From an optimization exercise on the open Yosys and OpenROAD flow, aimed at small area and a short achievable clock period; shortcuts taken in it are not production practice.
At most, simulation tests tie the RTL to the original design; equivalence was not proved.
Not every run is shown, and edits may drop behaviour that the tests do not exercise.
No functional check of the RTL was part of runs 8 to 14.
Power and IR drop assume default switching activity.

==> design/flow/design.v <==
module RF_ALU (input clk,
               input RegSet,
               input RegWrite,
               input [3:0] ALU_control,
               input [31:0] instr,
               input [31:0] Writedata,
               output reg [31:0] rd1,
               output reg [31:0] rd2,
               output [31:0] ALU_result,
               output Zero);
wire [4:0] rs1 = instr[19:15];
wire [4:0] rs2 = instr[24:20];
wire [4:0] rd  = instr[11:7];
reg        pend_v;
reg        pend_alu;
reg [4:0]  pend_rd;
reg [31:0] pend_wd;
reg [31:0] regs [1:31];
wire [31:0] wdata = pend_alu ? ALU_result : pend_wd;
wire [31:0] stale;         
assign stale[0] = 1'b0;
wire [32*32-1:0] rows;     
assign rows[31:0] = wdata;
genvar r, k;
generate
    for (r = 1; r < 32; r = r + 1) begin : row
        wire we   = pend_v && (pend_rd == r);
        wire hold = !we;
        wire [31:0] d;
        assign stale[r] = we;
        assign rows[32*r +: 32] = regs[r];
        for (k = 0; k < 32; k = k + 1) begin : bt
            g_ao22 wc (.a1(regs[r][k]), .a2(hold), .b1(wdata[k]), .b2(we), .y(d[k]));
        end
        always @(posedge clk) regs[r] <= d;
    end
endgenerate
function [31:0] selects(input [4:0] rs, input [31:0] stl, input pv, input [4:0] prd);
    integer j;
    begin
        selects[0] = pv && (rs == prd) && (rs != 5'd0);
        for (j = 1; j < 32; j = j + 1)
            selects[j] = (rs == j) && !stl[j];
    end
endfunction
wire [31:0] sel1 = selects(rs1, stale, pend_v, pend_rd);
wire [31:0] sel2 = selects(rs2, stale, pend_v, pend_rd);
wire [31:0] a, b;
generate
    for (k = 0; k < 32; k = k + 1) begin : rdbit
        wire [31:0] col;
        for (r = 0; r < 32; r = r + 1) begin : c
            assign col[r] = rows[32*r + k];
        end
        rf_mux32 m1 (.sel(sel1), .d(col), .q(a[k]));
        rf_mux32 m2 (.sel(sel2), .d(col), .q(b[k]));
    end
endgenerate
wire op_and   = (ALU_control == 4'b0000);
wire op_or    = (ALU_control == 4'b0001);
wire op_sub   = (ALU_control == 4'b0110);
wire op_arith = (ALU_control == 4'b0010) || op_sub;
wire [31:0] aa, g0n, t0n;
generate
    for (k = 0; k < 32; k = k + 1) begin : pg
        g_xor2  x (.a(a[k]), .b(op_sub), .y(aa[k]));
        g_nand3 g (.a(aa[k]), .b(b[k]), .c(op_arith), .y(g0n[k]));
        g_nor2  t (.a(aa[k]), .b(b[k]), .y(t0n[k]));
    end
endgenerate
reg [31:0] alu_p;    
reg [31:0] alu_g;    
reg [31:8] alu_t;    
wire l1g_1;
wire l1g_2;
wire l1t_2;
wire l1g_3;
wire l1t_3;
wire l1g_4;
wire l1t_4;
wire l1g_5;
wire l1t_5;
wire l1g_6;
wire l1t_6;
wire l1g_7;
wire l1t_7;
wire l1g_8;
wire l1t_8;
wire l1g_9;
wire l1t_9;
wire l1g_10;
wire l1t_10;
wire l1g_11;
wire l1t_11;
wire l1g_12;
wire l1t_12;
wire l1g_13;
wire l1t_13;
wire l1g_14;
wire l1t_14;
wire l1g_15;
wire l1t_15;
wire l1g_16;
wire l1t_16;
wire l1g_17;
wire l1t_17;
wire l1g_18;
wire l1t_18;
wire l1g_19;
wire l1t_19;
wire l1g_20;
wire l1t_20;
wire l1g_21;
wire l1t_21;
wire l1g_22;
wire l1t_22;
wire l1g_23;
wire l1t_23;
wire l1g_24;
wire l1t_24;
wire l1g_25;
wire l1t_25;
wire l1g_26;
wire l1t_26;
wire l1g_27;
wire l1t_27;
wire l1g_28;
wire l1t_28;
wire l1g_29;
wire l1t_29;
wire l1g_30;
wire l1t_30;
wire l1g_31;
wire l1t_31;
wire n_g0n_0;
wire l2g_2;
wire l2g_3;
wire l2g_4;
wire l2t_4;
wire l2g_5;
wire l2t_5;
wire l2g_6;
wire l2t_6;
wire l2g_7;
wire l2t_7;
wire l2g_8;
wire l2t_8;
wire l2g_9;
wire l2t_9;
wire l2g_10;
wire l2t_10;
wire l2g_11;
wire l2t_11;
wire l2g_12;
wire l2t_12;
wire l2g_13;
wire l2t_13;
wire l2g_14;
wire l2t_14;
wire l2g_15;
wire l2t_15;
wire l2g_16;
wire l2t_16;
wire l2g_17;
wire l2t_17;
wire l2g_18;
wire l2t_18;
wire l2g_19;
wire l2t_19;
wire l2g_20;
wire l2t_20;
wire l2g_21;
wire l2t_21;
wire l2g_22;
wire l2t_22;
wire l2g_23;
wire l2t_23;
wire l2g_24;
wire l2t_24;
wire l2g_25;
wire l2t_25;
wire l2g_26;
wire l2t_26;
wire l2g_27;
wire l2t_27;
wire l2g_28;
wire l2t_28;
wire l2g_29;
wire l2t_29;
wire l2g_30;
wire l2t_30;
wire l2g_31;
wire l2t_31;
wire l3g_4;
wire n_l1g_1;
wire l3g_5;
wire l3g_6;
wire l3g_7;
wire l3g_8;
wire l3t_8;
wire l3g_9;
wire l3t_9;
wire l3g_10;
wire l3t_10;
wire l3g_11;
wire l3t_11;
wire l3g_12;
wire l3t_12;
wire l3g_13;
wire l3t_13;
wire l3g_14;
wire l3t_14;
wire l3g_15;
wire l3t_15;
wire l3g_16;
wire l3t_16;
wire l3g_17;
wire l3t_17;
wire l3g_18;
wire l3t_18;
wire l3g_19;
wire l3t_19;
wire l3g_20;
wire l3t_20;
wire l3g_21;
wire l3t_21;
wire l3g_22;
wire l3t_22;
wire l3g_23;
wire l3t_23;
wire l3g_24;
wire l3t_24;
wire l3g_25;
wire l3t_25;
wire l3g_26;
wire l3t_26;
wire l3g_27;
wire l3t_27;
wire l3g_28;
wire l3t_28;
wire l3g_29;
wire l3t_29;
wire l3g_30;
wire l3t_30;
wire l3g_31;
wire l3t_31;
wire n_alu_g_0;
wire l4g_8;
wire l4g_9;
wire n_alu_g_2;
wire l4g_10;
wire n_alu_g_3;
wire l4g_11;
wire l4g_12;
wire l4g_13;
wire l4g_14;
wire l4g_15;
wire l4g_16;
wire l4t_16;
wire l4g_17;
wire l4t_17;
wire l4g_18;
wire l4t_18;
wire l4g_19;
wire l4t_19;
wire l4g_20;
wire l4t_20;
wire l4g_21;
wire l4t_21;
wire l4g_22;
wire l4t_22;
wire l4g_23;
wire l4t_23;
wire l4g_24;
wire l4t_24;
wire l4g_25;
wire l4t_25;
wire l4g_26;
wire l4t_26;
wire l4g_27;
wire l4t_27;
wire l4g_28;
wire l4t_28;
wire l4g_29;
wire l4t_29;
wire l4g_30;
wire l4t_30;
wire l4g_31;
wire l4t_31;
wire l5g_16;
wire n_alu_g_1;
wire l5g_17;
wire l5g_18;
wire l5g_19;
wire n_alu_g_4;
wire l5g_20;
wire n_alu_g_5;
wire l5g_21;
wire n_alu_g_6;
wire l5g_22;
wire n_alu_g_7;
wire l5g_23;
wire l5g_24;
wire l5g_25;
wire l5g_26;
wire l5g_27;
wire l5g_28;
wire l5g_29;
wire l5g_30;
wire l5g_31;
g_oai21 p0g1 (.a1(t0n[1]), .a2(g0n[0]), .b1(g0n[1]), .y(l1g_1));
g_oai21 p0g2 (.a1(t0n[2]), .a2(g0n[1]), .b1(g0n[2]), .y(l1g_2));
g_nor2 p0t2 (.a(t0n[2]), .b(t0n[1]), .y(l1t_2));
g_oai21 p0g3 (.a1(t0n[3]), .a2(g0n[2]), .b1(g0n[3]), .y(l1g_3));
g_nor2 p0t3 (.a(t0n[3]), .b(t0n[2]), .y(l1t_3));
g_oai21 p0g4 (.a1(t0n[4]), .a2(g0n[3]), .b1(g0n[4]), .y(l1g_4));
g_nor2 p0t4 (.a(t0n[4]), .b(t0n[3]), .y(l1t_4));
g_oai21 p0g5 (.a1(t0n[5]), .a2(g0n[4]), .b1(g0n[5]), .y(l1g_5));
g_nor2 p0t5 (.a(t0n[5]), .b(t0n[4]), .y(l1t_5));
g_oai21 p0g6 (.a1(t0n[6]), .a2(g0n[5]), .b1(g0n[6]), .y(l1g_6));
g_nor2 p0t6 (.a(t0n[6]), .b(t0n[5]), .y(l1t_6));
g_oai21 p0g7 (.a1(t0n[7]), .a2(g0n[6]), .b1(g0n[7]), .y(l1g_7));
g_nor2 p0t7 (.a(t0n[7]), .b(t0n[6]), .y(l1t_7));
g_oai21 p0g8 (.a1(t0n[8]), .a2(g0n[7]), .b1(g0n[8]), .y(l1g_8));
g_nor2 p0t8 (.a(t0n[8]), .b(t0n[7]), .y(l1t_8));
g_oai21 p0g9 (.a1(t0n[9]), .a2(g0n[8]), .b1(g0n[9]), .y(l1g_9));
g_nor2 p0t9 (.a(t0n[9]), .b(t0n[8]), .y(l1t_9));
g_oai21 p0g10 (.a1(t0n[10]), .a2(g0n[9]), .b1(g0n[10]), .y(l1g_10));
g_nor2 p0t10 (.a(t0n[10]), .b(t0n[9]), .y(l1t_10));
g_oai21 p0g11 (.a1(t0n[11]), .a2(g0n[10]), .b1(g0n[11]), .y(l1g_11));
g_nor2 p0t11 (.a(t0n[11]), .b(t0n[10]), .y(l1t_11));
g_oai21 p0g12 (.a1(t0n[12]), .a2(g0n[11]), .b1(g0n[12]), .y(l1g_12));
g_nor2 p0t12 (.a(t0n[12]), .b(t0n[11]), .y(l1t_12));
g_oai21 p0g13 (.a1(t0n[13]), .a2(g0n[12]), .b1(g0n[13]), .y(l1g_13));
g_nor2 p0t13 (.a(t0n[13]), .b(t0n[12]), .y(l1t_13));
g_oai21 p0g14 (.a1(t0n[14]), .a2(g0n[13]), .b1(g0n[14]), .y(l1g_14));
g_nor2 p0t14 (.a(t0n[14]), .b(t0n[13]), .y(l1t_14));
g_oai21 p0g15 (.a1(t0n[15]), .a2(g0n[14]), .b1(g0n[15]), .y(l1g_15));
g_nor2 p0t15 (.a(t0n[15]), .b(t0n[14]), .y(l1t_15));
g_oai21 p0g16 (.a1(t0n[16]), .a2(g0n[15]), .b1(g0n[16]), .y(l1g_16));
g_nor2 p0t16 (.a(t0n[16]), .b(t0n[15]), .y(l1t_16));
g_oai21 p0g17 (.a1(t0n[17]), .a2(g0n[16]), .b1(g0n[17]), .y(l1g_17));
g_nor2 p0t17 (.a(t0n[17]), .b(t0n[16]), .y(l1t_17));
g_oai21 p0g18 (.a1(t0n[18]), .a2(g0n[17]), .b1(g0n[18]), .y(l1g_18));
g_nor2 p0t18 (.a(t0n[18]), .b(t0n[17]), .y(l1t_18));
g_oai21 p0g19 (.a1(t0n[19]), .a2(g0n[18]), .b1(g0n[19]), .y(l1g_19));
g_nor2 p0t19 (.a(t0n[19]), .b(t0n[18]), .y(l1t_19));
g_oai21 p0g20 (.a1(t0n[20]), .a2(g0n[19]), .b1(g0n[20]), .y(l1g_20));
g_nor2 p0t20 (.a(t0n[20]), .b(t0n[19]), .y(l1t_20));
g_oai21 p0g21 (.a1(t0n[21]), .a2(g0n[20]), .b1(g0n[21]), .y(l1g_21));
g_nor2 p0t21 (.a(t0n[21]), .b(t0n[20]), .y(l1t_21));
g_oai21 p0g22 (.a1(t0n[22]), .a2(g0n[21]), .b1(g0n[22]), .y(l1g_22));
g_nor2 p0t22 (.a(t0n[22]), .b(t0n[21]), .y(l1t_22));
g_oai21 p0g23 (.a1(t0n[23]), .a2(g0n[22]), .b1(g0n[23]), .y(l1g_23));
g_nor2 p0t23 (.a(t0n[23]), .b(t0n[22]), .y(l1t_23));
g_oai21 p0g24 (.a1(t0n[24]), .a2(g0n[23]), .b1(g0n[24]), .y(l1g_24));
g_nor2 p0t24 (.a(t0n[24]), .b(t0n[23]), .y(l1t_24));
g_oai21 p0g25 (.a1(t0n[25]), .a2(g0n[24]), .b1(g0n[25]), .y(l1g_25));
g_nor2 p0t25 (.a(t0n[25]), .b(t0n[24]), .y(l1t_25));
g_oai21 p0g26 (.a1(t0n[26]), .a2(g0n[25]), .b1(g0n[26]), .y(l1g_26));
g_nor2 p0t26 (.a(t0n[26]), .b(t0n[25]), .y(l1t_26));
g_oai21 p0g27 (.a1(t0n[27]), .a2(g0n[26]), .b1(g0n[27]), .y(l1g_27));
g_nor2 p0t27 (.a(t0n[27]), .b(t0n[26]), .y(l1t_27));
g_oai21 p0g28 (.a1(t0n[28]), .a2(g0n[27]), .b1(g0n[28]), .y(l1g_28));
g_nor2 p0t28 (.a(t0n[28]), .b(t0n[27]), .y(l1t_28));
g_oai21 p0g29 (.a1(t0n[29]), .a2(g0n[28]), .b1(g0n[29]), .y(l1g_29));
g_nor2 p0t29 (.a(t0n[29]), .b(t0n[28]), .y(l1t_29));
g_oai21 p0g30 (.a1(t0n[30]), .a2(g0n[29]), .b1(g0n[30]), .y(l1g_30));
g_nor2 p0t30 (.a(t0n[30]), .b(t0n[29]), .y(l1t_30));
g_oai21 p0g31 (.a1(t0n[31]), .a2(g0n[30]), .b1(g0n[31]), .y(l1g_31));
g_nor2 p0t31 (.a(t0n[31]), .b(t0n[30]), .y(l1t_31));
g_inv i_n_g0n_0 (.a(g0n[0]), .y(n_g0n_0));
g_aoi21 p1g2 (.a1(l1t_2), .a2(n_g0n_0), .b1(l1g_2), .y(l2g_2));
g_aoi21 p1g3 (.a1(l1t_3), .a2(l1g_1), .b1(l1g_3), .y(l2g_3));
g_aoi21 p1g4 (.a1(l1t_4), .a2(l1g_2), .b1(l1g_4), .y(l2g_4));
g_nand2 p1t4 (.a(l1t_4), .b(l1t_2), .y(l2t_4));
g_aoi21 p1g5 (.a1(l1t_5), .a2(l1g_3), .b1(l1g_5), .y(l2g_5));
g_nand2 p1t5 (.a(l1t_5), .b(l1t_3), .y(l2t_5));
g_aoi21 p1g6 (.a1(l1t_6), .a2(l1g_4), .b1(l1g_6), .y(l2g_6));
g_nand2 p1t6 (.a(l1t_6), .b(l1t_4), .y(l2t_6));
g_aoi21 p1g7 (.a1(l1t_7), .a2(l1g_5), .b1(l1g_7), .y(l2g_7));
g_nand2 p1t7 (.a(l1t_7), .b(l1t_5), .y(l2t_7));
g_aoi21 p1g8 (.a1(l1t_8), .a2(l1g_6), .b1(l1g_8), .y(l2g_8));
g_nand2 p1t8 (.a(l1t_8), .b(l1t_6), .y(l2t_8));
g_aoi21 p1g9 (.a1(l1t_9), .a2(l1g_7), .b1(l1g_9), .y(l2g_9));
g_nand2 p1t9 (.a(l1t_9), .b(l1t_7), .y(l2t_9));
g_aoi21 p1g10 (.a1(l1t_10), .a2(l1g_8), .b1(l1g_10), .y(l2g_10));
g_nand2 p1t10 (.a(l1t_10), .b(l1t_8), .y(l2t_10));
g_aoi21 p1g11 (.a1(l1t_11), .a2(l1g_9), .b1(l1g_11), .y(l2g_11));
g_nand2 p1t11 (.a(l1t_11), .b(l1t_9), .y(l2t_11));
g_aoi21 p1g12 (.a1(l1t_12), .a2(l1g_10), .b1(l1g_12), .y(l2g_12));
g_nand2 p1t12 (.a(l1t_12), .b(l1t_10), .y(l2t_12));
g_aoi21 p1g13 (.a1(l1t_13), .a2(l1g_11), .b1(l1g_13), .y(l2g_13));
g_nand2 p1t13 (.a(l1t_13), .b(l1t_11), .y(l2t_13));
g_aoi21 p1g14 (.a1(l1t_14), .a2(l1g_12), .b1(l1g_14), .y(l2g_14));
g_nand2 p1t14 (.a(l1t_14), .b(l1t_12), .y(l2t_14));
g_aoi21 p1g15 (.a1(l1t_15), .a2(l1g_13), .b1(l1g_15), .y(l2g_15));
g_nand2 p1t15 (.a(l1t_15), .b(l1t_13), .y(l2t_15));
g_aoi21 p1g16 (.a1(l1t_16), .a2(l1g_14), .b1(l1g_16), .y(l2g_16));
g_nand2 p1t16 (.a(l1t_16), .b(l1t_14), .y(l2t_16));
g_aoi21 p1g17 (.a1(l1t_17), .a2(l1g_15), .b1(l1g_17), .y(l2g_17));
g_nand2 p1t17 (.a(l1t_17), .b(l1t_15), .y(l2t_17));
g_aoi21 p1g18 (.a1(l1t_18), .a2(l1g_16), .b1(l1g_18), .y(l2g_18));
g_nand2 p1t18 (.a(l1t_18), .b(l1t_16), .y(l2t_18));
g_aoi21 p1g19 (.a1(l1t_19), .a2(l1g_17), .b1(l1g_19), .y(l2g_19));
g_nand2 p1t19 (.a(l1t_19), .b(l1t_17), .y(l2t_19));
g_aoi21 p1g20 (.a1(l1t_20), .a2(l1g_18), .b1(l1g_20), .y(l2g_20));
g_nand2 p1t20 (.a(l1t_20), .b(l1t_18), .y(l2t_20));
g_aoi21 p1g21 (.a1(l1t_21), .a2(l1g_19), .b1(l1g_21), .y(l2g_21));
g_nand2 p1t21 (.a(l1t_21), .b(l1t_19), .y(l2t_21));
g_aoi21 p1g22 (.a1(l1t_22), .a2(l1g_20), .b1(l1g_22), .y(l2g_22));
g_nand2 p1t22 (.a(l1t_22), .b(l1t_20), .y(l2t_22));
g_aoi21 p1g23 (.a1(l1t_23), .a2(l1g_21), .b1(l1g_23), .y(l2g_23));
g_nand2 p1t23 (.a(l1t_23), .b(l1t_21), .y(l2t_23));
g_aoi21 p1g24 (.a1(l1t_24), .a2(l1g_22), .b1(l1g_24), .y(l2g_24));
g_nand2 p1t24 (.a(l1t_24), .b(l1t_22), .y(l2t_24));
g_aoi21 p1g25 (.a1(l1t_25), .a2(l1g_23), .b1(l1g_25), .y(l2g_25));
g_nand2 p1t25 (.a(l1t_25), .b(l1t_23), .y(l2t_25));
g_aoi21 p1g26 (.a1(l1t_26), .a2(l1g_24), .b1(l1g_26), .y(l2g_26));
g_nand2 p1t26 (.a(l1t_26), .b(l1t_24), .y(l2t_26));
g_aoi21 p1g27 (.a1(l1t_27), .a2(l1g_25), .b1(l1g_27), .y(l2g_27));
g_nand2 p1t27 (.a(l1t_27), .b(l1t_25), .y(l2t_27));
g_aoi21 p1g28 (.a1(l1t_28), .a2(l1g_26), .b1(l1g_28), .y(l2g_28));
g_nand2 p1t28 (.a(l1t_28), .b(l1t_26), .y(l2t_28));
g_aoi21 p1g29 (.a1(l1t_29), .a2(l1g_27), .b1(l1g_29), .y(l2g_29));
g_nand2 p1t29 (.a(l1t_29), .b(l1t_27), .y(l2t_29));
g_aoi21 p1g30 (.a1(l1t_30), .a2(l1g_28), .b1(l1g_30), .y(l2g_30));
g_nand2 p1t30 (.a(l1t_30), .b(l1t_28), .y(l2t_30));
g_aoi21 p1g31 (.a1(l1t_31), .a2(l1g_29), .b1(l1g_31), .y(l2g_31));
g_nand2 p1t31 (.a(l1t_31), .b(l1t_29), .y(l2t_31));
g_oai21 p2g4 (.a1(l2t_4), .a2(g0n[0]), .b1(l2g_4), .y(l3g_4));
g_inv i_n_l1g_1 (.a(l1g_1), .y(n_l1g_1));
g_oai21 p2g5 (.a1(l2t_5), .a2(n_l1g_1), .b1(l2g_5), .y(l3g_5));
g_oai21 p2g6 (.a1(l2t_6), .a2(l2g_2), .b1(l2g_6), .y(l3g_6));
g_oai21 p2g7 (.a1(l2t_7), .a2(l2g_3), .b1(l2g_7), .y(l3g_7));
g_oai21 p2g8 (.a1(l2t_8), .a2(l2g_4), .b1(l2g_8), .y(l3g_8));
g_nor2 p2t8 (.a(l2t_8), .b(l2t_4), .y(l3t_8));
g_oai21 p2g9 (.a1(l2t_9), .a2(l2g_5), .b1(l2g_9), .y(l3g_9));
g_nor2 p2t9 (.a(l2t_9), .b(l2t_5), .y(l3t_9));
g_oai21 p2g10 (.a1(l2t_10), .a2(l2g_6), .b1(l2g_10), .y(l3g_10));
g_nor2 p2t10 (.a(l2t_10), .b(l2t_6), .y(l3t_10));
g_oai21 p2g11 (.a1(l2t_11), .a2(l2g_7), .b1(l2g_11), .y(l3g_11));
g_nor2 p2t11 (.a(l2t_11), .b(l2t_7), .y(l3t_11));
g_oai21 p2g12 (.a1(l2t_12), .a2(l2g_8), .b1(l2g_12), .y(l3g_12));
g_nor2 p2t12 (.a(l2t_12), .b(l2t_8), .y(l3t_12));
g_oai21 p2g13 (.a1(l2t_13), .a2(l2g_9), .b1(l2g_13), .y(l3g_13));
g_nor2 p2t13 (.a(l2t_13), .b(l2t_9), .y(l3t_13));
g_oai21 p2g14 (.a1(l2t_14), .a2(l2g_10), .b1(l2g_14), .y(l3g_14));
g_nor2 p2t14 (.a(l2t_14), .b(l2t_10), .y(l3t_14));
g_oai21 p2g15 (.a1(l2t_15), .a2(l2g_11), .b1(l2g_15), .y(l3g_15));
g_nor2 p2t15 (.a(l2t_15), .b(l2t_11), .y(l3t_15));
g_oai21 p2g16 (.a1(l2t_16), .a2(l2g_12), .b1(l2g_16), .y(l3g_16));
g_nor2 p2t16 (.a(l2t_16), .b(l2t_12), .y(l3t_16));
g_oai21 p2g17 (.a1(l2t_17), .a2(l2g_13), .b1(l2g_17), .y(l3g_17));
g_nor2 p2t17 (.a(l2t_17), .b(l2t_13), .y(l3t_17));
g_oai21 p2g18 (.a1(l2t_18), .a2(l2g_14), .b1(l2g_18), .y(l3g_18));
g_nor2 p2t18 (.a(l2t_18), .b(l2t_14), .y(l3t_18));
g_oai21 p2g19 (.a1(l2t_19), .a2(l2g_15), .b1(l2g_19), .y(l3g_19));
g_nor2 p2t19 (.a(l2t_19), .b(l2t_15), .y(l3t_19));
g_oai21 p2g20 (.a1(l2t_20), .a2(l2g_16), .b1(l2g_20), .y(l3g_20));
g_nor2 p2t20 (.a(l2t_20), .b(l2t_16), .y(l3t_20));
g_oai21 p2g21 (.a1(l2t_21), .a2(l2g_17), .b1(l2g_21), .y(l3g_21));
g_nor2 p2t21 (.a(l2t_21), .b(l2t_17), .y(l3t_21));
g_oai21 p2g22 (.a1(l2t_22), .a2(l2g_18), .b1(l2g_22), .y(l3g_22));
g_nor2 p2t22 (.a(l2t_22), .b(l2t_18), .y(l3t_22));
g_oai21 p2g23 (.a1(l2t_23), .a2(l2g_19), .b1(l2g_23), .y(l3g_23));
g_nor2 p2t23 (.a(l2t_23), .b(l2t_19), .y(l3t_23));
g_oai21 p2g24 (.a1(l2t_24), .a2(l2g_20), .b1(l2g_24), .y(l3g_24));
g_nor2 p2t24 (.a(l2t_24), .b(l2t_20), .y(l3t_24));
g_oai21 p2g25 (.a1(l2t_25), .a2(l2g_21), .b1(l2g_25), .y(l3g_25));
g_nor2 p2t25 (.a(l2t_25), .b(l2t_21), .y(l3t_25));
g_oai21 p2g26 (.a1(l2t_26), .a2(l2g_22), .b1(l2g_26), .y(l3g_26));
g_nor2 p2t26 (.a(l2t_26), .b(l2t_22), .y(l3t_26));
g_oai21 p2g27 (.a1(l2t_27), .a2(l2g_23), .b1(l2g_27), .y(l3g_27));
g_nor2 p2t27 (.a(l2t_27), .b(l2t_23), .y(l3t_27));
g_oai21 p2g28 (.a1(l2t_28), .a2(l2g_24), .b1(l2g_28), .y(l3g_28));
g_nor2 p2t28 (.a(l2t_28), .b(l2t_24), .y(l3t_28));
g_oai21 p2g29 (.a1(l2t_29), .a2(l2g_25), .b1(l2g_29), .y(l3g_29));
g_nor2 p2t29 (.a(l2t_29), .b(l2t_25), .y(l3t_29));
g_oai21 p2g30 (.a1(l2t_30), .a2(l2g_26), .b1(l2g_30), .y(l3g_30));
g_nor2 p2t30 (.a(l2t_30), .b(l2t_26), .y(l3t_30));
g_oai21 p2g31 (.a1(l2t_31), .a2(l2g_27), .b1(l2g_31), .y(l3g_31));
g_nor2 p2t31 (.a(l2t_31), .b(l2t_27), .y(l3t_31));
g_inv i_n_alu_g_0 (.a(alu_g[0]), .y(n_alu_g_0));
g_aoi21 p3g8 (.a1(alu_t[8]), .a2(n_alu_g_0), .b1(alu_g[8]), .y(l4g_8));
g_aoi21 p3g9 (.a1(alu_t[9]), .a2(alu_g[1]), .b1(alu_g[9]), .y(l4g_9));
g_inv i_n_alu_g_2 (.a(alu_g[2]), .y(n_alu_g_2));
g_aoi21 p3g10 (.a1(alu_t[10]), .a2(n_alu_g_2), .b1(alu_g[10]), .y(l4g_10));
g_inv i_n_alu_g_3 (.a(alu_g[3]), .y(n_alu_g_3));
g_aoi21 p3g11 (.a1(alu_t[11]), .a2(n_alu_g_3), .b1(alu_g[11]), .y(l4g_11));
g_aoi21 p3g12 (.a1(alu_t[12]), .a2(alu_g[4]), .b1(alu_g[12]), .y(l4g_12));
g_aoi21 p3g13 (.a1(alu_t[13]), .a2(alu_g[5]), .b1(alu_g[13]), .y(l4g_13));
g_aoi21 p3g14 (.a1(alu_t[14]), .a2(alu_g[6]), .b1(alu_g[14]), .y(l4g_14));
g_aoi21 p3g15 (.a1(alu_t[15]), .a2(alu_g[7]), .b1(alu_g[15]), .y(l4g_15));
g_aoi21 p3g16 (.a1(alu_t[16]), .a2(alu_g[8]), .b1(alu_g[16]), .y(l4g_16));
g_nand2 p3t16 (.a(alu_t[16]), .b(alu_t[8]), .y(l4t_16));
g_aoi21 p3g17 (.a1(alu_t[17]), .a2(alu_g[9]), .b1(alu_g[17]), .y(l4g_17));
g_nand2 p3t17 (.a(alu_t[17]), .b(alu_t[9]), .y(l4t_17));
g_aoi21 p3g18 (.a1(alu_t[18]), .a2(alu_g[10]), .b1(alu_g[18]), .y(l4g_18));
g_nand2 p3t18 (.a(alu_t[18]), .b(alu_t[10]), .y(l4t_18));
g_aoi21 p3g19 (.a1(alu_t[19]), .a2(alu_g[11]), .b1(alu_g[19]), .y(l4g_19));
g_nand2 p3t19 (.a(alu_t[19]), .b(alu_t[11]), .y(l4t_19));
g_aoi21 p3g20 (.a1(alu_t[20]), .a2(alu_g[12]), .b1(alu_g[20]), .y(l4g_20));
g_nand2 p3t20 (.a(alu_t[20]), .b(alu_t[12]), .y(l4t_20));
g_aoi21 p3g21 (.a1(alu_t[21]), .a2(alu_g[13]), .b1(alu_g[21]), .y(l4g_21));
g_nand2 p3t21 (.a(alu_t[21]), .b(alu_t[13]), .y(l4t_21));
g_aoi21 p3g22 (.a1(alu_t[22]), .a2(alu_g[14]), .b1(alu_g[22]), .y(l4g_22));
g_nand2 p3t22 (.a(alu_t[22]), .b(alu_t[14]), .y(l4t_22));
g_aoi21 p3g23 (.a1(alu_t[23]), .a2(alu_g[15]), .b1(alu_g[23]), .y(l4g_23));
g_nand2 p3t23 (.a(alu_t[23]), .b(alu_t[15]), .y(l4t_23));
g_aoi21 p3g24 (.a1(alu_t[24]), .a2(alu_g[16]), .b1(alu_g[24]), .y(l4g_24));
g_nand2 p3t24 (.a(alu_t[24]), .b(alu_t[16]), .y(l4t_24));
g_aoi21 p3g25 (.a1(alu_t[25]), .a2(alu_g[17]), .b1(alu_g[25]), .y(l4g_25));
g_nand2 p3t25 (.a(alu_t[25]), .b(alu_t[17]), .y(l4t_25));
g_aoi21 p3g26 (.a1(alu_t[26]), .a2(alu_g[18]), .b1(alu_g[26]), .y(l4g_26));
g_nand2 p3t26 (.a(alu_t[26]), .b(alu_t[18]), .y(l4t_26));
g_aoi21 p3g27 (.a1(alu_t[27]), .a2(alu_g[19]), .b1(alu_g[27]), .y(l4g_27));
g_nand2 p3t27 (.a(alu_t[27]), .b(alu_t[19]), .y(l4t_27));
g_aoi21 p3g28 (.a1(alu_t[28]), .a2(alu_g[20]), .b1(alu_g[28]), .y(l4g_28));
g_nand2 p3t28 (.a(alu_t[28]), .b(alu_t[20]), .y(l4t_28));
g_aoi21 p3g29 (.a1(alu_t[29]), .a2(alu_g[21]), .b1(alu_g[29]), .y(l4g_29));
g_nand2 p3t29 (.a(alu_t[29]), .b(alu_t[21]), .y(l4t_29));
g_aoi21 p3g30 (.a1(alu_t[30]), .a2(alu_g[22]), .b1(alu_g[30]), .y(l4g_30));
g_nand2 p3t30 (.a(alu_t[30]), .b(alu_t[22]), .y(l4t_30));
g_aoi21 p3g31 (.a1(alu_t[31]), .a2(alu_g[23]), .b1(alu_g[31]), .y(l4g_31));
g_nand2 p3t31 (.a(alu_t[31]), .b(alu_t[23]), .y(l4t_31));
g_oai21 p4g16 (.a1(l4t_16), .a2(alu_g[0]), .b1(l4g_16), .y(l5g_16));
g_inv i_n_alu_g_1 (.a(alu_g[1]), .y(n_alu_g_1));
g_oai21 p4g17 (.a1(l4t_17), .a2(n_alu_g_1), .b1(l4g_17), .y(l5g_17));
g_oai21 p4g18 (.a1(l4t_18), .a2(alu_g[2]), .b1(l4g_18), .y(l5g_18));
g_oai21 p4g19 (.a1(l4t_19), .a2(alu_g[3]), .b1(l4g_19), .y(l5g_19));
g_inv i_n_alu_g_4 (.a(alu_g[4]), .y(n_alu_g_4));
g_oai21 p4g20 (.a1(l4t_20), .a2(n_alu_g_4), .b1(l4g_20), .y(l5g_20));
g_inv i_n_alu_g_5 (.a(alu_g[5]), .y(n_alu_g_5));
g_oai21 p4g21 (.a1(l4t_21), .a2(n_alu_g_5), .b1(l4g_21), .y(l5g_21));
g_inv i_n_alu_g_6 (.a(alu_g[6]), .y(n_alu_g_6));
g_oai21 p4g22 (.a1(l4t_22), .a2(n_alu_g_6), .b1(l4g_22), .y(l5g_22));
g_inv i_n_alu_g_7 (.a(alu_g[7]), .y(n_alu_g_7));
g_oai21 p4g23 (.a1(l4t_23), .a2(n_alu_g_7), .b1(l4g_23), .y(l5g_23));
g_oai21 p4g24 (.a1(l4t_24), .a2(l4g_8), .b1(l4g_24), .y(l5g_24));
g_oai21 p4g25 (.a1(l4t_25), .a2(l4g_9), .b1(l4g_25), .y(l5g_25));
g_oai21 p4g26 (.a1(l4t_26), .a2(l4g_10), .b1(l4g_26), .y(l5g_26));
g_oai21 p4g27 (.a1(l4t_27), .a2(l4g_11), .b1(l4g_27), .y(l5g_27));
g_oai21 p4g28 (.a1(l4t_28), .a2(l4g_12), .b1(l4g_28), .y(l5g_28));
g_oai21 p4g29 (.a1(l4t_29), .a2(l4g_13), .b1(l4g_29), .y(l5g_29));
g_oai21 p4g30 (.a1(l4t_30), .a2(l4g_14), .b1(l4g_30), .y(l5g_30));
g_oai21 p4g31 (.a1(l4t_31), .a2(l4g_15), .b1(l4g_31), .y(l5g_31));
assign Zero = (rd1 == rd2);
assign ALU_result[0] = alu_p[0];
g_xnor2 s1 (.a(alu_p[1]), .b(alu_g[0]), .y(ALU_result[1]));
g_xor2 s2 (.a(alu_p[2]), .b(alu_g[1]), .y(ALU_result[2]));
g_xnor2 s3 (.a(alu_p[3]), .b(alu_g[2]), .y(ALU_result[3]));
g_xnor2 s4 (.a(alu_p[4]), .b(alu_g[3]), .y(ALU_result[4]));
g_xor2 s5 (.a(alu_p[5]), .b(alu_g[4]), .y(ALU_result[5]));
g_xor2 s6 (.a(alu_p[6]), .b(alu_g[5]), .y(ALU_result[6]));
g_xor2 s7 (.a(alu_p[7]), .b(alu_g[6]), .y(ALU_result[7]));
g_xor2 s8 (.a(alu_p[8]), .b(alu_g[7]), .y(ALU_result[8]));
g_xnor2 s9 (.a(alu_p[9]), .b(l4g_8), .y(ALU_result[9]));
g_xnor2 s10 (.a(alu_p[10]), .b(l4g_9), .y(ALU_result[10]));
g_xnor2 s11 (.a(alu_p[11]), .b(l4g_10), .y(ALU_result[11]));
g_xnor2 s12 (.a(alu_p[12]), .b(l4g_11), .y(ALU_result[12]));
g_xnor2 s13 (.a(alu_p[13]), .b(l4g_12), .y(ALU_result[13]));
g_xnor2 s14 (.a(alu_p[14]), .b(l4g_13), .y(ALU_result[14]));
g_xnor2 s15 (.a(alu_p[15]), .b(l4g_14), .y(ALU_result[15]));
g_xnor2 s16 (.a(alu_p[16]), .b(l4g_15), .y(ALU_result[16]));
g_xor2 s17 (.a(alu_p[17]), .b(l5g_16), .y(ALU_result[17]));
g_xor2 s18 (.a(alu_p[18]), .b(l5g_17), .y(ALU_result[18]));
g_xor2 s19 (.a(alu_p[19]), .b(l5g_18), .y(ALU_result[19]));
g_xor2 s20 (.a(alu_p[20]), .b(l5g_19), .y(ALU_result[20]));
g_xor2 s21 (.a(alu_p[21]), .b(l5g_20), .y(ALU_result[21]));
g_xor2 s22 (.a(alu_p[22]), .b(l5g_21), .y(ALU_result[22]));
g_xor2 s23 (.a(alu_p[23]), .b(l5g_22), .y(ALU_result[23]));
g_xor2 s24 (.a(alu_p[24]), .b(l5g_23), .y(ALU_result[24]));
g_xor2 s25 (.a(alu_p[25]), .b(l5g_24), .y(ALU_result[25]));
g_xor2 s26 (.a(alu_p[26]), .b(l5g_25), .y(ALU_result[26]));
g_xor2 s27 (.a(alu_p[27]), .b(l5g_26), .y(ALU_result[27]));
g_xor2 s28 (.a(alu_p[28]), .b(l5g_27), .y(ALU_result[28]));
g_xor2 s29 (.a(alu_p[29]), .b(l5g_28), .y(ALU_result[29]));
g_xor2 s30 (.a(alu_p[30]), .b(l5g_29), .y(ALU_result[30]));
g_xor2 s31 (.a(alu_p[31]), .b(l5g_30), .y(ALU_result[31]));
always @(posedge clk) begin
    rd1 <= a;
    rd2 <= b;
    alu_p <= op_arith ? (a ^ b) : op_and ? (a & b) : op_or ? (a | b) : ALU_result;
    alu_g[0] <= g0n[0];
    alu_g[1] <= l1g_1;
    alu_g[2] <= l2g_2;
    alu_g[3] <= l2g_3;
    alu_g[4] <= l3g_4;
    alu_g[5] <= l3g_5;
    alu_g[6] <= l3g_6;
    alu_g[7] <= l3g_7;
    alu_g[8] <= l3g_8;
    alu_g[9] <= l3g_9;
    alu_g[10] <= l3g_10;
    alu_g[11] <= l3g_11;
    alu_g[12] <= l3g_12;
    alu_g[13] <= l3g_13;
    alu_g[14] <= l3g_14;
    alu_g[15] <= l3g_15;
    alu_g[16] <= l3g_16;
    alu_g[17] <= l3g_17;
    alu_g[18] <= l3g_18;
    alu_g[19] <= l3g_19;
    alu_g[20] <= l3g_20;
    alu_g[21] <= l3g_21;
    alu_g[22] <= l3g_22;
    alu_g[23] <= l3g_23;
    alu_g[24] <= l3g_24;
    alu_g[25] <= l3g_25;
    alu_g[26] <= l3g_26;
    alu_g[27] <= l3g_27;
    alu_g[28] <= l3g_28;
    alu_g[29] <= l3g_29;
    alu_g[30] <= l3g_30;
    alu_g[31] <= l3g_31;
    alu_t[8] <= l3t_8;
    alu_t[9] <= l3t_9;
    alu_t[10] <= l3t_10;
    alu_t[11] <= l3t_11;
    alu_t[12] <= l3t_12;
    alu_t[13] <= l3t_13;
    alu_t[14] <= l3t_14;
    alu_t[15] <= l3t_15;
    alu_t[16] <= l3t_16;
    alu_t[17] <= l3t_17;
    alu_t[18] <= l3t_18;
    alu_t[19] <= l3t_19;
    alu_t[20] <= l3t_20;
    alu_t[21] <= l3t_21;
    alu_t[22] <= l3t_22;
    alu_t[23] <= l3t_23;
    alu_t[24] <= l3t_24;
    alu_t[25] <= l3t_25;
    alu_t[26] <= l3t_26;
    alu_t[27] <= l3t_27;
    alu_t[28] <= l3t_28;
    alu_t[29] <= l3t_29;
    alu_t[30] <= l3t_30;
    alu_t[31] <= l3t_31;
    pend_v   <= (RegWrite || RegSet) && (rd != 5'd0);
    pend_alu <= RegWrite;
    pend_rd  <= rd;
    pend_wd  <= Writedata;
end
endmodule
module rf_mux32 (input [31:0] sel, input [31:0] d, output q);
wire [3:0] u;
wire [1:0] v;
genvar j;
generate
    for (j = 0; j < 4; j = j + 1) begin : l1
        rf_mux8 x (.sel(sel[8*j +: 8]), .d(d[8*j +: 8]), .y(u[j]));
    end
endgenerate
g_nor2 v0 (.a(u[0]), .b(u[1]), .y(v[0]));
g_nor2 v1 (.a(u[2]), .b(u[3]), .y(v[1]));
g_nand2 o (.a(v[0]), .b(v[1]), .y(q));
endmodule
module rf_mux8 (input [7:0] sel, input [7:0] d, output y);
assign y = |(sel & d);
endmodule
module g_ao22 (input a1, input a2, input b1, input b2, output y);
assign y = (a1 & a2) | (b1 & b2);
endmodule
module g_aoi21 (input a1, input a2, input b1, output y);
assign y = ~((a1 & a2) | b1);
endmodule
module g_oai21 (input a1, input a2, input b1, output y);
assign y = ~((a1 | a2) & b1);
endmodule
module g_nand4 (input a, input b, input c, input d, output y);
assign y = ~(a & b & c & d);
endmodule
module g_nand3 (input a, input b, input c, output y);
assign y = ~(a & b & c);
endmodule
module g_nand2 (input a, input b, output y);
assign y = ~(a & b);
endmodule
module g_nor2 (input a, input b, output y);
assign y = ~(a | b);
endmodule
module g_xor2 (input a, input b, output y);
assign y = a ^ b;
endmodule
module g_inv (input a, output y);
assign y = ~a;
endmodule
module g_xnor2 (input a, input b, output y);
assign y = ~(a ^ b);
endmodule
==> design/flow/run.sh <==
#!/bin/bash
# synth_recipe.tcl (not shown) runs the flow's synth.tcl, then flattens the netlist and writes it again
# the make line also repeats each setting of config.mk as NAME=value (left out here)
make -C /OpenROAD-flow-scripts/flow DESIGN_CONFIG=/design/flow/config.mk WORK_HOME=/design/flow/orfs CLKGATE_MAP_FILE= SYNTH_SCRIPT=/design/flow/synth_recipe.tcl finish
==> design/flow/config.mk <==
export PLATFORM = sky130hd
export DESIGN_NAME = RF_ALU
export DESIGN_NICKNAME = RF_ALU
export VERILOG_FILES = /design/flow/design.v
export SDC_FILE = /design/flow/constraint.sdc
export NUM_CORES = 8
export LEC_CHECK = 0
export CAP_MARGIN = 20
export CORE_MARGIN = 2
export CORE_UTILIZATION = 60
export SETUP_SLACK_MARGIN = 5
export SLEW_MARGIN = 20
export SYNTH_HIERARCHICAL = 1
==> design/flow/constraint.sdc <==
create_clock -name core_clock -period 9.0 [get_ports {clk}]
set_input_delay 1.8000 -clock core_clock [delete_from_list [all_inputs] [get_ports {clk}]]
set_output_delay 1.8000 -clock core_clock [all_outputs]
set_load 0.01 [all_outputs]
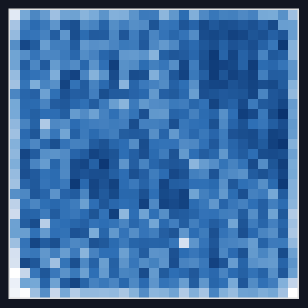
run_1/util_map.png
(1 px per um) 29 x 29 tiles, from white (low) to dark blue (high), 0 to 100% covered.
- mean over tiles: 71%
- fullest tile: 99%
- tiles over 75% full: 45%
- nearly empty tiles: 0.40%

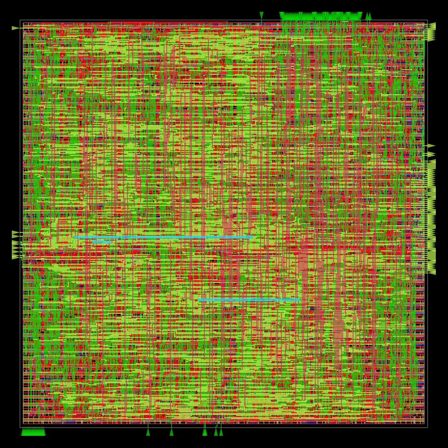
run_1/routed.png
routed wirelength normalized by instance count: 34.55 um
Total GRT Usage: 48.71%
Detail Route met2 WL: 84.41 mm

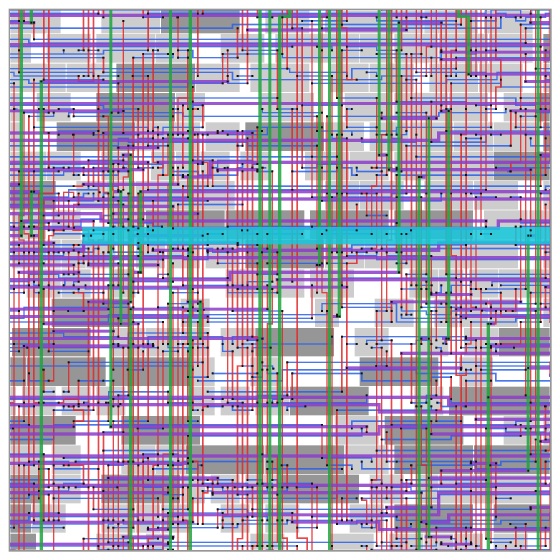
run_1/closeup.png
Region (119, 61) to (169, 111) um. Cells in gray, sequential cells in the stronger gray; small squares are vias.
- green: M4
- purple: M3
- red: M2
- blue: M1
- cyan: M5
- sequential cells in the window: 32
- cells with their middle in the window: 164
- netlist names of flops here include: regs (32)
- most frequent: a22o_1 (35), a22oi_1 (32), dfxtp_1 (32)

run 1: registers in the layout, summed over array words and instances, names as in the netlist:
| signal | cells |
|---|---|
| rd1 | 32 |
| pend_wd | 32 |
| regs | 992 |
| rd2 | 32 |
| pend_alu | 1 |
| pend_rd | 5 |
| pend_v | 1 |
| alu_g | 31 |
| alu_t | 23 |
| alu_p | 32 |
run 1: per-stage QoR:
| step | power (W) | util (%) |
|---|---|---|
| finish | 0.01748 | 74.80 |
| detailed placement | 0.01141 | 66.19 |
| CTS | 0.01700 | 73.30 |
| floorplan | 0.009780 | - |
| global placement | 0.01127 | 66.18 |
| global route | 0.01791 | 74.79 |
run 1: modules after synthesis, one instance, submodules excluded, a selection:
module   cell area, sq um  copies in the design  cells
rf_mux8             36.28                   256      5
g_oai21             5.005                    72      1
g_nor2              3.754                   210      1
g_inv               3.754                    10      1
g_aoi21             8.758                    52      1
g_xor2              8.758                    51      1
g_nand3             5.005                    31      1
g_xnor2             8.758                    11      1
RF_ALU              27550                     1   1806
g_ao22              8.758                   992      1
g_nand2             3.754                   106      1
run 1: report_power, final:
| group | total (W) | leakage [nW] | switching [W] | internal (W) |
|---|---|---|---|---|
| Sequential | 0.00771 | 9.80 | 0.00110 | 0.00661 |
| Clock | 0.00555 | 2.16 | 0.00220 | 0.00336 |
| Combinational | 0.00422 | 10.4 | 0.00238 | 0.00183 |
run 1: worst paths after layout:
kind | from | end | cells past startpoint
min reg2reg | regs[1][17] | regs[1][17] | 1
max | instr[18] | alu_g[14] | 15
max reg2reg | pend_rd[1] | alu_g[14] | 14
min | regs[1][17] | regs[1][17] | 1
run 1: metal layers:
layer,track usage (%),up-vias,routed length (um)
li1,-,19830,-
met1,62.36,23270,77690
met2,66.05,4253,84410
met3,22.63,791,36510
met4,29.70,6,16230
met5,0.6395,-,205
run 1: placed cells by master (no fill, tap or decap), types with 48 or more instances in the layout:
master,count
sky130_fd_sc_hd__a21oi_1,64
sky130_fd_sc_hd__a21oi_2,48
sky130_fd_sc_hd__a22o_1,992
sky130_fd_sc_hd__a22oi_1,1014
sky130_fd_sc_hd__buf_4,125
sky130_fd_sc_hd__buf_6,58
sky130_fd_sc_hd__clkbuf_16,124
sky130_fd_sc_hd__clkdlybuf4s50_1,122
sky130_fd_sc_hd__dfxtp_1,1170
sky130_fd_sc_hd__ha_1,56
sky130_fd_sc_hd__inv_1,106
sky130_fd_sc_hd__nand2_1,86
sky130_fd_sc_hd__nand2b_1,50
sky130_fd_sc_hd__nand4_1,259
sky130_fd_sc_hd__nor2_1,88
sky130_fd_sc_hd__nor2_2,78
sky130_fd_sc_hd__nor2_4,96
sky130_fd_sc_hd__nor3_2,49
sky130_fd_sc_hd__xor2_1,53
run 1: layout make-up:
type	instances	area, sq um	area share, %
inverter	107	401.6	0.6710
antenna	2	5.005	0.008361
timing repair buffer	359	3665	6.122
sequential	1181	23670	39.54
clock buffer	165	3445	5.755
tap	1060	1326	2.216
multi-input combinational	3292	26390	44.09
clock inverter	58	954.7	1.595
run 1: timing repair:
item                                    in CTS  in global routing
setup buffers                               24                 14
hold buffers                                 0                  0
cloned                                       0                  6
resized for setup                          337                240
endpoints found under the setup margin     171                 95
pin swaps                                   66                103
hold endpoints to repair                     0                  0
run 1: cell families after synthesis:
family          share of synthesized area [%]
mux                                    0.7674
buf+inv                                 1.206
xor+xnor                                1.851
fa+ha+maj                               1.659
compound gates                          36.75
simple gates                            8.760
flops                                   49.01
==> results.cfg, run 1 <==
[outcome]
outcome = finished clean

[timing]
rsz0062_at_grt = true
post-route-min-period_ns = 4.155
slew_headroom_pct = 21.67
fmax_ghz = 0.2407
min_period_over_period_pct = 46.17
setup_slack_ns = 4.845
setup_viol = 0
setup_total_negative_slack_ns = 0
timing_max_transition_violations_final = 0
max_slew.worst_pin.slew_ns = 1.175
whs_ns = 0.5110
finalClockSkew_ns = 0.02573
hold_violations = 0

[cts]
clock_tree_from_tritoncts = done
root_buffer = sky130_fd_sc_hd__clkbuf_16
tritoncts.num_buffers = 121
maximum_clock_path_buffer_count = 3
clock_pin_slew_on_the_worst_setup_and_hold_paths_ns = 0.06
clk-insertion-delay-late_ns = 0.72
ctsHtreeMaxLevel = 3
cts_sinks = 1181

[synthesis]
ys_async_sr_fraction_pct = 0
synth.most_common_cell = sky130_fd_sc_hd__dfxtp_1
seq_area_frac_synth_pct = 49.01
ys_warn_count = 9
count_of_different_cell_masters_after_synthesis = 35
syn_area_sq_um = 48260
postSynthRegisterBits = 1181
post-synth-top-area-fraction_pct = 48.95
ys_dominant_reg_cell = sky130_fd_sc_hd__dfxtp_1
netlist.top_cell.by_area = sky130_fd_sc_hd__dfxtp_1
post_synth_main_area_contributors = sky130_fd_sc_hd__dfxtp_1, sky130_fd_sc_hd__a22o_1, sky130_fd_sc_hd__a22oi_1, sky130_fd_sc_hd__nand4_1, sky130_fd_sc_hd__nor2_1
syn_inst = 4621
synth-edff-count = 1
avgSynthCellArea_sq_um = 10.44
synth_top_cells_by_count = sky130_fd_sc_hd__dfxtp_1, sky130_fd_sc_hd__a22oi_1, sky130_fd_sc_hd__a22o_1

[pwr]
vdd_drop_max_uv = 202.9
p_per_area_nw_per_um2 = 292.0
power.leakage_nw = 22.32

[finish]
final_area_sq_um = 59860
fill_cells = 5705
area_growth_pct = 24.03
final_nets = 5197
finish.cell_count_without_fillers = 6224
drive_above_1_share_pct = 18.40

[critical_path]
worst_ep_required_time_ns = 9.63
critPathMaxFanout = 15
critical_path_class = primary input to register
timing.critical_path.buf_inv = 4
worst-endpoint-arrival_ns = 4.79
cell_with_the_biggest_individual_delay_on_the_critical_path = sky130_fd_sc_hd__nand4_1
cp_cell_sequence = buf_8 > nand3b_1 > buf_4 > nor4_4 > buf_6 > buf_12 > a22oi_1 > nand4_1 > nor2_4 > nand2_2 > xor2_1 > nand3_2 > o21ai_2 > a21oi_2 > o21ai_1
cp-start-kind = primary input
slowest_delay_ns = 0.46
setup.reg_to_reg.worst_slack_ns = 4.93
worstSetupEndpointType = register
cpLargestDelayFamily = simple AND/OR/NAND/NOR gates

[placement]
dp_slack_ns = 2.846
place_congestion = 1.018
place.detailed.hpwl_mm = 122.1
placement.cell_area_sq_um = 52970
placed_cells_incl_taps = 5955
port-buffer-count = 150

[routing]
detail_route.vias_per_cell = 7.737
detail_route.drc_violations = 0
num_vias = 48150
ant_nets = 0
detailedRoute.firstIterationViolations = 8564
wl_mm = 215.0
detailedRoute.firstPassIterationCount = 10

[global_route]
grt_pass1_wl_mm = 298.2
grt.overflow.total = 0
antenna_found_initial = 2
grt_start_max_net_pins = 66
first_global_vias = 43960

[floorplanning]
design.portCount = 168
coreArea_sq_um = 80030
die_width_um = 287.6
fp.dieArea_sq_um = 82720
dieHeight_um = 287.6
core.rowCount = 104
floorplan.initialDensity_pct = 60.30

[worst_hold_path]
timing.hold.worst.class = register to register

[job]
max-cap-violations = 0
==> run 2, diff against run 1 <==
--- a/design/flow/config.mk
+++ b/design/flow/config.mk
@@ -7,7 +7,9 @@
 export LEC_CHECK = 0
 export CAP_MARGIN = 20
 export CORE_MARGIN = 2
-export CORE_UTILIZATION = 60
+export CORE_UTILIZATION = 40
+export CTS_CLUSTER_DIAMETER = 100
+export CTS_CLUSTER_SIZE = 30
 export SETUP_SLACK_MARGIN = 5
 export SLEW_MARGIN = 20
 export SYNTH_HIERARCHICAL = 1
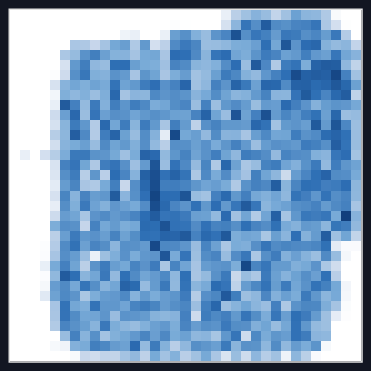
run_2/util_map.png
(1 px per um) 35 x 35 tiles, from white (low) to dark blue (high), 0 to 100% covered.
- emptiest ninth of the die: upper left
- fullest tile: 94%
- nearly empty tiles: 18%
- mean over tiles: 45%

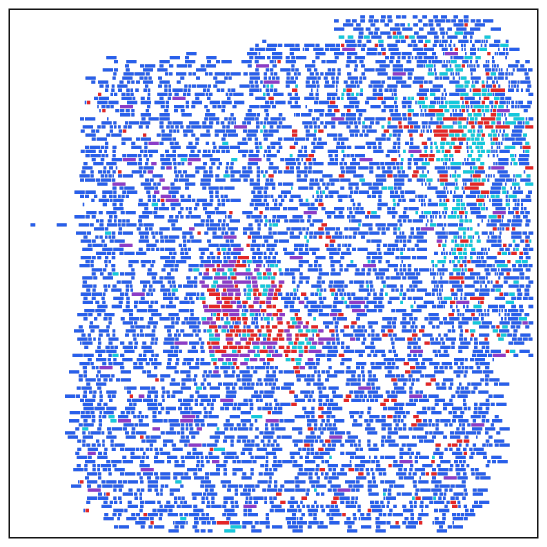
run_2/sizing.png
(1.5 px per um)
- red: x3 and x4 (cells 328; most used buf_4)
- purple: x6 and larger (cells 152; most used buf_6)
- cyan: x2 (cells 375; most used nor2_2)
- blue: x1 and smaller (cells 4160; most used dfxtp_1)

==> results.cfg, run 2 <==
[outcome]
outcome = finished clean

[finish]
final_core_util_pct = 48.44
area_growth_pct = 20.25
mostFrequentLayoutCells = sky130_fd_sc_hd__dfxtp_1, sky130_fd_sc_hd__a22oi_1, sky130_fd_sc_hd__a22o_1
final_nets = 5139
max_reg_flops = 992
fill_cells = 11050
mostFrequentLayoutCell = sky130_fd_sc_hd__dfxtp_1
registers.top_by_ff_count = regs
drive_above_1_share_pct = 17.05

[critical_path]
critPathMaxFanout = 16
worstSetupEndpointType = register
worst_ep_required_time_ns = 9.63
worst-endpoint-arrival_ns = 4.72
setup.reg_to_reg.worst_slack_ns = 4.96
critical_path_class = primary input to register
cp-start-kind = primary input

[floorplanning]
coreArea_sq_um = 119800
die_width_um = 351.3
fp.dieArea_sq_um = 123400
core.rowCount = 127
design.portCount = 168
floorplan.initialDensity_pct = 40.28
dieHeight_um = 351.3

[synthesis]
seq_area_frac_synth_pct = 49.01
post_synth_main_area_contributors = sky130_fd_sc_hd__dfxtp_1, sky130_fd_sc_hd__a22o_1, sky130_fd_sc_hd__a22oi_1, sky130_fd_sc_hd__nand4_1, sky130_fd_sc_hd__nor2_1
ys_dominant_reg_cell = sky130_fd_sc_hd__dfxtp_1
syn_inst = 4621
netlist.top_cell.by_area = sky130_fd_sc_hd__dfxtp_1
ys_warn_count = 9
synth-edff-count = 1
post-synth-top-area-fraction_pct = 48.95
postSynthRegisterBits = 1181
syn_area_sq_um = 48260
count_of_different_cell_masters_after_synthesis = 35
synth.most_common_cell = sky130_fd_sc_hd__dfxtp_1
synth_top_cells_by_count = sky130_fd_sc_hd__dfxtp_1, sky130_fd_sc_hd__a22oi_1, sky130_fd_sc_hd__a22o_1
ys_async_sr_fraction_pct = 0
avgSynthCellArea_sq_um = 10.44

[routing]
detailedRoute.firstPassIterationCount = 13
detailedRoute.firstIterationViolations = 7316
wl_per_cell_um = 33.83
ant_nets = 0
detail_route.drc_violations = 0
wl_mm = 224.2
num_vias = 46540
detail_route.vias_per_cell = 7.020

[cts]
clock_pin_slew_on_the_worst_setup_and_hold_paths_ns = 0.11
clk-insertion-delay-late_ns = 0.71
maximum_clock_path_buffer_count = 3
cts_sinks = 1181
tritoncts.num_buffers = 46
ctsHtreeMaxLevel = 2
clock_tree_from_tritoncts = done
root_buffer = sky130_fd_sc_hd__clkbuf_16

[pwr]
power.leakage_nw = 20.92
p_per_area_nw_per_um2 = 253.6
vdd_drop_max_uv = 144.8
totalPowerFinal_w = 0.01472

[global_route]
antenna_found_initial = 5
grt.overflow.total = 0
gr-usage-all-layers_pct = 34.33
grt_start_max_net_pins = 66
first_global_vias = 42080
grt_pass1_wl_mm = 309.8

[timing]
hold_violations = 0
fmax_ghz = 0.2448
slew_headroom_pct = 22.53
rsz0062_at_grt = true
setup_viol = 0
max_slew.worst_pin.slew_ns = 1.162
finalClockSkew_ns = 0.04170
min_period_over_period_pct = 45.40
timing_max_transition_violations_final = 0
setup_total_negative_slack_ns = 0
post-route-min-period_ns = 4.086

[placement]
place_congestion = 0.9840
place.detailed.hpwl_mm = 131.9
port-buffer-count = 150

[worst_hold_path]
timing.hold.worst.class = register to register

[job]
max-cap-violations = 0
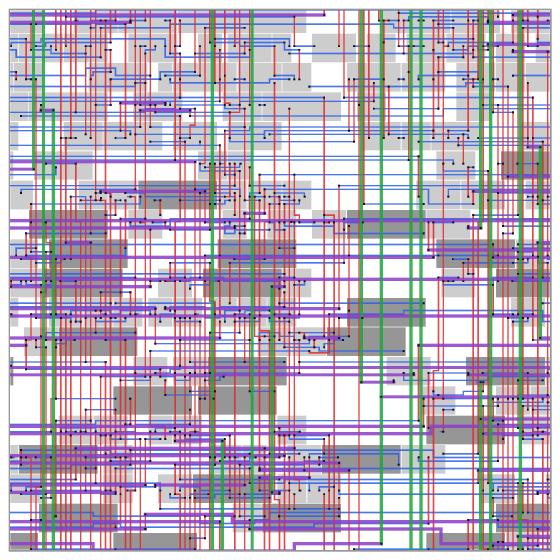
run_2/closeup.png
Region (151, 80) to (201, 130) um. Cells in gray, sequential cells in the stronger gray; small squares are vias.
- purple: M3
- red: M2
- green: M4
- blue: M1
- cells with their middle in the window: 130
- most frequent: a22o_1 (25), dfxtp_1 (25), a22oi_1 (21)
- netlist names of flops here include: regs (25), pend_alu (1)
- sequential cells in the window: 26

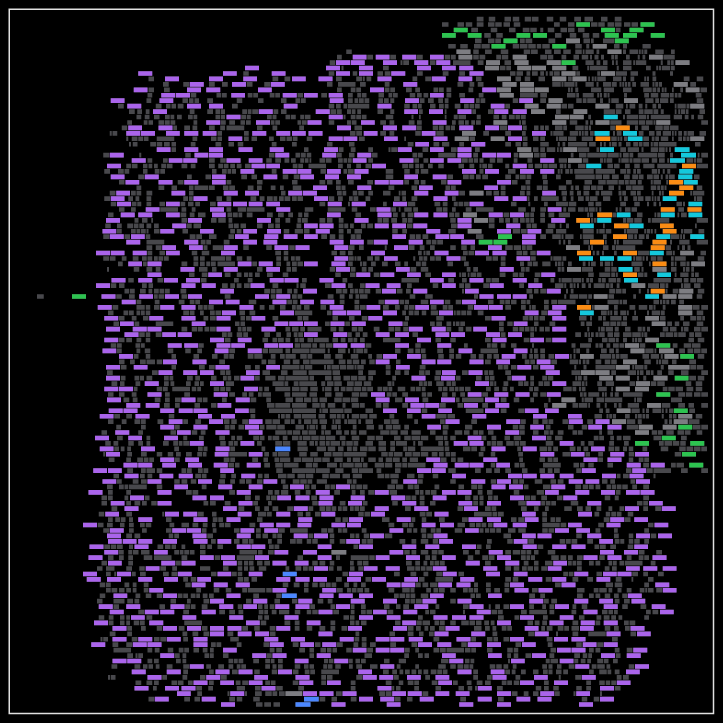
run_2/ff_map.png
(2 px per um)
- blue: pend_rd (flops 5; where bottom center)
- orange: alu_t (flops 23)
- green: pend_wd (flops 32)
- purple: regs (flops 992)
- cyan: alu_g (flops 31)
- not colored: 98

run 2: cell count changes in the layout (fill, tap and decap cells not counted), moves of 10 or more:
cell                        delta
sky130_fd_sc_hd__clkbuf_16    -73
sky130_fd_sc_hd__clkbuf_8     -26
sky130_fd_sc_hd__clkinv_2     -23
sky130_fd_sc_hd__bufinv_16    -22
sky130_fd_sc_hd__clkbuf_1     -16
sky130_fd_sc_hd__nand2_4      +14
sky130_fd_sc_hd__inv_1        -10
sky130_fd_sc_hd__nor2_4       +10
run 2: timing repair:
action	4_1_cts	5_1_grt
setup buffers	32	28
setup endpoints to repair	173	90
cloned	3	7
pin swaps	117	138
resized for setup	432	244
hold buffers	0	0
run 2: layout make-up:
| type | count | area (sq um) | share of cell area (%) |
|---|---|---|---|
| antenna | 2 | 5.005 | 0.008624 |
| clock buffer | 51 | 1191 | 2.053 |
| clock inverter | 8 | 116.4 | 0.2005 |
| inverter | 107 | 404.1 | 0.6964 |
| multi-input combinational | 3293 | 26760 | 46.10 |
| sequential | 1181 | 23680 | 40.80 |
| tap | 1612 | 2017 | 3.475 |
| timing repair buffer | 375 | 3867 | 6.664 |
run 2: cells by family (layout without fill, tap and decap cells):
logic type	count (synthesis)	in the layout	synth area share (%)
buf+inv	148	541	1.206
mux	33	33	0.7674
xor+xnor	102	102	1.851
compound gates	2238	2238	36.75
fa+ha+maj	64	64	1.659
flops	1181	1181	49.01
simple gates	855	856	8.760
other cells	0	2	0
run 2: path summary, 6_finish.rpt:
kind / startpoint / endpoint / depth (start not counted)
worst max-delay path: instr[18] / alu_g[21] / 14
worst min-delay path: regs[22][1] / regs[22][1] / 1
worst max register to register: pend_rd[4] / alu_g[30] / 16
worst min register to register: regs[22][1] / regs[22][1] / 1
run 2: critical path, stage by stage:
cell	delay [ns]
sky130_fd_sc_hd__buf_8	0.14
sky130_fd_sc_hd__nand3b_1	0.14
sky130_fd_sc_hd__buf_6	0.15
sky130_fd_sc_hd__nor4_4	0.06
sky130_fd_sc_hd__bufbuf_16	0.32
sky130_fd_sc_hd__a22oi_1	0.18
sky130_fd_sc_hd__nand4_1	0.42
sky130_fd_sc_hd__nor2_4	0.42
sky130_fd_sc_hd__nand2_4	0.17
sky130_fd_sc_hd__xor2_1	0.23
sky130_fd_sc_hd__nand3_1	0.17
sky130_fd_sc_hd__o21ai_2	0.26
sky130_fd_sc_hd__a21oi_2	0.10
sky130_fd_sc_hd__o21ai_1	0.14
run 2: metrics by stage:
stage	hold WS [ns]	setup WS, ns	instances	cell area (sq um)
6_report	0.5216	4.914	6629	58030
3_5_place_dp	0.4950	2.676	6498	53600
2_1_floorplan	0.4784	2.943	4621	48550
5_1_grt	0.5359	4.851	6628	58030
3_3_place_gp	0.4886	2.518	6497	53590
4_1_cts	0.5211	4.966	6592	56680
run 2: metal layers:
metal	GRT usage [%]	share of wire [%]	vias to the layer above
li1	-	-	19610
met1	45.56	39	23230
met2	50.25	42	3201
met3	10.55	13	493
met4	17.10	5.9	4
met5	0	0.015	-
run 2: power by group:
| group | internal, W | total (W) | switching, W |
|---|---|---|---|
| clock network | 0.00103 | 0.00275 | 0.00173 |
| registers | 0.00659 | 0.00767 | 0.00108 |
| logic | 0.00187 | 0.00429 | 0.00243 |
| total | 0.00949 | 0.0147 | 0.00523 |
run 2: Yosys stat by module (local to each module, per instance), excerpt:
module / flops+latches / times used / cell area, sq um / cells
RF_ALU: 1181 / 1 / 27550 / 1806
rf_mux8: 0 / 256 / 36.28 / 5
g_aoi21: 0 / 52 / 8.758 / 1
g_ao22: 0 / 992 / 8.758 / 1
g_nand3: 0 / 31 / 5.005 / 1
g_oai21: 0 / 72 / 5.005 / 1
g_nor2: 0 / 210 / 3.754 / 1
g_inv: 0 / 10 / 3.754 / 1
g_nand2: 0 / 106 / 3.754 / 1
==> run 3, diff against run 2 <==
--- a/design/flow/config.mk
+++ b/design/flow/config.mk
@@ -8,8 +8,8 @@
 export CAP_MARGIN = 20
 export CORE_MARGIN = 2
 export CORE_UTILIZATION = 40
-export CTS_CLUSTER_DIAMETER = 100
-export CTS_CLUSTER_SIZE = 30
+export CTS_BUF_LIST = sky130_fd_sc_hd__clkbuf_8
+export CTS_CLUSTER_SIZE = 20
 export SETUP_SLACK_MARGIN = 5
 export SLEW_MARGIN = 20
 export SYNTH_HIERARCHICAL = 1
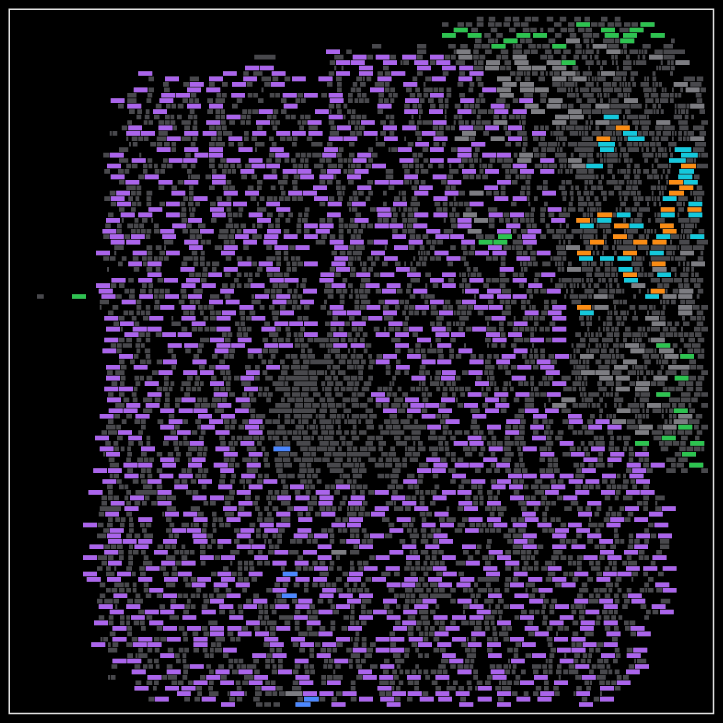
run_3/ff_map.png
(2 px per um)
- green: pend_wd (flops 32)
- cyan: alu_g (flops 31)
- purple: regs (flops 992)
- blue: pend_rd (flops 5; where bottom center)
- orange: alu_t (flops 23)
- not colored: 98

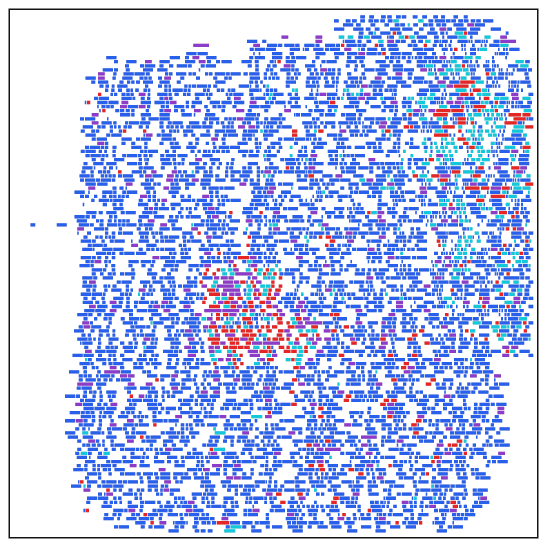
run_3/sizing.png
(1.5 px per um)
- cyan: x2 (cells 384; most used nor2_2)
- red: x3 and x4 (cells 289; most used buf_4)
- purple: x6 and larger (cells 347; most used clkbuf_8)
- blue: x1 and smaller (cells 4257; most used dfxtp_1)

==> results.cfg, run 3 <==
[outcome]
outcome = finished clean

[placement]
place_congestion = 0.9840
place.detailed.hpwl_mm = 131.9
placed_cells_incl_taps = 6498

[timing]
timing_max_transition_violations_final = 0
hold_violations = 0
rsz0062_at_grt = true
setup_total_negative_slack_ns = 0
finalClockSkew_ns = 0.04947
setup_viol = 0

[synthesis]
syn_inst = 4621
synth.most_common_cell = sky130_fd_sc_hd__dfxtp_1
seq_area_frac_synth_pct = 49.01
count_of_different_cell_masters_after_synthesis = 35
postSynthRegisterBits = 1181
ys_dominant_reg_cell = sky130_fd_sc_hd__dfxtp_1
ys_async_sr_fraction_pct = 0
synth-edff-count = 1
avgSynthCellArea_sq_um = 10.44
syn_area_sq_um = 48260

[cts]
ctsHtreeMaxLevel = 4
tritoncts.num_buffers = 195
clk-insertion-delay-late_ns = 0.95
cts_sinks = 1181
maximum_clock_path_buffer_count = 3
cts-hold-fix-buffers = 0
clock_pin_slew_on_the_worst_setup_and_hold_paths_ns = 0.06
root_buffer = sky130_fd_sc_hd__clkbuf_8
clock_tree_from_tritoncts = done

[routing]
num_vias = 47410
detailedRoute.firstIterationViolations = 7252
detail_route.drc_violations = 0
detailedRoute.firstPassIterationCount = 7
ant_nets = 0

[finish]
drive_above_1_share_pct = 19.33
final_nets = 5261
finish.cell_count_without_fillers = 6891
ff_latch_area_sq_um = 23700
area_growth_pct = 24.36
registers.top_by_ff_count = regs
fill_cells = 10940
mostFrequentLayoutCells = sky130_fd_sc_hd__dfxtp_1, sky130_fd_sc_hd__a22oi_1, sky130_fd_sc_hd__a22o_1
area_of_combinational_cells_with_multiple_inputs_sq_um = 26340
max_reg_flops = 992

[worst_hold_path]
min-delay-start = regs[25][25]
timing.hold.worst.class = register to register
hold_depth = 1
holdPathEnd = regs[25][25]

[floorplanning]
design.portCount = 168
fp.dieArea_sq_um = 123400
die_width_um = 351.3
dieHeight_um = 351.3
floorplan.initialDensity_pct = 40.28
core.rowCount = 127

[critical_path]
worst-endpoint-arrival_ns = 2.40
worst_r2r_startpoint = pend_v
critPathMaxFanout = 2
critical_path_class = register to output port
worstSetupEndpointType = output port
worst_r2r_endpoint = alu_g[25]
setup.reg_to_reg.worst_slack_ns = 4.97

[global_route]
grt.overflow.total = 0
grt_start_max_net_pins = 66
grt_pass1_wl_mm = 313.1
antenna_found_initial = 11
first_global_vias = 43780

[pwr]
vdd_drop_max_uv = 130.8
power.leakage_nw = 22.39
p_per_area_nw_per_um2 = 281.3
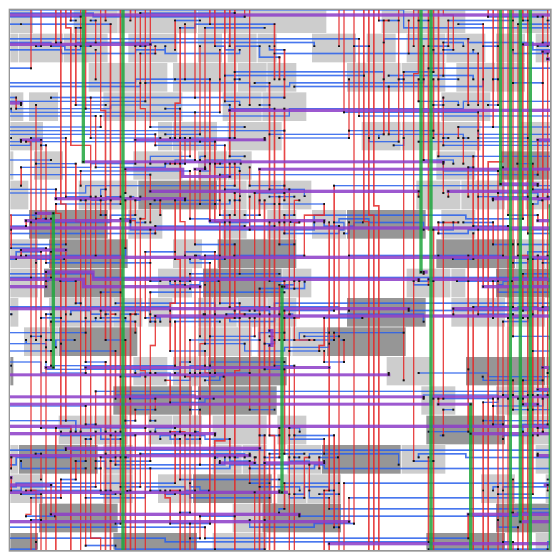
run_3/closeup.png
Region (151, 80) to (201, 130) um. Cells in gray, sequential cells in the stronger gray; small squares are vias.
- green: M4
- purple: M3
- red: M2
- blue: M1
- netlist names of flops here include: regs (25), pend_alu (1)
- cells with their middle in the window: 133
- most frequent: dfxtp_1 (25), a22o_1 (24), a22oi_1 (21)
- sequential cells in the window: 26

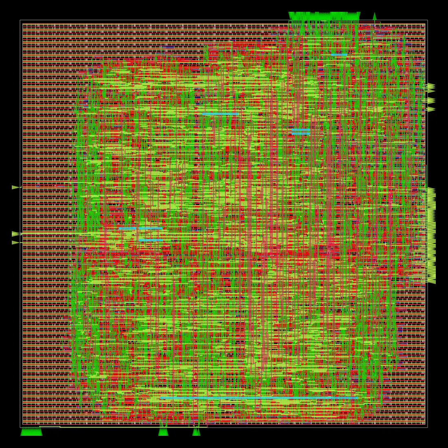
run_3/routed.png
routed wirelength normalized by instance count: 32.73 um
top routing layer used: met5
Total GRT Usage: 34.81%
wire length reported by the detailed router: 225.5 mm
Detail Route met2 WL: 93.44 mm

## run 3: cell counts after synthesis
No cell type changed its count.
## run 3: modules after synthesis (local to each module, per instance), a selection
module | flops+latches | cell area (sq um) | cells
g_nand2 | 0 | 3.754 | 1
RF_ALU | 1181 | 27550 | 1806
g_oai21 | 0 | 5.005 | 1
rf_mux8 | 0 | 36.28 | 5
g_nand3 | 0 | 5.005 | 1
g_aoi21 | 0 | 8.758 | 1
g_xor2 | 0 | 8.758 | 1
## run 3: where the power goes
| group | switching (W) | leakage (nW) | internal, W |
|---|---|---|---|
| Combinational | 0.00237 | 10.2 | 0.00181 |
| Clock | 0.00231 | 2.35 | 0.00270 |
| Sequential | 0.00109 | 9.80 | 0.00661 |
## run 3: what timing repair did
| action | CTS | global route |
|---|---|---|
| cloned | 1 | 3 |
| gates resized for setup | 413 | 164 |
| buffers inserted | 28 | 11 |
| setup endpoints to repair | 182 | 98 |
| pin swaps | 91 | 79 |
## run 3: routing by layer
layer  track usage, %  vias to the layer above  wire, um
li1                 -                    19970         -
met1            44.63                    23500     87310
met2            49.52                     3337     93440
met3            12.98                      586     30350
met4            20.59                       16     14150
met5            1.217                        -       287
## run 3: area by class of cell
| cell class | count | share of cell area (%) |
|---|---|---|
| sequential | 1181 | 39.49 |
| timing repair buffer | 348 | 5.721 |
| tap | 1612 | 3.361 |
| multi-input combinational | 3293 | 43.90 |
| clock buffer | 254 | 5.825 |
| inverter | 107 | 0.6734 |
| clock inverter | 94 | 1.030 |
| antenna | 2 | 0.008339 |
## run 3: worst max-delay path, cell delays in order (launching register included)
cell                      delay [ns]
sky130_fd_sc_hd__dfxtp_1        0.38
sky130_fd_sc_hd__xor2_1         0.64
sky130_fd_sc_hd__nor4_1         0.15
sky130_fd_sc_hd__nand4_1        0.11
sky130_fd_sc_hd__nor2_1         0.06
sky130_fd_sc_hd__buf_2          0.14
## run 3: cell families (layout without fill, tap and decap cells)
| kind of cell | after synthesis | in the layout | synth area share (%) |
|---|---|---|---|
| mux | 33 | 33 | 0.7674 |
| flops | 1181 | 1181 | 49.01 |
| simple gates | 855 | 856 | 8.760 |
| fa+ha+maj | 64 | 64 | 1.659 |
| xor+xnor | 102 | 102 | 1.851 |
| compound gates | 2238 | 2238 | 36.75 |
| other cells | 0 | 2 | 0 |
| buf+inv | 148 | 803 | 1.206 |
## run 3: worst max path at each step
stage          startpoint        end  slack [ns]  cells after the start
6_report          rd1[25]       Zero        4.80                      5
3_3_place_gp    instr[15]  alu_g[23]        2.52                     14
3_5_place_dp    instr[21]   alu_p[9]        2.68                     14
4_1_cts            rd2[0]       Zero        4.73                      6
2_1_floorplan   instr[15]  alu_g[14]        2.94                     13
5_1_grt            rd2[0]       Zero        4.74                      6
## run 3: per-stage QoR
step | worst slack [ns] | power [W] | hold slack, ns | utilization (%) | cell area [sq um]
2_1_floorplan | 2.943 | 0.009780 | 0.4784 | - | 48550
5_1_grt | 4.738 | 0.01744 | 0.5204 | 50.09 | 60020
3_3_place_gp | 2.518 | 0.01140 | 0.4886 | 44.73 | 53590
6_report | 4.798 | 0.01688 | 0.5095 | 50.09 | 60020
4_1_cts | 4.733 | 0.01663 | 0.5084 | 49.53 | 59340
3_5_place_dp | 2.676 | 0.01151 | 0.4950 | 44.74 | 53600
==> run 4, diff against run 3 <==
--- a/design/flow/config.mk
+++ b/design/flow/config.mk
@@ -8,8 +8,8 @@
 export CAP_MARGIN = 20
 export CORE_MARGIN = 2
 export CORE_UTILIZATION = 40
-export CTS_BUF_LIST = sky130_fd_sc_hd__clkbuf_8
-export CTS_CLUSTER_SIZE = 20
+export CTS_CLUSTER_DIAMETER = 80
+export CTS_CLUSTER_SIZE = 24
 export SETUP_SLACK_MARGIN = 5
 export SLEW_MARGIN = 20
 export SYNTH_HIERARCHICAL = 1
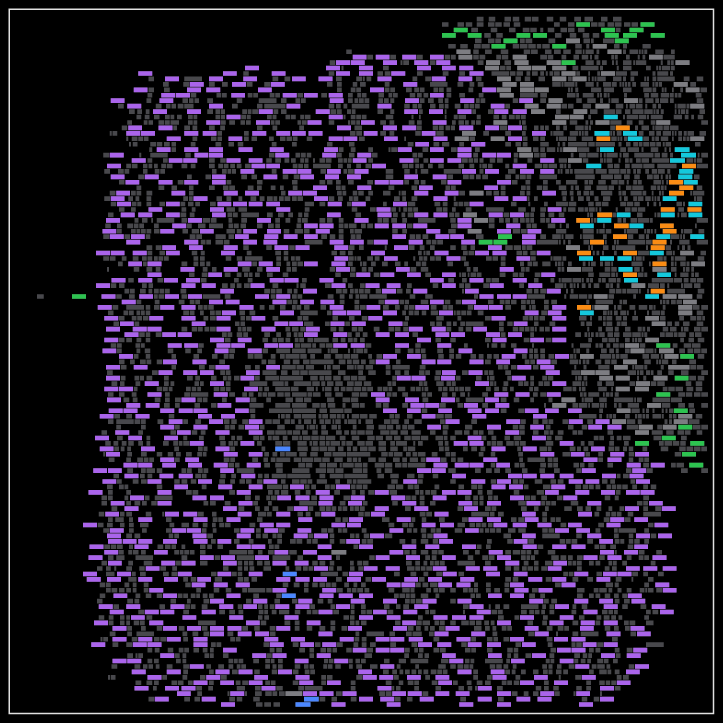
run_4/ff_map.png
(2 px per um)
- green: pend_wd (flops 32)
- orange: alu_t (flops 23)
- purple: regs (flops 992)
- blue: pend_rd (flops 5; where bottom center)
- cyan: alu_g (flops 31)
- not colored: 98

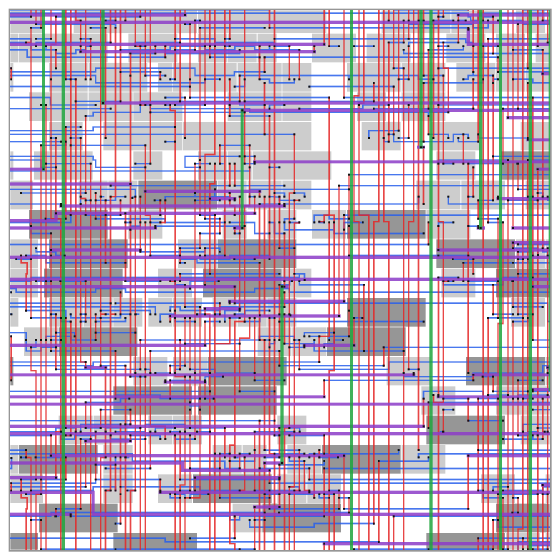
run_4/closeup.png
Region (151, 80) to (201, 130) um. Cells in gray, sequential cells in the stronger gray; small squares are vias.
- blue: M1
- purple: M3
- green: M4
- red: M2
- netlist names of flops here include: regs (25), pend_alu (1)
- cells with their middle in the window: 130
- most frequent: a22o_1 (25), dfxtp_1 (25), a22oi_1 (21)
- sequential cells in the window: 26

==> results.cfg, run 4 <==
[cts]
ctsHtreeMaxLevel = 2
tritoncts.num_buffers = 58
clock_tree_from_tritoncts = done
clock_pin_slew_on_the_worst_setup_and_hold_paths_ns = 0.10
maximum_clock_path_buffer_count = 3
clk-insertion-delay-late_ns = 0.74
root_buffer = sky130_fd_sc_hd__clkbuf_16
cts_sinks = 1181

[pwr]
sequentialPowerShare_pct = 50.8
total_switching_power_w = 0.005320
p_per_area_nw_per_um2 = 258.5
power_frac_comb_pct = 28.3
totalPowerFinal_w = 0.01510
vdd_drop_max_uv = 153.5
pwr-share-clk_pct = 20.8
switching_part_of_the_total_pct = 35.23
cellInternalPower_w = 0.009779
power.leakage_nw = 21.13

[synthesis]
post_synth_main_area_contributors = sky130_fd_sc_hd__dfxtp_1, sky130_fd_sc_hd__a22o_1, sky130_fd_sc_hd__a22oi_1, sky130_fd_sc_hd__nand4_1, sky130_fd_sc_hd__nor2_1
avgSynthCellArea_sq_um = 10.44
synth-edff-count = 1
synth.most_common_cell = sky130_fd_sc_hd__dfxtp_1
ys_warn_count = 9
netlist.top_cell.by_area = sky130_fd_sc_hd__dfxtp_1
synth_top_cells_by_count = sky130_fd_sc_hd__dfxtp_1, sky130_fd_sc_hd__a22oi_1, sky130_fd_sc_hd__a22o_1
ys_dominant_reg_cell = sky130_fd_sc_hd__dfxtp_1
post-synth-top-area-fraction_pct = 48.95
count_of_different_cell_masters_after_synthesis = 35
seq_area_frac_synth_pct = 49.01
syn_inst = 4621
ys_async_sr_fraction_pct = 0
syn_area_sq_um = 48260
postSynthRegisterBits = 1181

[timing]
setup_viol = 0
hold_violations = 0
rsz0062_at_grt = true
setup_total_negative_slack_ns = 0
slew_headroom_pct = 24.04
max_slew.worst_pin.slew_ns = 1.139
post-route-min-period_ns = 4.089
timing_max_transition_violations_final = 0
fmax_ghz = 0.2445
min_period_over_period_pct = 45.44
finalClockSkew_ns = 0.03722

[placement]
port-buffer-count = 150
place_congestion = 0.9840
placement.cell_area_sq_um = 53600
place.detailed.hpwl_mm = 131.9
placed_cells_incl_taps = 6498

[finish]
max_reg_flops = 992
final_nets = 5151
mostFrequentLayoutCells = sky130_fd_sc_hd__dfxtp_1, sky130_fd_sc_hd__a22oi_1, sky130_fd_sc_hd__a22o_1
finish.cell_count_without_fillers = 6650
registers.top_by_ff_count = regs
final_area_sq_um = 58400
drive_above_1_share_pct = 17.30
mostFrequentLayoutCell = sky130_fd_sc_hd__dfxtp_1
area_growth_pct = 21.02
final_core_util_pct = 48.75

[floorplanning]
floorplan.initialDensity_pct = 40.28
fp.dieArea_sq_um = 123400
die_width_um = 351.3
core.rowCount = 127
dieHeight_um = 351.3
coreArea_sq_um = 119800
design.portCount = 168

[routing]
detailedRoute.firstPassIterationCount = 7
ant_nets = 0
wl_mm = 224.7
wl_per_cell_um = 33.79
detail_route.drc_violations = 0
num_vias = 46740
detailedRoute.firstIterationViolations = 7900
detail_route.vias_per_cell = 7.029

[global_route]
gr-usage-all-layers_pct = 34.21
grt_pass1_wl_mm = 308.8
antenna_found_initial = 7
groute.layer.met2.usage_pct = 49.18
grt_start_max_net_pins = 66
grt_busiest_layer = met2
groute.layer.met1.usage_pct = 44.82
first_global_vias = 42100
grt.overflow.total = 0
met3_usage_pct = 11.55

[critical_path]
cp-start-kind = primary input
worstSetupEndpointType = register
critPathMaxFanout = 16
worst_ep_required_time_ns = 9.67
worst-endpoint-arrival_ns = 4.76
critical_path_class = primary input to register

[job]
max-cap-violations = 0

[worst_hold_path]
timing.hold.worst.class = register to register

[outcome]
outcome = finished clean
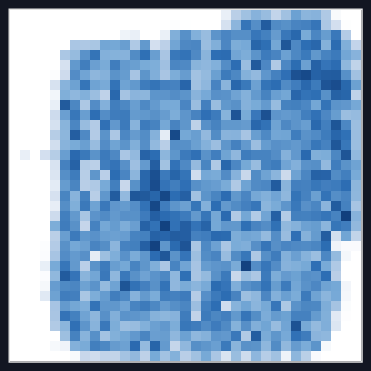
run_4/util_map.png
(1 px per um) 35 x 35 tiles, from white (low) to dark blue (high), 0 to 100% covered.
- nearly empty tiles: 17%
- fullest tile: 94%
- mean over tiles: 46%
- tiles over 75% full: 8.4%

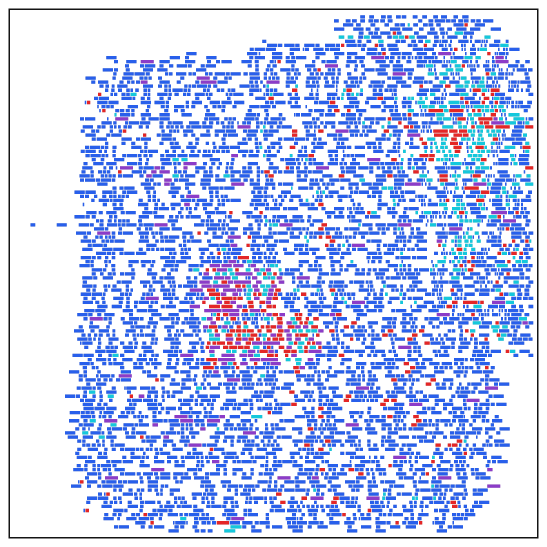
run_4/sizing.png
(1.5 px per um)
- blue: x1 and smaller (cells 4164; most used dfxtp_1)
- cyan: x2 (cells 379; most used nor2_2)
- red: x3 and x4 (cells 321; most used buf_4)
- purple: x6 and larger (cells 171; most used buf_6)

run 4: cell counts after synthesis:
Identical to the previous run, type by type.
run 4: repair_timing:
item	4_1_cts	5_1_grt
hold buffers	0	0
buffers inserted	33	26
endpoints found under the setup margin	173	90
pin swaps	118	115
gates cloned	2	9
resized for setup	427	237
run 4: final timing paths:
kind                                   start           end  slack (ns)  cells after the start
worst min register to register  regs[20][19]  regs[20][19]        0.52                      1
worst max-delay path               instr[16]     alu_g[30]        4.91                     15
worst max register to register    pend_rd[4]     alu_g[30]        4.94                     16
worst min-delay path            regs[20][19]  regs[20][19]        0.52                      1
run 4: Yosys stat by module (local to each module, per instance), excerpt:
| module | flip-flops and latches | cells | area [sq um] | times used |
|---|---|---|---|---|
| g_oai21 | 0 | 1 | 5.005 | 72 |
| g_ao22 | 0 | 1 | 8.758 | 992 |
| g_xnor2 | 0 | 1 | 8.758 | 11 |
| g_inv | 0 | 1 | 3.754 | 10 |
| rf_mux8 | 0 | 5 | 36.28 | 256 |
| g_nand3 | 0 | 1 | 5.005 | 31 |
| g_nor2 | 0 | 1 | 3.754 | 210 |
| g_aoi21 | 0 | 1 | 8.758 | 52 |
| RF_ALU | 1181 | 1806 | 27550 | 1 |
| g_nand2 | 0 | 1 | 3.754 | 106 |
run 4: logic make-up after synthesis:
logic type	after synthesis	share of synthesized area [%]
adder cells (fa/ha/maj)	64	1.659
AO/OA/AOI/OAI	2238	36.75
AND/OR/NAND/NOR	855	8.760
flip-flops	1181	49.01
buffers and inverters	148	1.206
multiplexers	33	0.7674
XOR/XNOR	102	1.851
run 4: power groups by stage:
stage / clock network, W / registers (W) / logic [W]
floorplan: 0 / 0.00749 / 0.00229
global placement: 0 / 0.00765 / 0.00374
detailed placement: 0 / 0.00770 / 0.00381
CTS: 0.00316 / 0.00761 / 0.00400
global route: 0.00333 / 0.00782 / 0.00445
finish: 0.00315 / 0.00767 / 0.00428
run 4: stage by stage:
stage	worst slack, ns	hold WS [ns]
6_report	4.911	0.5186
5_1_grt	4.821	0.5308
4_1_cts	4.963	0.5178
3_5_place_dp	2.676	0.4950
3_3_place_gp	2.518	0.4886
2_1_floorplan	2.943	0.4784
run 4: routing by layer:
metal	vias up	wire [um]
li1	19650	-
met1	23190	86920
met2	3368	93530
met3	529	30450
met4	10	13420
met5	-	349
run 4: area by class of cell:
type / instances / area, sq um
fill: 11030 / 61410
multi-input combinational: 3293 / 26700
sequential: 1181 / 23670
timing repair buffer: 375 / 3875
tap: 1612 / 2017
clock buffer: 67 / 1546
inverter: 107 / 404.1
clock inverter: 12 / 182.7
antenna: 3 / 7.507
run 4: worst max-delay path: stages:
cell	delay (ns)
sky130_fd_sc_hd__buf_6	0.18
sky130_fd_sc_hd__nand2b_4	0.23
sky130_fd_sc_hd__or2_4	0.19
sky130_fd_sc_hd__nor4_4	0.05
sky130_fd_sc_hd__buf_4	0.18
sky130_fd_sc_hd__buf_6	0.19
sky130_fd_sc_hd__a22oi_1	0.19
sky130_fd_sc_hd__nand4_1	0.40
sky130_fd_sc_hd__nor2_2	0.28
sky130_fd_sc_hd__nand2_4	0.12
sky130_fd_sc_hd__xor2_2	0.24
sky130_fd_sc_hd__nand3_1	0.19
sky130_fd_sc_hd__o21ai_2	0.24
sky130_fd_sc_hd__a21oi_2	0.11
sky130_fd_sc_hd__o21ai_1	0.14
==> run 5, diff against run 4 <==
--- a/design/flow/config.mk
+++ b/design/flow/config.mk
@@ -13,3 +13,4 @@
 export SETUP_SLACK_MARGIN = 5
 export SLEW_MARGIN = 20
 export SYNTH_HIERARCHICAL = 1
+export TNS_END_PERCENT = 10
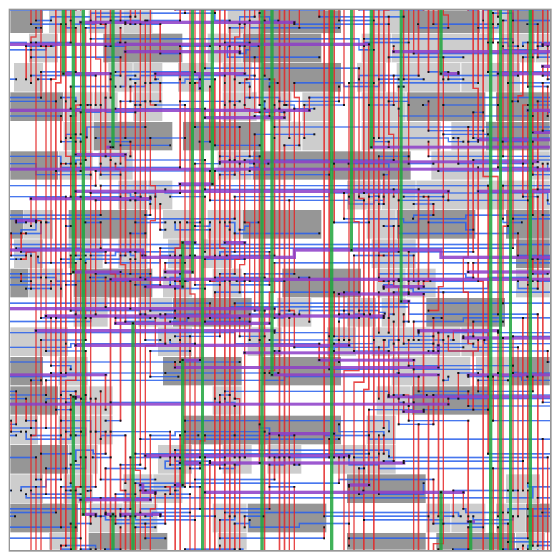
run_5/closeup.png
Region (151, 80) to (201, 130) um. Cells in gray, sequential cells in the stronger gray; small squares are vias.
- red: M2
- blue: M1
- green: M4
- purple: M3
- cells with their middle in the window: 136
- sequential cells in the window: 35
- most frequent: a22oi_1 (38), a22o_1 (36), dfxtp_1 (35)
- netlist names of flops here include: regs (35)

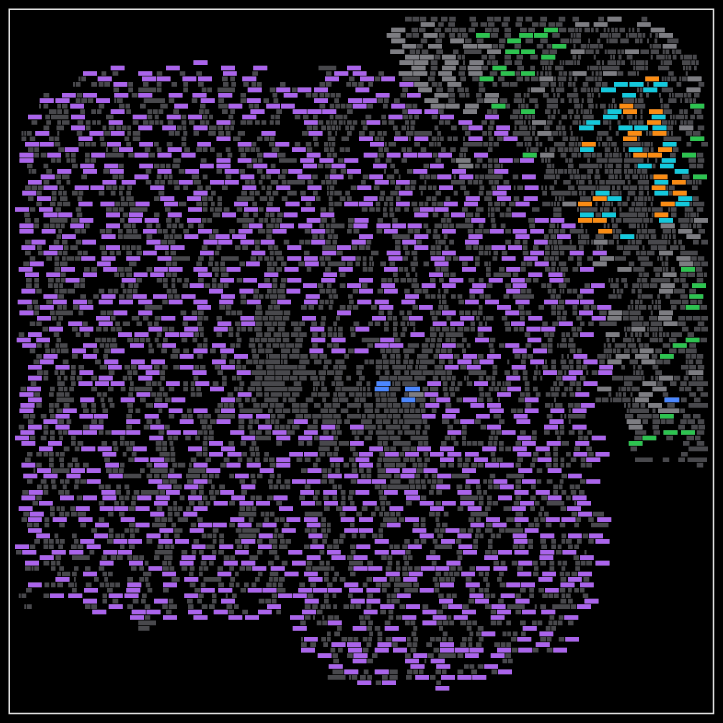
run_5/ff_map.png
(2 px per um)
- orange: alu_t (flops 23; where upper right)
- green: pend_wd (flops 32)
- cyan: alu_g (flops 31; where upper right)
- purple: regs (flops 992; where widely spread)
- blue: pend_rd (flops 5; where center)

==> results.cfg, run 5 <==
[critical_path]
setup.reg_to_reg.worst_slack_ns = 4.81
critPathLaunch = instr[15]
cell_with_the_biggest_individual_delay_on_the_critical_path = sky130_fd_sc_hd__nor3_4
worstSetupEndpointType = register
critical-path-top-cell-by-count = sky130_fd_sc_hd__nor2_1
cpLargestDelayFamily = simple AND/OR/NAND/NOR gates
worst_ep_required_time_ns = 9.60
critical_path_class = primary input to register
cp_cell_sequence = buf_16 > buf_4 > nor4_4 > nor3_2 > a21oi_2 > nor3_4 > clkbuf_16 > a22oi_1 > nand4_1 > nor2_4 > nand2_4 > xor2_1 > nor2_2 > nor2_1 > nand2_1 > nor2_1
cp-start-kind = primary input
worst-endpoint-arrival_ns = 4.88
worst-r2r-cell-count = 15
critPathMaxFanout = 8
worst_r2r_endpoint = alu_g[9]

[finish]
area_growth_pct = 22.68
final_nets = 5205
drive_above_1_share_pct = 17.43
mostFrequentLayoutCells = sky130_fd_sc_hd__dfxtp_1, sky130_fd_sc_hd__a22oi_1, sky130_fd_sc_hd__a22o_1
fill_cells = 10940
final_core_util_pct = 49.42
registers.top_by_ff_count = regs
mostFrequentLayoutCell = sky130_fd_sc_hd__dfxtp_1

[synthesis]
seq_area_frac_synth_pct = 49.01
synth_top_cells_by_count = sky130_fd_sc_hd__dfxtp_1, sky130_fd_sc_hd__a22oi_1, sky130_fd_sc_hd__a22o_1
post-synth-top-area-fraction_pct = 48.95
ys_dominant_reg_cell = sky130_fd_sc_hd__dfxtp_1
post_synth_main_area_contributors = sky130_fd_sc_hd__dfxtp_1, sky130_fd_sc_hd__a22o_1, sky130_fd_sc_hd__a22oi_1, sky130_fd_sc_hd__nand4_1, sky130_fd_sc_hd__nor2_1
ys_warn_count = 9
synth-edff-count = 1
syn_area_sq_um = 48260
count_of_different_cell_masters_after_synthesis = 35
avgSynthCellArea_sq_um = 10.44
ys_async_sr_fraction_pct = 0
postSynthRegisterBits = 1181

[global_route]
grt_start_max_net_pins = 66
grt.overflow.total = 0
antenna_found_initial = 4

[timing]
slew_headroom_pct = 25.44
setup_total_negative_slack_ns = 0
min_period_over_period_pct = 47.50
finalClockSkew_ns = 0.04262
fmax_ghz = 0.2339
max_slew.worst_pin.slew_ns = 1.118
rsz0062_at_grt = true
setup_viol = 0
hold_violations = 0
setup_slack_ns = 4.725
post-route-min-period_ns = 4.275

[placement]
place_congestion = 0.9888
dp_slack_ns = 2.371
port-buffer-count = 150
place.detailed.hpwl_mm = 138.4

[cts]
ctsHtreeMaxLevel = 3
clock_tree_from_tritoncts = done
maximum_clock_path_buffer_count = 3
tritoncts.num_buffers = 66
clk-insertion-delay-late_ns = 0.70
cts_sinks = 1181
clock_pin_slew_on_the_worst_setup_and_hold_paths_ns = 0.08
root_buffer = sky130_fd_sc_hd__clkbuf_16

[pwr]
p_per_area_nw_per_um2 = 263.9
vdd_drop_max_uv = 190.2
power.leakage_nw = 21.46

[routing]
detailedRoute.firstPassIterationCount = 7
wl_mm = 234.6
detail_route.drc_violations = 0
ant_nets = 0
detailedRoute.firstIterationViolations = 7220
wl_per_cell_um = 34.93

[job]
max-cap-violations = 0

[floorplanning]
fp.dieArea_sq_um = 123400
die_width_um = 351.3
dieHeight_um = 351.3
core.rowCount = 127
coreArea_sq_um = 119800
design.portCount = 168

[worst_hold_path]
timing.hold.worst.class = register to register
min-delay-start = regs[16][12]
hold_depth = 1

[outcome]
outcome = finished clean
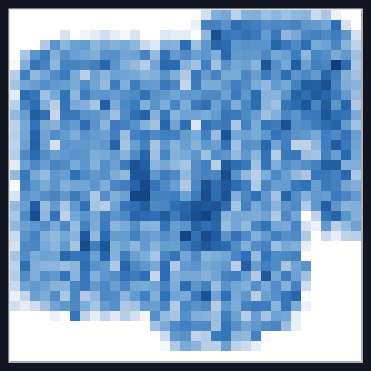
run_5/util_map.png
(1 px per um) 35 x 35 tiles, from white (low) to dark blue (high), 0 to 100% covered.
- nearly empty tiles: 17%
- mean over tiles: 46%
- fullest tile: 95%
- emptiest ninth of the die: lower right
- densest ninth of the die: center

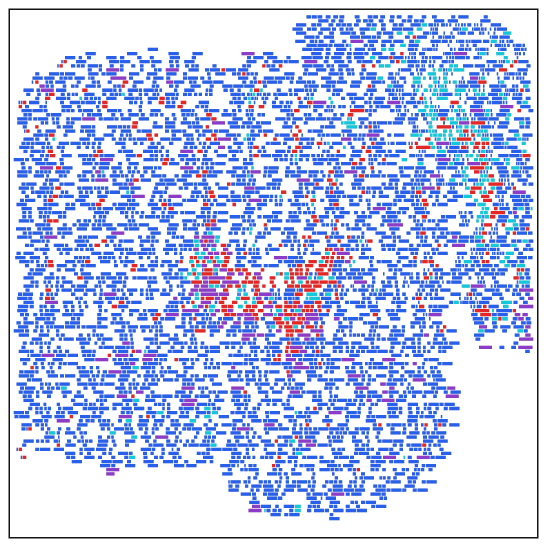
run_5/sizing.png
(1.5 px per um)
- blue: x1 and smaller (cells 4211; most used dfxtp_1)
- red: x3 and x4 (cells 389; most used buf_4)
- purple: x6 and larger (cells 191; most used clkbuf_16)
- cyan: x2 (cells 309; most used a21oi_2)

-- run 5: final cells by class --
class	instances	area (sq um)	area share [%]
multi-input combinational	3295	26720	45.13
clock inverter	22	309.0	0.5220
clock buffer	76	1815	3.066
antenna	4	10.01	0.01691
timing repair buffer	419	4269	7.210
tap	1612	2017	3.407
inverter	107	401.6	0.6784
sequential	1181	23660	39.97
-- run 5: cell families (layout without fill, tap and decap cells) --
group,after synthesis,count (layout),synth area share (%)
AO/OA/AOI/OAI,2238,2238,36.75
flip-flops,1181,1181,49.01
AND/OR/NAND/NOR,855,858,8.760
buffers and inverters,148,624,1.206
XOR/XNOR,102,102,1.851
adder cells (fa/ha/maj),64,64,1.659
multiplexers,33,33,0.7674
other,0,4,0
-- run 5: power breakdown --
part / internal, W / switching [W]
combinational: 0.00189 / 0.00256
clock: 0.00158 / 0.00194
sequential: 0.00659 / 0.00106
-- run 5: modules after synthesis, one instance, submodules excluded, excerpt --
module / cell area (sq um) / flip-flops and latches / copies in the design / cells
rf_mux8: 36.28 / 0 / 256 / 5
g_xor2: 8.758 / 0 / 51 / 1
g_ao22: 8.758 / 0 / 992 / 1
g_inv: 3.754 / 0 / 10 / 1
g_nand3: 5.005 / 0 / 31 / 1
g_oai21: 5.005 / 0 / 72 / 1
g_nor2: 3.754 / 0 / 210 / 1
g_nand2: 3.754 / 0 / 106 / 1
g_xnor2: 8.758 / 0 / 11 / 1
-- run 5: worst max-delay path by stage --
stage | to | cells past startpoint
global placement | alu_p[20] | 15
floorplan | alu_g[14] | 13
global route | alu_g[9] | 15
detailed placement | alu_p[20] | 15
CTS | ALU_result[26] | 4
finish | alu_t[9] | 16
-- run 5: repair_timing --
item,CTS,global route
setup buffers,43,47
gates resized for setup,425,256
endpoints found under the setup margin,175,107
pin swaps,132,109
gates cloned,5,11
hold buffers,0,0
-- run 5: worst reg2reg max path: cells and delay by family, from the launching register on --
kind	cells	cell delay, ns
DFF	1	0.47
xor gates and xnor gates	1	0.24
and+or+nand+nor	10	2.47
AOI/OAI and AO/OA	2	0.34
buffers and inverters	2	0.61
-- run 5: through the flow --
step	hold WS, ns	area, sq um	power [W]	instances
floorplan	0.4784	48370	0.009740	4621
global placement	0.4889	53510	0.01147	6508
detailed placement	0.4955	53510	0.01158	6508
CTS	0.5165	57470	0.01522	6654
global route	0.5285	59200	0.01614	6712
finish	0.5169	59210	0.01562	6716
-- run 5: routing by layer --
layer  share of wire, %  up-vias  track usage (%)
met1                 37    23160            44.22
met2                 41     3243            51.75
li1                   -    19790                -
met4                8.3        4            25.21
met3                 14      668            13.35
met5              0.012        -          0.07849
==> run 6, diff against run 5 <==
--- a/design/flow/config.mk
+++ b/design/flow/config.mk
@@ -10,7 +10,6 @@
 export CORE_UTILIZATION = 40
 export CTS_CLUSTER_DIAMETER = 80
 export CTS_CLUSTER_SIZE = 24
-export SETUP_SLACK_MARGIN = 5
+export SETUP_SLACK_MARGIN = 4.8
 export SLEW_MARGIN = 20
 export SYNTH_HIERARCHICAL = 1
-export TNS_END_PERCENT = 10
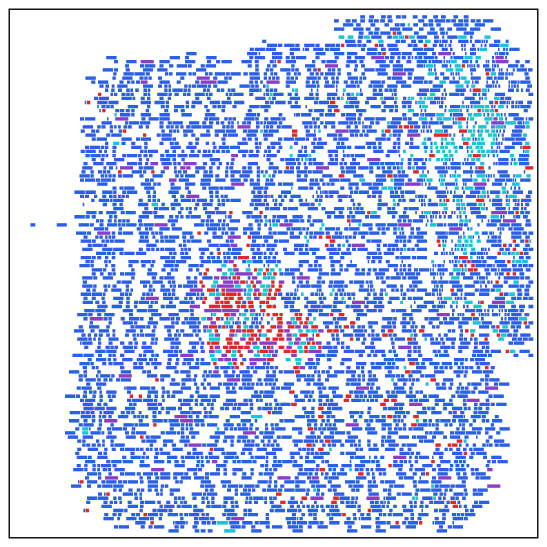
run_6/sizing.png
(1.5 px per um)
- purple: x6 and larger (cells 133; most used clkbuf_16)
- cyan: x2 (cells 355; most used nor2_2)
- blue: x1 and smaller (cells 4247; most used dfxtp_1)
- red: x3 and x4 (cells 268; most used buf_4)

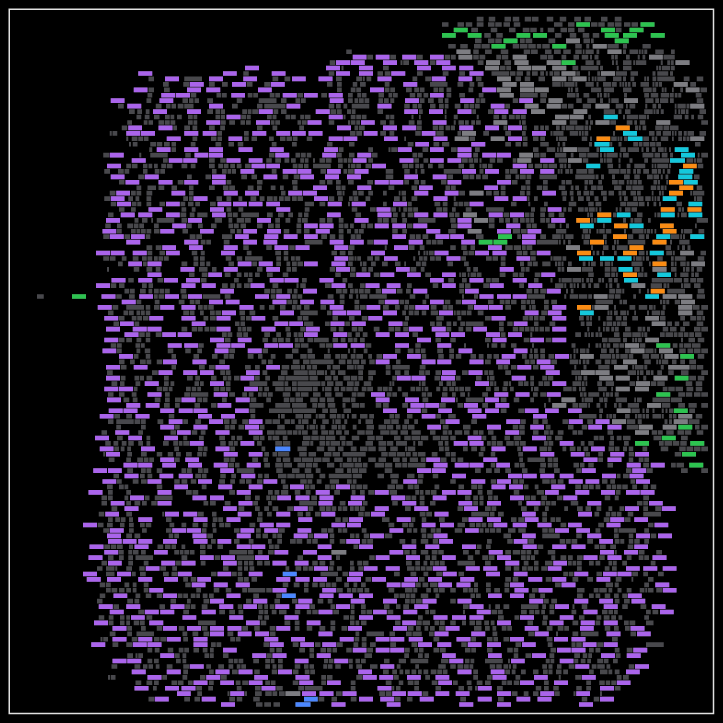
run_6/ff_map.png
(2 px per um)
- cyan: alu_g (flops 31)
- orange: alu_t (flops 23)
- purple: regs (flops 992)
- blue: pend_rd (flops 5; where bottom center)
- green: pend_wd (flops 32)
- not colored: 98

==> results.cfg, run 6 <==
[outcome]
outcome = finished clean

[timing]
fmax_ghz = 0.2352
timing_max_transition_violations_final = 0
finalClockSkew_ns = 0.03442
post-route-min-period_ns = 4.252
slew_headroom_pct = 10.71
max_slew.worst_pin.slew_ns = 1.339
setup_total_negative_slack_ns = 0
setup_viol = 0
setup_slack_ns = 4.748
min_period_over_period_pct = 47.24
rsz0062_at_grt = true
hold_violations = 0

[synthesis]
netlist.top_cell.by_area = sky130_fd_sc_hd__dfxtp_1
syn_area_sq_um = 48260
post-synth-top-area-fraction_pct = 48.95
syn_inst = 4621
ys_async_sr_fraction_pct = 0
postSynthRegisterBits = 1181
synth_top_cells_by_count = sky130_fd_sc_hd__dfxtp_1, sky130_fd_sc_hd__a22oi_1, sky130_fd_sc_hd__a22o_1
ys_warn_count = 9
seq_area_frac_synth_pct = 49.01
synth.most_common_cell = sky130_fd_sc_hd__dfxtp_1
synth-edff-count = 1
count_of_different_cell_masters_after_synthesis = 35
ys_dominant_reg_cell = sky130_fd_sc_hd__dfxtp_1
post_synth_main_area_contributors = sky130_fd_sc_hd__dfxtp_1, sky130_fd_sc_hd__a22o_1, sky130_fd_sc_hd__a22oi_1, sky130_fd_sc_hd__nand4_1, sky130_fd_sc_hd__nor2_1
avgSynthCellArea_sq_um = 10.44

[pwr]
power.leakage_nw = 20.71
p_per_area_nw_per_um2 = 261.8
vdd_drop_max_uv = 153.7

[global_route]
grt.overflow.total = 0
grt_busiest_layer = met2
antenna_found_initial = 9
grt_pass1_wl_mm = 307.3
groute.layer.met1.usage_pct = 44.68
groute.layer.met2.usage_pct = 49.15
grt_start_max_net_pins = 66
met3_usage_pct = 11.72

[floorplanning]
dieHeight_um = 351.3
design.portCount = 168
fp.dieArea_sq_um = 123400
die_width_um = 351.3
core.rowCount = 127
coreArea_sq_um = 119800

[worst_hold_path]
hold_depth = 1
min-delay-start = regs[12][3]
timing.hold.worst.class = register to register

[critical_path]
worst-r2r-cell-count = 16
cp_cell_sequence = nor2b_2 > nand3_2 > nor2_4 > buf_6 > nor3_4 > buf_6 > buf_4 > a22oi_1 > nand4_1 > nor2_4 > nand2_4 > xor2_2 > nor2_2 > nor2_1 > a21oi_2 > o21ai_1
worst-endpoint-arrival_ns = 4.86
slowest_delay_ns = 0.49
setup.reg_to_reg.worst_slack_ns = 4.75
worstSetupEndpointType = register
cp-start-kind = register
worst_ep_required_time_ns = 9.61
critPathMaxFanout = 25
cell_with_the_biggest_individual_delay_on_the_critical_path = sky130_fd_sc_hd__dfxtp_1
critPathLaunch = pend_rd[3]
critical_path_class = register to register

[finish]
drive_above_1_share_pct = 15.11
fill_cells = 11190
ff_latch_area_sq_um = 23660
registers.top_by_ff_count = regs
mostFrequentLayoutCells = sky130_fd_sc_hd__dfxtp_1, sky130_fd_sc_hd__a22oi_1, sky130_fd_sc_hd__a22o_1
final_nets = 5119
max_reg_flops = 992
area_of_combinational_cells_with_multiple_inputs_sq_um = 26020
area_growth_pct = 18.45
mostFrequentLayoutCell = sky130_fd_sc_hd__dfxtp_1

[routing]
ant_nets = 0
wl_per_cell_um = 33.55
wl_mm = 222.1
detailedRoute.firstPassIterationCount = 7
detailedRoute.firstIterationViolations = 7356
detail_route.vias_per_cell = 7.008
detail_route.drc_violations = 0

[cts]
maximum_clock_path_buffer_count = 3
cts-hold-fix-buffers = 0
cts_sinks = 1181
tritoncts.num_buffers = 58
clock_pin_slew_on_the_worst_setup_and_hold_paths_ns = 0.10
clock_tree_from_tritoncts = done
root_buffer = sky130_fd_sc_hd__clkbuf_16
clk-insertion-delay-late_ns = 0.73
ctsHtreeMaxLevel = 2

[placement]
dp_slack_ns = 2.676
place.detailed.hpwl_mm = 131.9
place_congestion = 0.9840
port-buffer-count = 150

[job]
max-cap-violations = 0
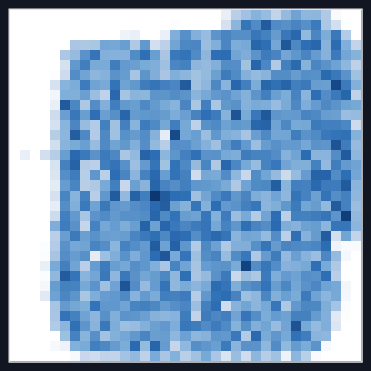
run_6/util_map.png
(1 px per um) 35 x 35 tiles, from white (low) to dark blue (high), 0 to 100% covered.
- fullest tile: 97%
- nearly empty tiles: 17%
- mean over tiles: 45%
- tiles over 75% full: 6.4%

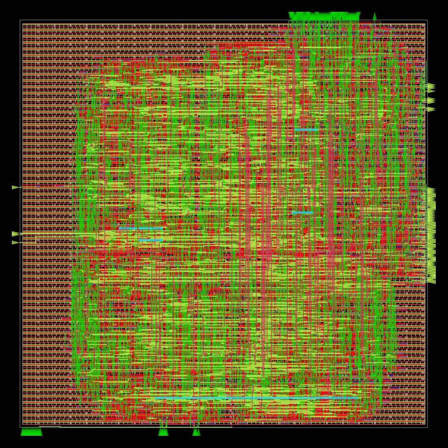
run_6/routed.png
total via count after detailed routing: 46390
wire length on met1: 86.41 mm
Total GRT Usage: 34.07%
metal3 WL: 29.89 mm

==> run 6: changes by cell type in the layout (fill, tap and decap cells not counted), moves of 16 or more <==
| cell | previous run | this run |
|---|---|---|
| sky130_fd_sc_hd__clkbuf_16 | 78 | 59 |
| sky130_fd_sc_hd__nand2_1 | 73 | 89 |
| sky130_fd_sc_hd__nand2_4 | 39 | 14 |
| sky130_fd_sc_hd__nor2_2 | 49 | 77 |
| sky130_fd_sc_hd__nor2_4 | 104 | 78 |
| sky130_fd_sc_hd__buf_4 | 182 | 134 |
==> run 6: cell families after synthesis <==
family | after synthesis | share of synthesized area [%]
mux | 33 | 0.7674
flops | 1181 | 49.01
compound gates | 2238 | 36.75
fa+ha+maj | 64 | 1.659
xor+xnor | 102 | 1.851
buf+inv | 148 | 1.206
simple gates | 855 | 8.760
==> run 6: stage by stage <==
stage	hold slack [ns]	utilization [%]	instances	area (sq um)	power [W]
6_report	0.5209	47.71	6619	57170	0.01497
5_1_grt	0.5308	47.71	6616	57160	0.01546
2_1_floorplan	0.4784	-	4621	48550	0.009780
3_3_place_gp	0.4886	44.73	6497	53590	0.01140
3_5_place_dp	0.4950	44.74	6498	53600	0.01151
4_1_cts	0.5178	47.18	6597	56520	0.01470
==> run 6: critical path: cells and delay by family, from the launching register on <==
family	cells	cell delay, ns
compound gates	3	0.52
xor+xnor	1	0.19
flops	1	0.49
buf+inv	3	0.70
simple gates	9	2.21
==> run 6: layout make-up <==
class                           count  share of cell area (%)
Sequential cell                  1181                   41.39
Inverter                          107                  0.7070
Timing Repair Buffer              343                   5.811
Multi-Input combinational cell   3293                   45.52
Tap cell                         1612                   3.528
Clock buffer                       67                   2.705
Clock inverter                     12                  0.3196
Antenna cell                        4                 0.01751
==> run 6: per-module statistics from Yosys, one instance, submodules excluded, excerpt <==
| module | times used | area (sq um) | flip-flops and latches |
|---|---|---|---|
| rf_mux8 | 256 | 36.28 | 0 |
| g_ao22 | 992 | 8.758 | 0 |
| g_aoi21 | 52 | 8.758 | 0 |
| g_xnor2 | 11 | 8.758 | 0 |
| g_xor2 | 51 | 8.758 | 0 |
| g_nand2 | 106 | 3.754 | 0 |
| g_inv | 10 | 3.754 | 0 |
==> run 6: metal layers <==
metal  part of all wire, %  routed length, um  vias up
met4                   5.9              13140       12
li1                      -                  -    19580
met1                    39              86410    23070
met3                    13              29890      456
met2                    42              92400     3270
met5                  0.12                257        -
==> run 6: what timing repair did <==
action | in CTS | in global routing
pin swaps | 69 | 71
gates resized for setup | 288 | 143
buffers inserted | 19 | 14
setup endpoints to repair | 169 | 96
hold endpoints to repair | 0 | 0
cloned | 1 | 4
==> run 6: final timing paths <==
kind,to
worst max-delay path,alu_g[10]
worst min register to register,regs[12][3]
worst min-delay path,regs[12][3]
worst max register to register,alu_g[10]
==> run 6: power breakdown <==
part	total, W	switching [W]	leakage, nW	internal (W)
combinational	0.00416	0.00235	10.1	0.00181
sequential	0.00767	0.00107	9.79	0.00659
clock	0.00314	0.00182	0.840	0.00132
total	0.0150	0.00524	20.7	0.00972
==> run 7, diff against run 6 <==
--- a/design/flow/config.mk
+++ b/design/flow/config.mk
@@ -8,8 +8,6 @@
 export CAP_MARGIN = 20
 export CORE_MARGIN = 2
 export CORE_UTILIZATION = 40
-export CTS_CLUSTER_DIAMETER = 80
-export CTS_CLUSTER_SIZE = 24
-export SETUP_SLACK_MARGIN = 4.8
+export SETUP_SLACK_MARGIN = 5
 export SLEW_MARGIN = 20
 export SYNTH_HIERARCHICAL = 1
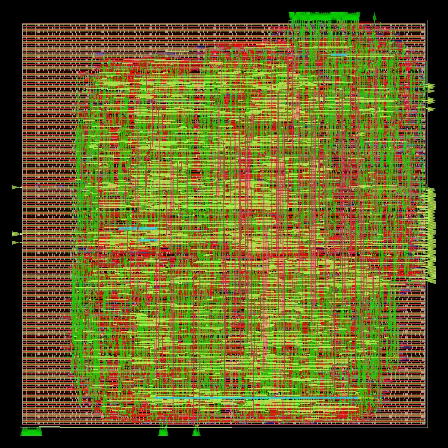
run_7/routed.png
routed wirelength normalized by instance count: 33.21 um
Detail Route met2 WL: 93.51 mm
wire length on met1: 87.58 mm
wire length reported by the detailed router: 225.4 mm

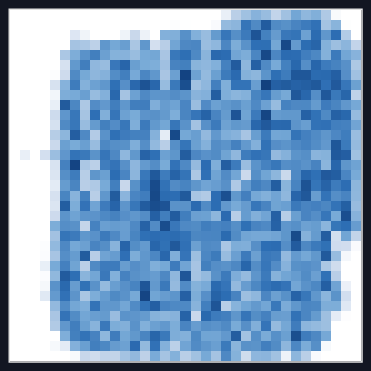
run_7/util_map.png
(1 px per um) 35 x 35 tiles, from white (low) to dark blue (high), 0 to 100% covered.
- emptiest ninth of the die: upper left
- fullest tile: 93%
- nearly empty tiles: 17%
- tiles over 75% full: 11%
- mean over tiles: 47%

==> results.cfg, run 7 <==
[synthesis]
seq_area_frac_synth_pct = 49.01
ys_dominant_reg_cell = sky130_fd_sc_hd__dfxtp_1
post-synth-top-area-fraction_pct = 48.95
postSynthRegisterBits = 1181
ys_async_sr_fraction_pct = 0
ys_warn_count = 9
count_of_different_cell_masters_after_synthesis = 35
synth-edff-count = 1
syn_area_sq_um = 48260
avgSynthCellArea_sq_um = 10.44
synth.most_common_cell = sky130_fd_sc_hd__dfxtp_1
synth_top_cells_by_count = sky130_fd_sc_hd__dfxtp_1, sky130_fd_sc_hd__a22oi_1, sky130_fd_sc_hd__a22o_1
syn_inst = 4621
post_synth_main_area_contributors = sky130_fd_sc_hd__dfxtp_1, sky130_fd_sc_hd__a22o_1, sky130_fd_sc_hd__a22oi_1, sky130_fd_sc_hd__nand4_1, sky130_fd_sc_hd__nor2_1
netlist.top_cell.by_area = sky130_fd_sc_hd__dfxtp_1

[global_route]
grt_pass1_wl_mm = 311.6
antenna_found_initial = 10
first_global_vias = 42850
grt.overflow.total = 0
grt_start_max_net_pins = 66
gr-usage-all-layers_pct = 34.55

[timing]
setup_slack_ns = 4.916
post-route-min-period_ns = 4.084
rsz0062_at_grt = true
max_slew.worst_pin.slew_ns = 1.165
hold_violations = 0
min_period_over_period_pct = 45.38
slew_headroom_pct = 22.34
fmax_ghz = 0.2448
timing_max_transition_violations_final = 0
setup_viol = 0
setup_total_negative_slack_ns = 0
finalClockSkew_ns = 0.02486

[floorplanning]
coreArea_sq_um = 119800
die_width_um = 351.3
core.rowCount = 127
design.portCount = 168
floorplan.initialDensity_pct = 40.28
fp.dieArea_sq_um = 123400
dieHeight_um = 351.3

[critical_path]
worst-endpoint-arrival_ns = 4.70
critPathMaxFanout = 25
worstSetupEndpointType = register
worst_r2r_endpoint = alu_g[30]
critPathLaunch = pend_rd[4]
worst_ep_required_time_ns = 9.61
worst-r2r-cell-count = 16
critical_path_class = register to register
setup.reg_to_reg.worst_slack_ns = 4.92
critPathCapture = alu_g[30]
cp-start-kind = register
worst_r2r_startpoint = pend_rd[4]

[cts]
clk-insertion-delay-late_ns = 0.73
clock_pin_slew_on_the_worst_setup_and_hold_paths_ns = 0.06
root_buffer = sky130_fd_sc_hd__clkbuf_16
maximum_clock_path_buffer_count = 3
ctsHtreeMaxLevel = 3
cts_sinks = 1181
clock_tree_from_tritoncts = done
cts-hold-fix-buffers = 0
tritoncts.num_buffers = 121

[worst_hold_path]
min-delay-start = regs[25][25]
timing.hold.worst.class = register to register

[routing]
detailedRoute.firstIterationViolations = 7417
ant_nets = 0
detail_route.vias_per_cell = 6.910
detail_route.drc_violations = 0
detailedRoute.firstPassIterationCount = 6
num_vias = 46890

[finish]
ff_latch_area_sq_um = 23670
mostFrequentLayoutCell = sky130_fd_sc_hd__dfxtp_1
area_growth_pct = 25.54
registers.top_by_ff_count = regs
fill_cells = 10850
drive_above_1_share_pct = 19.01
mostFrequentLayoutCells = sky130_fd_sc_hd__dfxtp_1, sky130_fd_sc_hd__a22oi_1, sky130_fd_sc_hd__a22o_1
final_nets = 5204
area_of_combinational_cells_with_multiple_inputs_sq_um = 26700
max_reg_flops = 992

[pwr]
p_per_area_nw_per_um2 = 284.3
power.leakage_nw = 22.19
vdd_drop_max_uv = 193.5

[placement]
dp_slack_ns = 2.676
place.detailed.hpwl_mm = 131.9
port-buffer-count = 150
place_congestion = 0.9840

[job]
max-cap-violations = 0

[outcome]
outcome = finished clean
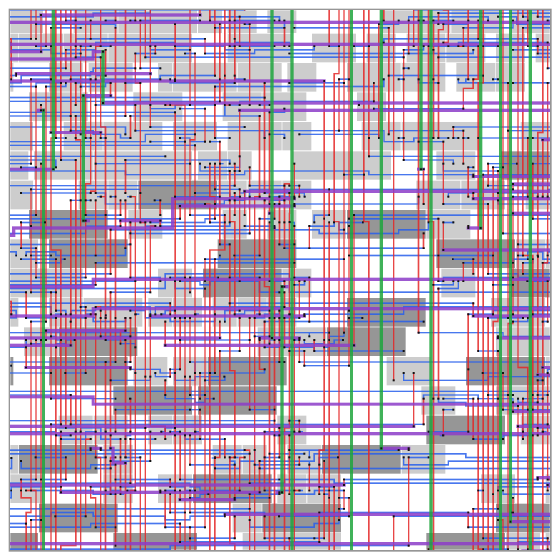
run_7/closeup.png
Region (151, 80) to (201, 130) um. Cells in gray, sequential cells in the stronger gray; small squares are vias.
- purple: M3
- red: M2
- green: M4
- blue: M1
- most frequent: a22o_1 (25), dfxtp_1 (24), a22oi_1 (21)
- cells with their middle in the window: 135
- sequential cells in the window: 25
- netlist names of flops here include: regs (24), pend_alu (1)

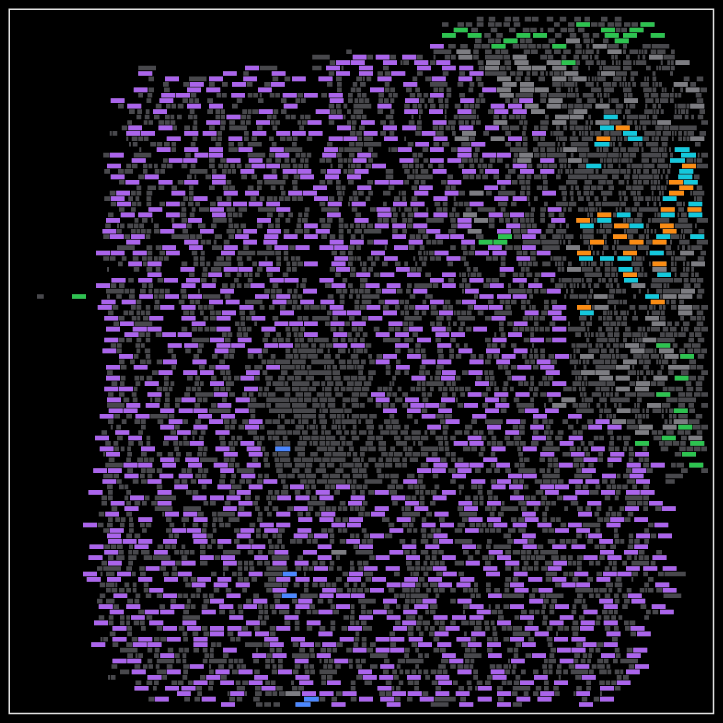
run_7/ff_map.png
(2 px per um)
- green: pend_wd (flops 32)
- purple: regs (flops 992)
- orange: alu_t (flops 23)
- cyan: alu_g (flops 31)
- blue: pend_rd (flops 5; where bottom center)

run 7: logic make-up after synthesis:
group,count (synthesis),share of synthesized area [%]
AOI/OAI and AO/OA,2238,36.75
adders and majority gates,64,1.659
xor gates and xnor gates,102,1.851
DFF,1181,49.01
buffers and inverters,148,1.206
and+or+nand+nor,855,8.760
muxes,33,0.7674
run 7: where the power goes:
part | internal (W) | switching [W]
Sequential | 0.00661 | 0.00108
Combinational | 0.00185 | 0.00241
Clock | 0.00303 | 0.00223
run 7: final cells by class:
cell class	instances	area share (%)
Timing Repair Buffer	365	6.043
Tap cell	1612	3.329
Clock buffer	183	5.981
Multi-Input combinational cell	3293	44.07
Inverter	107	0.6671
Clock inverter	42	0.8281
Antenna cell	3	0.01239
Sequential cell	1181	39.07
run 7: worst min-delay path by stage:
| stage | to | depth (start not counted) |
|---|---|---|
| after floorplan | regs[10][0] | 1 |
| after global placement | regs[21][22] | 1 |
| after detailed placement | regs[11][8] | 1 |
| after CTS | regs[21][22] | 1 |
| after global routing | regs[25][0] | 1 |
| final | regs[25][25] | 1 |
run 7: worst max-delay path: stages (launching register included):
cell                      delay [ns]
sky130_fd_sc_hd__dfxtp_2        0.45
sky130_fd_sc_hd__nor2b_2        0.25
sky130_fd_sc_hd__nand3_2        0.23
sky130_fd_sc_hd__nor2_4         0.26
sky130_fd_sc_hd__buf_8          0.27
sky130_fd_sc_hd__nor3_4         0.08
sky130_fd_sc_hd__buf_6          0.17
sky130_fd_sc_hd__buf_6          0.18
sky130_fd_sc_hd__a22oi_1        0.21
sky130_fd_sc_hd__nand4_1        0.49
sky130_fd_sc_hd__nor2_4         0.40
sky130_fd_sc_hd__nand2_4        0.12
sky130_fd_sc_hd__xor2_1         0.18
sky130_fd_sc_hd__nor2_2         0.27
sky130_fd_sc_hd__o21ai_2        0.10
sky130_fd_sc_hd__a21oi_2        0.17
sky130_fd_sc_hd__o21ai_1        0.09
run 7: modules after synthesis (local to each module, per instance), excerpt:
module | flip-flops and latches | times used | cell area [sq um]
g_nor2 | 0 | 210 | 3.754
g_ao22 | 0 | 992 | 8.758
RF_ALU | 1181 | 1 | 27550
g_xor2 | 0 | 51 | 8.758
g_nand3 | 0 | 31 | 5.005
g_aoi21 | 0 | 52 | 8.758
rf_mux8 | 0 | 256 | 36.28
g_oai21 | 0 | 72 | 5.005
g_nand2 | 0 | 106 | 3.754
g_inv | 0 | 10 | 3.754
g_xnor2 | 0 | 11 | 8.758
run 7: stage by stage:
stage / instances / utilization, % / hold slack (ns) / cell area, sq um / power [W]
6_report: 6786 / 50.57 / 0.5116 / 60590 / 0.01722
5_1_grt: 6784 / 50.56 / 0.5224 / 60580 / 0.01775
2_1_floorplan: 4621 / - / 0.4784 / 48550 / 0.009780
3_5_place_dp: 6498 / 44.74 / 0.4950 / 53600 / 0.01151
3_3_place_gp: 6497 / 44.73 / 0.4886 / 53590 / 0.01140
4_1_cts: 6753 / 49.50 / 0.5090 / 59310 / 0.01687
run 7: repair_timing:
action	CTS	global route
setup buffers	28	24
cloned	2	6
gates resized for setup	402	242
endpoints found under the setup margin	175	90
pin swaps	102	122
run 7: metal layers:
metal	share of wire, %	wire length, um	vias to the layer above	global-route usage [%]
met5	0.10	226	-	1.020
met4	5.8	13090	10	18.44
met3	14	30970	494	12.45
met2	41	93510	3278	49.88
li1	-	-	19840	-
met1	39	87580	23270	44.72
==> run 8, diff against run 7 <==
--- a/design/flow/design.v
+++ b/design/flow/design.v
@@ -35,16 +35,10 @@
         always @(posedge clk) regs[r] <= d;
     end
 endgenerate
-function [31:0] selects(input [4:0] rs, input [31:0] stl, input pv, input [4:0] prd);
-    integer j;
-    begin
-        selects[0] = pv && (rs == prd) && (rs != 5'd0);
-        for (j = 1; j < 32; j = j + 1)
-            selects[j] = (rs == j) && !stl[j];
-    end
-endfunction
-wire [31:0] sel1 = selects(rs1, stale, pend_v, pend_rd);
-wire [31:0] sel2 = selects(rs2, stale, pend_v, pend_rd);
+wire pend_nz = pend_v && (pend_rd != 5'd0);
+wire [31:0] sel1, sel2;
+rf_dec dec1 (.rs(rs1), .stale(stale), .pv(pend_nz), .prd(pend_rd), .sel(sel1));
+rf_dec dec2 (.rs(rs2), .stale(stale), .pv(pend_nz), .prd(pend_rd), .sel(sel2));
 wire [31:0] a, b;
 generate
     for (k = 0; k < 32; k = k + 1) begin : rdbit
@@ -644,6 +638,34 @@
     pend_wd  <= Writedata;
 end
 endmodule
+module rf_dec (input [4:0] rs, input [31:0] stale, input pv, input [4:0] prd,
+               output [31:0] sel);
+wire [4:0] rn;
+wire [3:0] lo_n;
+wire [7:0] hi_n;
+wire [4:0] x;
+wire e0, e1;
+genvar j;
+generate
+    for (j = 0; j < 5; j = j + 1) begin : iv
+        g_inv i (.a(rs[j]), .y(rn[j]));
+        g_xnor2 c (.a(rs[j]), .b(prd[j]), .y(x[j]));
+    end
+    for (j = 0; j < 4; j = j + 1) begin : lo
+        g_nand2 n (.a(j & 1 ? rs[0] : rn[0]), .b(j & 2 ? rs[1] : rn[1]), .y(lo_n[j]));
+    end
+    for (j = 0; j < 8; j = j + 1) begin : hi
+        g_nand3 n (.a(j & 1 ? rs[2] : rn[2]), .b(j & 2 ? rs[3] : rn[3]),
+                   .c(j & 4 ? rs[4] : rn[4]), .y(hi_n[j]));
+    end
+    for (j = 1; j < 32; j = j + 1) begin : s
+        g_nor3 n (.a(lo_n[j % 4]), .b(hi_n[j / 4]), .c(stale[j]), .y(sel[j]));
+    end
+endgenerate
+g_nand3 c0 (.a(x[0]), .b(x[1]), .c(x[2]), .y(e0));
+g_nand3 c1 (.a(x[3]), .b(x[4]), .c(pv), .y(e1));
+g_nor2 c2 (.a(e0), .b(e1), .y(sel[0]));
+endmodule
 module rf_mux32 (input [31:0] sel, input [31:0] d, output q);
 wire [3:0] u;
 wire [1:0] v;
@@ -675,6 +697,9 @@
 module g_nand3 (input a, input b, input c, output y);
 assign y = ~(a & b & c);
 endmodule
+module g_nor3 (input a, input b, input c, output y);
+assign y = ~(a | b | c);
+endmodule
 module g_nand2 (input a, input b, output y);
 assign y = ~(a & b);
 endmodule
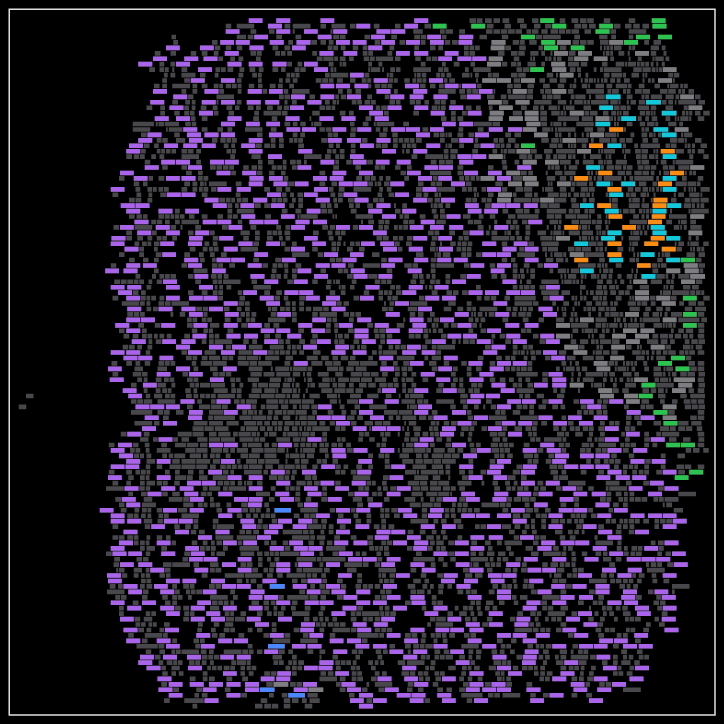
run_8/ff_map.png
(2 px per um)
- purple: regs (flops 992)
- orange: alu_t (flops 23)
- green: pend_wd (flops 32)
- cyan: alu_g (flops 31; where upper right)
- blue: pend_rd (flops 5)

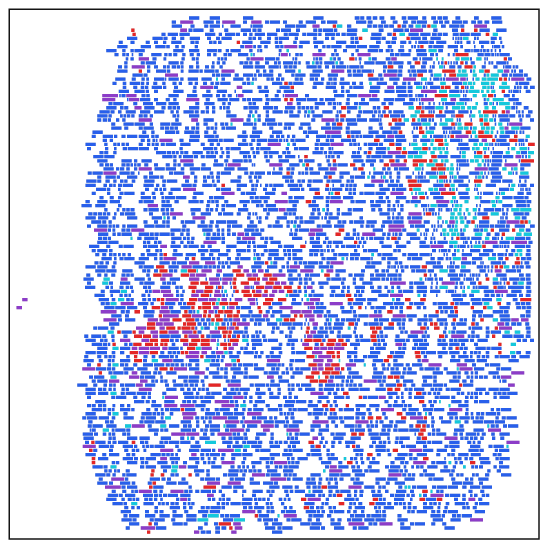
run_8/sizing.png
(1.5 px per um)
- red: x3 and x4 (cells 397; most used buf_4)
- purple: x6 and larger (cells 332; most used clkbuf_16)
- blue: x1 and smaller (cells 4161; most used dfxtp_1)
- cyan: x2 (cells 354; most used nor2_2)

==> results.cfg, run 8 <==
[outcome]
outcome = finished clean

[finish]
drive_above_1_share_pct = 20.65
registers.top_by_ff_count = regs
ff_latch_area_sq_um = 23680
final_nets = 5279
mostFrequentLayoutCells = sky130_fd_sc_hd__dfxtp_1, sky130_fd_sc_hd__a22oi_1, sky130_fd_sc_hd__a22o_1
max_reg_flops = 992
area_of_combinational_cells_with_multiple_inputs_sq_um = 26990
fill_cells = 10740
final_core_util_pct = 51.86
final_area_sq_um = 62300
area_growth_pct = 28.51
mostFrequentLayoutCell = sky130_fd_sc_hd__dfxtp_1

[cts]
clk-insertion-delay-late_ns = 0.75
clock_tree_from_tritoncts = done
tritoncts.num_buffers = 119
ctsHtreeMaxLevel = 3
clock_pin_slew_on_the_worst_setup_and_hold_paths_ns = 0.06
cts_sinks = 1181
maximum_clock_path_buffer_count = 3
root_buffer = sky130_fd_sc_hd__clkbuf_16

[placement]
placement.cell_area_sq_um = 53860
port-buffer-count = 150
place_congestion = 0.9298
place.detailed.hpwl_mm = 132.3

[floorplanning]
design.portCount = 168
core.rowCount = 127
die_width_um = 352.1
fp.dieArea_sq_um = 124000
dieHeight_um = 352.1
coreArea_sq_um = 120100
floorplan.initialDensity_pct = 40.36

[pwr]
vdd_drop_max_uv = 194.2
p_per_area_nw_per_um2 = 279.4
power.leakage_nw = 22.98

[job]
max-cap-violations = 0

[routing]
wl_mm = 231.7
detailroute.wirelength.met3_mm = 32.08
ant_nets = 0
detail_route.drc_violations = 0
wl_per_cell_um = 33.78
detailedRoute.firstPassIterationCount = 9
route.met2.wl_mm = 95.33
top_layer = met5
detail_route.vias_per_cell = 6.974
detailedRoute.firstIterationViolations = 8079

[timing]
min_period_over_period_pct = 47.05
finalClockSkew_ns = 0.02325
slew_headroom_pct = 26.10
timing_max_transition_violations_final = 0
setup_total_negative_slack_ns = 0
rsz0062_at_grt = true
fmax_ghz = 0.2362
post-route-min-period_ns = 4.235
whs_ns = 0.5118
hold_violations = 0
max_slew.worst_pin.slew_ns = 1.109
setup_viol = 0

[critical_path]
critPathMaxFanout = 8
cp-start-kind = primary input
worst-endpoint-arrival_ns = 4.85
worst_ep_required_time_ns = 9.61
worstSetupEndpointType = register
critical_path_class = primary input to register

[synthesis]
ys_warn_count = 9
syn_inst = 4611
syn_area_sq_um = 48480
avgSynthCellArea_sq_um = 10.51

[worst_hold_path]
timing.hold.worst.class = register to register

[global_route]
antenna_found_initial = 4
grt.overflow.total = 0
grt_start_max_net_pins = 66
grt_pass1_wl_mm = 321.4
gr-usage-all-layers_pct = 35.11
first_global_vias = 43670
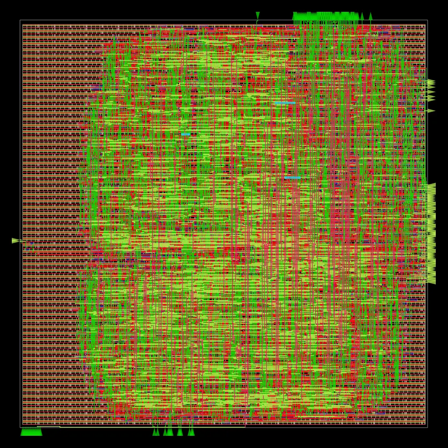
run_8/routed.png
total via count after detailed routing: 47830
wire length on met1: 88.77 mm

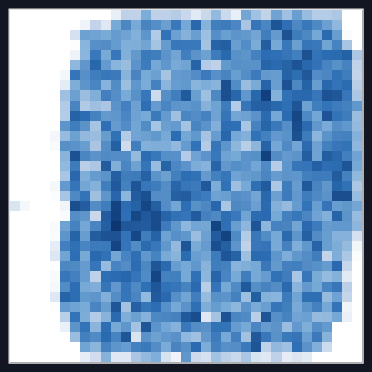
run_8/util_map.png
(1 px per um) 35 x 35 tiles, from white (low) to dark blue (high), 0 to 100% covered.
- emptiest ninth of the die: upper left
- nearly empty tiles: 17%
- fullest tile: 97%
- tiles over 75% full: 14%
- mean over tiles: 49%

run 8: changes by cell type in the layout (fill, tap and decap cells not counted), moves of 13 or more:
cell,before,now
sky130_fd_sc_hd__nand2_1,79,105
sky130_fd_sc_hd__nor4_2,14,1
sky130_fd_sc_hd__nor3_2,44,0
sky130_fd_sc_hd__nor3_4,6,64
sky130_fd_sc_hd__buf_12,8,46
sky130_fd_sc_hd__inv_1,96,81
sky130_fd_sc_hd__clkinvlp_4,4,34
sky130_fd_sc_hd__nand3_4,2,15
sky130_fd_sc_hd__nor2_4,98,79
run 8: cell type report:
class                   instances  area share, %
diodes                          2       0.008034
clock buffers                 176          5.690
clock inverters                45         0.9500
inverters                     117         0.8917
multi-input cells            3285          43.32
flip-flops and latches       1181          38.01
well taps                    1612          3.238
repair buffers                438          7.877
repair inverters                2        0.01607
run 8: worst paths after layout:
kind / from / endpoint / slack, ns / cells after the start
worst min-delay path: regs[3][17] / regs[3][17] / 0.51 / 1
worst min register to register: regs[3][17] / regs[3][17] / 0.51 / 1
worst max-delay path: instr[18] / alu_g[13] / 4.77 / 18
worst max register to register: pend_rd[1] / alu_g[9] / 4.82 / 17
run 8: worst max-delay path: stages:
cell and delay (ns):
sky130_fd_sc_hd__buf_6 0.07, sky130_fd_sc_hd__buf_8 0.12, sky130_fd_sc_hd__clkinvlp_4 0.11, sky130_fd_sc_hd__buf_6 0.13
sky130_fd_sc_hd__nand3_4 0.10, sky130_fd_sc_hd__buf_12 0.12, sky130_fd_sc_hd__nor3_4 0.04, sky130_fd_sc_hd__buf_6 0.16
sky130_fd_sc_hd__buf_16 0.17, sky130_fd_sc_hd__a22oi_2 0.18, sky130_fd_sc_hd__nand4_1 0.45, sky130_fd_sc_hd__nor2_4 0.44
sky130_fd_sc_hd__nand2_4 0.14, sky130_fd_sc_hd__xor2_2 0.19, sky130_fd_sc_hd__nor2_2 0.23, sky130_fd_sc_hd__o21ai_2 0.10
sky130_fd_sc_hd__a21oi_2 0.17, sky130_fd_sc_hd__o21ai_1 0.09
run 8: metrics by stage:
step	worst slack (ns)	instances	total power (W)
after floorplan	4.988	4611	0.009781
after global placement	2.526	6506	0.01141
after detailed placement	2.544	6507	0.01151
after CTS	4.897	6823	0.01700
after global routing	4.763	6857	0.01792
final	4.765	6858	0.01740
run 8: power breakdown:
part	internal, W	switching [W]
registers	0.00661	0.00111
logic	0.00191	0.00247
clock network	0.00311	0.00220
run 8: layer usage:
layer	track usage, %	vias to the layer above
li1	-	19990
met1	45.72	23650
met2	49.41	3582
met3	12.54	600
met4	21.37	6
met5	0	-
run 8: repair_timing:
item / 4_1_cts / 5_1_grt
cloned: 12 / 3
hold buffers: 0 / 0
gates resized for setup: 570 / 280
endpoints found under the setup margin: 175 / 89
buffers inserted: 83 / 30
pin swaps: 138 / 123
==> run 9, diff against run 8 <==
--- a/design/flow/design.v
+++ b/design/flow/design.v
@@ -12,20 +12,30 @@
 wire [4:0] rs2 = instr[24:20];
 wire [4:0] rd  = instr[11:7];
 reg        pend_v;
+reg [3:0]  pend_lo;     
+reg [7:0]  pend_hi;     
 reg        pend_alu;
 reg [4:0]  pend_rd;
 reg [31:0] pend_wd;
 reg [31:0] regs [1:31];
-wire [31:0] wdata = pend_alu ? ALU_result : pend_wd;
+wire [31:0] wdata, fwd;
+genvar m;
+generate
+    for (m = 0; m < 32; m = m + 1) begin : wd
+        g_mux2 w (.s(pend_alu), .a(pend_wd[m]), .b(ALU_result[m]), .y(wdata[m]));
+        g_mux2 f (.s(pend_alu), .a(pend_wd[m]), .b(ALU_result[m]), .y(fwd[m]));
+    end
+endgenerate
 wire [31:0] stale;         
 assign stale[0] = 1'b0;
 wire [32*32-1:0] rows;     
-assign rows[31:0] = wdata;
+assign rows[31:0] = fwd;
 genvar r, k;
 generate
     for (r = 1; r < 32; r = r + 1) begin : row
-        wire we   = pend_v && (pend_rd == r);
-        wire hold = !we;
+        wire we, hold;
+        g_and2 w (.a(pend_lo[r % 4]), .b(pend_hi[r / 4]), .y(we));
+        g_inv h (.a(we), .y(hold));
         wire [31:0] d;
         assign stale[r] = we;
         assign rows[32*r +: 32] = regs[r];
@@ -539,7 +549,29 @@
 g_oai21 p4g29 (.a1(l4t_29), .a2(l4g_13), .b1(l4g_29), .y(l5g_29));
 g_oai21 p4g30 (.a1(l4t_30), .a2(l4g_14), .b1(l4g_30), .y(l5g_30));
 g_oai21 p4g31 (.a1(l4t_31), .a2(l4g_15), .b1(l4g_31), .y(l5g_31));
-assign Zero = (rd1 == rd2);
+reg [1:0] nzq;
+g_nor2 zr (.a(nzq[0]), .b(nzq[1]), .y(Zero));
+wire [31:0] ab_x;
+wire [15:0] ab_o1;
+wire [7:0] ab_o2;
+wire [3:0] ab_o3;
+wire ne_lo, ne_hi;
+generate
+    for (k = 0; k < 32; k = k + 1) begin : zx
+        g_xor2 x (.a(a[k]), .b(b[k]), .y(ab_x[k]));
+    end
+    for (k = 0; k < 16; k = k + 1) begin : z1
+        g_nor2 o (.a(ab_x[2*k]), .b(ab_x[2*k+1]), .y(ab_o1[k]));
+    end
+    for (k = 0; k < 8; k = k + 1) begin : z2
+        g_nand2 o (.a(ab_o1[2*k]), .b(ab_o1[2*k+1]), .y(ab_o2[k]));
+    end
+    for (k = 0; k < 4; k = k + 1) begin : z3
+        g_nor2 o (.a(ab_o2[2*k]), .b(ab_o2[2*k+1]), .y(ab_o3[k]));
+    end
+endgenerate
+g_nand2 z4l (.a(ab_o3[0]), .b(ab_o3[1]), .y(ne_lo));
+g_nand2 z4h (.a(ab_o3[2]), .b(ab_o3[3]), .y(ne_hi));
 assign ALU_result[0] = alu_p[0];
 g_xnor2 s1 (.a(alu_p[1]), .b(alu_g[0]), .y(ALU_result[1]));
 g_xor2 s2 (.a(alu_p[2]), .b(alu_g[1]), .y(ALU_result[2]));
@@ -575,6 +607,7 @@
 always @(posedge clk) begin
     rd1 <= a;
     rd2 <= b;
+    nzq <= {ne_hi, ne_lo};
     alu_p <= op_arith ? (a ^ b) : op_and ? (a & b) : op_or ? (a | b) : ALU_result;
     alu_g[0] <= g0n[0];
     alu_g[1] <= l1g_1;
@@ -633,6 +666,8 @@
     alu_t[30] <= l3t_30;
     alu_t[31] <= l3t_31;
     pend_v   <= (RegWrite || RegSet) && (rd != 5'd0);
+    pend_lo  <= ((RegWrite || RegSet) && (rd != 5'd0)) ? (4'd1 << rd[1:0]) : 4'd0;
+    pend_hi  <= 8'd1 << rd[4:2];
     pend_alu <= RegWrite;
     pend_rd  <= rd;
     pend_wd  <= Writedata;
@@ -700,6 +735,12 @@
 module g_nor3 (input a, input b, input c, output y);
 assign y = ~(a | b | c);
 endmodule
+module g_mux2 (input s, input a, input b, output y);
+assign y = s ? b : a;
+endmodule
+module g_and2 (input a, input b, output y);
+assign y = a & b;
+endmodule
 module g_nand2 (input a, input b, output y);
 assign y = ~(a & b);
 endmodule
--- a/design/flow/config.mk
+++ b/design/flow/config.mk
@@ -8,6 +8,8 @@
 export CAP_MARGIN = 20
 export CORE_MARGIN = 2
 export CORE_UTILIZATION = 40
+export CTS_CLUSTER_DIAMETER = 100
+export CTS_CLUSTER_SIZE = 30
 export SETUP_SLACK_MARGIN = 5
 export SLEW_MARGIN = 20
 export SYNTH_HIERARCHICAL = 1
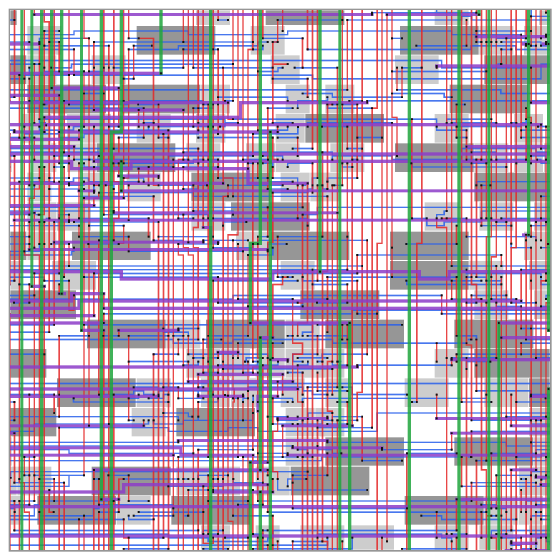
run_9/closeup.png
Region (153, 82) to (203, 132) um. Cells in gray, sequential cells in the stronger gray; small squares are vias.
- red: M2
- blue: M1
- green: M4
- purple: M3
- sequential cells in the window: 34
- netlist names of flops here include: regs (34)
- cells with their middle in the window: 117
- most frequent: a22o_1 (35), dfxtp_1 (34), a22oi_1 (33)

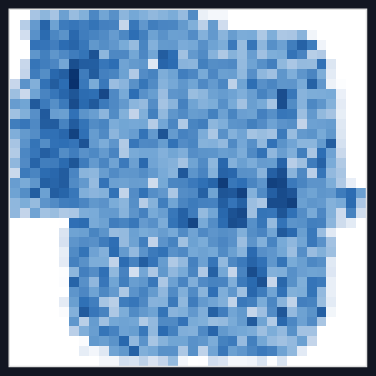
run_9/util_map.png
(1 px per um) 36 x 36 tiles, from white (low) to dark blue (high), 0 to 100% covered.
- fullest tile: 99%
- tiles over 75% full: 9.1%
- emptiest ninth of the die: lower left
- mean over tiles: 46%

==> results.cfg, run 9 <==
[critical_path]
cell_with_the_biggest_individual_delay_on_the_critical_path = sky130_fd_sc_hd__nor2_4
worstSetupEndpointType = register
critical-path-top-cell-by-count = sky130_fd_sc_hd__buf_12
worst_r2r_startpoint = pend_lo[3]
timing.critical_path.buf_inv = 4
cpLargestDelayFamily = simple AND/OR/NAND/NOR gates
critical_path_class = primary input to register
worst-r2r-cell-count = 13
worst-endpoint-arrival_ns = 4.74
cp_cell_sequence = buf_12 > clkinvlp_4 > nand2_8 > buf_12 > nor3_4 > clkbuf_16 > a22oi_1 > nand4_1 > nor2_4 > nand2_4 > xor2_4 > nand3_1 > o21ai_2 > a21oi_2 > o21ai_1
setup.reg_to_reg.worst_slack_ns = 5.03
worst_r2r_endpoint = alu_g[30]
cp-start-kind = primary input
slowest_delay_ns = 0.44
critPathLaunch = instr[15]
critPathMaxFanout = 16
worst_ep_required_time_ns = 9.64

[pwr]
power.leakage_nw = 22.23
switching_part_of_the_total_pct = 35.59
cellInternalPower_w = 0.009858
total_switching_power_w = 0.005447
pwr-share-clk_pct = 18.7
p_per_area_nw_per_um2 = 254.3
power_frac_comb_pct = 29.9
vdd_drop_max_uv = 150.9
sequentialPowerShare_pct = 51.4

[synthesis]
avgSynthCellArea_sq_um = 10.66
syn_area_sq_um = 49470
syn_inst = 4641
ys_warn_count = 9

[global_route]
gr-usage-all-layers_pct = 33.88
antenna_found_initial = 4
grt_pass1_wl_mm = 314.9
grt.overflow.total = 0
first_global_vias = 42890
grt_start_max_net_pins = 73

[timing]
whs_ns = 0.5244
min_period_over_period_pct = 45.63
post-route-min-period_ns = 4.106
fmax_ghz = 0.2435
finalClockSkew_ns = 0.03054
setup_viol = 0
hold_violations = 0
setup_slack_ns = 4.894
timing_max_transition_violations_final = 0
rsz0062_at_grt = true
slew_headroom_pct = 19.62
max_slew.worst_pin.slew_ns = 1.206

[cts]
root_buffer = sky130_fd_sc_hd__clkbuf_16
clock_pin_slew_on_the_worst_setup_and_hold_paths_ns = 0.11
clk-insertion-delay-late_ns = 0.71
clock_tree_from_tritoncts = done
cts-hold-fix-buffers = 0
maximum_clock_path_buffer_count = 3
cts_sinks = 1195
tritoncts.num_buffers = 48
ctsHtreeMaxLevel = 2

[placement]
dp_slack_ns = 2.565
port-buffer-count = 150
place_congestion = 0.9264
place.detailed.hpwl_mm = 128.6
placed_cells_incl_taps = 6538

[floorplanning]
floorplan.initialDensity_pct = 40.17
core.rowCount = 129
die_width_um = 355.7
design.portCount = 168
coreArea_sq_um = 123200
dieHeight_um = 355.7
fp.dieArea_sq_um = 126500

[finish]
mostFrequentLayoutCells = sky130_fd_sc_hd__dfxtp_1, sky130_fd_sc_hd__a22oi_1, sky130_fd_sc_hd__a22o_1
drive_above_1_share_pct = 18.28
registers.top_by_ff_count = regs
mostFrequentLayoutCell = sky130_fd_sc_hd__dfxtp_1
num_antenna_cells = 0
area_growth_pct = 21.63
finish.cell_count_without_fillers = 6714
max_reg_flops = 992
final_nets = 5198

[worst_hold_path]
holdPathEnd = regs[17][5]
timing.hold.worst.class = register to register
min-delay-start = regs[17][5]
hold_depth = 1

[routing]
ant_nets = 0
detailedRoute.firstPassIterationCount = 7
detail_route.vias_per_cell = 6.963
detailedRoute.firstIterationViolations = 6739
num_vias = 46750
detail_route.drc_violations = 0
wl_per_cell_um = 33.89
wl_mm = 227.6

[outcome]
outcome = finished clean

[job]
max-cap-violations = 0
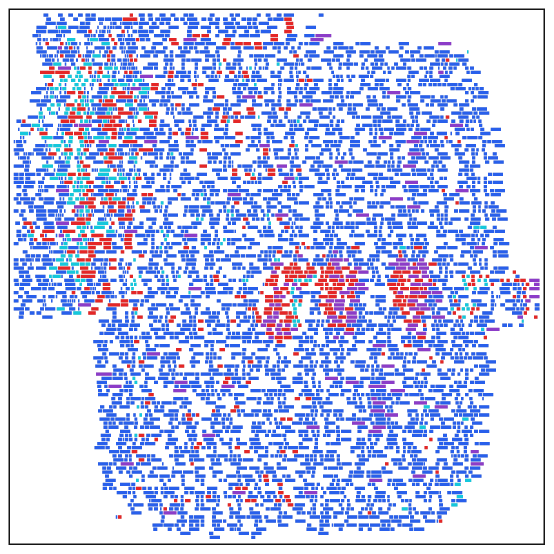
run_9/sizing.png
(1.5 px per um)
- purple: x6 and larger (cells 163; most used clkbuf_16)
- blue: x1 and smaller (cells 4149; most used dfxtp_1)
- cyan: x2 (cells 272; most used nor2_2)
- red: x3 and x4 (cells 493; most used buf_4)

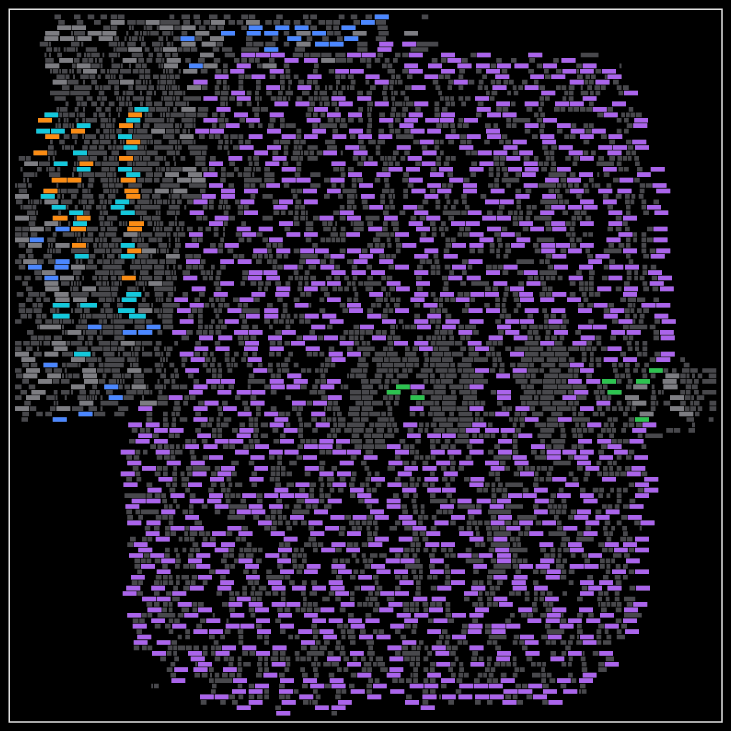
run_9/ff_map.png
(2 px per um)
- orange: alu_t (flops 23; where upper left)
- cyan: alu_g (flops 31)
- green: pend_hi (flops 8; where middle right)
- purple: regs (flops 992)
- blue: pend_wd (flops 32)

-- run 9: cell count changes in the layout (fill, tap and decap cells not counted), sizes merged, moves of 24 or more --
| cell | delta |
|---|---|
| clkinvlp | -26 |
| a21oi | -61 |
| o41ai | +31 |
| nor2 | +60 |
| o21ai | -24 |
| buf | -57 |
| and3 | +31 |
| nand2b | -49 |
| and2 | +32 |
| clkbuf | -113 |
| mux2 | +32 |
-- run 9: area by class of cell --
class,count,area (sq um)
multi-input combinational,3310,28050
inverter,116,473.0
fill,11100,62980
sequential,1195,23970
clock inverter,10,140.1
tap,1637,2048
clock buffer,54,1255
timing repair buffer,392,4237
-- run 9: timing repair --
item,in CTS,in global routing
resized for setup,505,182
setup buffers,48,45
endpoints found under the setup margin,181,91
gates cloned,4,15
pin swaps,143,133
-- run 9: routing by layer --
metal | up-vias | track usage, % | part of all wire (%)
li1 | 19810 | - | -
met1 | 23210 | 45.39 | 40
met2 | 3184 | 47.24 | 40
met3 | 537 | 11.85 | 13
met4 | 6 | 18.63 | 6.3
met5 | - | 0 | 0.019
-- run 9: worst max-delay path by stage --
| stage | end | slack (ns) | cells past startpoint |
|---|---|---|---|
| final | alu_g[30] | 4.89 | 15 |
| after global routing | alu_g[20] | 4.87 | 15 |
| after CTS | ALU_result[15] | 4.93 | 3 |
| after detailed placement | alu_g[21] | 2.56 | 14 |
| after global placement | alu_g[21] | 2.60 | 14 |
| after floorplan | alu_p[0] | 4.99 | 10 |
-- run 9: power by group through the flow --
stage / registers (W) / clock network [W] / logic [W]
after global routing: 0.00802 / 0.00305 / 0.00476
after detailed placement: 0.00788 / 0 / 0.00397
after global placement: 0.00783 / 0 / 0.00389
after CTS: 0.00779 / 0.00288 / 0.00424
final: 0.00787 / 0.00286 / 0.00458
after floorplan: 0.00769 / 0 / 0.00250
-- run 9: metrics by stage --
stage	utilization, %	total power [W]	area (sq um)
2_1_floorplan	-	0.01019	50350
3_3_place_gp	44.50	0.01172	54800
3_5_place_dp	44.50	0.01185	54800
4_1_cts	47.52	0.01492	58520
5_1_grt	48.86	0.01583	60170
6_report	48.86	0.01530	60170
## Run 10: files that changed since run 9, shown whole
==> design/flow/design.v <==
module RF_ALU (input clk,
               input RegSet,
               input RegWrite,
               input [3:0] ALU_control,
               input [31:0] instr,
               input [31:0] Writedata,
               output reg [31:0] rd1,
               output reg [31:0] rd2,
               output [31:0] ALU_result,
               output Zero);
wire [4:0] rs1 = instr[19:15];
wire [4:0] rs2 = instr[24:20];
wire [4:0] rd  = instr[11:7];
reg        pend_v;
reg [3:0]  pend_lo;     
reg [7:0]  pend_hi;     
reg        pend_alu;
reg [4:0]  pend_rd;
reg [31:0] pend_wd;
reg [31:0] regs [1:31];
wire [31:0] wdata = pend_alu ? ALU_result : pend_wd;
wire [31:0] stale;         
assign stale[0] = 1'b0;
wire [32*32-1:0] rows;     
assign rows[31:0] = wdata;
genvar r, k;
generate
    for (r = 1; r < 32; r = r + 1) begin : row
        wire we, hold;
        g_and2 w (.a(pend_lo[r % 4]), .b(pend_hi[r / 4]), .y(we));
        g_inv h (.a(we), .y(hold));
        wire [31:0] d;
        assign stale[r] = we;
        assign rows[32*r +: 32] = regs[r];
        for (k = 0; k < 32; k = k + 1) begin : bt
            g_ao22 wc (.a1(regs[r][k]), .a2(hold), .b1(wdata[k]), .b2(we), .y(d[k]));
        end
        always @(posedge clk) regs[r] <= d;
    end
endgenerate
wire pend_nz = pend_v && (pend_rd != 5'd0);
wire [31:0] sel1, sel2;
rf_dec dec1 (.rs(rs1), .stale(stale), .pv(pend_nz), .prd(pend_rd), .sel(sel1));
rf_dec dec2 (.rs(rs2), .stale(stale), .pv(pend_nz), .prd(pend_rd), .sel(sel2));
wire [31:0] a, b;
generate
    for (k = 0; k < 32; k = k + 1) begin : rdbit
        wire [31:0] col;
        for (r = 0; r < 32; r = r + 1) begin : c
            assign col[r] = rows[32*r + k];
        end
        rf_mux32 m1 (.sel(sel1), .d(col), .q(a[k]));
        rf_mux32 m2 (.sel(sel2), .d(col), .q(b[k]));
    end
endgenerate
wire op_and   = (ALU_control == 4'b0000);
wire op_or    = (ALU_control == 4'b0001);
wire op_sub   = (ALU_control == 4'b0110);
wire op_arith = (ALU_control == 4'b0010) || op_sub;
wire [31:0] aa, g0n, t0n;
generate
    for (k = 0; k < 32; k = k + 1) begin : pg
        g_xor2  x (.a(a[k]), .b(op_sub), .y(aa[k]));
        g_nand3 g (.a(aa[k]), .b(b[k]), .c(op_arith), .y(g0n[k]));
        g_nor2  t (.a(aa[k]), .b(b[k]), .y(t0n[k]));
    end
endgenerate
reg [31:0] alu_p;    
reg [31:0] alu_g;    
reg [31:4] alu_t;    
wire l1g_1;
wire l1g_2;
wire l1t_2;
wire l1g_3;
wire l1t_3;
wire l1g_4;
wire l1t_4;
wire l1g_5;
wire l1t_5;
wire l1g_6;
wire l1t_6;
wire l1g_7;
wire l1t_7;
wire l1g_8;
wire l1t_8;
wire l1g_9;
wire l1t_9;
wire l1g_10;
wire l1t_10;
wire l1g_11;
wire l1t_11;
wire l1g_12;
wire l1t_12;
wire l1g_13;
wire l1t_13;
wire l1g_14;
wire l1t_14;
wire l1g_15;
wire l1t_15;
wire l1g_16;
wire l1t_16;
wire l1g_17;
wire l1t_17;
wire l1g_18;
wire l1t_18;
wire l1g_19;
wire l1t_19;
wire l1g_20;
wire l1t_20;
wire l1g_21;
wire l1t_21;
wire l1g_22;
wire l1t_22;
wire l1g_23;
wire l1t_23;
wire l1g_24;
wire l1t_24;
wire l1g_25;
wire l1t_25;
wire l1g_26;
wire l1t_26;
wire l1g_27;
wire l1t_27;
wire l1g_28;
wire l1t_28;
wire l1g_29;
wire l1t_29;
wire l1g_30;
wire l1t_30;
wire l1g_31;
wire l1t_31;
wire n_g0n_0;
wire l2g_2;
wire l2g_3;
wire l2g_4;
wire l2t_4;
wire l2g_5;
wire l2t_5;
wire l2g_6;
wire l2t_6;
wire l2g_7;
wire l2t_7;
wire l2g_8;
wire l2t_8;
wire l2g_9;
wire l2t_9;
wire l2g_10;
wire l2t_10;
wire l2g_11;
wire l2t_11;
wire l2g_12;
wire l2t_12;
wire l2g_13;
wire l2t_13;
wire l2g_14;
wire l2t_14;
wire l2g_15;
wire l2t_15;
wire l2g_16;
wire l2t_16;
wire l2g_17;
wire l2t_17;
wire l2g_18;
wire l2t_18;
wire l2g_19;
wire l2t_19;
wire l2g_20;
wire l2t_20;
wire l2g_21;
wire l2t_21;
wire l2g_22;
wire l2t_22;
wire l2g_23;
wire l2t_23;
wire l2g_24;
wire l2t_24;
wire l2g_25;
wire l2t_25;
wire l2g_26;
wire l2t_26;
wire l2g_27;
wire l2t_27;
wire l2g_28;
wire l2t_28;
wire l2g_29;
wire l2t_29;
wire l2g_30;
wire l2t_30;
wire l2g_31;
wire l2t_31;
wire l3g_4;
wire n_alu_g_1;
wire l3g_5;
wire l3g_6;
wire l3g_7;
wire l3g_8;
wire l3t_8;
wire l3g_9;
wire l3t_9;
wire l3g_10;
wire l3t_10;
wire l3g_11;
wire l3t_11;
wire l3g_12;
wire l3t_12;
wire l3g_13;
wire l3t_13;
wire l3g_14;
wire l3t_14;
wire l3g_15;
wire l3t_15;
wire l3g_16;
wire l3t_16;
wire l3g_17;
wire l3t_17;
wire l3g_18;
wire l3t_18;
wire l3g_19;
wire l3t_19;
wire l3g_20;
wire l3t_20;
wire l3g_21;
wire l3t_21;
wire l3g_22;
wire l3t_22;
wire l3g_23;
wire l3t_23;
wire l3g_24;
wire l3t_24;
wire l3g_25;
wire l3t_25;
wire l3g_26;
wire l3t_26;
wire l3g_27;
wire l3t_27;
wire l3g_28;
wire l3t_28;
wire l3g_29;
wire l3t_29;
wire l3g_30;
wire l3t_30;
wire l3g_31;
wire l3t_31;
wire n_alu_g_0;
wire l4g_8;
wire l4g_9;
wire n_alu_g_2;
wire l4g_10;
wire n_alu_g_3;
wire l4g_11;
wire l4g_12;
wire l4g_13;
wire l4g_14;
wire l4g_15;
wire l4g_16;
wire l4t_16;
wire l4g_17;
wire l4t_17;
wire l4g_18;
wire l4t_18;
wire l4g_19;
wire l4t_19;
wire l4g_20;
wire l4t_20;
wire l4g_21;
wire l4t_21;
wire l4g_22;
wire l4t_22;
wire l4g_23;
wire l4t_23;
wire l4g_24;
wire l4t_24;
wire l4g_25;
wire l4t_25;
wire l4g_26;
wire l4t_26;
wire l4g_27;
wire l4t_27;
wire l4g_28;
wire l4t_28;
wire l4g_29;
wire l4t_29;
wire l4g_30;
wire l4t_30;
wire l4g_31;
wire l4t_31;
wire l5g_16;
wire l5g_17;
wire l5g_18;
wire l5g_19;
wire n_l3g_4;
wire l5g_20;
wire n_l3g_5;
wire l5g_21;
wire n_l3g_6;
wire l5g_22;
wire n_l3g_7;
wire l5g_23;
wire l5g_24;
wire l5g_25;
wire l5g_26;
wire l5g_27;
wire l5g_28;
wire l5g_29;
wire l5g_30;
wire l5g_31;
g_oai21 p0g1 (.a1(t0n[1]), .a2(g0n[0]), .b1(g0n[1]), .y(l1g_1));
g_oai21 p0g2 (.a1(t0n[2]), .a2(g0n[1]), .b1(g0n[2]), .y(l1g_2));
g_nor2 p0t2 (.a(t0n[2]), .b(t0n[1]), .y(l1t_2));
g_oai21 p0g3 (.a1(t0n[3]), .a2(g0n[2]), .b1(g0n[3]), .y(l1g_3));
g_nor2 p0t3 (.a(t0n[3]), .b(t0n[2]), .y(l1t_3));
g_oai21 p0g4 (.a1(t0n[4]), .a2(g0n[3]), .b1(g0n[4]), .y(l1g_4));
g_nor2 p0t4 (.a(t0n[4]), .b(t0n[3]), .y(l1t_4));
g_oai21 p0g5 (.a1(t0n[5]), .a2(g0n[4]), .b1(g0n[5]), .y(l1g_5));
g_nor2 p0t5 (.a(t0n[5]), .b(t0n[4]), .y(l1t_5));
g_oai21 p0g6 (.a1(t0n[6]), .a2(g0n[5]), .b1(g0n[6]), .y(l1g_6));
g_nor2 p0t6 (.a(t0n[6]), .b(t0n[5]), .y(l1t_6));
g_oai21 p0g7 (.a1(t0n[7]), .a2(g0n[6]), .b1(g0n[7]), .y(l1g_7));
g_nor2 p0t7 (.a(t0n[7]), .b(t0n[6]), .y(l1t_7));
g_oai21 p0g8 (.a1(t0n[8]), .a2(g0n[7]), .b1(g0n[8]), .y(l1g_8));
g_nor2 p0t8 (.a(t0n[8]), .b(t0n[7]), .y(l1t_8));
g_oai21 p0g9 (.a1(t0n[9]), .a2(g0n[8]), .b1(g0n[9]), .y(l1g_9));
g_nor2 p0t9 (.a(t0n[9]), .b(t0n[8]), .y(l1t_9));
g_oai21 p0g10 (.a1(t0n[10]), .a2(g0n[9]), .b1(g0n[10]), .y(l1g_10));
g_nor2 p0t10 (.a(t0n[10]), .b(t0n[9]), .y(l1t_10));
g_oai21 p0g11 (.a1(t0n[11]), .a2(g0n[10]), .b1(g0n[11]), .y(l1g_11));
g_nor2 p0t11 (.a(t0n[11]), .b(t0n[10]), .y(l1t_11));
g_oai21 p0g12 (.a1(t0n[12]), .a2(g0n[11]), .b1(g0n[12]), .y(l1g_12));
g_nor2 p0t12 (.a(t0n[12]), .b(t0n[11]), .y(l1t_12));
g_oai21 p0g13 (.a1(t0n[13]), .a2(g0n[12]), .b1(g0n[13]), .y(l1g_13));
g_nor2 p0t13 (.a(t0n[13]), .b(t0n[12]), .y(l1t_13));
g_oai21 p0g14 (.a1(t0n[14]), .a2(g0n[13]), .b1(g0n[14]), .y(l1g_14));
g_nor2 p0t14 (.a(t0n[14]), .b(t0n[13]), .y(l1t_14));
g_oai21 p0g15 (.a1(t0n[15]), .a2(g0n[14]), .b1(g0n[15]), .y(l1g_15));
g_nor2 p0t15 (.a(t0n[15]), .b(t0n[14]), .y(l1t_15));
g_oai21 p0g16 (.a1(t0n[16]), .a2(g0n[15]), .b1(g0n[16]), .y(l1g_16));
g_nor2 p0t16 (.a(t0n[16]), .b(t0n[15]), .y(l1t_16));
g_oai21 p0g17 (.a1(t0n[17]), .a2(g0n[16]), .b1(g0n[17]), .y(l1g_17));
g_nor2 p0t17 (.a(t0n[17]), .b(t0n[16]), .y(l1t_17));
g_oai21 p0g18 (.a1(t0n[18]), .a2(g0n[17]), .b1(g0n[18]), .y(l1g_18));
g_nor2 p0t18 (.a(t0n[18]), .b(t0n[17]), .y(l1t_18));
g_oai21 p0g19 (.a1(t0n[19]), .a2(g0n[18]), .b1(g0n[19]), .y(l1g_19));
g_nor2 p0t19 (.a(t0n[19]), .b(t0n[18]), .y(l1t_19));
g_oai21 p0g20 (.a1(t0n[20]), .a2(g0n[19]), .b1(g0n[20]), .y(l1g_20));
g_nor2 p0t20 (.a(t0n[20]), .b(t0n[19]), .y(l1t_20));
g_oai21 p0g21 (.a1(t0n[21]), .a2(g0n[20]), .b1(g0n[21]), .y(l1g_21));
g_nor2 p0t21 (.a(t0n[21]), .b(t0n[20]), .y(l1t_21));
g_oai21 p0g22 (.a1(t0n[22]), .a2(g0n[21]), .b1(g0n[22]), .y(l1g_22));
g_nor2 p0t22 (.a(t0n[22]), .b(t0n[21]), .y(l1t_22));
g_oai21 p0g23 (.a1(t0n[23]), .a2(g0n[22]), .b1(g0n[23]), .y(l1g_23));
g_nor2 p0t23 (.a(t0n[23]), .b(t0n[22]), .y(l1t_23));
g_oai21 p0g24 (.a1(t0n[24]), .a2(g0n[23]), .b1(g0n[24]), .y(l1g_24));
g_nor2 p0t24 (.a(t0n[24]), .b(t0n[23]), .y(l1t_24));
g_oai21 p0g25 (.a1(t0n[25]), .a2(g0n[24]), .b1(g0n[25]), .y(l1g_25));
g_nor2 p0t25 (.a(t0n[25]), .b(t0n[24]), .y(l1t_25));
g_oai21 p0g26 (.a1(t0n[26]), .a2(g0n[25]), .b1(g0n[26]), .y(l1g_26));
g_nor2 p0t26 (.a(t0n[26]), .b(t0n[25]), .y(l1t_26));
g_oai21 p0g27 (.a1(t0n[27]), .a2(g0n[26]), .b1(g0n[27]), .y(l1g_27));
g_nor2 p0t27 (.a(t0n[27]), .b(t0n[26]), .y(l1t_27));
g_oai21 p0g28 (.a1(t0n[28]), .a2(g0n[27]), .b1(g0n[28]), .y(l1g_28));
g_nor2 p0t28 (.a(t0n[28]), .b(t0n[27]), .y(l1t_28));
g_oai21 p0g29 (.a1(t0n[29]), .a2(g0n[28]), .b1(g0n[29]), .y(l1g_29));
g_nor2 p0t29 (.a(t0n[29]), .b(t0n[28]), .y(l1t_29));
g_oai21 p0g30 (.a1(t0n[30]), .a2(g0n[29]), .b1(g0n[30]), .y(l1g_30));
g_nor2 p0t30 (.a(t0n[30]), .b(t0n[29]), .y(l1t_30));
g_oai21 p0g31 (.a1(t0n[31]), .a2(g0n[30]), .b1(g0n[31]), .y(l1g_31));
g_nor2 p0t31 (.a(t0n[31]), .b(t0n[30]), .y(l1t_31));
g_inv i_n_g0n_0 (.a(g0n[0]), .y(n_g0n_0));
g_aoi21 p1g2 (.a1(l1t_2), .a2(n_g0n_0), .b1(l1g_2), .y(l2g_2));
g_aoi21 p1g3 (.a1(l1t_3), .a2(l1g_1), .b1(l1g_3), .y(l2g_3));
g_aoi21 p1g4 (.a1(l1t_4), .a2(l1g_2), .b1(l1g_4), .y(l2g_4));
g_nand2 p1t4 (.a(l1t_4), .b(l1t_2), .y(l2t_4));
g_aoi21 p1g5 (.a1(l1t_5), .a2(l1g_3), .b1(l1g_5), .y(l2g_5));
g_nand2 p1t5 (.a(l1t_5), .b(l1t_3), .y(l2t_5));
g_aoi21 p1g6 (.a1(l1t_6), .a2(l1g_4), .b1(l1g_6), .y(l2g_6));
g_nand2 p1t6 (.a(l1t_6), .b(l1t_4), .y(l2t_6));
g_aoi21 p1g7 (.a1(l1t_7), .a2(l1g_5), .b1(l1g_7), .y(l2g_7));
g_nand2 p1t7 (.a(l1t_7), .b(l1t_5), .y(l2t_7));
g_aoi21 p1g8 (.a1(l1t_8), .a2(l1g_6), .b1(l1g_8), .y(l2g_8));
g_nand2 p1t8 (.a(l1t_8), .b(l1t_6), .y(l2t_8));
g_aoi21 p1g9 (.a1(l1t_9), .a2(l1g_7), .b1(l1g_9), .y(l2g_9));
g_nand2 p1t9 (.a(l1t_9), .b(l1t_7), .y(l2t_9));
g_aoi21 p1g10 (.a1(l1t_10), .a2(l1g_8), .b1(l1g_10), .y(l2g_10));
g_nand2 p1t10 (.a(l1t_10), .b(l1t_8), .y(l2t_10));
g_aoi21 p1g11 (.a1(l1t_11), .a2(l1g_9), .b1(l1g_11), .y(l2g_11));
g_nand2 p1t11 (.a(l1t_11), .b(l1t_9), .y(l2t_11));
g_aoi21 p1g12 (.a1(l1t_12), .a2(l1g_10), .b1(l1g_12), .y(l2g_12));
g_nand2 p1t12 (.a(l1t_12), .b(l1t_10), .y(l2t_12));
g_aoi21 p1g13 (.a1(l1t_13), .a2(l1g_11), .b1(l1g_13), .y(l2g_13));
g_nand2 p1t13 (.a(l1t_13), .b(l1t_11), .y(l2t_13));
g_aoi21 p1g14 (.a1(l1t_14), .a2(l1g_12), .b1(l1g_14), .y(l2g_14));
g_nand2 p1t14 (.a(l1t_14), .b(l1t_12), .y(l2t_14));
g_aoi21 p1g15 (.a1(l1t_15), .a2(l1g_13), .b1(l1g_15), .y(l2g_15));
g_nand2 p1t15 (.a(l1t_15), .b(l1t_13), .y(l2t_15));
g_aoi21 p1g16 (.a1(l1t_16), .a2(l1g_14), .b1(l1g_16), .y(l2g_16));
g_nand2 p1t16 (.a(l1t_16), .b(l1t_14), .y(l2t_16));
g_aoi21 p1g17 (.a1(l1t_17), .a2(l1g_15), .b1(l1g_17), .y(l2g_17));
g_nand2 p1t17 (.a(l1t_17), .b(l1t_15), .y(l2t_17));
g_aoi21 p1g18 (.a1(l1t_18), .a2(l1g_16), .b1(l1g_18), .y(l2g_18));
g_nand2 p1t18 (.a(l1t_18), .b(l1t_16), .y(l2t_18));
g_aoi21 p1g19 (.a1(l1t_19), .a2(l1g_17), .b1(l1g_19), .y(l2g_19));
g_nand2 p1t19 (.a(l1t_19), .b(l1t_17), .y(l2t_19));
g_aoi21 p1g20 (.a1(l1t_20), .a2(l1g_18), .b1(l1g_20), .y(l2g_20));
g_nand2 p1t20 (.a(l1t_20), .b(l1t_18), .y(l2t_20));
g_aoi21 p1g21 (.a1(l1t_21), .a2(l1g_19), .b1(l1g_21), .y(l2g_21));
g_nand2 p1t21 (.a(l1t_21), .b(l1t_19), .y(l2t_21));
g_aoi21 p1g22 (.a1(l1t_22), .a2(l1g_20), .b1(l1g_22), .y(l2g_22));
g_nand2 p1t22 (.a(l1t_22), .b(l1t_20), .y(l2t_22));
g_aoi21 p1g23 (.a1(l1t_23), .a2(l1g_21), .b1(l1g_23), .y(l2g_23));
g_nand2 p1t23 (.a(l1t_23), .b(l1t_21), .y(l2t_23));
g_aoi21 p1g24 (.a1(l1t_24), .a2(l1g_22), .b1(l1g_24), .y(l2g_24));
g_nand2 p1t24 (.a(l1t_24), .b(l1t_22), .y(l2t_24));
g_aoi21 p1g25 (.a1(l1t_25), .a2(l1g_23), .b1(l1g_25), .y(l2g_25));
g_nand2 p1t25 (.a(l1t_25), .b(l1t_23), .y(l2t_25));
g_aoi21 p1g26 (.a1(l1t_26), .a2(l1g_24), .b1(l1g_26), .y(l2g_26));
g_nand2 p1t26 (.a(l1t_26), .b(l1t_24), .y(l2t_26));
g_aoi21 p1g27 (.a1(l1t_27), .a2(l1g_25), .b1(l1g_27), .y(l2g_27));
g_nand2 p1t27 (.a(l1t_27), .b(l1t_25), .y(l2t_27));
g_aoi21 p1g28 (.a1(l1t_28), .a2(l1g_26), .b1(l1g_28), .y(l2g_28));
g_nand2 p1t28 (.a(l1t_28), .b(l1t_26), .y(l2t_28));
g_aoi21 p1g29 (.a1(l1t_29), .a2(l1g_27), .b1(l1g_29), .y(l2g_29));
g_nand2 p1t29 (.a(l1t_29), .b(l1t_27), .y(l2t_29));
g_aoi21 p1g30 (.a1(l1t_30), .a2(l1g_28), .b1(l1g_30), .y(l2g_30));
g_nand2 p1t30 (.a(l1t_30), .b(l1t_28), .y(l2t_30));
g_aoi21 p1g31 (.a1(l1t_31), .a2(l1g_29), .b1(l1g_31), .y(l2g_31));
g_nand2 p1t31 (.a(l1t_31), .b(l1t_29), .y(l2t_31));
g_oai21 p2g4 (.a1(alu_t[4]), .a2(alu_g[0]), .b1(alu_g[4]), .y(l3g_4));
g_inv i_n_alu_g_1 (.a(alu_g[1]), .y(n_alu_g_1));
g_oai21 p2g5 (.a1(alu_t[5]), .a2(n_alu_g_1), .b1(alu_g[5]), .y(l3g_5));
g_oai21 p2g6 (.a1(alu_t[6]), .a2(alu_g[2]), .b1(alu_g[6]), .y(l3g_6));
g_oai21 p2g7 (.a1(alu_t[7]), .a2(alu_g[3]), .b1(alu_g[7]), .y(l3g_7));
g_oai21 p2g8 (.a1(alu_t[8]), .a2(alu_g[4]), .b1(alu_g[8]), .y(l3g_8));
g_nor2 p2t8 (.a(alu_t[8]), .b(alu_t[4]), .y(l3t_8));
g_oai21 p2g9 (.a1(alu_t[9]), .a2(alu_g[5]), .b1(alu_g[9]), .y(l3g_9));
g_nor2 p2t9 (.a(alu_t[9]), .b(alu_t[5]), .y(l3t_9));
g_oai21 p2g10 (.a1(alu_t[10]), .a2(alu_g[6]), .b1(alu_g[10]), .y(l3g_10));
g_nor2 p2t10 (.a(alu_t[10]), .b(alu_t[6]), .y(l3t_10));
g_oai21 p2g11 (.a1(alu_t[11]), .a2(alu_g[7]), .b1(alu_g[11]), .y(l3g_11));
g_nor2 p2t11 (.a(alu_t[11]), .b(alu_t[7]), .y(l3t_11));
g_oai21 p2g12 (.a1(alu_t[12]), .a2(alu_g[8]), .b1(alu_g[12]), .y(l3g_12));
g_nor2 p2t12 (.a(alu_t[12]), .b(alu_t[8]), .y(l3t_12));
g_oai21 p2g13 (.a1(alu_t[13]), .a2(alu_g[9]), .b1(alu_g[13]), .y(l3g_13));
g_nor2 p2t13 (.a(alu_t[13]), .b(alu_t[9]), .y(l3t_13));
g_oai21 p2g14 (.a1(alu_t[14]), .a2(alu_g[10]), .b1(alu_g[14]), .y(l3g_14));
g_nor2 p2t14 (.a(alu_t[14]), .b(alu_t[10]), .y(l3t_14));
g_oai21 p2g15 (.a1(alu_t[15]), .a2(alu_g[11]), .b1(alu_g[15]), .y(l3g_15));
g_nor2 p2t15 (.a(alu_t[15]), .b(alu_t[11]), .y(l3t_15));
g_oai21 p2g16 (.a1(alu_t[16]), .a2(alu_g[12]), .b1(alu_g[16]), .y(l3g_16));
g_nor2 p2t16 (.a(alu_t[16]), .b(alu_t[12]), .y(l3t_16));
g_oai21 p2g17 (.a1(alu_t[17]), .a2(alu_g[13]), .b1(alu_g[17]), .y(l3g_17));
g_nor2 p2t17 (.a(alu_t[17]), .b(alu_t[13]), .y(l3t_17));
g_oai21 p2g18 (.a1(alu_t[18]), .a2(alu_g[14]), .b1(alu_g[18]), .y(l3g_18));
g_nor2 p2t18 (.a(alu_t[18]), .b(alu_t[14]), .y(l3t_18));
g_oai21 p2g19 (.a1(alu_t[19]), .a2(alu_g[15]), .b1(alu_g[19]), .y(l3g_19));
g_nor2 p2t19 (.a(alu_t[19]), .b(alu_t[15]), .y(l3t_19));
g_oai21 p2g20 (.a1(alu_t[20]), .a2(alu_g[16]), .b1(alu_g[20]), .y(l3g_20));
g_nor2 p2t20 (.a(alu_t[20]), .b(alu_t[16]), .y(l3t_20));
g_oai21 p2g21 (.a1(alu_t[21]), .a2(alu_g[17]), .b1(alu_g[21]), .y(l3g_21));
g_nor2 p2t21 (.a(alu_t[21]), .b(alu_t[17]), .y(l3t_21));
g_oai21 p2g22 (.a1(alu_t[22]), .a2(alu_g[18]), .b1(alu_g[22]), .y(l3g_22));
g_nor2 p2t22 (.a(alu_t[22]), .b(alu_t[18]), .y(l3t_22));
g_oai21 p2g23 (.a1(alu_t[23]), .a2(alu_g[19]), .b1(alu_g[23]), .y(l3g_23));
g_nor2 p2t23 (.a(alu_t[23]), .b(alu_t[19]), .y(l3t_23));
g_oai21 p2g24 (.a1(alu_t[24]), .a2(alu_g[20]), .b1(alu_g[24]), .y(l3g_24));
g_nor2 p2t24 (.a(alu_t[24]), .b(alu_t[20]), .y(l3t_24));
g_oai21 p2g25 (.a1(alu_t[25]), .a2(alu_g[21]), .b1(alu_g[25]), .y(l3g_25));
g_nor2 p2t25 (.a(alu_t[25]), .b(alu_t[21]), .y(l3t_25));
g_oai21 p2g26 (.a1(alu_t[26]), .a2(alu_g[22]), .b1(alu_g[26]), .y(l3g_26));
g_nor2 p2t26 (.a(alu_t[26]), .b(alu_t[22]), .y(l3t_26));
g_oai21 p2g27 (.a1(alu_t[27]), .a2(alu_g[23]), .b1(alu_g[27]), .y(l3g_27));
g_nor2 p2t27 (.a(alu_t[27]), .b(alu_t[23]), .y(l3t_27));
g_oai21 p2g28 (.a1(alu_t[28]), .a2(alu_g[24]), .b1(alu_g[28]), .y(l3g_28));
g_nor2 p2t28 (.a(alu_t[28]), .b(alu_t[24]), .y(l3t_28));
g_oai21 p2g29 (.a1(alu_t[29]), .a2(alu_g[25]), .b1(alu_g[29]), .y(l3g_29));
g_nor2 p2t29 (.a(alu_t[29]), .b(alu_t[25]), .y(l3t_29));
g_oai21 p2g30 (.a1(alu_t[30]), .a2(alu_g[26]), .b1(alu_g[30]), .y(l3g_30));
g_nor2 p2t30 (.a(alu_t[30]), .b(alu_t[26]), .y(l3t_30));
g_oai21 p2g31 (.a1(alu_t[31]), .a2(alu_g[27]), .b1(alu_g[31]), .y(l3g_31));
g_nor2 p2t31 (.a(alu_t[31]), .b(alu_t[27]), .y(l3t_31));
g_inv i_n_alu_g_0 (.a(alu_g[0]), .y(n_alu_g_0));
g_aoi21 p3g8 (.a1(l3t_8), .a2(n_alu_g_0), .b1(l3g_8), .y(l4g_8));
g_aoi21 p3g9 (.a1(l3t_9), .a2(alu_g[1]), .b1(l3g_9), .y(l4g_9));
g_inv i_n_alu_g_2 (.a(alu_g[2]), .y(n_alu_g_2));
g_aoi21 p3g10 (.a1(l3t_10), .a2(n_alu_g_2), .b1(l3g_10), .y(l4g_10));
g_inv i_n_alu_g_3 (.a(alu_g[3]), .y(n_alu_g_3));
g_aoi21 p3g11 (.a1(l3t_11), .a2(n_alu_g_3), .b1(l3g_11), .y(l4g_11));
g_aoi21 p3g12 (.a1(l3t_12), .a2(l3g_4), .b1(l3g_12), .y(l4g_12));
g_aoi21 p3g13 (.a1(l3t_13), .a2(l3g_5), .b1(l3g_13), .y(l4g_13));
g_aoi21 p3g14 (.a1(l3t_14), .a2(l3g_6), .b1(l3g_14), .y(l4g_14));
g_aoi21 p3g15 (.a1(l3t_15), .a2(l3g_7), .b1(l3g_15), .y(l4g_15));
g_aoi21 p3g16 (.a1(l3t_16), .a2(l3g_8), .b1(l3g_16), .y(l4g_16));
g_nand2 p3t16 (.a(l3t_16), .b(l3t_8), .y(l4t_16));
g_aoi21 p3g17 (.a1(l3t_17), .a2(l3g_9), .b1(l3g_17), .y(l4g_17));
g_nand2 p3t17 (.a(l3t_17), .b(l3t_9), .y(l4t_17));
g_aoi21 p3g18 (.a1(l3t_18), .a2(l3g_10), .b1(l3g_18), .y(l4g_18));
g_nand2 p3t18 (.a(l3t_18), .b(l3t_10), .y(l4t_18));
g_aoi21 p3g19 (.a1(l3t_19), .a2(l3g_11), .b1(l3g_19), .y(l4g_19));
g_nand2 p3t19 (.a(l3t_19), .b(l3t_11), .y(l4t_19));
g_aoi21 p3g20 (.a1(l3t_20), .a2(l3g_12), .b1(l3g_20), .y(l4g_20));
g_nand2 p3t20 (.a(l3t_20), .b(l3t_12), .y(l4t_20));
g_aoi21 p3g21 (.a1(l3t_21), .a2(l3g_13), .b1(l3g_21), .y(l4g_21));
g_nand2 p3t21 (.a(l3t_21), .b(l3t_13), .y(l4t_21));
g_aoi21 p3g22 (.a1(l3t_22), .a2(l3g_14), .b1(l3g_22), .y(l4g_22));
g_nand2 p3t22 (.a(l3t_22), .b(l3t_14), .y(l4t_22));
g_aoi21 p3g23 (.a1(l3t_23), .a2(l3g_15), .b1(l3g_23), .y(l4g_23));
g_nand2 p3t23 (.a(l3t_23), .b(l3t_15), .y(l4t_23));
g_aoi21 p3g24 (.a1(l3t_24), .a2(l3g_16), .b1(l3g_24), .y(l4g_24));
g_nand2 p3t24 (.a(l3t_24), .b(l3t_16), .y(l4t_24));
g_aoi21 p3g25 (.a1(l3t_25), .a2(l3g_17), .b1(l3g_25), .y(l4g_25));
g_nand2 p3t25 (.a(l3t_25), .b(l3t_17), .y(l4t_25));
g_aoi21 p3g26 (.a1(l3t_26), .a2(l3g_18), .b1(l3g_26), .y(l4g_26));
g_nand2 p3t26 (.a(l3t_26), .b(l3t_18), .y(l4t_26));
g_aoi21 p3g27 (.a1(l3t_27), .a2(l3g_19), .b1(l3g_27), .y(l4g_27));
g_nand2 p3t27 (.a(l3t_27), .b(l3t_19), .y(l4t_27));
g_aoi21 p3g28 (.a1(l3t_28), .a2(l3g_20), .b1(l3g_28), .y(l4g_28));
g_nand2 p3t28 (.a(l3t_28), .b(l3t_20), .y(l4t_28));
g_aoi21 p3g29 (.a1(l3t_29), .a2(l3g_21), .b1(l3g_29), .y(l4g_29));
g_nand2 p3t29 (.a(l3t_29), .b(l3t_21), .y(l4t_29));
g_aoi21 p3g30 (.a1(l3t_30), .a2(l3g_22), .b1(l3g_30), .y(l4g_30));
g_nand2 p3t30 (.a(l3t_30), .b(l3t_22), .y(l4t_30));
g_aoi21 p3g31 (.a1(l3t_31), .a2(l3g_23), .b1(l3g_31), .y(l4g_31));
g_nand2 p3t31 (.a(l3t_31), .b(l3t_23), .y(l4t_31));
g_oai21 p4g16 (.a1(l4t_16), .a2(alu_g[0]), .b1(l4g_16), .y(l5g_16));
g_oai21 p4g17 (.a1(l4t_17), .a2(n_alu_g_1), .b1(l4g_17), .y(l5g_17));
g_oai21 p4g18 (.a1(l4t_18), .a2(alu_g[2]), .b1(l4g_18), .y(l5g_18));
g_oai21 p4g19 (.a1(l4t_19), .a2(alu_g[3]), .b1(l4g_19), .y(l5g_19));
g_inv i_n_l3g_4 (.a(l3g_4), .y(n_l3g_4));
g_oai21 p4g20 (.a1(l4t_20), .a2(n_l3g_4), .b1(l4g_20), .y(l5g_20));
g_inv i_n_l3g_5 (.a(l3g_5), .y(n_l3g_5));
g_oai21 p4g21 (.a1(l4t_21), .a2(n_l3g_5), .b1(l4g_21), .y(l5g_21));
g_inv i_n_l3g_6 (.a(l3g_6), .y(n_l3g_6));
g_oai21 p4g22 (.a1(l4t_22), .a2(n_l3g_6), .b1(l4g_22), .y(l5g_22));
g_inv i_n_l3g_7 (.a(l3g_7), .y(n_l3g_7));
g_oai21 p4g23 (.a1(l4t_23), .a2(n_l3g_7), .b1(l4g_23), .y(l5g_23));
g_oai21 p4g24 (.a1(l4t_24), .a2(l4g_8), .b1(l4g_24), .y(l5g_24));
g_oai21 p4g25 (.a1(l4t_25), .a2(l4g_9), .b1(l4g_25), .y(l5g_25));
g_oai21 p4g26 (.a1(l4t_26), .a2(l4g_10), .b1(l4g_26), .y(l5g_26));
g_oai21 p4g27 (.a1(l4t_27), .a2(l4g_11), .b1(l4g_27), .y(l5g_27));
g_oai21 p4g28 (.a1(l4t_28), .a2(l4g_12), .b1(l4g_28), .y(l5g_28));
g_oai21 p4g29 (.a1(l4t_29), .a2(l4g_13), .b1(l4g_29), .y(l5g_29));
g_oai21 p4g30 (.a1(l4t_30), .a2(l4g_14), .b1(l4g_30), .y(l5g_30));
g_oai21 p4g31 (.a1(l4t_31), .a2(l4g_15), .b1(l4g_31), .y(l5g_31));
assign Zero = (rd1 == rd2);
assign ALU_result[0] = alu_p[0];
g_xnor2 s1 (.a(alu_p[1]), .b(alu_g[0]), .y(ALU_result[1]));
g_xor2 s2 (.a(alu_p[2]), .b(alu_g[1]), .y(ALU_result[2]));
g_xnor2 s3 (.a(alu_p[3]), .b(alu_g[2]), .y(ALU_result[3]));
g_xnor2 s4 (.a(alu_p[4]), .b(alu_g[3]), .y(ALU_result[4]));
g_xor2 s5 (.a(alu_p[5]), .b(l3g_4), .y(ALU_result[5]));
g_xor2 s6 (.a(alu_p[6]), .b(l3g_5), .y(ALU_result[6]));
g_xor2 s7 (.a(alu_p[7]), .b(l3g_6), .y(ALU_result[7]));
g_xor2 s8 (.a(alu_p[8]), .b(l3g_7), .y(ALU_result[8]));
g_xnor2 s9 (.a(alu_p[9]), .b(l4g_8), .y(ALU_result[9]));
g_xnor2 s10 (.a(alu_p[10]), .b(l4g_9), .y(ALU_result[10]));
g_xnor2 s11 (.a(alu_p[11]), .b(l4g_10), .y(ALU_result[11]));
g_xnor2 s12 (.a(alu_p[12]), .b(l4g_11), .y(ALU_result[12]));
g_xnor2 s13 (.a(alu_p[13]), .b(l4g_12), .y(ALU_result[13]));
g_xnor2 s14 (.a(alu_p[14]), .b(l4g_13), .y(ALU_result[14]));
g_xnor2 s15 (.a(alu_p[15]), .b(l4g_14), .y(ALU_result[15]));
g_xnor2 s16 (.a(alu_p[16]), .b(l4g_15), .y(ALU_result[16]));
g_xor2 s17 (.a(alu_p[17]), .b(l5g_16), .y(ALU_result[17]));
g_xor2 s18 (.a(alu_p[18]), .b(l5g_17), .y(ALU_result[18]));
g_xor2 s19 (.a(alu_p[19]), .b(l5g_18), .y(ALU_result[19]));
g_xor2 s20 (.a(alu_p[20]), .b(l5g_19), .y(ALU_result[20]));
g_xor2 s21 (.a(alu_p[21]), .b(l5g_20), .y(ALU_result[21]));
g_xor2 s22 (.a(alu_p[22]), .b(l5g_21), .y(ALU_result[22]));
g_xor2 s23 (.a(alu_p[23]), .b(l5g_22), .y(ALU_result[23]));
g_xor2 s24 (.a(alu_p[24]), .b(l5g_23), .y(ALU_result[24]));
g_xor2 s25 (.a(alu_p[25]), .b(l5g_24), .y(ALU_result[25]));
g_xor2 s26 (.a(alu_p[26]), .b(l5g_25), .y(ALU_result[26]));
g_xor2 s27 (.a(alu_p[27]), .b(l5g_26), .y(ALU_result[27]));
g_xor2 s28 (.a(alu_p[28]), .b(l5g_27), .y(ALU_result[28]));
g_xor2 s29 (.a(alu_p[29]), .b(l5g_28), .y(ALU_result[29]));
g_xor2 s30 (.a(alu_p[30]), .b(l5g_29), .y(ALU_result[30]));
g_xor2 s31 (.a(alu_p[31]), .b(l5g_30), .y(ALU_result[31]));
always @(posedge clk) begin
    rd1 <= a;
    rd2 <= b;
    alu_p <= op_arith ? (a ^ b) : op_and ? (a & b) : op_or ? (a | b) : ALU_result;
    alu_g[0] <= g0n[0];
    alu_g[1] <= l1g_1;
    alu_g[2] <= l2g_2;
    alu_g[3] <= l2g_3;
    alu_g[4] <= l2g_4;
    alu_g[5] <= l2g_5;
    alu_g[6] <= l2g_6;
    alu_g[7] <= l2g_7;
    alu_g[8] <= l2g_8;
    alu_g[9] <= l2g_9;
    alu_g[10] <= l2g_10;
    alu_g[11] <= l2g_11;
    alu_g[12] <= l2g_12;
    alu_g[13] <= l2g_13;
    alu_g[14] <= l2g_14;
    alu_g[15] <= l2g_15;
    alu_g[16] <= l2g_16;
    alu_g[17] <= l2g_17;
    alu_g[18] <= l2g_18;
    alu_g[19] <= l2g_19;
    alu_g[20] <= l2g_20;
    alu_g[21] <= l2g_21;
    alu_g[22] <= l2g_22;
    alu_g[23] <= l2g_23;
    alu_g[24] <= l2g_24;
    alu_g[25] <= l2g_25;
    alu_g[26] <= l2g_26;
    alu_g[27] <= l2g_27;
    alu_g[28] <= l2g_28;
    alu_g[29] <= l2g_29;
    alu_g[30] <= l2g_30;
    alu_g[31] <= l2g_31;
    alu_t[4] <= l2t_4;
    alu_t[5] <= l2t_5;
    alu_t[6] <= l2t_6;
    alu_t[7] <= l2t_7;
    alu_t[8] <= l2t_8;
    alu_t[9] <= l2t_9;
    alu_t[10] <= l2t_10;
    alu_t[11] <= l2t_11;
    alu_t[12] <= l2t_12;
    alu_t[13] <= l2t_13;
    alu_t[14] <= l2t_14;
    alu_t[15] <= l2t_15;
    alu_t[16] <= l2t_16;
    alu_t[17] <= l2t_17;
    alu_t[18] <= l2t_18;
    alu_t[19] <= l2t_19;
    alu_t[20] <= l2t_20;
    alu_t[21] <= l2t_21;
    alu_t[22] <= l2t_22;
    alu_t[23] <= l2t_23;
    alu_t[24] <= l2t_24;
    alu_t[25] <= l2t_25;
    alu_t[26] <= l2t_26;
    alu_t[27] <= l2t_27;
    alu_t[28] <= l2t_28;
    alu_t[29] <= l2t_29;
    alu_t[30] <= l2t_30;
    alu_t[31] <= l2t_31;
    pend_v   <= (RegWrite || RegSet) && (rd != 5'd0);
    pend_lo  <= ((RegWrite || RegSet) && (rd != 5'd0)) ? (4'd1 << rd[1:0]) : 4'd0;
    pend_hi  <= 8'd1 << rd[4:2];
    pend_alu <= RegWrite;
    pend_rd  <= rd;
    pend_wd  <= Writedata;
end
endmodule
module rf_dec (input [4:0] rs, input [31:0] stale, input pv, input [4:0] prd,
               output [31:0] sel);
wire [4:0] rn;
wire [3:0] lo_n;
wire [7:0] hi_n;
wire [4:0] x;
wire e0, e1;
genvar j;
generate
    for (j = 0; j < 5; j = j + 1) begin : iv
        g_inv i (.a(rs[j]), .y(rn[j]));
        g_xnor2 c (.a(rs[j]), .b(prd[j]), .y(x[j]));
    end
    for (j = 0; j < 4; j = j + 1) begin : lo
        g_nand2 n (.a(j & 1 ? rs[0] : rn[0]), .b(j & 2 ? rs[1] : rn[1]), .y(lo_n[j]));
    end
    for (j = 0; j < 8; j = j + 1) begin : hi
        g_nand3 n (.a(j & 1 ? rs[2] : rn[2]), .b(j & 2 ? rs[3] : rn[3]),
                   .c(j & 4 ? rs[4] : rn[4]), .y(hi_n[j]));
    end
    for (j = 1; j < 32; j = j + 1) begin : s
        g_nor3 n (.a(lo_n[j % 4]), .b(hi_n[j / 4]), .c(stale[j]), .y(sel[j]));
    end
endgenerate
g_nand3 c0 (.a(x[0]), .b(x[1]), .c(x[2]), .y(e0));
g_nand3 c1 (.a(x[3]), .b(x[4]), .c(pv), .y(e1));
g_nor2 c2 (.a(e0), .b(e1), .y(sel[0]));
endmodule
module rf_mux32 (input [31:0] sel, input [31:0] d, output q);
wire [3:0] u;
wire [1:0] v;
genvar j;
generate
    for (j = 0; j < 4; j = j + 1) begin : l1
        rf_mux8 x (.sel(sel[8*j +: 8]), .d(d[8*j +: 8]), .y(u[j]));
    end
endgenerate
g_nor2 v0 (.a(u[0]), .b(u[1]), .y(v[0]));
g_nor2 v1 (.a(u[2]), .b(u[3]), .y(v[1]));
g_nand2 o (.a(v[0]), .b(v[1]), .y(q));
endmodule
module rf_mux8 (input [7:0] sel, input [7:0] d, output y);
assign y = |(sel & d);
endmodule
module g_ao22 (input a1, input a2, input b1, input b2, output y);
assign y = (a1 & a2) | (b1 & b2);
endmodule
module g_aoi21 (input a1, input a2, input b1, output y);
assign y = ~((a1 & a2) | b1);
endmodule
module g_oai21 (input a1, input a2, input b1, output y);
assign y = ~((a1 | a2) & b1);
endmodule
module g_nand4 (input a, input b, input c, input d, output y);
assign y = ~(a & b & c & d);
endmodule
module g_nand3 (input a, input b, input c, output y);
assign y = ~(a & b & c);
endmodule
module g_nor3 (input a, input b, input c, output y);
assign y = ~(a | b | c);
endmodule
module g_and2 (input a, input b, output y);
assign y = a & b;
endmodule
module g_nand2 (input a, input b, output y);
assign y = ~(a & b);
endmodule
module g_nor2 (input a, input b, output y);
assign y = ~(a | b);
endmodule
module g_xor2 (input a, input b, output y);
assign y = a ^ b;
endmodule
module g_inv (input a, output y);
assign y = ~a;
endmodule
module g_xnor2 (input a, input b, output y);
assign y = ~(a ^ b);
endmodule
==> design/flow/config.mk <==
export PLATFORM = sky130hd
export DESIGN_NAME = RF_ALU
export DESIGN_NICKNAME = RF_ALU
export VERILOG_FILES = /design/flow/design.v
export SDC_FILE = /design/flow/constraint.sdc
export NUM_CORES = 8
export LEC_CHECK = 0
export CAP_MARGIN = 20
export CORE_MARGIN = 2
export CORE_UTILIZATION = 40
export SETUP_SLACK_MARGIN = 5
export SLEW_MARGIN = 20
export SYNTH_HIERARCHICAL = 1
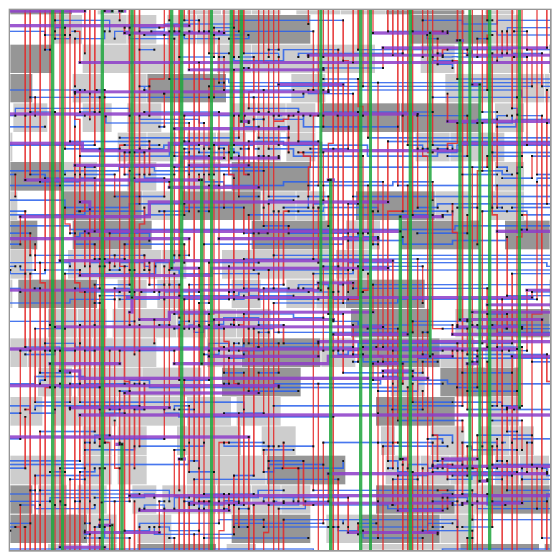
run_10/closeup.png
Region (152, 81) to (202, 131) um. Cells in gray, sequential cells in the stronger gray; small squares are vias.
- blue: M1
- green: M4
- purple: M3
- red: M2
- netlist names of flops here include: regs (30)
- most frequent: a22oi_1 (38), a22o_1 (31), dfxtp_1 (30)
- cells with their middle in the window: 136
- sequential cells in the window: 30

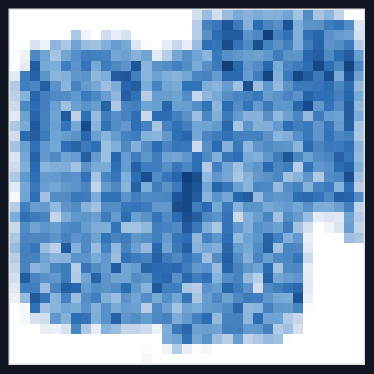
run_10/util_map.png
(1 px per um) 35 x 35 tiles, from white (low) to dark blue (high), 0 to 100% covered.
- emptiest ninth of the die: lower right
- tiles over 75% full: 11%
- nearly empty tiles: 16%
- mean over tiles: 48%
- fullest tile: 94%

==> results.cfg, run 10 <==
[routing]
detailedRoute.firstPassIterationCount = 8
detailedRoute.firstIterationViolations = 7162
detail_route.drc_violations = 0
wl_mm = 233.3
num_vias = 47340
detail_route.vias_per_cell = 6.897

[finish]
max_reg_flops = 992
area_growth_pct = 26.39
mostFrequentLayoutCells = sky130_fd_sc_hd__dfxtp_1, sky130_fd_sc_hd__a22oi_1, sky130_fd_sc_hd__a22o_1
registers.top_by_ff_count = regs
mostFrequentLayoutCell = sky130_fd_sc_hd__dfxtp_1
final_area_sq_um = 61760
drive_above_1_share_pct = 19.40
final_nets = 5267

[floorplanning]
core.rowCount = 128
design.portCount = 168
coreArea_sq_um = 121600
floorplan.initialDensity_pct = 40.20
die_width_um = 353.5
dieHeight_um = 353.5
fp.dieArea_sq_um = 125000

[pwr]
power.leakage_nw = 22.96
vdd_drop_max_uv = 222.0
p_per_area_nw_per_um2 = 291.4

[cts]
clk-insertion-delay-late_ns = 0.79
tritoncts.num_buffers = 130
cts-hold-fix-buffers = 0
clock_tree_from_tritoncts = done
clock_pin_slew_on_the_worst_setup_and_hold_paths_ns = 0.06
ctsHtreeMaxLevel = 4
cts_sinks = 1197
root_buffer = sky130_fd_sc_hd__clkbuf_16
maximum_clock_path_buffer_count = 3

[placement]
placement.cell_area_sq_um = 54280
place_congestion = 0.9675
dp_slack_ns = 2.531
place.detailed.hpwl_mm = 140.6

[global_route]
groute.layer.met2.usage_pct = 50.66
grt.overflow.total = 0
first_global_vias = 44510
grt_start_max_net_pins = 66
antenna_found_initial = 6
grt_pass1_wl_mm = 326.4
met3_usage_pct = 14.06
grt_busiest_layer = met2

[timing]
setup_viol = 0
finalClockSkew_ns = 0.03212
hold_violations = 0
slew_headroom_pct = 12.46
post-route-min-period_ns = 4.181
rsz0062_at_grt = true
setup_slack_ns = 4.819
timing_max_transition_violations_final = 0
fmax_ghz = 0.2392
min_period_over_period_pct = 46.45
max_slew.worst_pin.slew_ns = 1.313

[job]
max-cap-violations = 0

[synthesis]
syn_area_sq_um = 48860
syn_inst = 4620
avgSynthCellArea_sq_um = 10.58
ys_warn_count = 9

[critical_path]
critical_path_class = primary input to register
worst_ep_required_time_ns = 9.65
cp-start-kind = primary input
worstSetupEndpointType = register
critPathLaunch = instr[17]
worst-endpoint-arrival_ns = 4.83
worst_r2r_startpoint = alu_t[0]
critPathMaxFanout = 13

[worst_hold_path]
min-delay-start = regs[22][3]
timing.hold.worst.class = register to register

[outcome]
outcome = finished clean
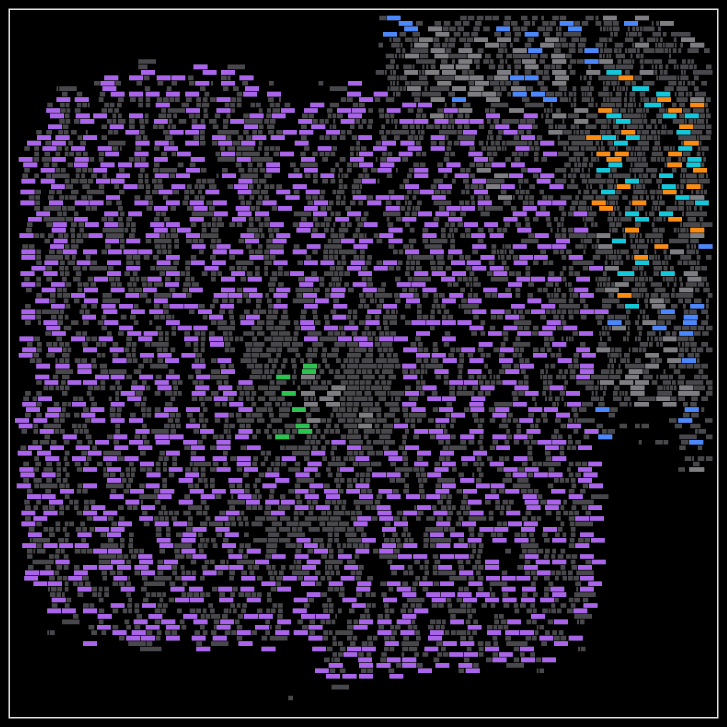
run_10/ff_map.png
(2 px per um)
- cyan: alu_g (flops 31; where upper right)
- purple: regs (flops 992; where widely spread)
- orange: alu_t (flops 27; where upper right)
- blue: pend_wd (flops 32)
- green: pend_hi (flops 8; where center)
- not colored: 107

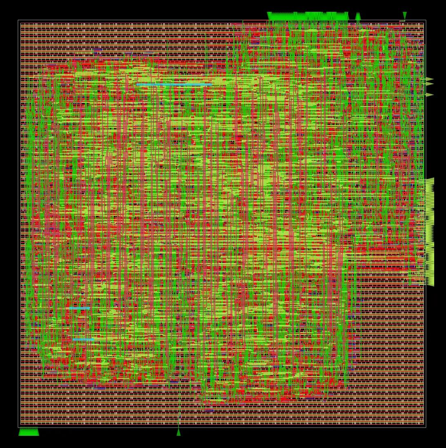
run_10/routed.png
Total GRT Usage: 35.70%
routed wirelength normalized by instance count: 33.99 um

[run 10: changes by cell type in the layout (fill, tap and decap cells not counted), sizes merged, moves of 15 or more]
cell	change
nor2	-62
o21ai	+24
bufinv	+18
nand2b	+46
inv	+16
nand2	-15
and3	-30
buf	+41
a21oi	+62
o41ai	-31
mux2	-32
clkbuf	+121
[run 10: layout make-up]
cell class | count | area, sq um
diodes | 2 | 5.005
multi-input cells | 3285 | 26870
repair buffers | 402 | 3694
clock inverters | 50 | 817.0
flip-flops and latches | 1197 | 24000
well taps | 1625 | 2033
inverters | 116 | 465.4
fillers | 10970 | 59800
clock buffers | 187 | 3872
[run 10: worst max-delay path, cell delays in order]
cell	delay [ns]
sky130_fd_sc_hd__buf_6	0.17
sky130_fd_sc_hd__clkinvlp_4	0.14
sky130_fd_sc_hd__buf_4	0.15
sky130_fd_sc_hd__nand3_4	0.10
sky130_fd_sc_hd__nor3_4	0.06
sky130_fd_sc_hd__buf_4	0.20
sky130_fd_sc_hd__buf_4	0.21
sky130_fd_sc_hd__a22oi_1	0.20
sky130_fd_sc_hd__nand4_1	0.50
sky130_fd_sc_hd__nor2_2	0.32
sky130_fd_sc_hd__nand2_4	0.14
sky130_fd_sc_hd__xor2_2	0.19
sky130_fd_sc_hd__nand3_1	0.21
sky130_fd_sc_hd__o21ai_2	0.31
sky130_fd_sc_hd__a21oi_2	0.09
[run 10: timing repair]
action / CTS / global route
gates cloned: 3 / 0
setup buffers: 62 / 32
setup endpoints to repair: 184 / 110
pin swaps: 102 / 130
hold endpoints to repair: 0 / 0
gates resized for setup: 421 / 217
[run 10: worst paths after layout]
kind              depth (start not counted)  slack, ns          end
setup / recovery                         15       4.82    alu_g[15]
hold / removal                            1       0.51  regs[22][3]
setup reg to reg                         16       4.95    alu_g[20]
hold reg to reg                           1       0.51  regs[22][3]
[run 10: metal layers]
| layer | share of wire [%] | wire, um |
|---|---|---|
| met2 | 41 | 95970 |
| met4 | 8.3 | 19280 |
| met5 | 0.041 | 95 |
| met1 | 37 | 86670 |
| met3 | 13 | 31290 |
[run 10: through the flow]
| step | total power, W | hold WS, ns | utilization, % | instances |
|---|---|---|---|---|
| floorplan | 0.009836 | 0.4784 | - | 4620 |
| CTS | 0.01769 | 0.5097 | 49.96 | 6830 |
| finish | 0.01800 | 0.5094 | 50.81 | 6864 |
| detailed placement | 0.01168 | 0.4954 | 44.65 | 6528 |
| global placement | 0.01157 | 0.4882 | 44.62 | 6526 |
| global route | 0.01856 | 0.5152 | 50.80 | 6862 |
[run 10: report_power, final]
| group | leakage (nW) | switching, W | internal, W |
|---|---|---|---|
| Clock | 2.31 | 0.00234 | 0.00355 |
| Combinational | 10.7 | 0.00250 | 0.00183 |
| Sequential | 9.93 | 0.00110 | 0.00669 |
==> run 11, diff against run 10 <==
--- a/design/flow/design.v
+++ b/design/flow/design.v
@@ -12,8 +12,6 @@
 wire [4:0] rs2 = instr[24:20];
 wire [4:0] rd  = instr[11:7];
 reg        pend_v;
-reg [3:0]  pend_lo;     
-reg [7:0]  pend_hi;     
 reg        pend_alu;
 reg [4:0]  pend_rd;
 reg [31:0] pend_wd;
@@ -26,9 +24,8 @@
 genvar r, k;
 generate
     for (r = 1; r < 32; r = r + 1) begin : row
-        wire we, hold;
-        g_and2 w (.a(pend_lo[r % 4]), .b(pend_hi[r / 4]), .y(we));
-        g_inv h (.a(we), .y(hold));
+        wire we   = pend_v && (pend_rd == r);
+        wire hold = !we;
         wire [31:0] d;
         assign stale[r] = we;
         assign rows[32*r +: 32] = regs[r];
@@ -38,10 +35,16 @@
         always @(posedge clk) regs[r] <= d;
     end
 endgenerate
-wire pend_nz = pend_v && (pend_rd != 5'd0);
-wire [31:0] sel1, sel2;
-rf_dec dec1 (.rs(rs1), .stale(stale), .pv(pend_nz), .prd(pend_rd), .sel(sel1));
-rf_dec dec2 (.rs(rs2), .stale(stale), .pv(pend_nz), .prd(pend_rd), .sel(sel2));
+function [31:0] selects(input [4:0] rs, input [31:0] stl, input pv, input [4:0] prd);
+    integer j;
+    begin
+        selects[0] = pv && (rs == prd) && (rs != 5'd0);
+        for (j = 1; j < 32; j = j + 1)
+            selects[j] = (rs == j) && !stl[j];
+    end
+endfunction
+wire [31:0] sel1 = selects(rs1, stale, pend_v, pend_rd);
+wire [31:0] sel2 = selects(rs2, stale, pend_v, pend_rd);
 wire [31:0] a, b;
 generate
     for (k = 0; k < 32; k = k + 1) begin : rdbit
@@ -540,7 +543,29 @@
 g_oai21 p4g29 (.a1(l4t_29), .a2(l4g_13), .b1(l4g_29), .y(l5g_29));
 g_oai21 p4g30 (.a1(l4t_30), .a2(l4g_14), .b1(l4g_30), .y(l5g_30));
 g_oai21 p4g31 (.a1(l4t_31), .a2(l4g_15), .b1(l4g_31), .y(l5g_31));
-assign Zero = (rd1 == rd2);
+reg [1:0] nzq;
+g_nor2 zr (.a(nzq[0]), .b(nzq[1]), .y(Zero));
+wire [31:0] ab_x;
+wire [15:0] ab_o1;
+wire [7:0] ab_o2;
+wire [3:0] ab_o3;
+wire ne_lo, ne_hi;
+generate
+    for (k = 0; k < 32; k = k + 1) begin : zx
+        g_xor2 x (.a(a[k]), .b(b[k]), .y(ab_x[k]));
+    end
+    for (k = 0; k < 16; k = k + 1) begin : z1
+        g_nor2 o (.a(ab_x[2*k]), .b(ab_x[2*k+1]), .y(ab_o1[k]));
+    end
+    for (k = 0; k < 8; k = k + 1) begin : z2
+        g_nand2 o (.a(ab_o1[2*k]), .b(ab_o1[2*k+1]), .y(ab_o2[k]));
+    end
+    for (k = 0; k < 4; k = k + 1) begin : z3
+        g_nor2 o (.a(ab_o2[2*k]), .b(ab_o2[2*k+1]), .y(ab_o3[k]));
+    end
+endgenerate
+g_nand2 z4l (.a(ab_o3[0]), .b(ab_o3[1]), .y(ne_lo));
+g_nand2 z4h (.a(ab_o3[2]), .b(ab_o3[3]), .y(ne_hi));
 assign ALU_result[0] = alu_p[0];
 g_xnor2 s1 (.a(alu_p[1]), .b(alu_g[0]), .y(ALU_result[1]));
 g_xor2 s2 (.a(alu_p[2]), .b(alu_g[1]), .y(ALU_result[2]));
@@ -576,6 +601,7 @@
 always @(posedge clk) begin
     rd1 <= a;
     rd2 <= b;
+    nzq <= {ne_hi, ne_lo};
     alu_p <= op_arith ? (a ^ b) : op_and ? (a & b) : op_or ? (a | b) : ALU_result;
     alu_g[0] <= g0n[0];
     alu_g[1] <= l1g_1;
@@ -638,41 +664,11 @@
     alu_t[30] <= l2t_30;
     alu_t[31] <= l2t_31;
     pend_v   <= (RegWrite || RegSet) && (rd != 5'd0);
-    pend_lo  <= ((RegWrite || RegSet) && (rd != 5'd0)) ? (4'd1 << rd[1:0]) : 4'd0;
-    pend_hi  <= 8'd1 << rd[4:2];
     pend_alu <= RegWrite;
     pend_rd  <= rd;
     pend_wd  <= Writedata;
 end
 endmodule
-module rf_dec (input [4:0] rs, input [31:0] stale, input pv, input [4:0] prd,
-               output [31:0] sel);
-wire [4:0] rn;
-wire [3:0] lo_n;
-wire [7:0] hi_n;
-wire [4:0] x;
-wire e0, e1;
-genvar j;
-generate
-    for (j = 0; j < 5; j = j + 1) begin : iv
-        g_inv i (.a(rs[j]), .y(rn[j]));
-        g_xnor2 c (.a(rs[j]), .b(prd[j]), .y(x[j]));
-    end
-    for (j = 0; j < 4; j = j + 1) begin : lo
-        g_nand2 n (.a(j & 1 ? rs[0] : rn[0]), .b(j & 2 ? rs[1] : rn[1]), .y(lo_n[j]));
-    end
-    for (j = 0; j < 8; j = j + 1) begin : hi
-        g_nand3 n (.a(j & 1 ? rs[2] : rn[2]), .b(j & 2 ? rs[3] : rn[3]),
-                   .c(j & 4 ? rs[4] : rn[4]), .y(hi_n[j]));
-    end
-    for (j = 1; j < 32; j = j + 1) begin : s
-        g_nor3 n (.a(lo_n[j % 4]), .b(hi_n[j / 4]), .c(stale[j]), .y(sel[j]));
-    end
-endgenerate
-g_nand3 c0 (.a(x[0]), .b(x[1]), .c(x[2]), .y(e0));
-g_nand3 c1 (.a(x[3]), .b(x[4]), .c(pv), .y(e1));
-g_nor2 c2 (.a(e0), .b(e1), .y(sel[0]));
-endmodule
 module rf_mux32 (input [31:0] sel, input [31:0] d, output q);
 wire [3:0] u;
 wire [1:0] v;
@@ -704,12 +700,6 @@
 module g_nand3 (input a, input b, input c, output y);
 assign y = ~(a & b & c);
 endmodule
-module g_nor3 (input a, input b, input c, output y);
-assign y = ~(a | b | c);
-endmodule
-module g_and2 (input a, input b, output y);
-assign y = a & b;
-endmodule
 module g_nand2 (input a, input b, output y);
 assign y = ~(a & b);
 endmodule
--- a/design/flow/config.mk
+++ b/design/flow/config.mk
@@ -8,6 +8,8 @@
 export CAP_MARGIN = 20
 export CORE_MARGIN = 2
 export CORE_UTILIZATION = 40
+export CTS_CLUSTER_DIAMETER = 80
+export CTS_CLUSTER_SIZE = 24
 export SETUP_SLACK_MARGIN = 5
 export SLEW_MARGIN = 20
 export SYNTH_HIERARCHICAL = 1
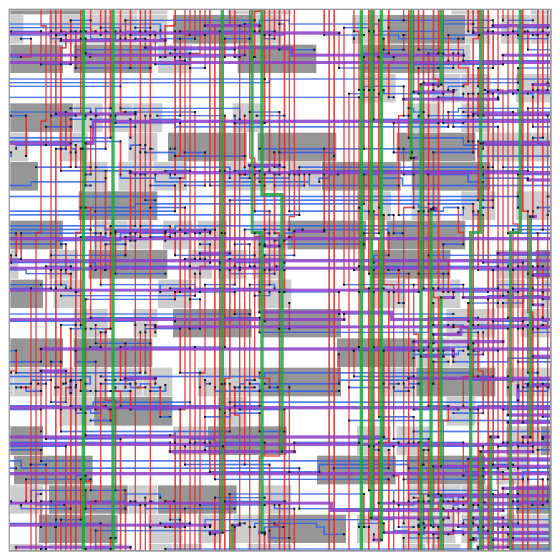
run_11/closeup.png
Region (151, 81) to (201, 131) um. Cells in gray, sequential cells in the stronger gray; small squares are vias.
- blue: M1
- purple: M3
- green: M4
- red: M2
- sequential cells in the window: 34
- cells with their middle in the window: 122
- most frequent: a22oi_1 (40), dfxtp_1 (34), a22o_1 (33)
- netlist names of flops here include: regs (34)

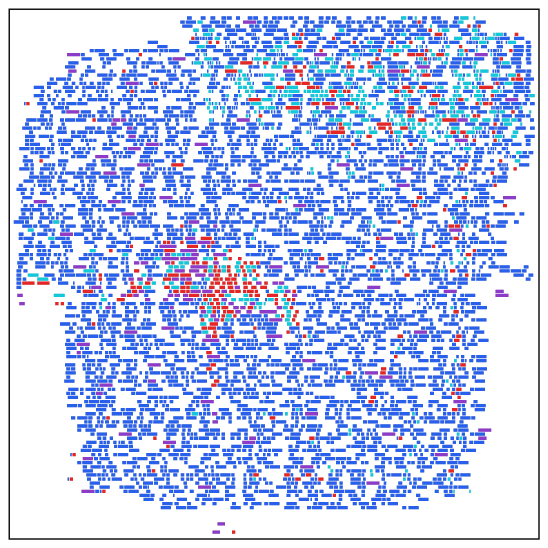
run_11/sizing.png
(1.5 px per um)
- red: x3 and x4 (cells 309; most used buf_4)
- purple: x6 and larger (cells 147; most used clkbuf_16)
- blue: x1 and smaller (cells 4113; most used dfxtp_1)
- cyan: x2 (cells 472; most used nor2_2)

==> results.cfg, run 11 <==
[global_route]
antenna_found_initial = 7
grt_pass1_wl_mm = 316.7
gr-usage-all-layers_pct = 34.48
grt_start_max_net_pins = 73
grt.overflow.total = 0
first_global_vias = 42950

[cts]
clock_tree_from_tritoncts = done
cts_sinks = 1187
cts-hold-fix-buffers = 0
tritoncts.num_buffers = 59
maximum_clock_path_buffer_count = 3
clock_pin_slew_on_the_worst_setup_and_hold_paths_ns = 0.10
clk-insertion-delay-late_ns = 0.75
ctsHtreeMaxLevel = 2
root_buffer = sky130_fd_sc_hd__clkbuf_16

[pwr]
p_per_area_nw_per_um2 = 262.5
total_switching_power_w = 0.005340
switching_part_of_the_total_pct = 34.99
power_frac_comb_pct = 27.8
cellInternalPower_w = 0.009921
pwr-share-clk_pct = 20.6
power.leakage_nw = 21.31
sequentialPowerShare_pct = 51.6
vdd_drop_max_uv = 168.7

[timing]
setup_total_negative_slack_ns = 0
min_period_over_period_pct = 45.46
hold_violations = 0
setup_slack_ns = 4.909
timing_max_transition_violations_final = 0
max_slew.worst_pin.slew_ns = 1.095
whs_ns = 0.5147
post-route-min-period_ns = 4.091
finalClockSkew_ns = 0.06265
slew_headroom_pct = 27.03
setup_viol = 0
fmax_ghz = 0.2444
rsz0062_at_grt = true

[placement]
port-buffer-count = 150
dp_slack_ns = 3.057
place_congestion = 0.9453
place.detailed.hpwl_mm = 130.0
placed_cells_incl_taps = 6490

[critical_path]
slowest_delay_ns = 0.52
critical_path_class = primary input to register
cp-start-kind = primary input
cp_cell_sequence = buf_4 > nor2_2 > a211o_1 > a211oi_4 > buf_4 > buf_12 > a22oi_1 > nand4_1 > nor2_1 > nand2_2 > inv_1 > ha_2 > and3_1 > o41ai_1
critical-path-top-cell-by-count = sky130_fd_sc_hd__buf_4
worst_ep_required_time_ns = 9.63
worstSetupEndpointType = register
critPathMaxFanout = 16
worst-endpoint-arrival_ns = 4.72
cell_with_the_biggest_individual_delay_on_the_critical_path = sky130_fd_sc_hd__nand4_1

[synthesis]
syn_inst = 4619
post-synth-top-area-fraction_pct = 48.98
synth_top_cells_by_count = sky130_fd_sc_hd__dfxtp_1, sky130_fd_sc_hd__a22oi_1, sky130_fd_sc_hd__a22o_1
avgSynthCellArea_sq_um = 10.50
postSynthRegisterBits = 1187
syn_area_sq_um = 48480
ys_dominant_reg_cell = sky130_fd_sc_hd__dfxtp_1
synth-edff-count = 1
ys_async_sr_fraction_pct = 0
seq_area_frac_synth_pct = 49.04
ys_warn_count = 9
count_of_different_cell_masters_after_synthesis = 43
synth.most_common_cell = sky130_fd_sc_hd__dfxtp_1
netlist.top_cell.by_area = sky130_fd_sc_hd__dfxtp_1
post_synth_main_area_contributors = sky130_fd_sc_hd__dfxtp_1, sky130_fd_sc_hd__a22o_1, sky130_fd_sc_hd__a22oi_1, sky130_fd_sc_hd__nand4_1, sky130_fd_sc_hd__nor2_1

[routing]
detail_route.vias_per_cell = 6.997
detailedRoute.firstPassIterationCount = 6
ant_nets = 0
detail_route.drc_violations = 0
wl_per_cell_um = 34.12
detailedRoute.firstIterationViolations = 7629
num_vias = 46550
wl_mm = 227.0

[worst_hold_path]
timing.hold.worst.class = register to register

[floorplanning]
design.portCount = 168
coreArea_sq_um = 120100
core.rowCount = 127
floorplan.initialDensity_pct = 40.36
fp.dieArea_sq_um = 124000
die_width_um = 352.1
dieHeight_um = 352.1

[finish]
registers.top_by_ff_count = regs
drive_above_1_share_pct = 18.41
mostFrequentLayoutCell = sky130_fd_sc_hd__dfxtp_1
max_reg_flops = 992
num_antenna_cells = 0
fill_cells = 11130
finish.cell_count_without_fillers = 6653
final_core_util_pct = 48.40
area_growth_pct = 19.94
final_nets = 5157
mostFrequentLayoutCells = sky130_fd_sc_hd__dfxtp_1, sky130_fd_sc_hd__a22oi_1, sky130_fd_sc_hd__a22o_1

[outcome]
outcome = finished clean

[job]
max-cap-violations = 0
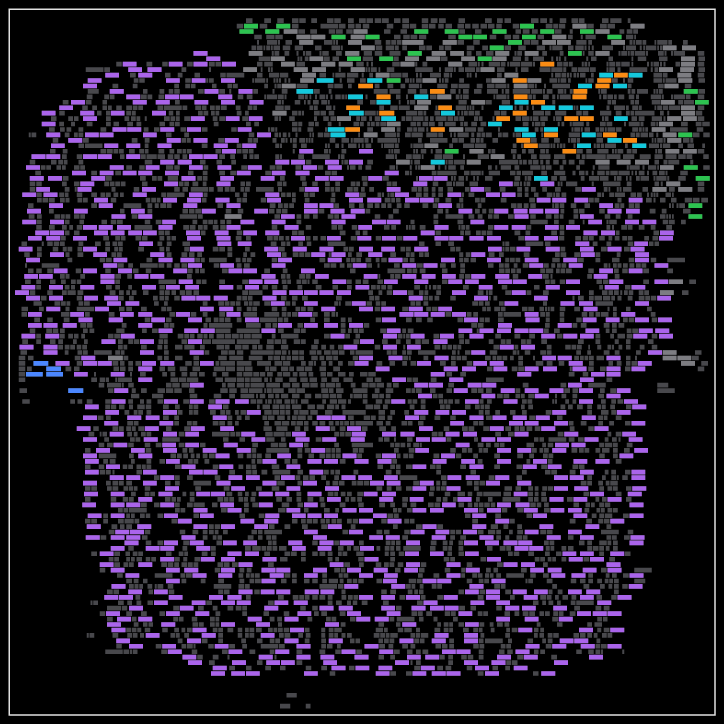
run_11/ff_map.png
(2 px per um)
- blue: pend_rd (flops 5; where middle left)
- orange: alu_t (flops 27)
- purple: regs (flops 992; where widely spread)
- cyan: alu_g (flops 31)
- green: pend_wd (flops 32)
- not colored: 100

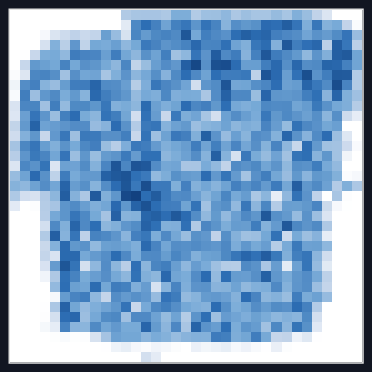
run_11/util_map.png
(1 px per um) 35 x 35 tiles, from white (low) to dark blue (high), 0 to 100% covered.
- tiles over 75% full: 8.8%
- fullest tile: 93%
- mean over tiles: 45%

## run 11: what timing repair did
item,in CTS,in global routing
setup buffers,43,30
pin swaps,61,72
hold endpoints to repair,0,0
cloned,4,6
gates resized for setup,325,159
setup endpoints to repair,184,101
## run 11: critical path: cells and delay by family
| kind | cells | cell delay (ns) |
|---|---|---|
| compound gates | 4 | 0.93 |
| fa+ha+maj | 1 | 0.18 |
| buf+inv | 4 | 0.64 |
| simple gates | 5 | 1.15 |
## run 11: per-layer routing
metal  track usage [%]  wire length, um  vias to the layer above
met5             1.192              276                        -
met4             18.55            13170                       14
met3             13.60            32110                      529
met2             47.54            91550                     3196
met1             45.72            89870                    23140
li1                  -                -                    19680
## run 11: worst paths after layout
kind | start | end | slack, ns | depth (start not counted)
setup / recovery | instr[22] | alu_p[23] | 4.91 | 14
hold / removal | regs[17][12] | regs[17][12] | 0.51 | 1
setup reg to reg | alu_t[0] | alu_g[24] | 5.00 | 14
hold reg to reg | regs[17][12] | regs[17][12] | 0.51 | 1
## run 11: power groups by stage
stage	Sequential (W)	Combinational, W	Clock, W
3_5_place_dp	0.00789	0.00393	0
4_1_cts	0.00780	0.00403	0.00315
6_report	0.00787	0.00424	0.00315
2_1_floorplan	0.00767	0.00249	0
3_3_place_gp	0.00783	0.00387	0
5_1_grt	0.00804	0.00445	0.00333
## run 11: final cells by class
type / count / area (sq um) / share of cell area (%)
inverter: 105 / 394.1 / 0.6778
clock buffer: 66 / 1544 / 2.655
sequential: 1187 / 23810 / 40.95
tap: 1612 / 2017 / 3.469
multi-input combinational: 3287 / 26430 / 45.46
clock inverter: 14 / 173.9 / 0.2991
timing repair buffer: 382 / 3772 / 6.488
## run 11: stage by stage
step | total power [W] | instance area, sq um
final | 0.01526 | 58150
after detailed placement | 0.01182 | 54050
after CTS | 0.01499 | 57150
after global placement | 0.01170 | 54050
after floorplan | 0.01016 | 49100
after global routing | 0.01581 | 58150
## run 11: logic make-up after synthesis
kind of cell	count (synthesis)	share of synthesized area, %
compound gates	2178	36.25
xor+xnor	102	1.843
fa+ha+maj	64	1.652
buf+inv	146	1.288
flops	1187	49.04
mux	33	0.7639
simple gates	909	9.167
## run 11: per-module statistics from Yosys, one instance, submodules excluded, a selection
| module | times used | cell area, sq um |
|---|---|---|
| g_nor2 | 231 | 3.754 |
| g_aoi21 | 52 | 8.758 |
| g_xnor2 | 11 | 8.758 |
| g_xor2 | 83 | 8.758 |
| g_nand2 | 116 | 3.754 |
| rf_mux8 | 256 | 36.28 |
| g_oai21 | 72 | 5.005 |
| g_ao22 | 992 | 8.758 |
| RF_ALU | 1 | 27370 |
| g_inv | 9 | 3.754 |
| g_nand3 | 31 | 5.005 |
==> run 12, diff against run 11 <==
--- a/design/flow/design.v
+++ b/design/flow/design.v
@@ -670,20 +670,29 @@
 end
 endmodule
 module rf_mux32 (input [31:0] sel, input [31:0] d, output q);
-wire [3:0] u;
-wire [1:0] v;
+wire [32:0] s = {1'b0, sel};
+wire [32:0] e = {1'b0, d};
+wire [10:0] t;
+wire [2:0] u;
+wire qn;
 genvar j;
 generate
-    for (j = 0; j < 4; j = j + 1) begin : l1
-        rf_mux8 x (.sel(sel[8*j +: 8]), .d(d[8*j +: 8]), .y(u[j]));
+    for (j = 0; j < 11; j = j + 1) begin : l1
+        g_aoi222 x (.a1(s[3*j]), .a2(e[3*j]), .b1(s[3*j+1]), .b2(e[3*j+1]),
+                    .c1(s[3*j+2]), .c2(e[3*j+2]), .y(t[j]));
     end
 endgenerate
-g_nor2 v0 (.a(u[0]), .b(u[1]), .y(v[0]));
-g_nor2 v1 (.a(u[2]), .b(u[3]), .y(v[1]));
-g_nand2 o (.a(v[0]), .b(v[1]), .y(q));
+g_nand4 n0 (.a(t[0]), .b(t[1]), .c(t[2]), .d(t[3]), .y(u[0]));
+g_nand4 n1 (.a(t[4]), .b(t[5]), .c(t[6]), .d(t[7]), .y(u[1]));
+g_nand3 n2 (.a(t[8]), .b(t[9]), .c(t[10]), .y(u[2]));
+g_nor3 o (.a(u[0]), .b(u[1]), .c(u[2]), .y(qn));
+g_inv i (.a(qn), .y(q));
 endmodule
-module rf_mux8 (input [7:0] sel, input [7:0] d, output y);
-assign y = |(sel & d);
+module g_aoi222 (input a1, input a2, input b1, input b2, input c1, input c2, output y);
+assign y = ~((a1 & a2) | (b1 & b2) | (c1 & c2));
+endmodule
+module g_nor3 (input a, input b, input c, output y);
+assign y = ~(a | b | c);
 endmodule
 module g_ao22 (input a1, input a2, input b1, input b2, output y);
 assign y = (a1 & a2) | (b1 & b2);
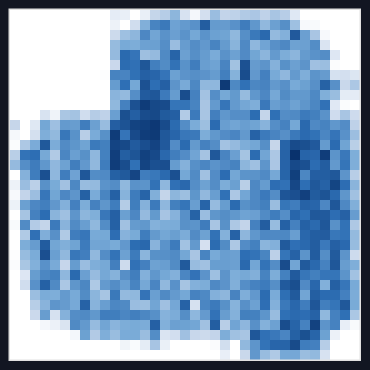
run_12/util_map.png
(1 px per um) 35 x 35 tiles, from white (low) to dark blue (high), 0 to 100% covered.
- emptiest ninth of the die: upper left
- fullest tile: 99%
- tiles over 75% full: 15%
- nearly empty tiles: 16%

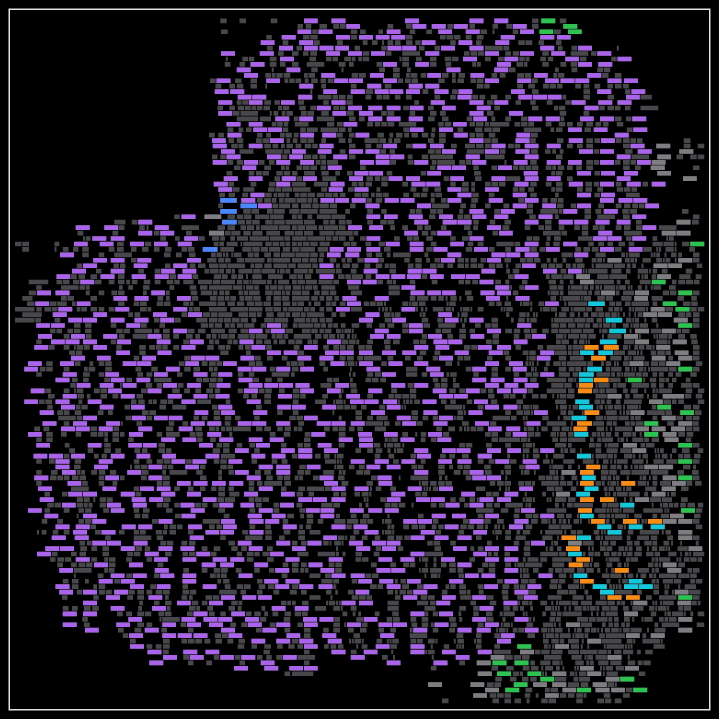
run_12/ff_map.png
(2 px per um)
- orange: alu_t (flops 27)
- purple: regs (flops 992)
- blue: pend_rd (flops 5)
- green: pend_wd (flops 32; where a column on the right)
- cyan: alu_g (flops 31)
- not colored: 100

==> results.cfg, run 12 <==
[timing]
max_slew.worst_pin.slew_ns = 1.067
post-route-min-period_ns = 4.331
setup_total_negative_slack_ns = 0
timing_max_transition_violations_final = 0
finalClockSkew_ns = 0.04709
whs_ns = 0.5155
fmax_ghz = 0.2309
min_period_over_period_pct = 48.13
rsz0062_at_grt = true
setup_viol = 0
slew_headroom_pct = 28.84

[critical_path]
critPathLaunch = instr[16]
worst-endpoint-arrival_ns = 4.95
worstSetupEndpointType = register
critPathMaxFanout = 8
worst-r2r-cell-count = 15
worst_r2r_startpoint = pend_rd[3]
critical_path_class = primary input to register
worst_r2r_endpoint = alu_g[5]
cp-start-kind = primary input
critPathCapture = alu_g[30]
setup.reg_to_reg.worst_slack_ns = 4.74

[finish]
mostFrequentLayoutCells = sky130_fd_sc_hd__dfxtp_1, sky130_fd_sc_hd__a22o_1, sky130_fd_sc_hd__a222oi_1
mostFrequentLayoutCell = sky130_fd_sc_hd__dfxtp_1
max_reg_flops = 992
final_nets = 4975
finish.cell_count_without_fillers = 6404
drive_above_1_share_pct = 24.49
final_core_util_pct = 51.17
area_growth_pct = 26.68

[routing]
detail_route.vias_per_cell = 7.364
ant_nets = 0
detailedRoute.firstIterationViolations = 10910
detail_route.drc_violations = 0
detailedRoute.firstPassIterationCount = 15

[cts]
clock_tree_from_tritoncts = done
cts-hold-fix-buffers = 0
ctsHtreeMaxLevel = 2
maximum_clock_path_buffer_count = 3
cts_sinks = 1187
root_buffer = sky130_fd_sc_hd__clkbuf_16
tritoncts.num_buffers = 60
clk-insertion-delay-late_ns = 0.75

[synthesis]
post_synth_fa_ha_maj_area_fraction_pct = 1.677
avgSynthCellArea_sq_um = 11.28
post_synth_main_area_contributors = sky130_fd_sc_hd__dfxtp_1, sky130_fd_sc_hd__a22o_1, sky130_fd_sc_hd__a222oi_1, sky130_fd_sc_hd__nand4_1, sky130_fd_sc_hd__ha_1
xor_and_xnor_fraction_of_the_mapped_netlist_area_pct = 1.871
synth-edff-count = 1
post-synth-top-area-fraction_pct = 49.71
syn_inst = 4235
ys_async_sr_fraction_pct = 0
ys_warn_count = 9
synth_top_cells_by_count = sky130_fd_sc_hd__dfxtp_1, sky130_fd_sc_hd__a22o_1, sky130_fd_sc_hd__a222oi_1
syn_area_sq_um = 47760
share_of_synthesized_cell_area_in_and_or_nand_and_nor_gates_pct = 8.132
netlist.top_cell.by_area = sky130_fd_sc_hd__dfxtp_1
seq_area_frac_synth_pct = 49.78
ys_dominant_reg_cell = sky130_fd_sc_hd__dfxtp_1
post_synth_mux_area_share_pct = 0.7755
count_of_different_cell_masters_after_synthesis = 45
synth.most_common_cell = sky130_fd_sc_hd__dfxtp_1

[job]
max-cap-violations = 0

[global_route]
grt_start_max_net_pins = 81
grt_pass1_wl_mm = 308.9
grt.overflow.total = 0
first_global_vias = 43040
antenna_found_initial = 1

[pwr]
p_per_area_nw_per_um2 = 278.4
vdd_drop_max_uv = 192.7
power.leakage_nw = 22.69

[worst_hold_path]
hold_depth = 1
timing.hold.worst.class = register to register

[floorplanning]
fp.dieArea_sq_um = 122200
floorplan.initialDensity_pct = 40.39
dieHeight_um = 349.5
core.rowCount = 126
die_width_um = 349.5
design.portCount = 168
coreArea_sq_um = 118200

[outcome]
outcome = finished clean

[placement]
port-buffer-count = 150
place.detailed.hpwl_mm = 128.4
placed_cells_incl_taps = 6099
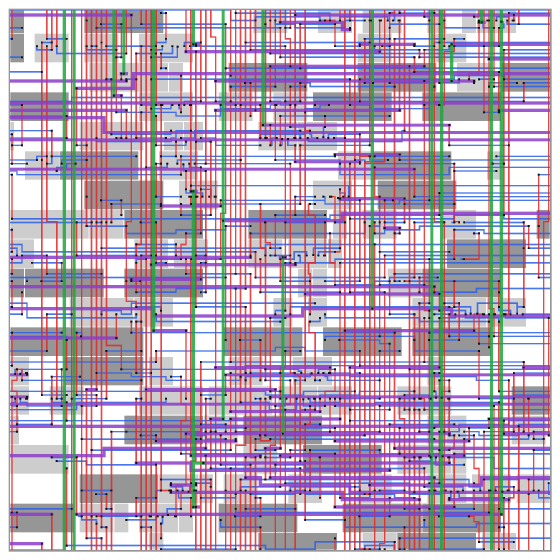
run_12/closeup.png
Region (150, 80) to (200, 130) um. Cells in gray, sequential cells in the stronger gray; small squares are vias.
- purple: M3
- blue: M1
- green: M4
- red: M2
- most frequent: a22o_1 (33), dfxtp_1 (33), a222oi_1 (20)
- cells with their middle in the window: 120
- netlist names of flops here include: regs (33)
- sequential cells in the window: 33

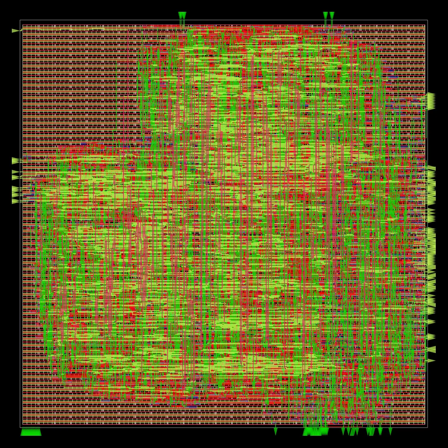
run_12/routed.png
routed wirelength normalized by instance count: 35.92 um
Detail Route met2 WL: 94.88 mm
Total GRT Usage: 34.38%
total via count after detailed routing: 47160
wire length reported by the detailed router: 230.0 mm

[run 12: cell types whose count changed in the layout (fill, tap and decap cells not counted), sizes merged, moves of 3 or more]
cell | before | now
a222oi | 0 | 704
a22oi | 1024 | 0
buf | 232 | 359
bufbuf | 7 | 2
clkbuf | 75 | 94
conb | 0 | 128
dlygate4sd2 | 18 | 15
inv | 98 | 167
nand2 | 159 | 95
nand3 | 35 | 99
nand4 | 257 | 129
nor2 | 321 | 194
nor3 | 56 | 121
[run 12: cells by family (layout without fill, tap and decap cells)]
logic type,after synthesis,in the layout
and+or+nand+nor,717,720
other,64,129
muxes,33,33
adders and majority gates,64,64
DFF,1187,1187
AOI/OAI and AO/OA,1858,1858
buffers and inverters,210,775
xor gates and xnor gates,102,102
[run 12: worst min path at each step]
| stage | from | end |
|---|---|---|
| 6_report | regs[13][2] | regs[13][2] |
| 5_1_grt | regs[13][8] | regs[13][8] |
| 4_1_cts | regs[13][2] | regs[13][2] |
| 3_5_place_dp | regs[19][18] | regs[19][18] |
| 3_3_place_gp | regs[6][10] | regs[6][10] |
| 2_1_floorplan | regs[12][0] | regs[12][0] |
[run 12: per-stage QoR]
| step | area [sq um] | setup WS, ns | total power [W] |
|---|---|---|---|
| 2_1_floorplan | 48450 | 3.032 | 0.01097 |
| 5_1_grt | 60500 | 4.734 | 0.01741 |
| 3_3_place_gp | 53340 | 2.598 | 0.01266 |
| 6_report | 60500 | 4.669 | 0.01685 |
| 3_5_place_dp | 53350 | 2.724 | 0.01281 |
| 4_1_cts | 57650 | 4.902 | 0.01621 |
[run 12: power breakdown]
| part | internal (W) | switching (W) |
|---|---|---|
| Sequential | 0.00701 | 0.00136 |
| Clock | 0.00137 | 0.00189 |
| Combinational | 0.00241 | 0.00281 |
[run 12: per-layer routing]
layer	GRT usage, %	vias up	part of all wire [%]
li1	-	19320	-
met1	44.39	23350	37
met2	49.87	3758	41
met3	11.45	735	14
met4	20.04	0	7.0
met5	0	-	0
[run 12: Yosys stat by module, one instance, submodules excluded, excerpt]
module    copies in the design  area (sq um)
RF_ALU                       1         27370
g_nor3                      64         10.01
g_aoi222                   704         10.01
g_aoi21                     52         8.758
g_xor2                      83         8.758
g_ao22                     992         8.758
g_nand4                    128         6.256
g_oai21                     72         5.005
rf_mux32                    64         3.754
g_nor2                     103         3.754
g_inv                       73         3.754
g_nand2                     52         3.754
[run 12: final cells by class]
class / instances / area, sq um
Antenna cell: 1 / 2.502
Clock buffer: 69 / 1587
Clock inverter: 20 / 261.5
Fill cell: 10270 / 57740
Inverter: 169 / 706.9
Multi-Input combinational cell: 2905 / 26670
Sequential cell: 1187 / 23820
Tap cell: 1536 / 1922
Timing Repair Buffer: 517 / 5528
[run 12: worst max-delay path: stages]
cell                        delay, ns
sky130_fd_sc_hd__buf_16          0.13
sky130_fd_sc_hd__nand2b_4        0.16
sky130_fd_sc_hd__buf_4           0.11
sky130_fd_sc_hd__buf_6           0.09
sky130_fd_sc_hd__buf_6           0.09
sky130_fd_sc_hd__nor3_4          0.06
sky130_fd_sc_hd__clkbuf_16       0.19
sky130_fd_sc_hd__a222oi_1        0.46
sky130_fd_sc_hd__nand4_1         0.49
sky130_fd_sc_hd__nor3_4          0.52
sky130_fd_sc_hd__inv_4           0.13
sky130_fd_sc_hd__xor2_4          0.21
sky130_fd_sc_hd__nand3_2         0.14
sky130_fd_sc_hd__o21ai_2         0.25
sky130_fd_sc_hd__a21oi_2         0.07
[run 12: repair_timing]
item,4_1_cts,5_1_grt
setup endpoints to repair,183,103
buffers inserted,85,102
cloned,12,16
pin swaps,163,264
gates resized for setup,432,377
==> run 13, diff against run 12 <==
--- a/design/flow/design.v
+++ b/design/flow/design.v
@@ -670,29 +670,28 @@
 end
 endmodule
 module rf_mux32 (input [31:0] sel, input [31:0] d, output q);
-wire [32:0] s = {1'b0, sel};
-wire [32:0] e = {1'b0, d};
-wire [10:0] t;
-wire [2:0] u;
+wire [15:0] t;
+wire [7:0] u;
+wire [3:0] v;
+wire [1:0] w;
 wire qn;
 genvar j;
 generate
-    for (j = 0; j < 11; j = j + 1) begin : l1
-        g_aoi222 x (.a1(s[3*j]), .a2(e[3*j]), .b1(s[3*j+1]), .b2(e[3*j+1]),
-                    .c1(s[3*j+2]), .c2(e[3*j+2]), .y(t[j]));
+    for (j = 0; j < 8; j = j + 1) begin : l1
+        rf_mux4 x (.sel(sel[4*j +: 4]), .d(d[4*j +: 4]), .y(u[j]));
+    end
+    for (j = 0; j < 4; j = j + 1) begin : l2
+        g_nor2 x (.a(u[2*j]), .b(u[2*j+1]), .y(v[j]));
+    end
+    for (j = 0; j < 2; j = j + 1) begin : l3
+        g_nand2 x (.a(v[2*j]), .b(v[2*j+1]), .y(w[j]));
     end
 endgenerate
-g_nand4 n0 (.a(t[0]), .b(t[1]), .c(t[2]), .d(t[3]), .y(u[0]));
-g_nand4 n1 (.a(t[4]), .b(t[5]), .c(t[6]), .d(t[7]), .y(u[1]));
-g_nand3 n2 (.a(t[8]), .b(t[9]), .c(t[10]), .y(u[2]));
-g_nor3 o (.a(u[0]), .b(u[1]), .c(u[2]), .y(qn));
+g_nor2 o (.a(w[0]), .b(w[1]), .y(qn));
 g_inv i (.a(qn), .y(q));
 endmodule
-module g_aoi222 (input a1, input a2, input b1, input b2, input c1, input c2, output y);
-assign y = ~((a1 & a2) | (b1 & b2) | (c1 & c2));
-endmodule
-module g_nor3 (input a, input b, input c, output y);
-assign y = ~(a | b | c);
+module rf_mux4 (input [3:0] sel, input [3:0] d, output y);
+assign y = |(sel & d);
 endmodule
 module g_ao22 (input a1, input a2, input b1, input b2, output y);
 assign y = (a1 & a2) | (b1 & b2);
==> design/flow/flow/run.sh (new file) <==
#!/bin/bash
# Own layout flow: the standard flow (standard.sh, standard synthesis
# unchanged) with two changes to how the layout is made:
#  - port buffers are sky130_fd_sc_hd__buf_2 (timing repair resizes them),
#  - timing repair may change a cell's footprint in every step.
set -euo pipefail
export SETUP_SLACK_MARGIN=5
export BUFFER_PORTS_ARGS="-buffer_cell sky130_fd_sc_hd__buf_2"
sed 's|"\${@:-finish}"|MATCH_CELL_FOOTPRINT=0 "${@:-finish}"|' standard.sh > standard_own.sh
grep -q 'MATCH_CELL_FOOTPRINT=0' standard_own.sh
bash standard_own.sh > standard_flow.log 2>&1
==> design/flow/standard.sh (new file) <==
#!/bin/bash
# synth_recipe.tcl (not shown) runs the flow's synth.tcl, then flattens the netlist and writes it again
# the make line also repeats each setting of config.mk as NAME=value (left out here)
make -C /OpenROAD-flow-scripts/flow DESIGN_CONFIG=/design/flow/config.mk WORK_HOME=/design/flow/orfs CLKGATE_MAP_FILE= SYNTH_SCRIPT=/design/flow/synth_recipe.tcl "${@:-finish}"
--- a/design/flow/config.mk
+++ b/design/flow/config.mk
@@ -10,6 +10,5 @@
 export CORE_UTILIZATION = 40
 export CTS_CLUSTER_DIAMETER = 80
 export CTS_CLUSTER_SIZE = 24
-export SETUP_SLACK_MARGIN = 5
 export SLEW_MARGIN = 20
 export SYNTH_HIERARCHICAL = 1
removed: design/flow/run.sh
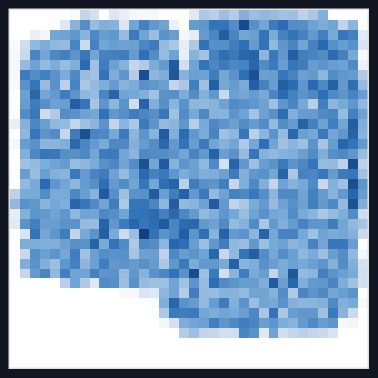
run_13/util_map.png
(1 px per um) 36 x 36 tiles, from white (low) to dark blue (high), 0 to 100% covered.
- emptiest ninth of the die: lower left
- mean over tiles: 44%
- tiles over 75% full: 6.2%
- nearly empty tiles: 18%
- fullest tile: 94%

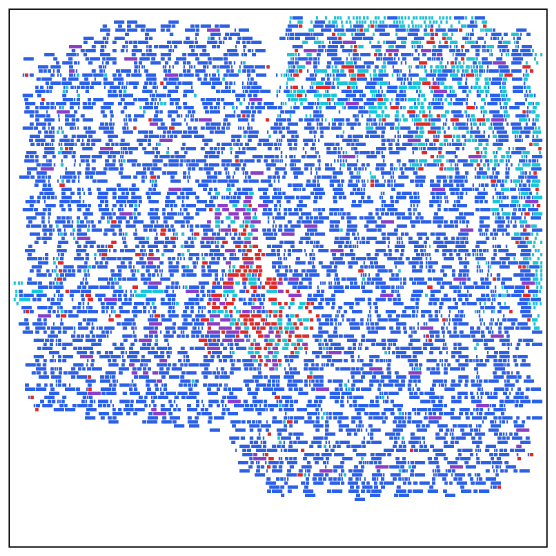
run_13/sizing.png
(1.5 px per um)
- red: x3 and x4 (cells 253; most used buf_4)
- blue: x1 and smaller (cells 4502; most used dfxtp_1)
- cyan: x2 (cells 694; most used buf_2)
- purple: x6 and larger (cells 132; most used clkbuf_16)

==> results.cfg, run 13 <==
[critical_path]
critPathMaxFanout = 32
worst-endpoint-arrival_ns = 4.69
cell_with_the_biggest_individual_delay_on_the_critical_path = sky130_fd_sc_hd__or2_4
critical_path_class = primary input to register
critical-path-top-cell-by-count = sky130_fd_sc_hd__nand2_1
worstSetupEndpointType = register
slowest_delay_ns = 0.32
cp-start-kind = primary input
cp_cell_sequence = clkbuf_4 > nand2b_4 > or2_4 > nor3_2 > buf_12 > a22oi_1 > nand2_1 > nor2_2 > nand2_1 > nor2_1 > inv_2 > xor2_2 > nand3_1 > o21ai_2 > a21oi_2

[floorplanning]
design.portCount = 168
dieHeight_um = 357.6
die_width_um = 357.6
floorplan.initialDensity_pct = 40.39
fp.dieArea_sq_um = 127800

[timing]
fmax_ghz = 0.2448
min_period_over_period_pct = 45.40
timing_max_transition_violations_final = 0
setup_total_negative_slack_ns = 0
slew_headroom_pct = 40.60
rsz0062_at_grt = true
max_slew.worst_pin.slew_ns = 0.8897
post-route-min-period_ns = 4.086
finalClockSkew_ns = 0.04003

[routing]
detailedRoute.firstPassIterationCount = 9
num_vias = 47650
detail_route.drc_violations = 0
wl_per_cell_um = 30.76
ant_nets = 0

[outcome]
outcome = finished clean

[synthesis]
synth.most_common_cell = sky130_fd_sc_hd__dfxtp_1
seq_area_frac_synth_pct = 47.55
synth_top_cells_by_count = sky130_fd_sc_hd__dfxtp_1, sky130_fd_sc_hd__a22oi_1, sky130_fd_sc_hd__a22o_1
synth-edff-count = 1
ys_warn_count = 9
count_of_different_cell_masters_after_synthesis = 43
syn_area_sq_um = 50000
post_synth_main_area_contributors = sky130_fd_sc_hd__dfxtp_1, sky130_fd_sc_hd__a22o_1, sky130_fd_sc_hd__a22oi_1, sky130_fd_sc_hd__nand2_1, sky130_fd_sc_hd__nor2_1
avgSynthCellArea_sq_um = 9.625
netlist.top_cell.by_area = sky130_fd_sc_hd__dfxtp_1
ys_dominant_reg_cell = sky130_fd_sc_hd__dfxtp_1
ys_async_sr_fraction_pct = 0

[job]
max-cap-violations = 0

[finish]
area_growth_pct = 16.57
drive_above_1_share_pct = 19.33
final_nets = 5697
max_reg_flops = 992
mostFrequentLayoutCell = sky130_fd_sc_hd__dfxtp_1

[cts]
tritoncts.num_buffers = 59
root_buffer = sky130_fd_sc_hd__clkbuf_16
cts_sinks = 1187
maximum_clock_path_buffer_count = 3
ctsHtreeMaxLevel = 2
clock_tree_from_tritoncts = done
cts-hold-fix-buffers = 0
clk-insertion-delay-late_ns = 0.75

[pwr]
power.leakage_nw = 24.45
p_per_area_nw_per_um2 = 256.7
totalPowerFinal_w = 0.01496
vdd_drop_max_uv = 164.4

[global_route]
grt.overflow.total = 0
gr-usage-all-layers_pct = 32.79
first_global_vias = 42840
grt_start_max_net_pins = 96
antenna_found_initial = 15

[placement]
port-buffer-count = 150
place.detailed.hpwl_mm = 132.5

[worst_hold_path]
timing.hold.worst.class = register to register
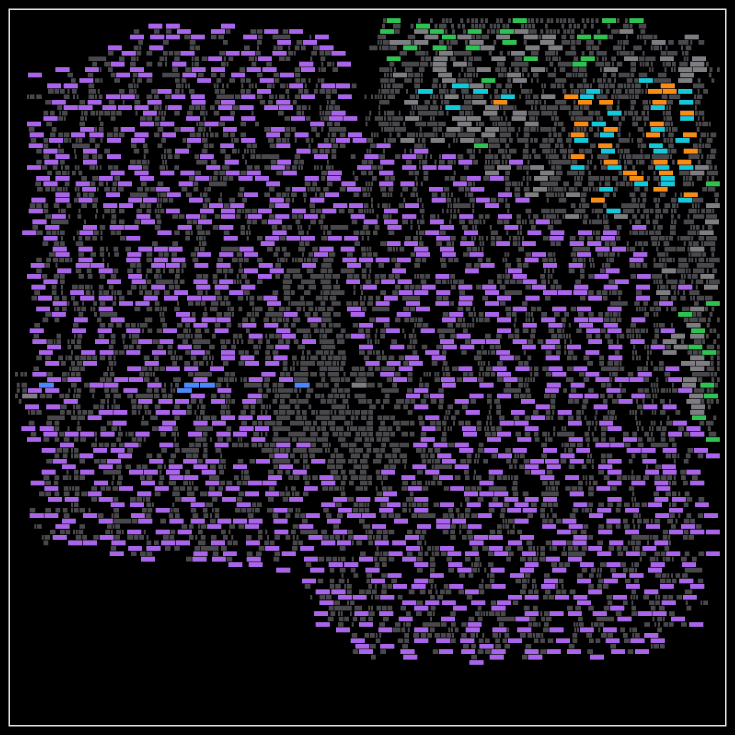
run_13/ff_map.png
(2 px per um)
- orange: alu_t (flops 27; where upper right)
- blue: pend_rd (flops 5; where middle left)
- cyan: alu_g (flops 31; where upper right)
- purple: regs (flops 992; where widely spread)
- green: pend_wd (flops 32)
- not colored: 100

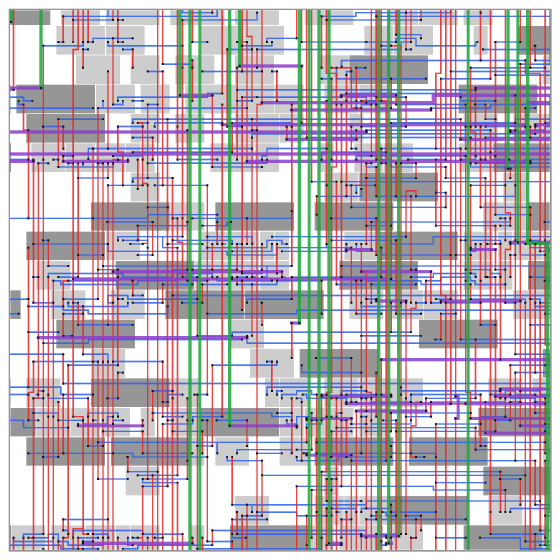
run_13/closeup.png
Region (154, 82) to (204, 132) um. Cells in gray, sequential cells in the stronger gray; small squares are vias.
- blue: M1
- purple: M3
- red: M2
- green: M4
- sequential cells in the window: 30
- cells with their middle in the window: 141
- most frequent: a22o_1 (31), dfxtp_1 (30), a22oi_1 (28)
- netlist names of flops here include: regs (30)

## run 13: cell count changes after synthesis
cell and delta:
sky130_fd_sc_hd__a22oi_1 +1024, sky130_fd_sc_hd__a222oi_1 -704, sky130_fd_sc_hd__nand2_1 +640, sky130_fd_sc_hd__nor2_1 +320
sky130_fd_sc_hd__nand4_1 -128, sky130_fd_sc_hd__conb_1 -64, sky130_fd_sc_hd__nand3_1 -64, sky130_fd_sc_hd__nor3_2 -64
## run 13: stage by stage
step / utilization [%] / setup slack (ns) / hold slack (ns) / cell area, sq um / std cells
2_1_floorplan: - / 2.932 / 0.4784 / 50400 / 5195
3_3_place_gp: 44.19 / 3.724 / 0.4887 / 54710 / 7102
3_5_place_dp: 44.19 / 3.657 / 0.4954 / 54710 / 7102
4_1_cts: 46.23 / 4.991 / 0.5173 / 57230 / 7194
5_1_grt: 47.07 / 4.921 / 0.5292 / 58280 / 7218
6_report: 47.08 / 4.914 / 0.5181 / 58290 / 7222
## run 13: repair_timing
item                       CTS  global route
resized for setup          212           224
buffers inserted            10            17
pin swaps                   19            17
gates cloned                 2             7
setup endpoints to repair  122            99
## run 13: per-layer routing
layer	global-route usage (%)	routed length [um]	part of all wire, %
met3	9.440	24630	11
met2	48.17	94820	43
met4	21.29	16120	7.3
met5	0	75	0.034
met1	41.97	86510	39
## run 13: final cells by class
cell class                      instances  area [sq um]
Antenna cell                            4         10.01
Sequential cell                      1187         23790
Tap cell                             1637          2048
Clock buffer                           65          1499
Clock inverter                         15         157.7
Multi-Input combinational cell       3798         27420
Timing Repair Buffer                  347          2731
Inverter                              169         634.4
Fill cell                           11740         65510
## run 13: power by group
| part | internal [W] | leakage [nW] | switching (W) |
|---|---|---|---|
| clock network | 0.00122 | 0.813 | 0.00186 |
| registers | 0.00672 | 9.88 | 0.00111 |
| logic | 0.00173 | 13.8 | 0.00232 |
| total | 0.00968 | 24.4 | 0.00529 |
## run 13: cells by family after synthesis
family | count (synthesis) | share of synthesized area [%]
and+or+nand+nor | 1421 | 11.45
xor gates and xnor gates | 102 | 1.787
DFF | 1187 | 47.55
AOI/OAI and AO/OA | 2178 | 35.15
adders and majority gates | 64 | 1.602
buffers and inverters | 210 | 1.729
muxes | 33 | 0.7407
## run 13: worst paths after layout
| check | startpoint | endpoint | slack [ns] | depth (start not counted) |
|---|---|---|---|---|
| worst max-delay path | instr[15] | alu_g[15] | 4.91 | 15 |
| worst min-delay path | regs[5][21] | regs[5][21] | 0.52 | 1 |
| worst max register to register | pend_rd[2] | alu_g[15] | 5.00 | 16 |
| worst min register to register | regs[5][21] | regs[5][21] | 0.52 | 1 |
## run 13: critical path: cells and delay by family
family / cells / cell delay, ns
compound gates: 3 / 0.48
xor+xnor: 1 / 0.18
buf+inv: 3 / 0.62
simple gates: 8 / 1.56
## run 13: per-module statistics from Yosys, one instance, submodules excluded, a selection
module   flip-flops and latches  area, sq um
g_xnor2                       0        8.758
RF_ALU                     1187        27370
g_aoi21                       0        8.758
g_xor2                        0        8.758
g_ao22                        0        8.758
g_nand2                       0        3.754
g_oai21                       0        5.005
rf_mux4                       0        18.77
g_nor2                        0        3.754
g_nand3                       0        5.005
g_inv                         0        3.754
--- run 14: outline of the changes from run 13 ---
design/flow/design.v: 725 -> 718 lines; modules unchanged: 10
  RF_ALU: edited, 671 -> 672 lines
  rf_mux32: edited, 21 -> 13 lines
  rf_mux8: new, 3 lines
  removed: rf_mux4
==> module rf_mux32 as of run 14 <==
module rf_mux32 (input [31:0] sel, input [31:0] d, output q);
wire [3:0] u;
wire [1:0] v;
genvar j;
generate
    for (j = 0; j < 4; j = j + 1) begin : l1
        rf_mux8 x (.sel(sel[8*j +: 8]), .d(d[8*j +: 8]), .y(u[j]));
    end
endgenerate
g_nor2 v0 (.a(u[0]), .b(u[1]), .y(v[0]));
g_nor2 v1 (.a(u[2]), .b(u[3]), .y(v[1]));
g_nand2 o (.a(v[0]), .b(v[1]), .y(q));
endmodule
==> module rf_mux8 as of run 14 <==
module rf_mux8 (input [7:0] sel, input [7:0] d, output y);
assign y = |(sel & d);
endmodule
==> design/flow/run.sh (new file) <==
#!/bin/bash
# synth_recipe.tcl (not shown) runs the flow's synth.tcl, then flattens the netlist and writes it again
# the make line also repeats each setting of config.mk as NAME=value (left out here)
make -C /OpenROAD-flow-scripts/flow DESIGN_CONFIG=/design/flow/config.mk WORK_HOME=/design/flow/orfs CLKGATE_MAP_FILE= SYNTH_SCRIPT=/design/flow/synth_recipe.tcl finish
--- a/design/flow/config.mk
+++ b/design/flow/config.mk
@@ -11,4 +11,5 @@
 export CTS_CLUSTER_DIAMETER = 80
 export CTS_CLUSTER_SIZE = 24
+export SETUP_SLACK_MARGIN = 5
 export SLEW_MARGIN = 20
 export SYNTH_HIERARCHICAL = 1
removed: design/flow/flow/run.sh
removed: design/flow/standard.sh
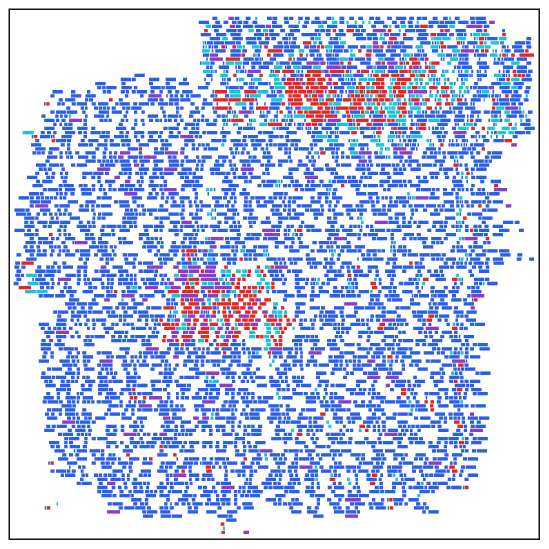
run_14/sizing.png
(1.5 px per um)
- cyan: x2 (cells 412; most used nand2_2)
- blue: x1 and smaller (cells 4092; most used dfxtp_1)
- purple: x6 and larger (cells 173; most used clkbuf_16)
- red: x3 and x4 (cells 414; most used buf_4)

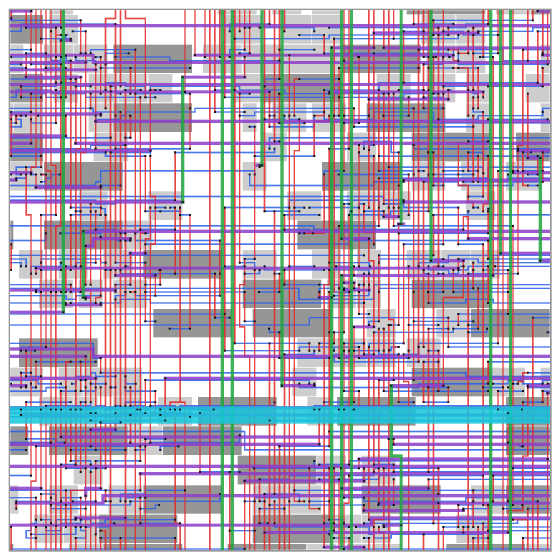
run_14/closeup.png
Region (151, 81) to (201, 131) um. Cells in gray, sequential cells in the stronger gray; small squares are vias.
- blue: M1
- red: M2
- green: M4
- cyan: M5
- purple: M3
- sequential cells in the window: 30
- netlist names of flops here include: regs (30)
- most frequent: a22oi_1 (32), a22o_1 (32), dfxtp_1 (30)
- cells with their middle in the window: 116

==> results.cfg, run 14 <==
[timing]
post-route-min-period_ns = 4.219
max_slew.worst_pin.slew_ns = 1.155
setup_total_negative_slack_ns = 0
rsz0062_at_grt = true
fmax_ghz = 0.2370
slew_headroom_pct = 22.98

[routing]
detail_route.drc_violations = 0
detailedRoute.firstPassIterationCount = 7
ant_nets = 0
wl_per_cell_um = 33.90
num_vias = 47110

[synthesis]
avgSynthCellArea_sq_um = 10.50
ys_warn_count = 9
seq_area_frac_synth_pct = 49.10
synth_top_cells_by_count = sky130_fd_sc_hd__dfxtp_1, sky130_fd_sc_hd__a22oi_1, sky130_fd_sc_hd__a22o_1
synth-edff-count = 1
count_of_different_cell_masters_after_synthesis = 43
ys_dominant_reg_cell = sky130_fd_sc_hd__dfxtp_1
synth.most_common_cell = sky130_fd_sc_hd__dfxtp_1
syn_area_sq_um = 48540

[critical_path]
setup.reg_to_reg.worst_slack_ns = 4.94
critical-path-top-cell-by-count = sky130_fd_sc_hd__nor2_4
worst-r2r-cell-count = 19
worst_r2r_endpoint = nzq[1]
cp_cell_sequence = nor2_4 > nand2_4 > nor2_4 > nand2_1 > o21ai_4 > xor2_2 > buf_2
cp-start-kind = register
critPathLaunch = alu_t[8]
worst-endpoint-arrival_ns = 2.42
cpLargestDelayFamily = simple AND/OR/NAND/NOR gates
slowest_delay_ns = 0.38
timing.critical_path.buf_inv = 1
critPathMaxFanout = 3

[placement]
placed_cells_incl_taps = 6497
placement.cell_area_sq_um = 53910
port-buffer-count = 150
place.detailed.hpwl_mm = 130.0

[global_route]
grt_start_max_net_pins = 95
antenna_found_initial = 5
gr-usage-all-layers_pct = 33.82
first_global_vias = 42800
grt.overflow.total = 0

[cts]
clock_tree_from_tritoncts = done
ctsHtreeMaxLevel = 2
maximum_clock_path_buffer_count = 3
root_buffer = sky130_fd_sc_hd__clkbuf_16
cts-hold-fix-buffers = 0
clk-insertion-delay-late_ns = 0.74
cts_sinks = 1190

[pwr]
power.leakage_nw = 21.73
vdd_drop_max_uv = 183.8

[worst_hold_path]
min-delay-start = regs[21][27]
timing.hold.worst.class = register to register
hold_depth = 1

[floorplanning]
die_width_um = 352.3
floorplan.initialDensity_pct = 40.40
fp.dieArea_sq_um = 124100
dieHeight_um = 352.3

[outcome]
outcome = finished clean

[finish]
final_nets = 5202
drive_above_1_share_pct = 19.62
max_reg_flops = 992

[job]
max-cap-violations = 0
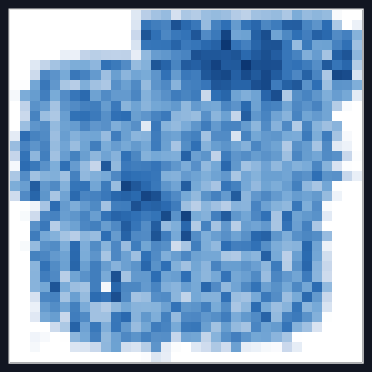
run_14/util_map.png
(1 px per um) 35 x 35 tiles, from white (low) to dark blue (high), 0 to 100% covered.
- nearly empty tiles: 17%
- fullest tile: 98%
- tiles over 75% full: 11%
- mean over tiles: 46%

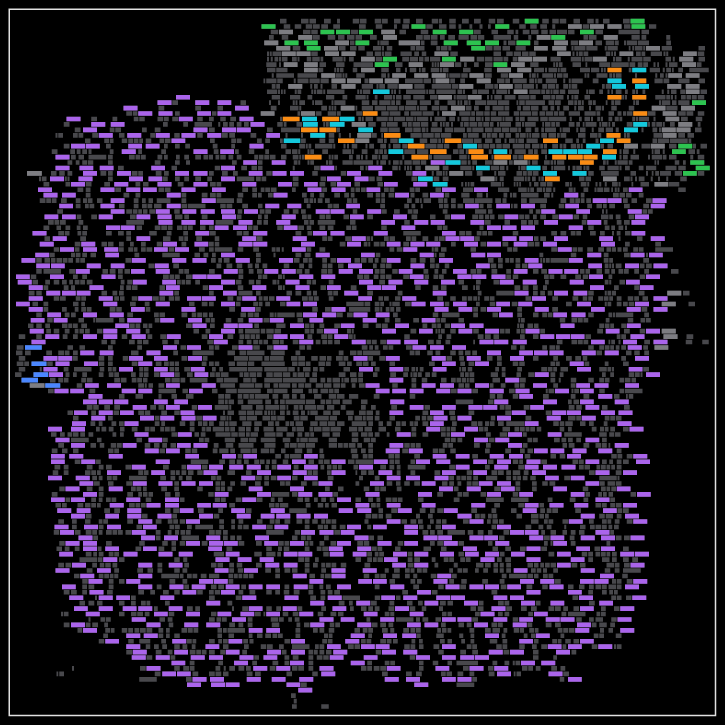
run_14/ff_map.png
(2 px per um)
- purple: regs (flops 992)
- green: pend_wd (flops 32)
- orange: alu_t (flops 30)
- blue: pend_rd (flops 5; where middle left)
- cyan: alu_g (flops 31)

run 14: changes by cell type after synthesis, sizes merged:
cell	change
dfxtp	+3
inv	-65
nand2	-576
nand4	+256
nor2	-192
run 14: per-layer routing:
metal,vias up,global-route usage (%),wire (um)
li1,19790,-,-
met4,6,18.08,13650
met1,23410,44.94,88530
met2,3342,47.06,92770
met3,562,12.69,32190
met5,-,1.115,166
run 14: report_power, final:
part / internal, W / switching [W] / leakage (nW)
logic: 0.00196 / 0.00230 / 10.9
clock network: 0.00141 / 0.00190 / 0.929
registers: 0.00682 / 0.00125 / 9.91
run 14: stage by stage:
stage / worst slack, ns / utilization (%) / power, W
after floorplan: 2.944 / - / 0.01017
after CTS: 4.771 / 48.05 / 0.01529
after global placement: 2.896 / 44.88 / 0.01169
after detailed placement: 2.816 / 44.88 / 0.01182
after global routing: 4.723 / 49.12 / 0.01618
final: 4.781 / 49.12 / 0.01564
run 14: worst max path at each step:
stage	to	slack, ns	cells after the start
2_1_floorplan	alu_p[0]	2.94	11
3_3_place_gp	alu_p[31]	2.90	13
3_5_place_dp	alu_p[31]	2.82	12
4_1_cts	ALU_result[22]	4.77	8
5_1_grt	ALU_result[28]	4.72	7
6_report	ALU_result[17]	4.78	7
run 14: repair_timing:
item | CTS | global route
resized for setup | 537 | 210
buffers inserted | 57 | 50
gates cloned | 1 | 10
endpoints found under the setup margin | 189 | 85
pin swaps | 84 | 117
run 14: per-module statistics from Yosys (local to each module, per instance), a selection:
module | area (sq um) | flip-flops and latches
RF_ALU | 27430 | 1190
g_nor2 | 3.754 | 0
g_aoi21 | 8.758 | 0
g_xor2 | 8.758 | 0
g_xnor2 | 8.758 | 0
g_oai21 | 5.005 | 0
g_inv | 3.754 | 0
rf_mux8 | 36.28 | 0
g_ao22 | 8.758 | 0
g_nand3 | 5.005 | 0
g_nand2 | 3.754 | 0
run 14: cell families after synthesis:
kind of cell / count (synthesis) / synth area share (%)
and+or+nand+nor: 909 / 9.157
buffers and inverters: 145 / 1.279
AOI/OAI and AO/OA: 2178 / 36.21
DFF: 1190 / 49.10
muxes: 33 / 0.7631
adders and majority gates: 64 / 1.650
xor gates and xnor gates: 102 / 1.841
run 14: area by class of cell:
| cell class | instances | area, sq um | share of cell area, % |
|---|---|---|---|
| inverter | 104 | 400.4 | 0.6785 |
| multi-input combinational | 3286 | 26700 | 45.24 |
| timing repair buffer | 424 | 4060 | 6.880 |
| sequential | 1190 | 23920 | 40.54 |
| antenna | 3 | 7.507 | 0.01272 |
| clock buffer | 68 | 1625 | 2.754 |
| clock inverter | 19 | 277.8 | 0.4707 |
| tap | 1612 | 2017 | 3.418 |
--- run 15: outline of the changes from run 14 ---
design/flow/design.v: 718 -> 717 lines; modules unchanged: 12
  RF_ALU: edited, 672 -> 671 lines
==> design/flow/flow/run.sh (new file) <==
#!/bin/bash
set -euo pipefail
export SETUP_SLACK_MARGIN=5
# let timing repair change a cell's footprint (drive strength) in every step
sed 's|"\${@:-finish}"|MATCH_CELL_FOOTPRINT=0 "${@:-finish}"|' standard.sh > standard_own.sh
grep -q 'MATCH_CELL_FOOTPRINT=0' standard_own.sh
bash standard_own.sh > standard_flow.log 2>&1
==> design/flow/standard.sh (new file) <==
#!/bin/bash
# synth_recipe.tcl (not shown) runs the flow's synth.tcl, then flattens the netlist and writes it again
# the make line also repeats each setting of config.mk as NAME=value (left out here)
make -C /OpenROAD-flow-scripts/flow DESIGN_CONFIG=/design/flow/config.mk WORK_HOME=/design/flow/orfs CLKGATE_MAP_FILE= SYNTH_SCRIPT=/design/flow/synth_recipe.tcl "${@:-finish}"
--- a/design/flow/config.mk
+++ b/design/flow/config.mk
@@ -11,5 +11,4 @@
 export CTS_CLUSTER_DIAMETER = 80
 export CTS_CLUSTER_SIZE = 24
-export SETUP_SLACK_MARGIN = 5
 export SLEW_MARGIN = 20
 export SYNTH_HIERARCHICAL = 1
removed: design/flow/run.sh
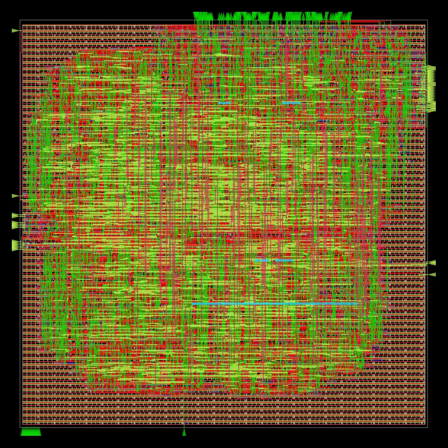
run_15/routed.png
wire length reported by the detailed router: 223.6 mm
routed wirelength normalized by instance count: 33.58 um
Total GRT Usage: 33.78%
metal3 WL: 29.99 mm

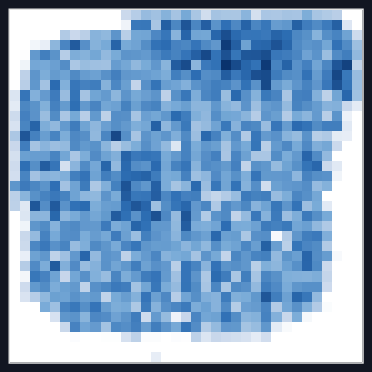
run_15/util_map.png
(1 px per um) 35 x 35 tiles, from white (low) to dark blue (high), 0 to 100% covered.
- nearly empty tiles: 18%
- mean over tiles: 45%
- emptiest ninth of the die: lower right

==> results.cfg, run 15 <==
[outcome]
outcome = finished clean

[synthesis]
xor_and_xnor_fraction_of_the_mapped_netlist_area_pct = 1.841
share_of_the_synthesized_area_in_compound_gates_ao_oa_aoi_oai_pct = 36.22
synth_top_family_by_area = compound AO/OA/AOI/OAI gates
synth.most_common_cell = sky130_fd_sc_hd__dfxtp_1
share_of_synthesized_cell_area_in_and_or_nand_and_nor_gates_pct = 9.161
ys_dominant_reg_cell = sky130_fd_sc_hd__dfxtp_1

[cts]
clock_tree_from_tritoncts = done
clk-insertion-delay-late_ns = 0.74
post_cts.repair.setup_buffers = 40

[critical_path]
cp-start-kind = register
critical_path_depth = 7
critPathMaxFanout = 3
critPathLaunch = alu_t[0]
worst_r2r_endpoint = nzq[0]
timing.critical_path.buf_inv = 2
cp_cell_sequence = nand2_4 > o21ai_4 > a21oi_4 > buf_6 > o21ai_4 > xor2_2 > buf_2

[timing]
setup_slack_ns = 4.906
post-route-min-period_ns = 4.094

[pwr]
seq_cell_power_w = 0.00797
clockNetworkPower_w = 0.00312
power_frac_comb_pct = 27.0
cellInternalPower_w = 0.009927
power_leader = sequential cells

[global_route]
antenna_found_initial = 10

[placement]
dp_slack_ns = 3.071
port-buffer-count = 150

[finish]
ff_latch_area_sq_um = 23880
max_reg_flops = 992
drive_above_1_share_pct = 17.27
area_of_combinational_cells_with_multiple_inputs_sq_um = 26200
final_core_util_pct = 48.10

[worst_hold_path]
timing.hold.worst.class = register to register

[routing]
detail_route.drc_violations = 0
detailedRoute.firstPassIterationCount = 7

[floorplanning]
dieHeight_um = 352.3

[job]
max-cap-violations = 0
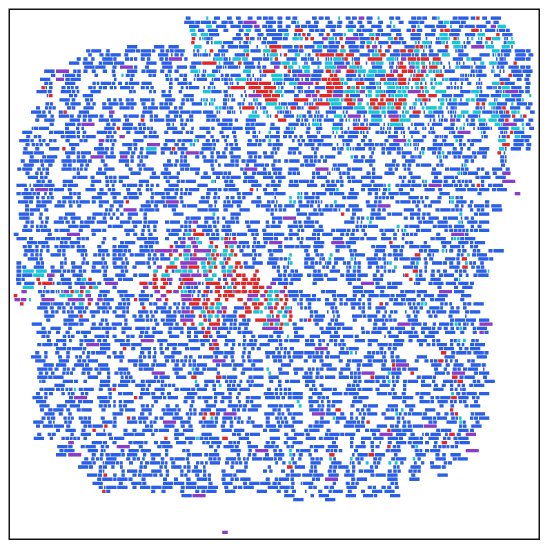
run_15/sizing.png
(1.5 px per um)
- blue: x1 and smaller (cells 4172; most used dfxtp_1)
- purple: x6 and larger (cells 141; most used clkbuf_16)
- cyan: x2 (cells 405; most used nand2_2)
- red: x3 and x4 (cells 325; most used buf_4)

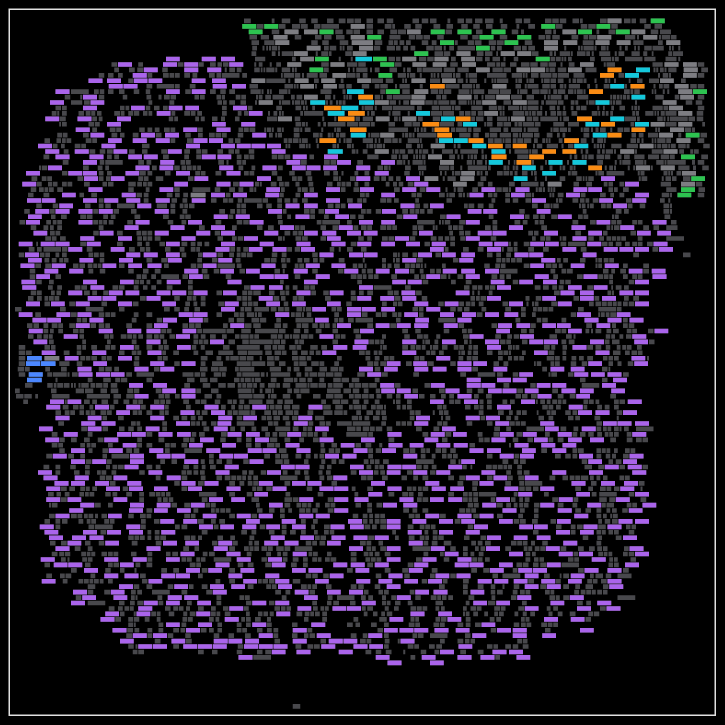
run_15/ff_map.png
(2 px per um)
- orange: alu_t (flops 29)
- blue: pend_rd (flops 5; where middle left)
- cyan: alu_g (flops 31)
- purple: regs (flops 992)
- green: pend_wd (flops 32)
- not colored: 100

[run 15: changes by cell type in the layout (fill, tap and decap cells not counted), moves of 8 or more]
cell,change
sky130_fd_sc_hd__buf_2,-11
sky130_fd_sc_hd__buf_4,-24
sky130_fd_sc_hd__clkbuf_16,-9
sky130_fd_sc_hd__clkbuf_2,+10
sky130_fd_sc_hd__nand2_1,+8
sky130_fd_sc_hd__nor2_1,+34
sky130_fd_sc_hd__nor2_4,-25
sky130_fd_sc_hd__o21ai_1,+18
sky130_fd_sc_hd__o21ai_4,-13
[run 15: worst min path at each step]
stage	start	to
global placement	regs[29][24]	regs[29][24]
CTS	regs[21][6]	regs[21][6]
finish	regs[5][3]	regs[5][3]
global route	regs[2][2]	regs[2][2]
detailed placement	regs[21][6]	regs[21][6]
floorplan	regs[10][0]	regs[10][0]
[run 15: cell type report]
cell class	instances	area share, %
antenna	5	0.02166
clock buffer	64	2.588
clock inverter	14	0.3227
inverter	104	0.6843
multi-input combinational	3288	45.34
sequential	1189	41.32
tap	1612	3.491
timing repair buffer	384	6.228
[run 15: cells by family (layout without fill, tap and decap cells)]
group                      after synthesis  in the layout
buffers and inverters                  145            566
muxes                                   33             33
DFF                                   1189           1189
AOI/OAI and AO/OA                     2178           2178
xor gates and xnor gates               102            102
and+or+nand+nor                        909            911
adders and majority gates               64             64
other                                    0              5
[run 15: layer usage]
metal,track usage [%],share of wire [%],wire length (um),up-vias
li1,-,-,-,19690
met1,46.69,41,90710,23390
met2,46.22,40,89830,3122
met3,11.51,13,29990,487
met4,17.20,5.8,12910,10
met5,0,0.083,186,-

==> gallery <==
Sizing map.
(1.5 px per um)
Plate I
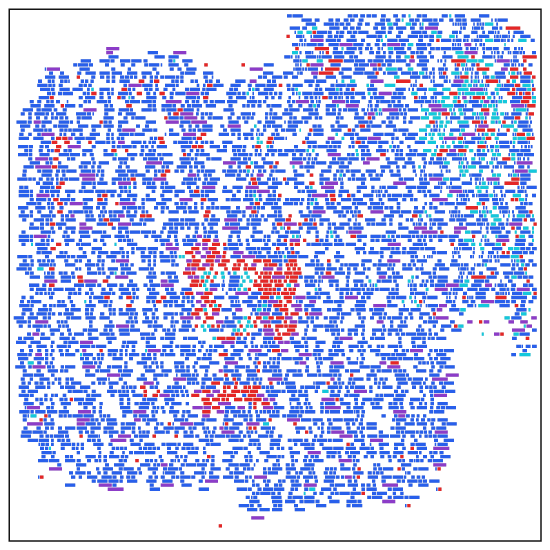
Plate II
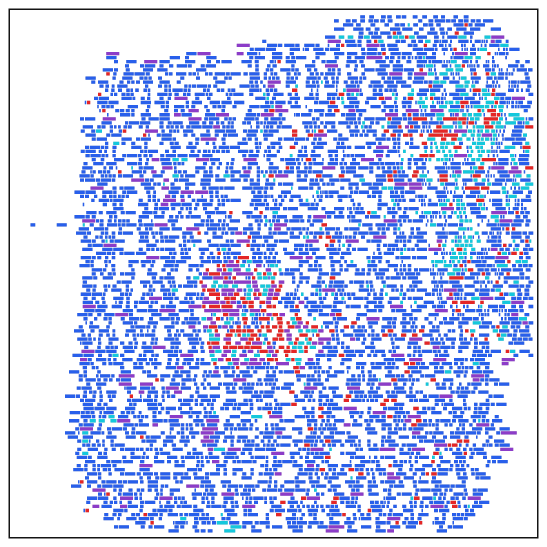
Plate III
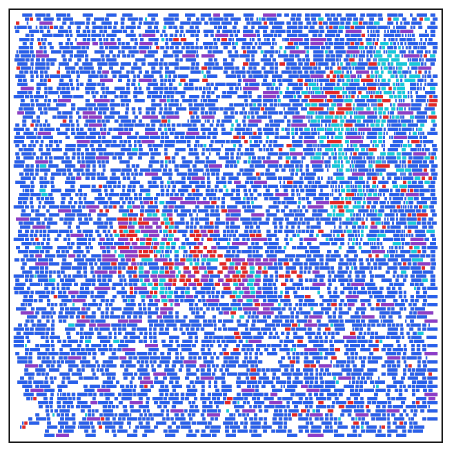
Plate IV
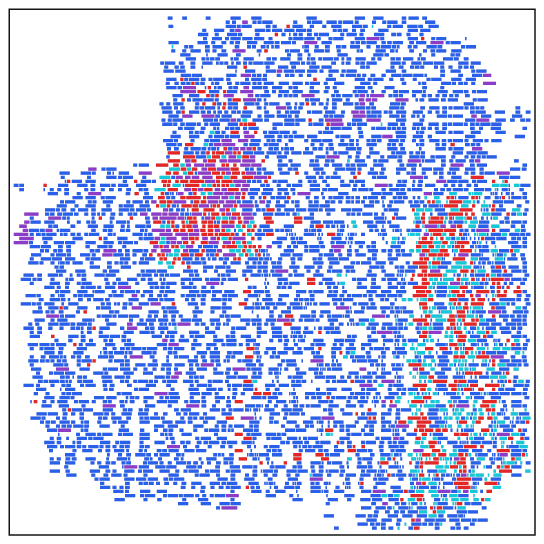
run 12: Plate IV
run 7: Plate II
run 10: Plate I
run 1: Plate III
Of these, smallest die: Plate III

Key to Plate I:
- purple: x6 and larger (cells 267; most used clkbuf_16)
- blue: x1 and smaller (cells 4221; most used dfxtp_1)
- red: x3 and x4 (cells 418; most used buf_4)
- cyan: x2 (cells 331; most used nor2_2)


==> layout pictures side by side <==
Routing view.
picture 1
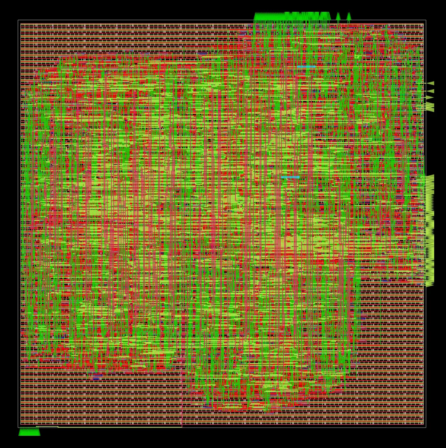
picture 2
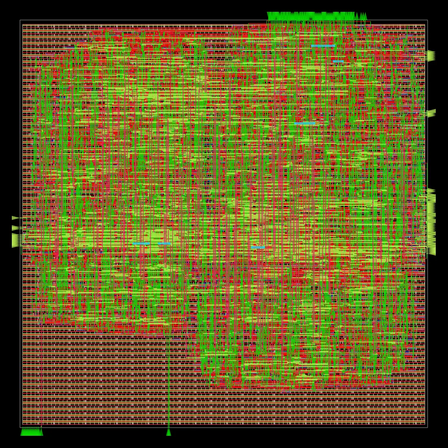
picture 3
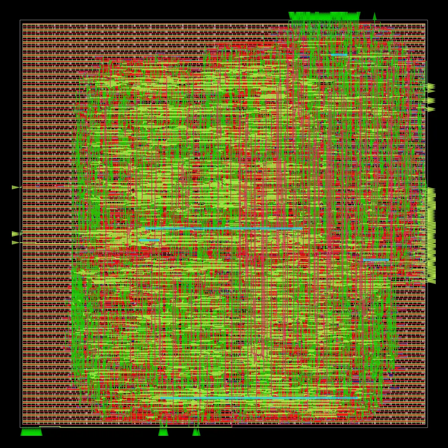
picture 4
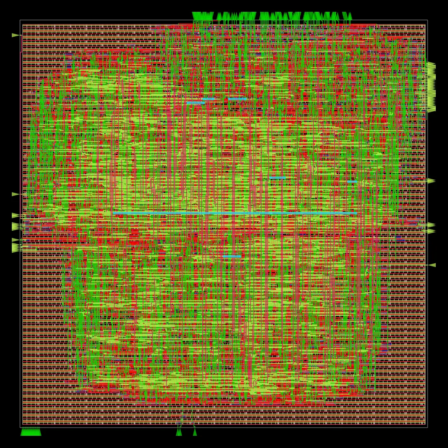
picture 5
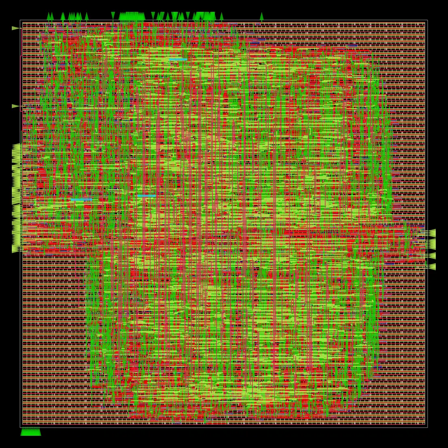
picture 4: run 11
picture 5: run 9
picture 2: run 13
picture 1: run 5
picture 3: run 4

==> separate check: timing with driven ports <==
Ports are ideal in the flow. The routed layouts listed here were re-timed in OpenROAD. Step 1 sets driving cells, clkbuf_16 on the clock port and buf_2 on the other inputs (assumed; they add their load-dependent delay and slew). Step 2 times the ports against the registers' clock, not the clock port: input delays grow and output delays shrink by t, the midpoint of the rising clock arrivals with the driver on. a / b / c = ideal / step 1 / step 2; a / b = the first two.
| run | t (ns) | setup slack, ns | hold slack, ns | clock arrival spread, ns |
|---|---|---|---|---|
| run 1 | 0.786 | 4.845 / 4.799 / 4.013 | 0.511 / 0.511 / 0.511 | 0.025 / 0.026 |
| run 2 | 0.764 | 4.914 / 4.819 / 4.055 | 0.522 / 0.522 / 0.522 | 0.045 / 0.045 |
| run 3 | 1.005 | 4.798 / 4.723 / 3.890 | 0.510 / 0.510 / 0.510 | 0.054 / 0.054 |
| run 4 | 0.790 | 4.911 / 4.836 / 4.045 | 0.519 / 0.519 / 0.519 | 0.039 / 0.039 |
| run 5 | 0.754 | 4.725 / 4.710 / 3.956 | 0.517 / 0.517 / 0.517 | 0.043 / 0.044 |
| run 6 | 0.786 | 4.748 / 4.667 / 3.881 | 0.521 / 0.521 / 0.521 | 0.036 / 0.036 |
| run 7 | 0.795 | 4.916 / 4.820 / 4.025 | 0.512 / 0.512 / 0.512 | 0.029 / 0.030 |
| run 8 | 0.810 | 4.765 / 4.800 / 3.990 | 0.512 / 0.512 / 0.512 | 0.026 / 0.026 |
| run 9 | 0.776 | 4.894 / 4.904 / 4.128 | 0.524 / 0.524 / 0.524 | 0.034 / 0.034 |
| run 10 | 0.857 | 4.819 / 4.793 / 4.001 | 0.509 / 0.509 / 0.509 | 0.036 / 0.035 |
| run 11 | 0.793 | 4.909 / 4.831 / 4.038 | 0.515 / 0.515 / 0.515 | 0.066 / 0.066 |
| run 12 | 0.803 | 4.669 / 4.562 / 3.759 | 0.515 / 0.515 / 0.515 | 0.051 / 0.051 |
| run 13 | 0.812 | 4.914 / 4.837 / 4.025 | 0.518 / 0.518 / 0.518 | 0.051 / 0.051 |
| run 14 | 0.794 | 4.781 / 4.709 / 3.920 | 0.520 / 0.520 / 0.520 | 0.031 / 0.031 |
| run 15 | 0.788 | 4.906 / 4.790 / 4.001 | 0.514 / 0.514 / 0.514 | 0.058 / 0.059 |
After both steps setup and hold are still met in every run listed. For run 12, which loses most, drivers alone change the setup slack by -0.107 ns; drivers and shift together by -0.910 ns.
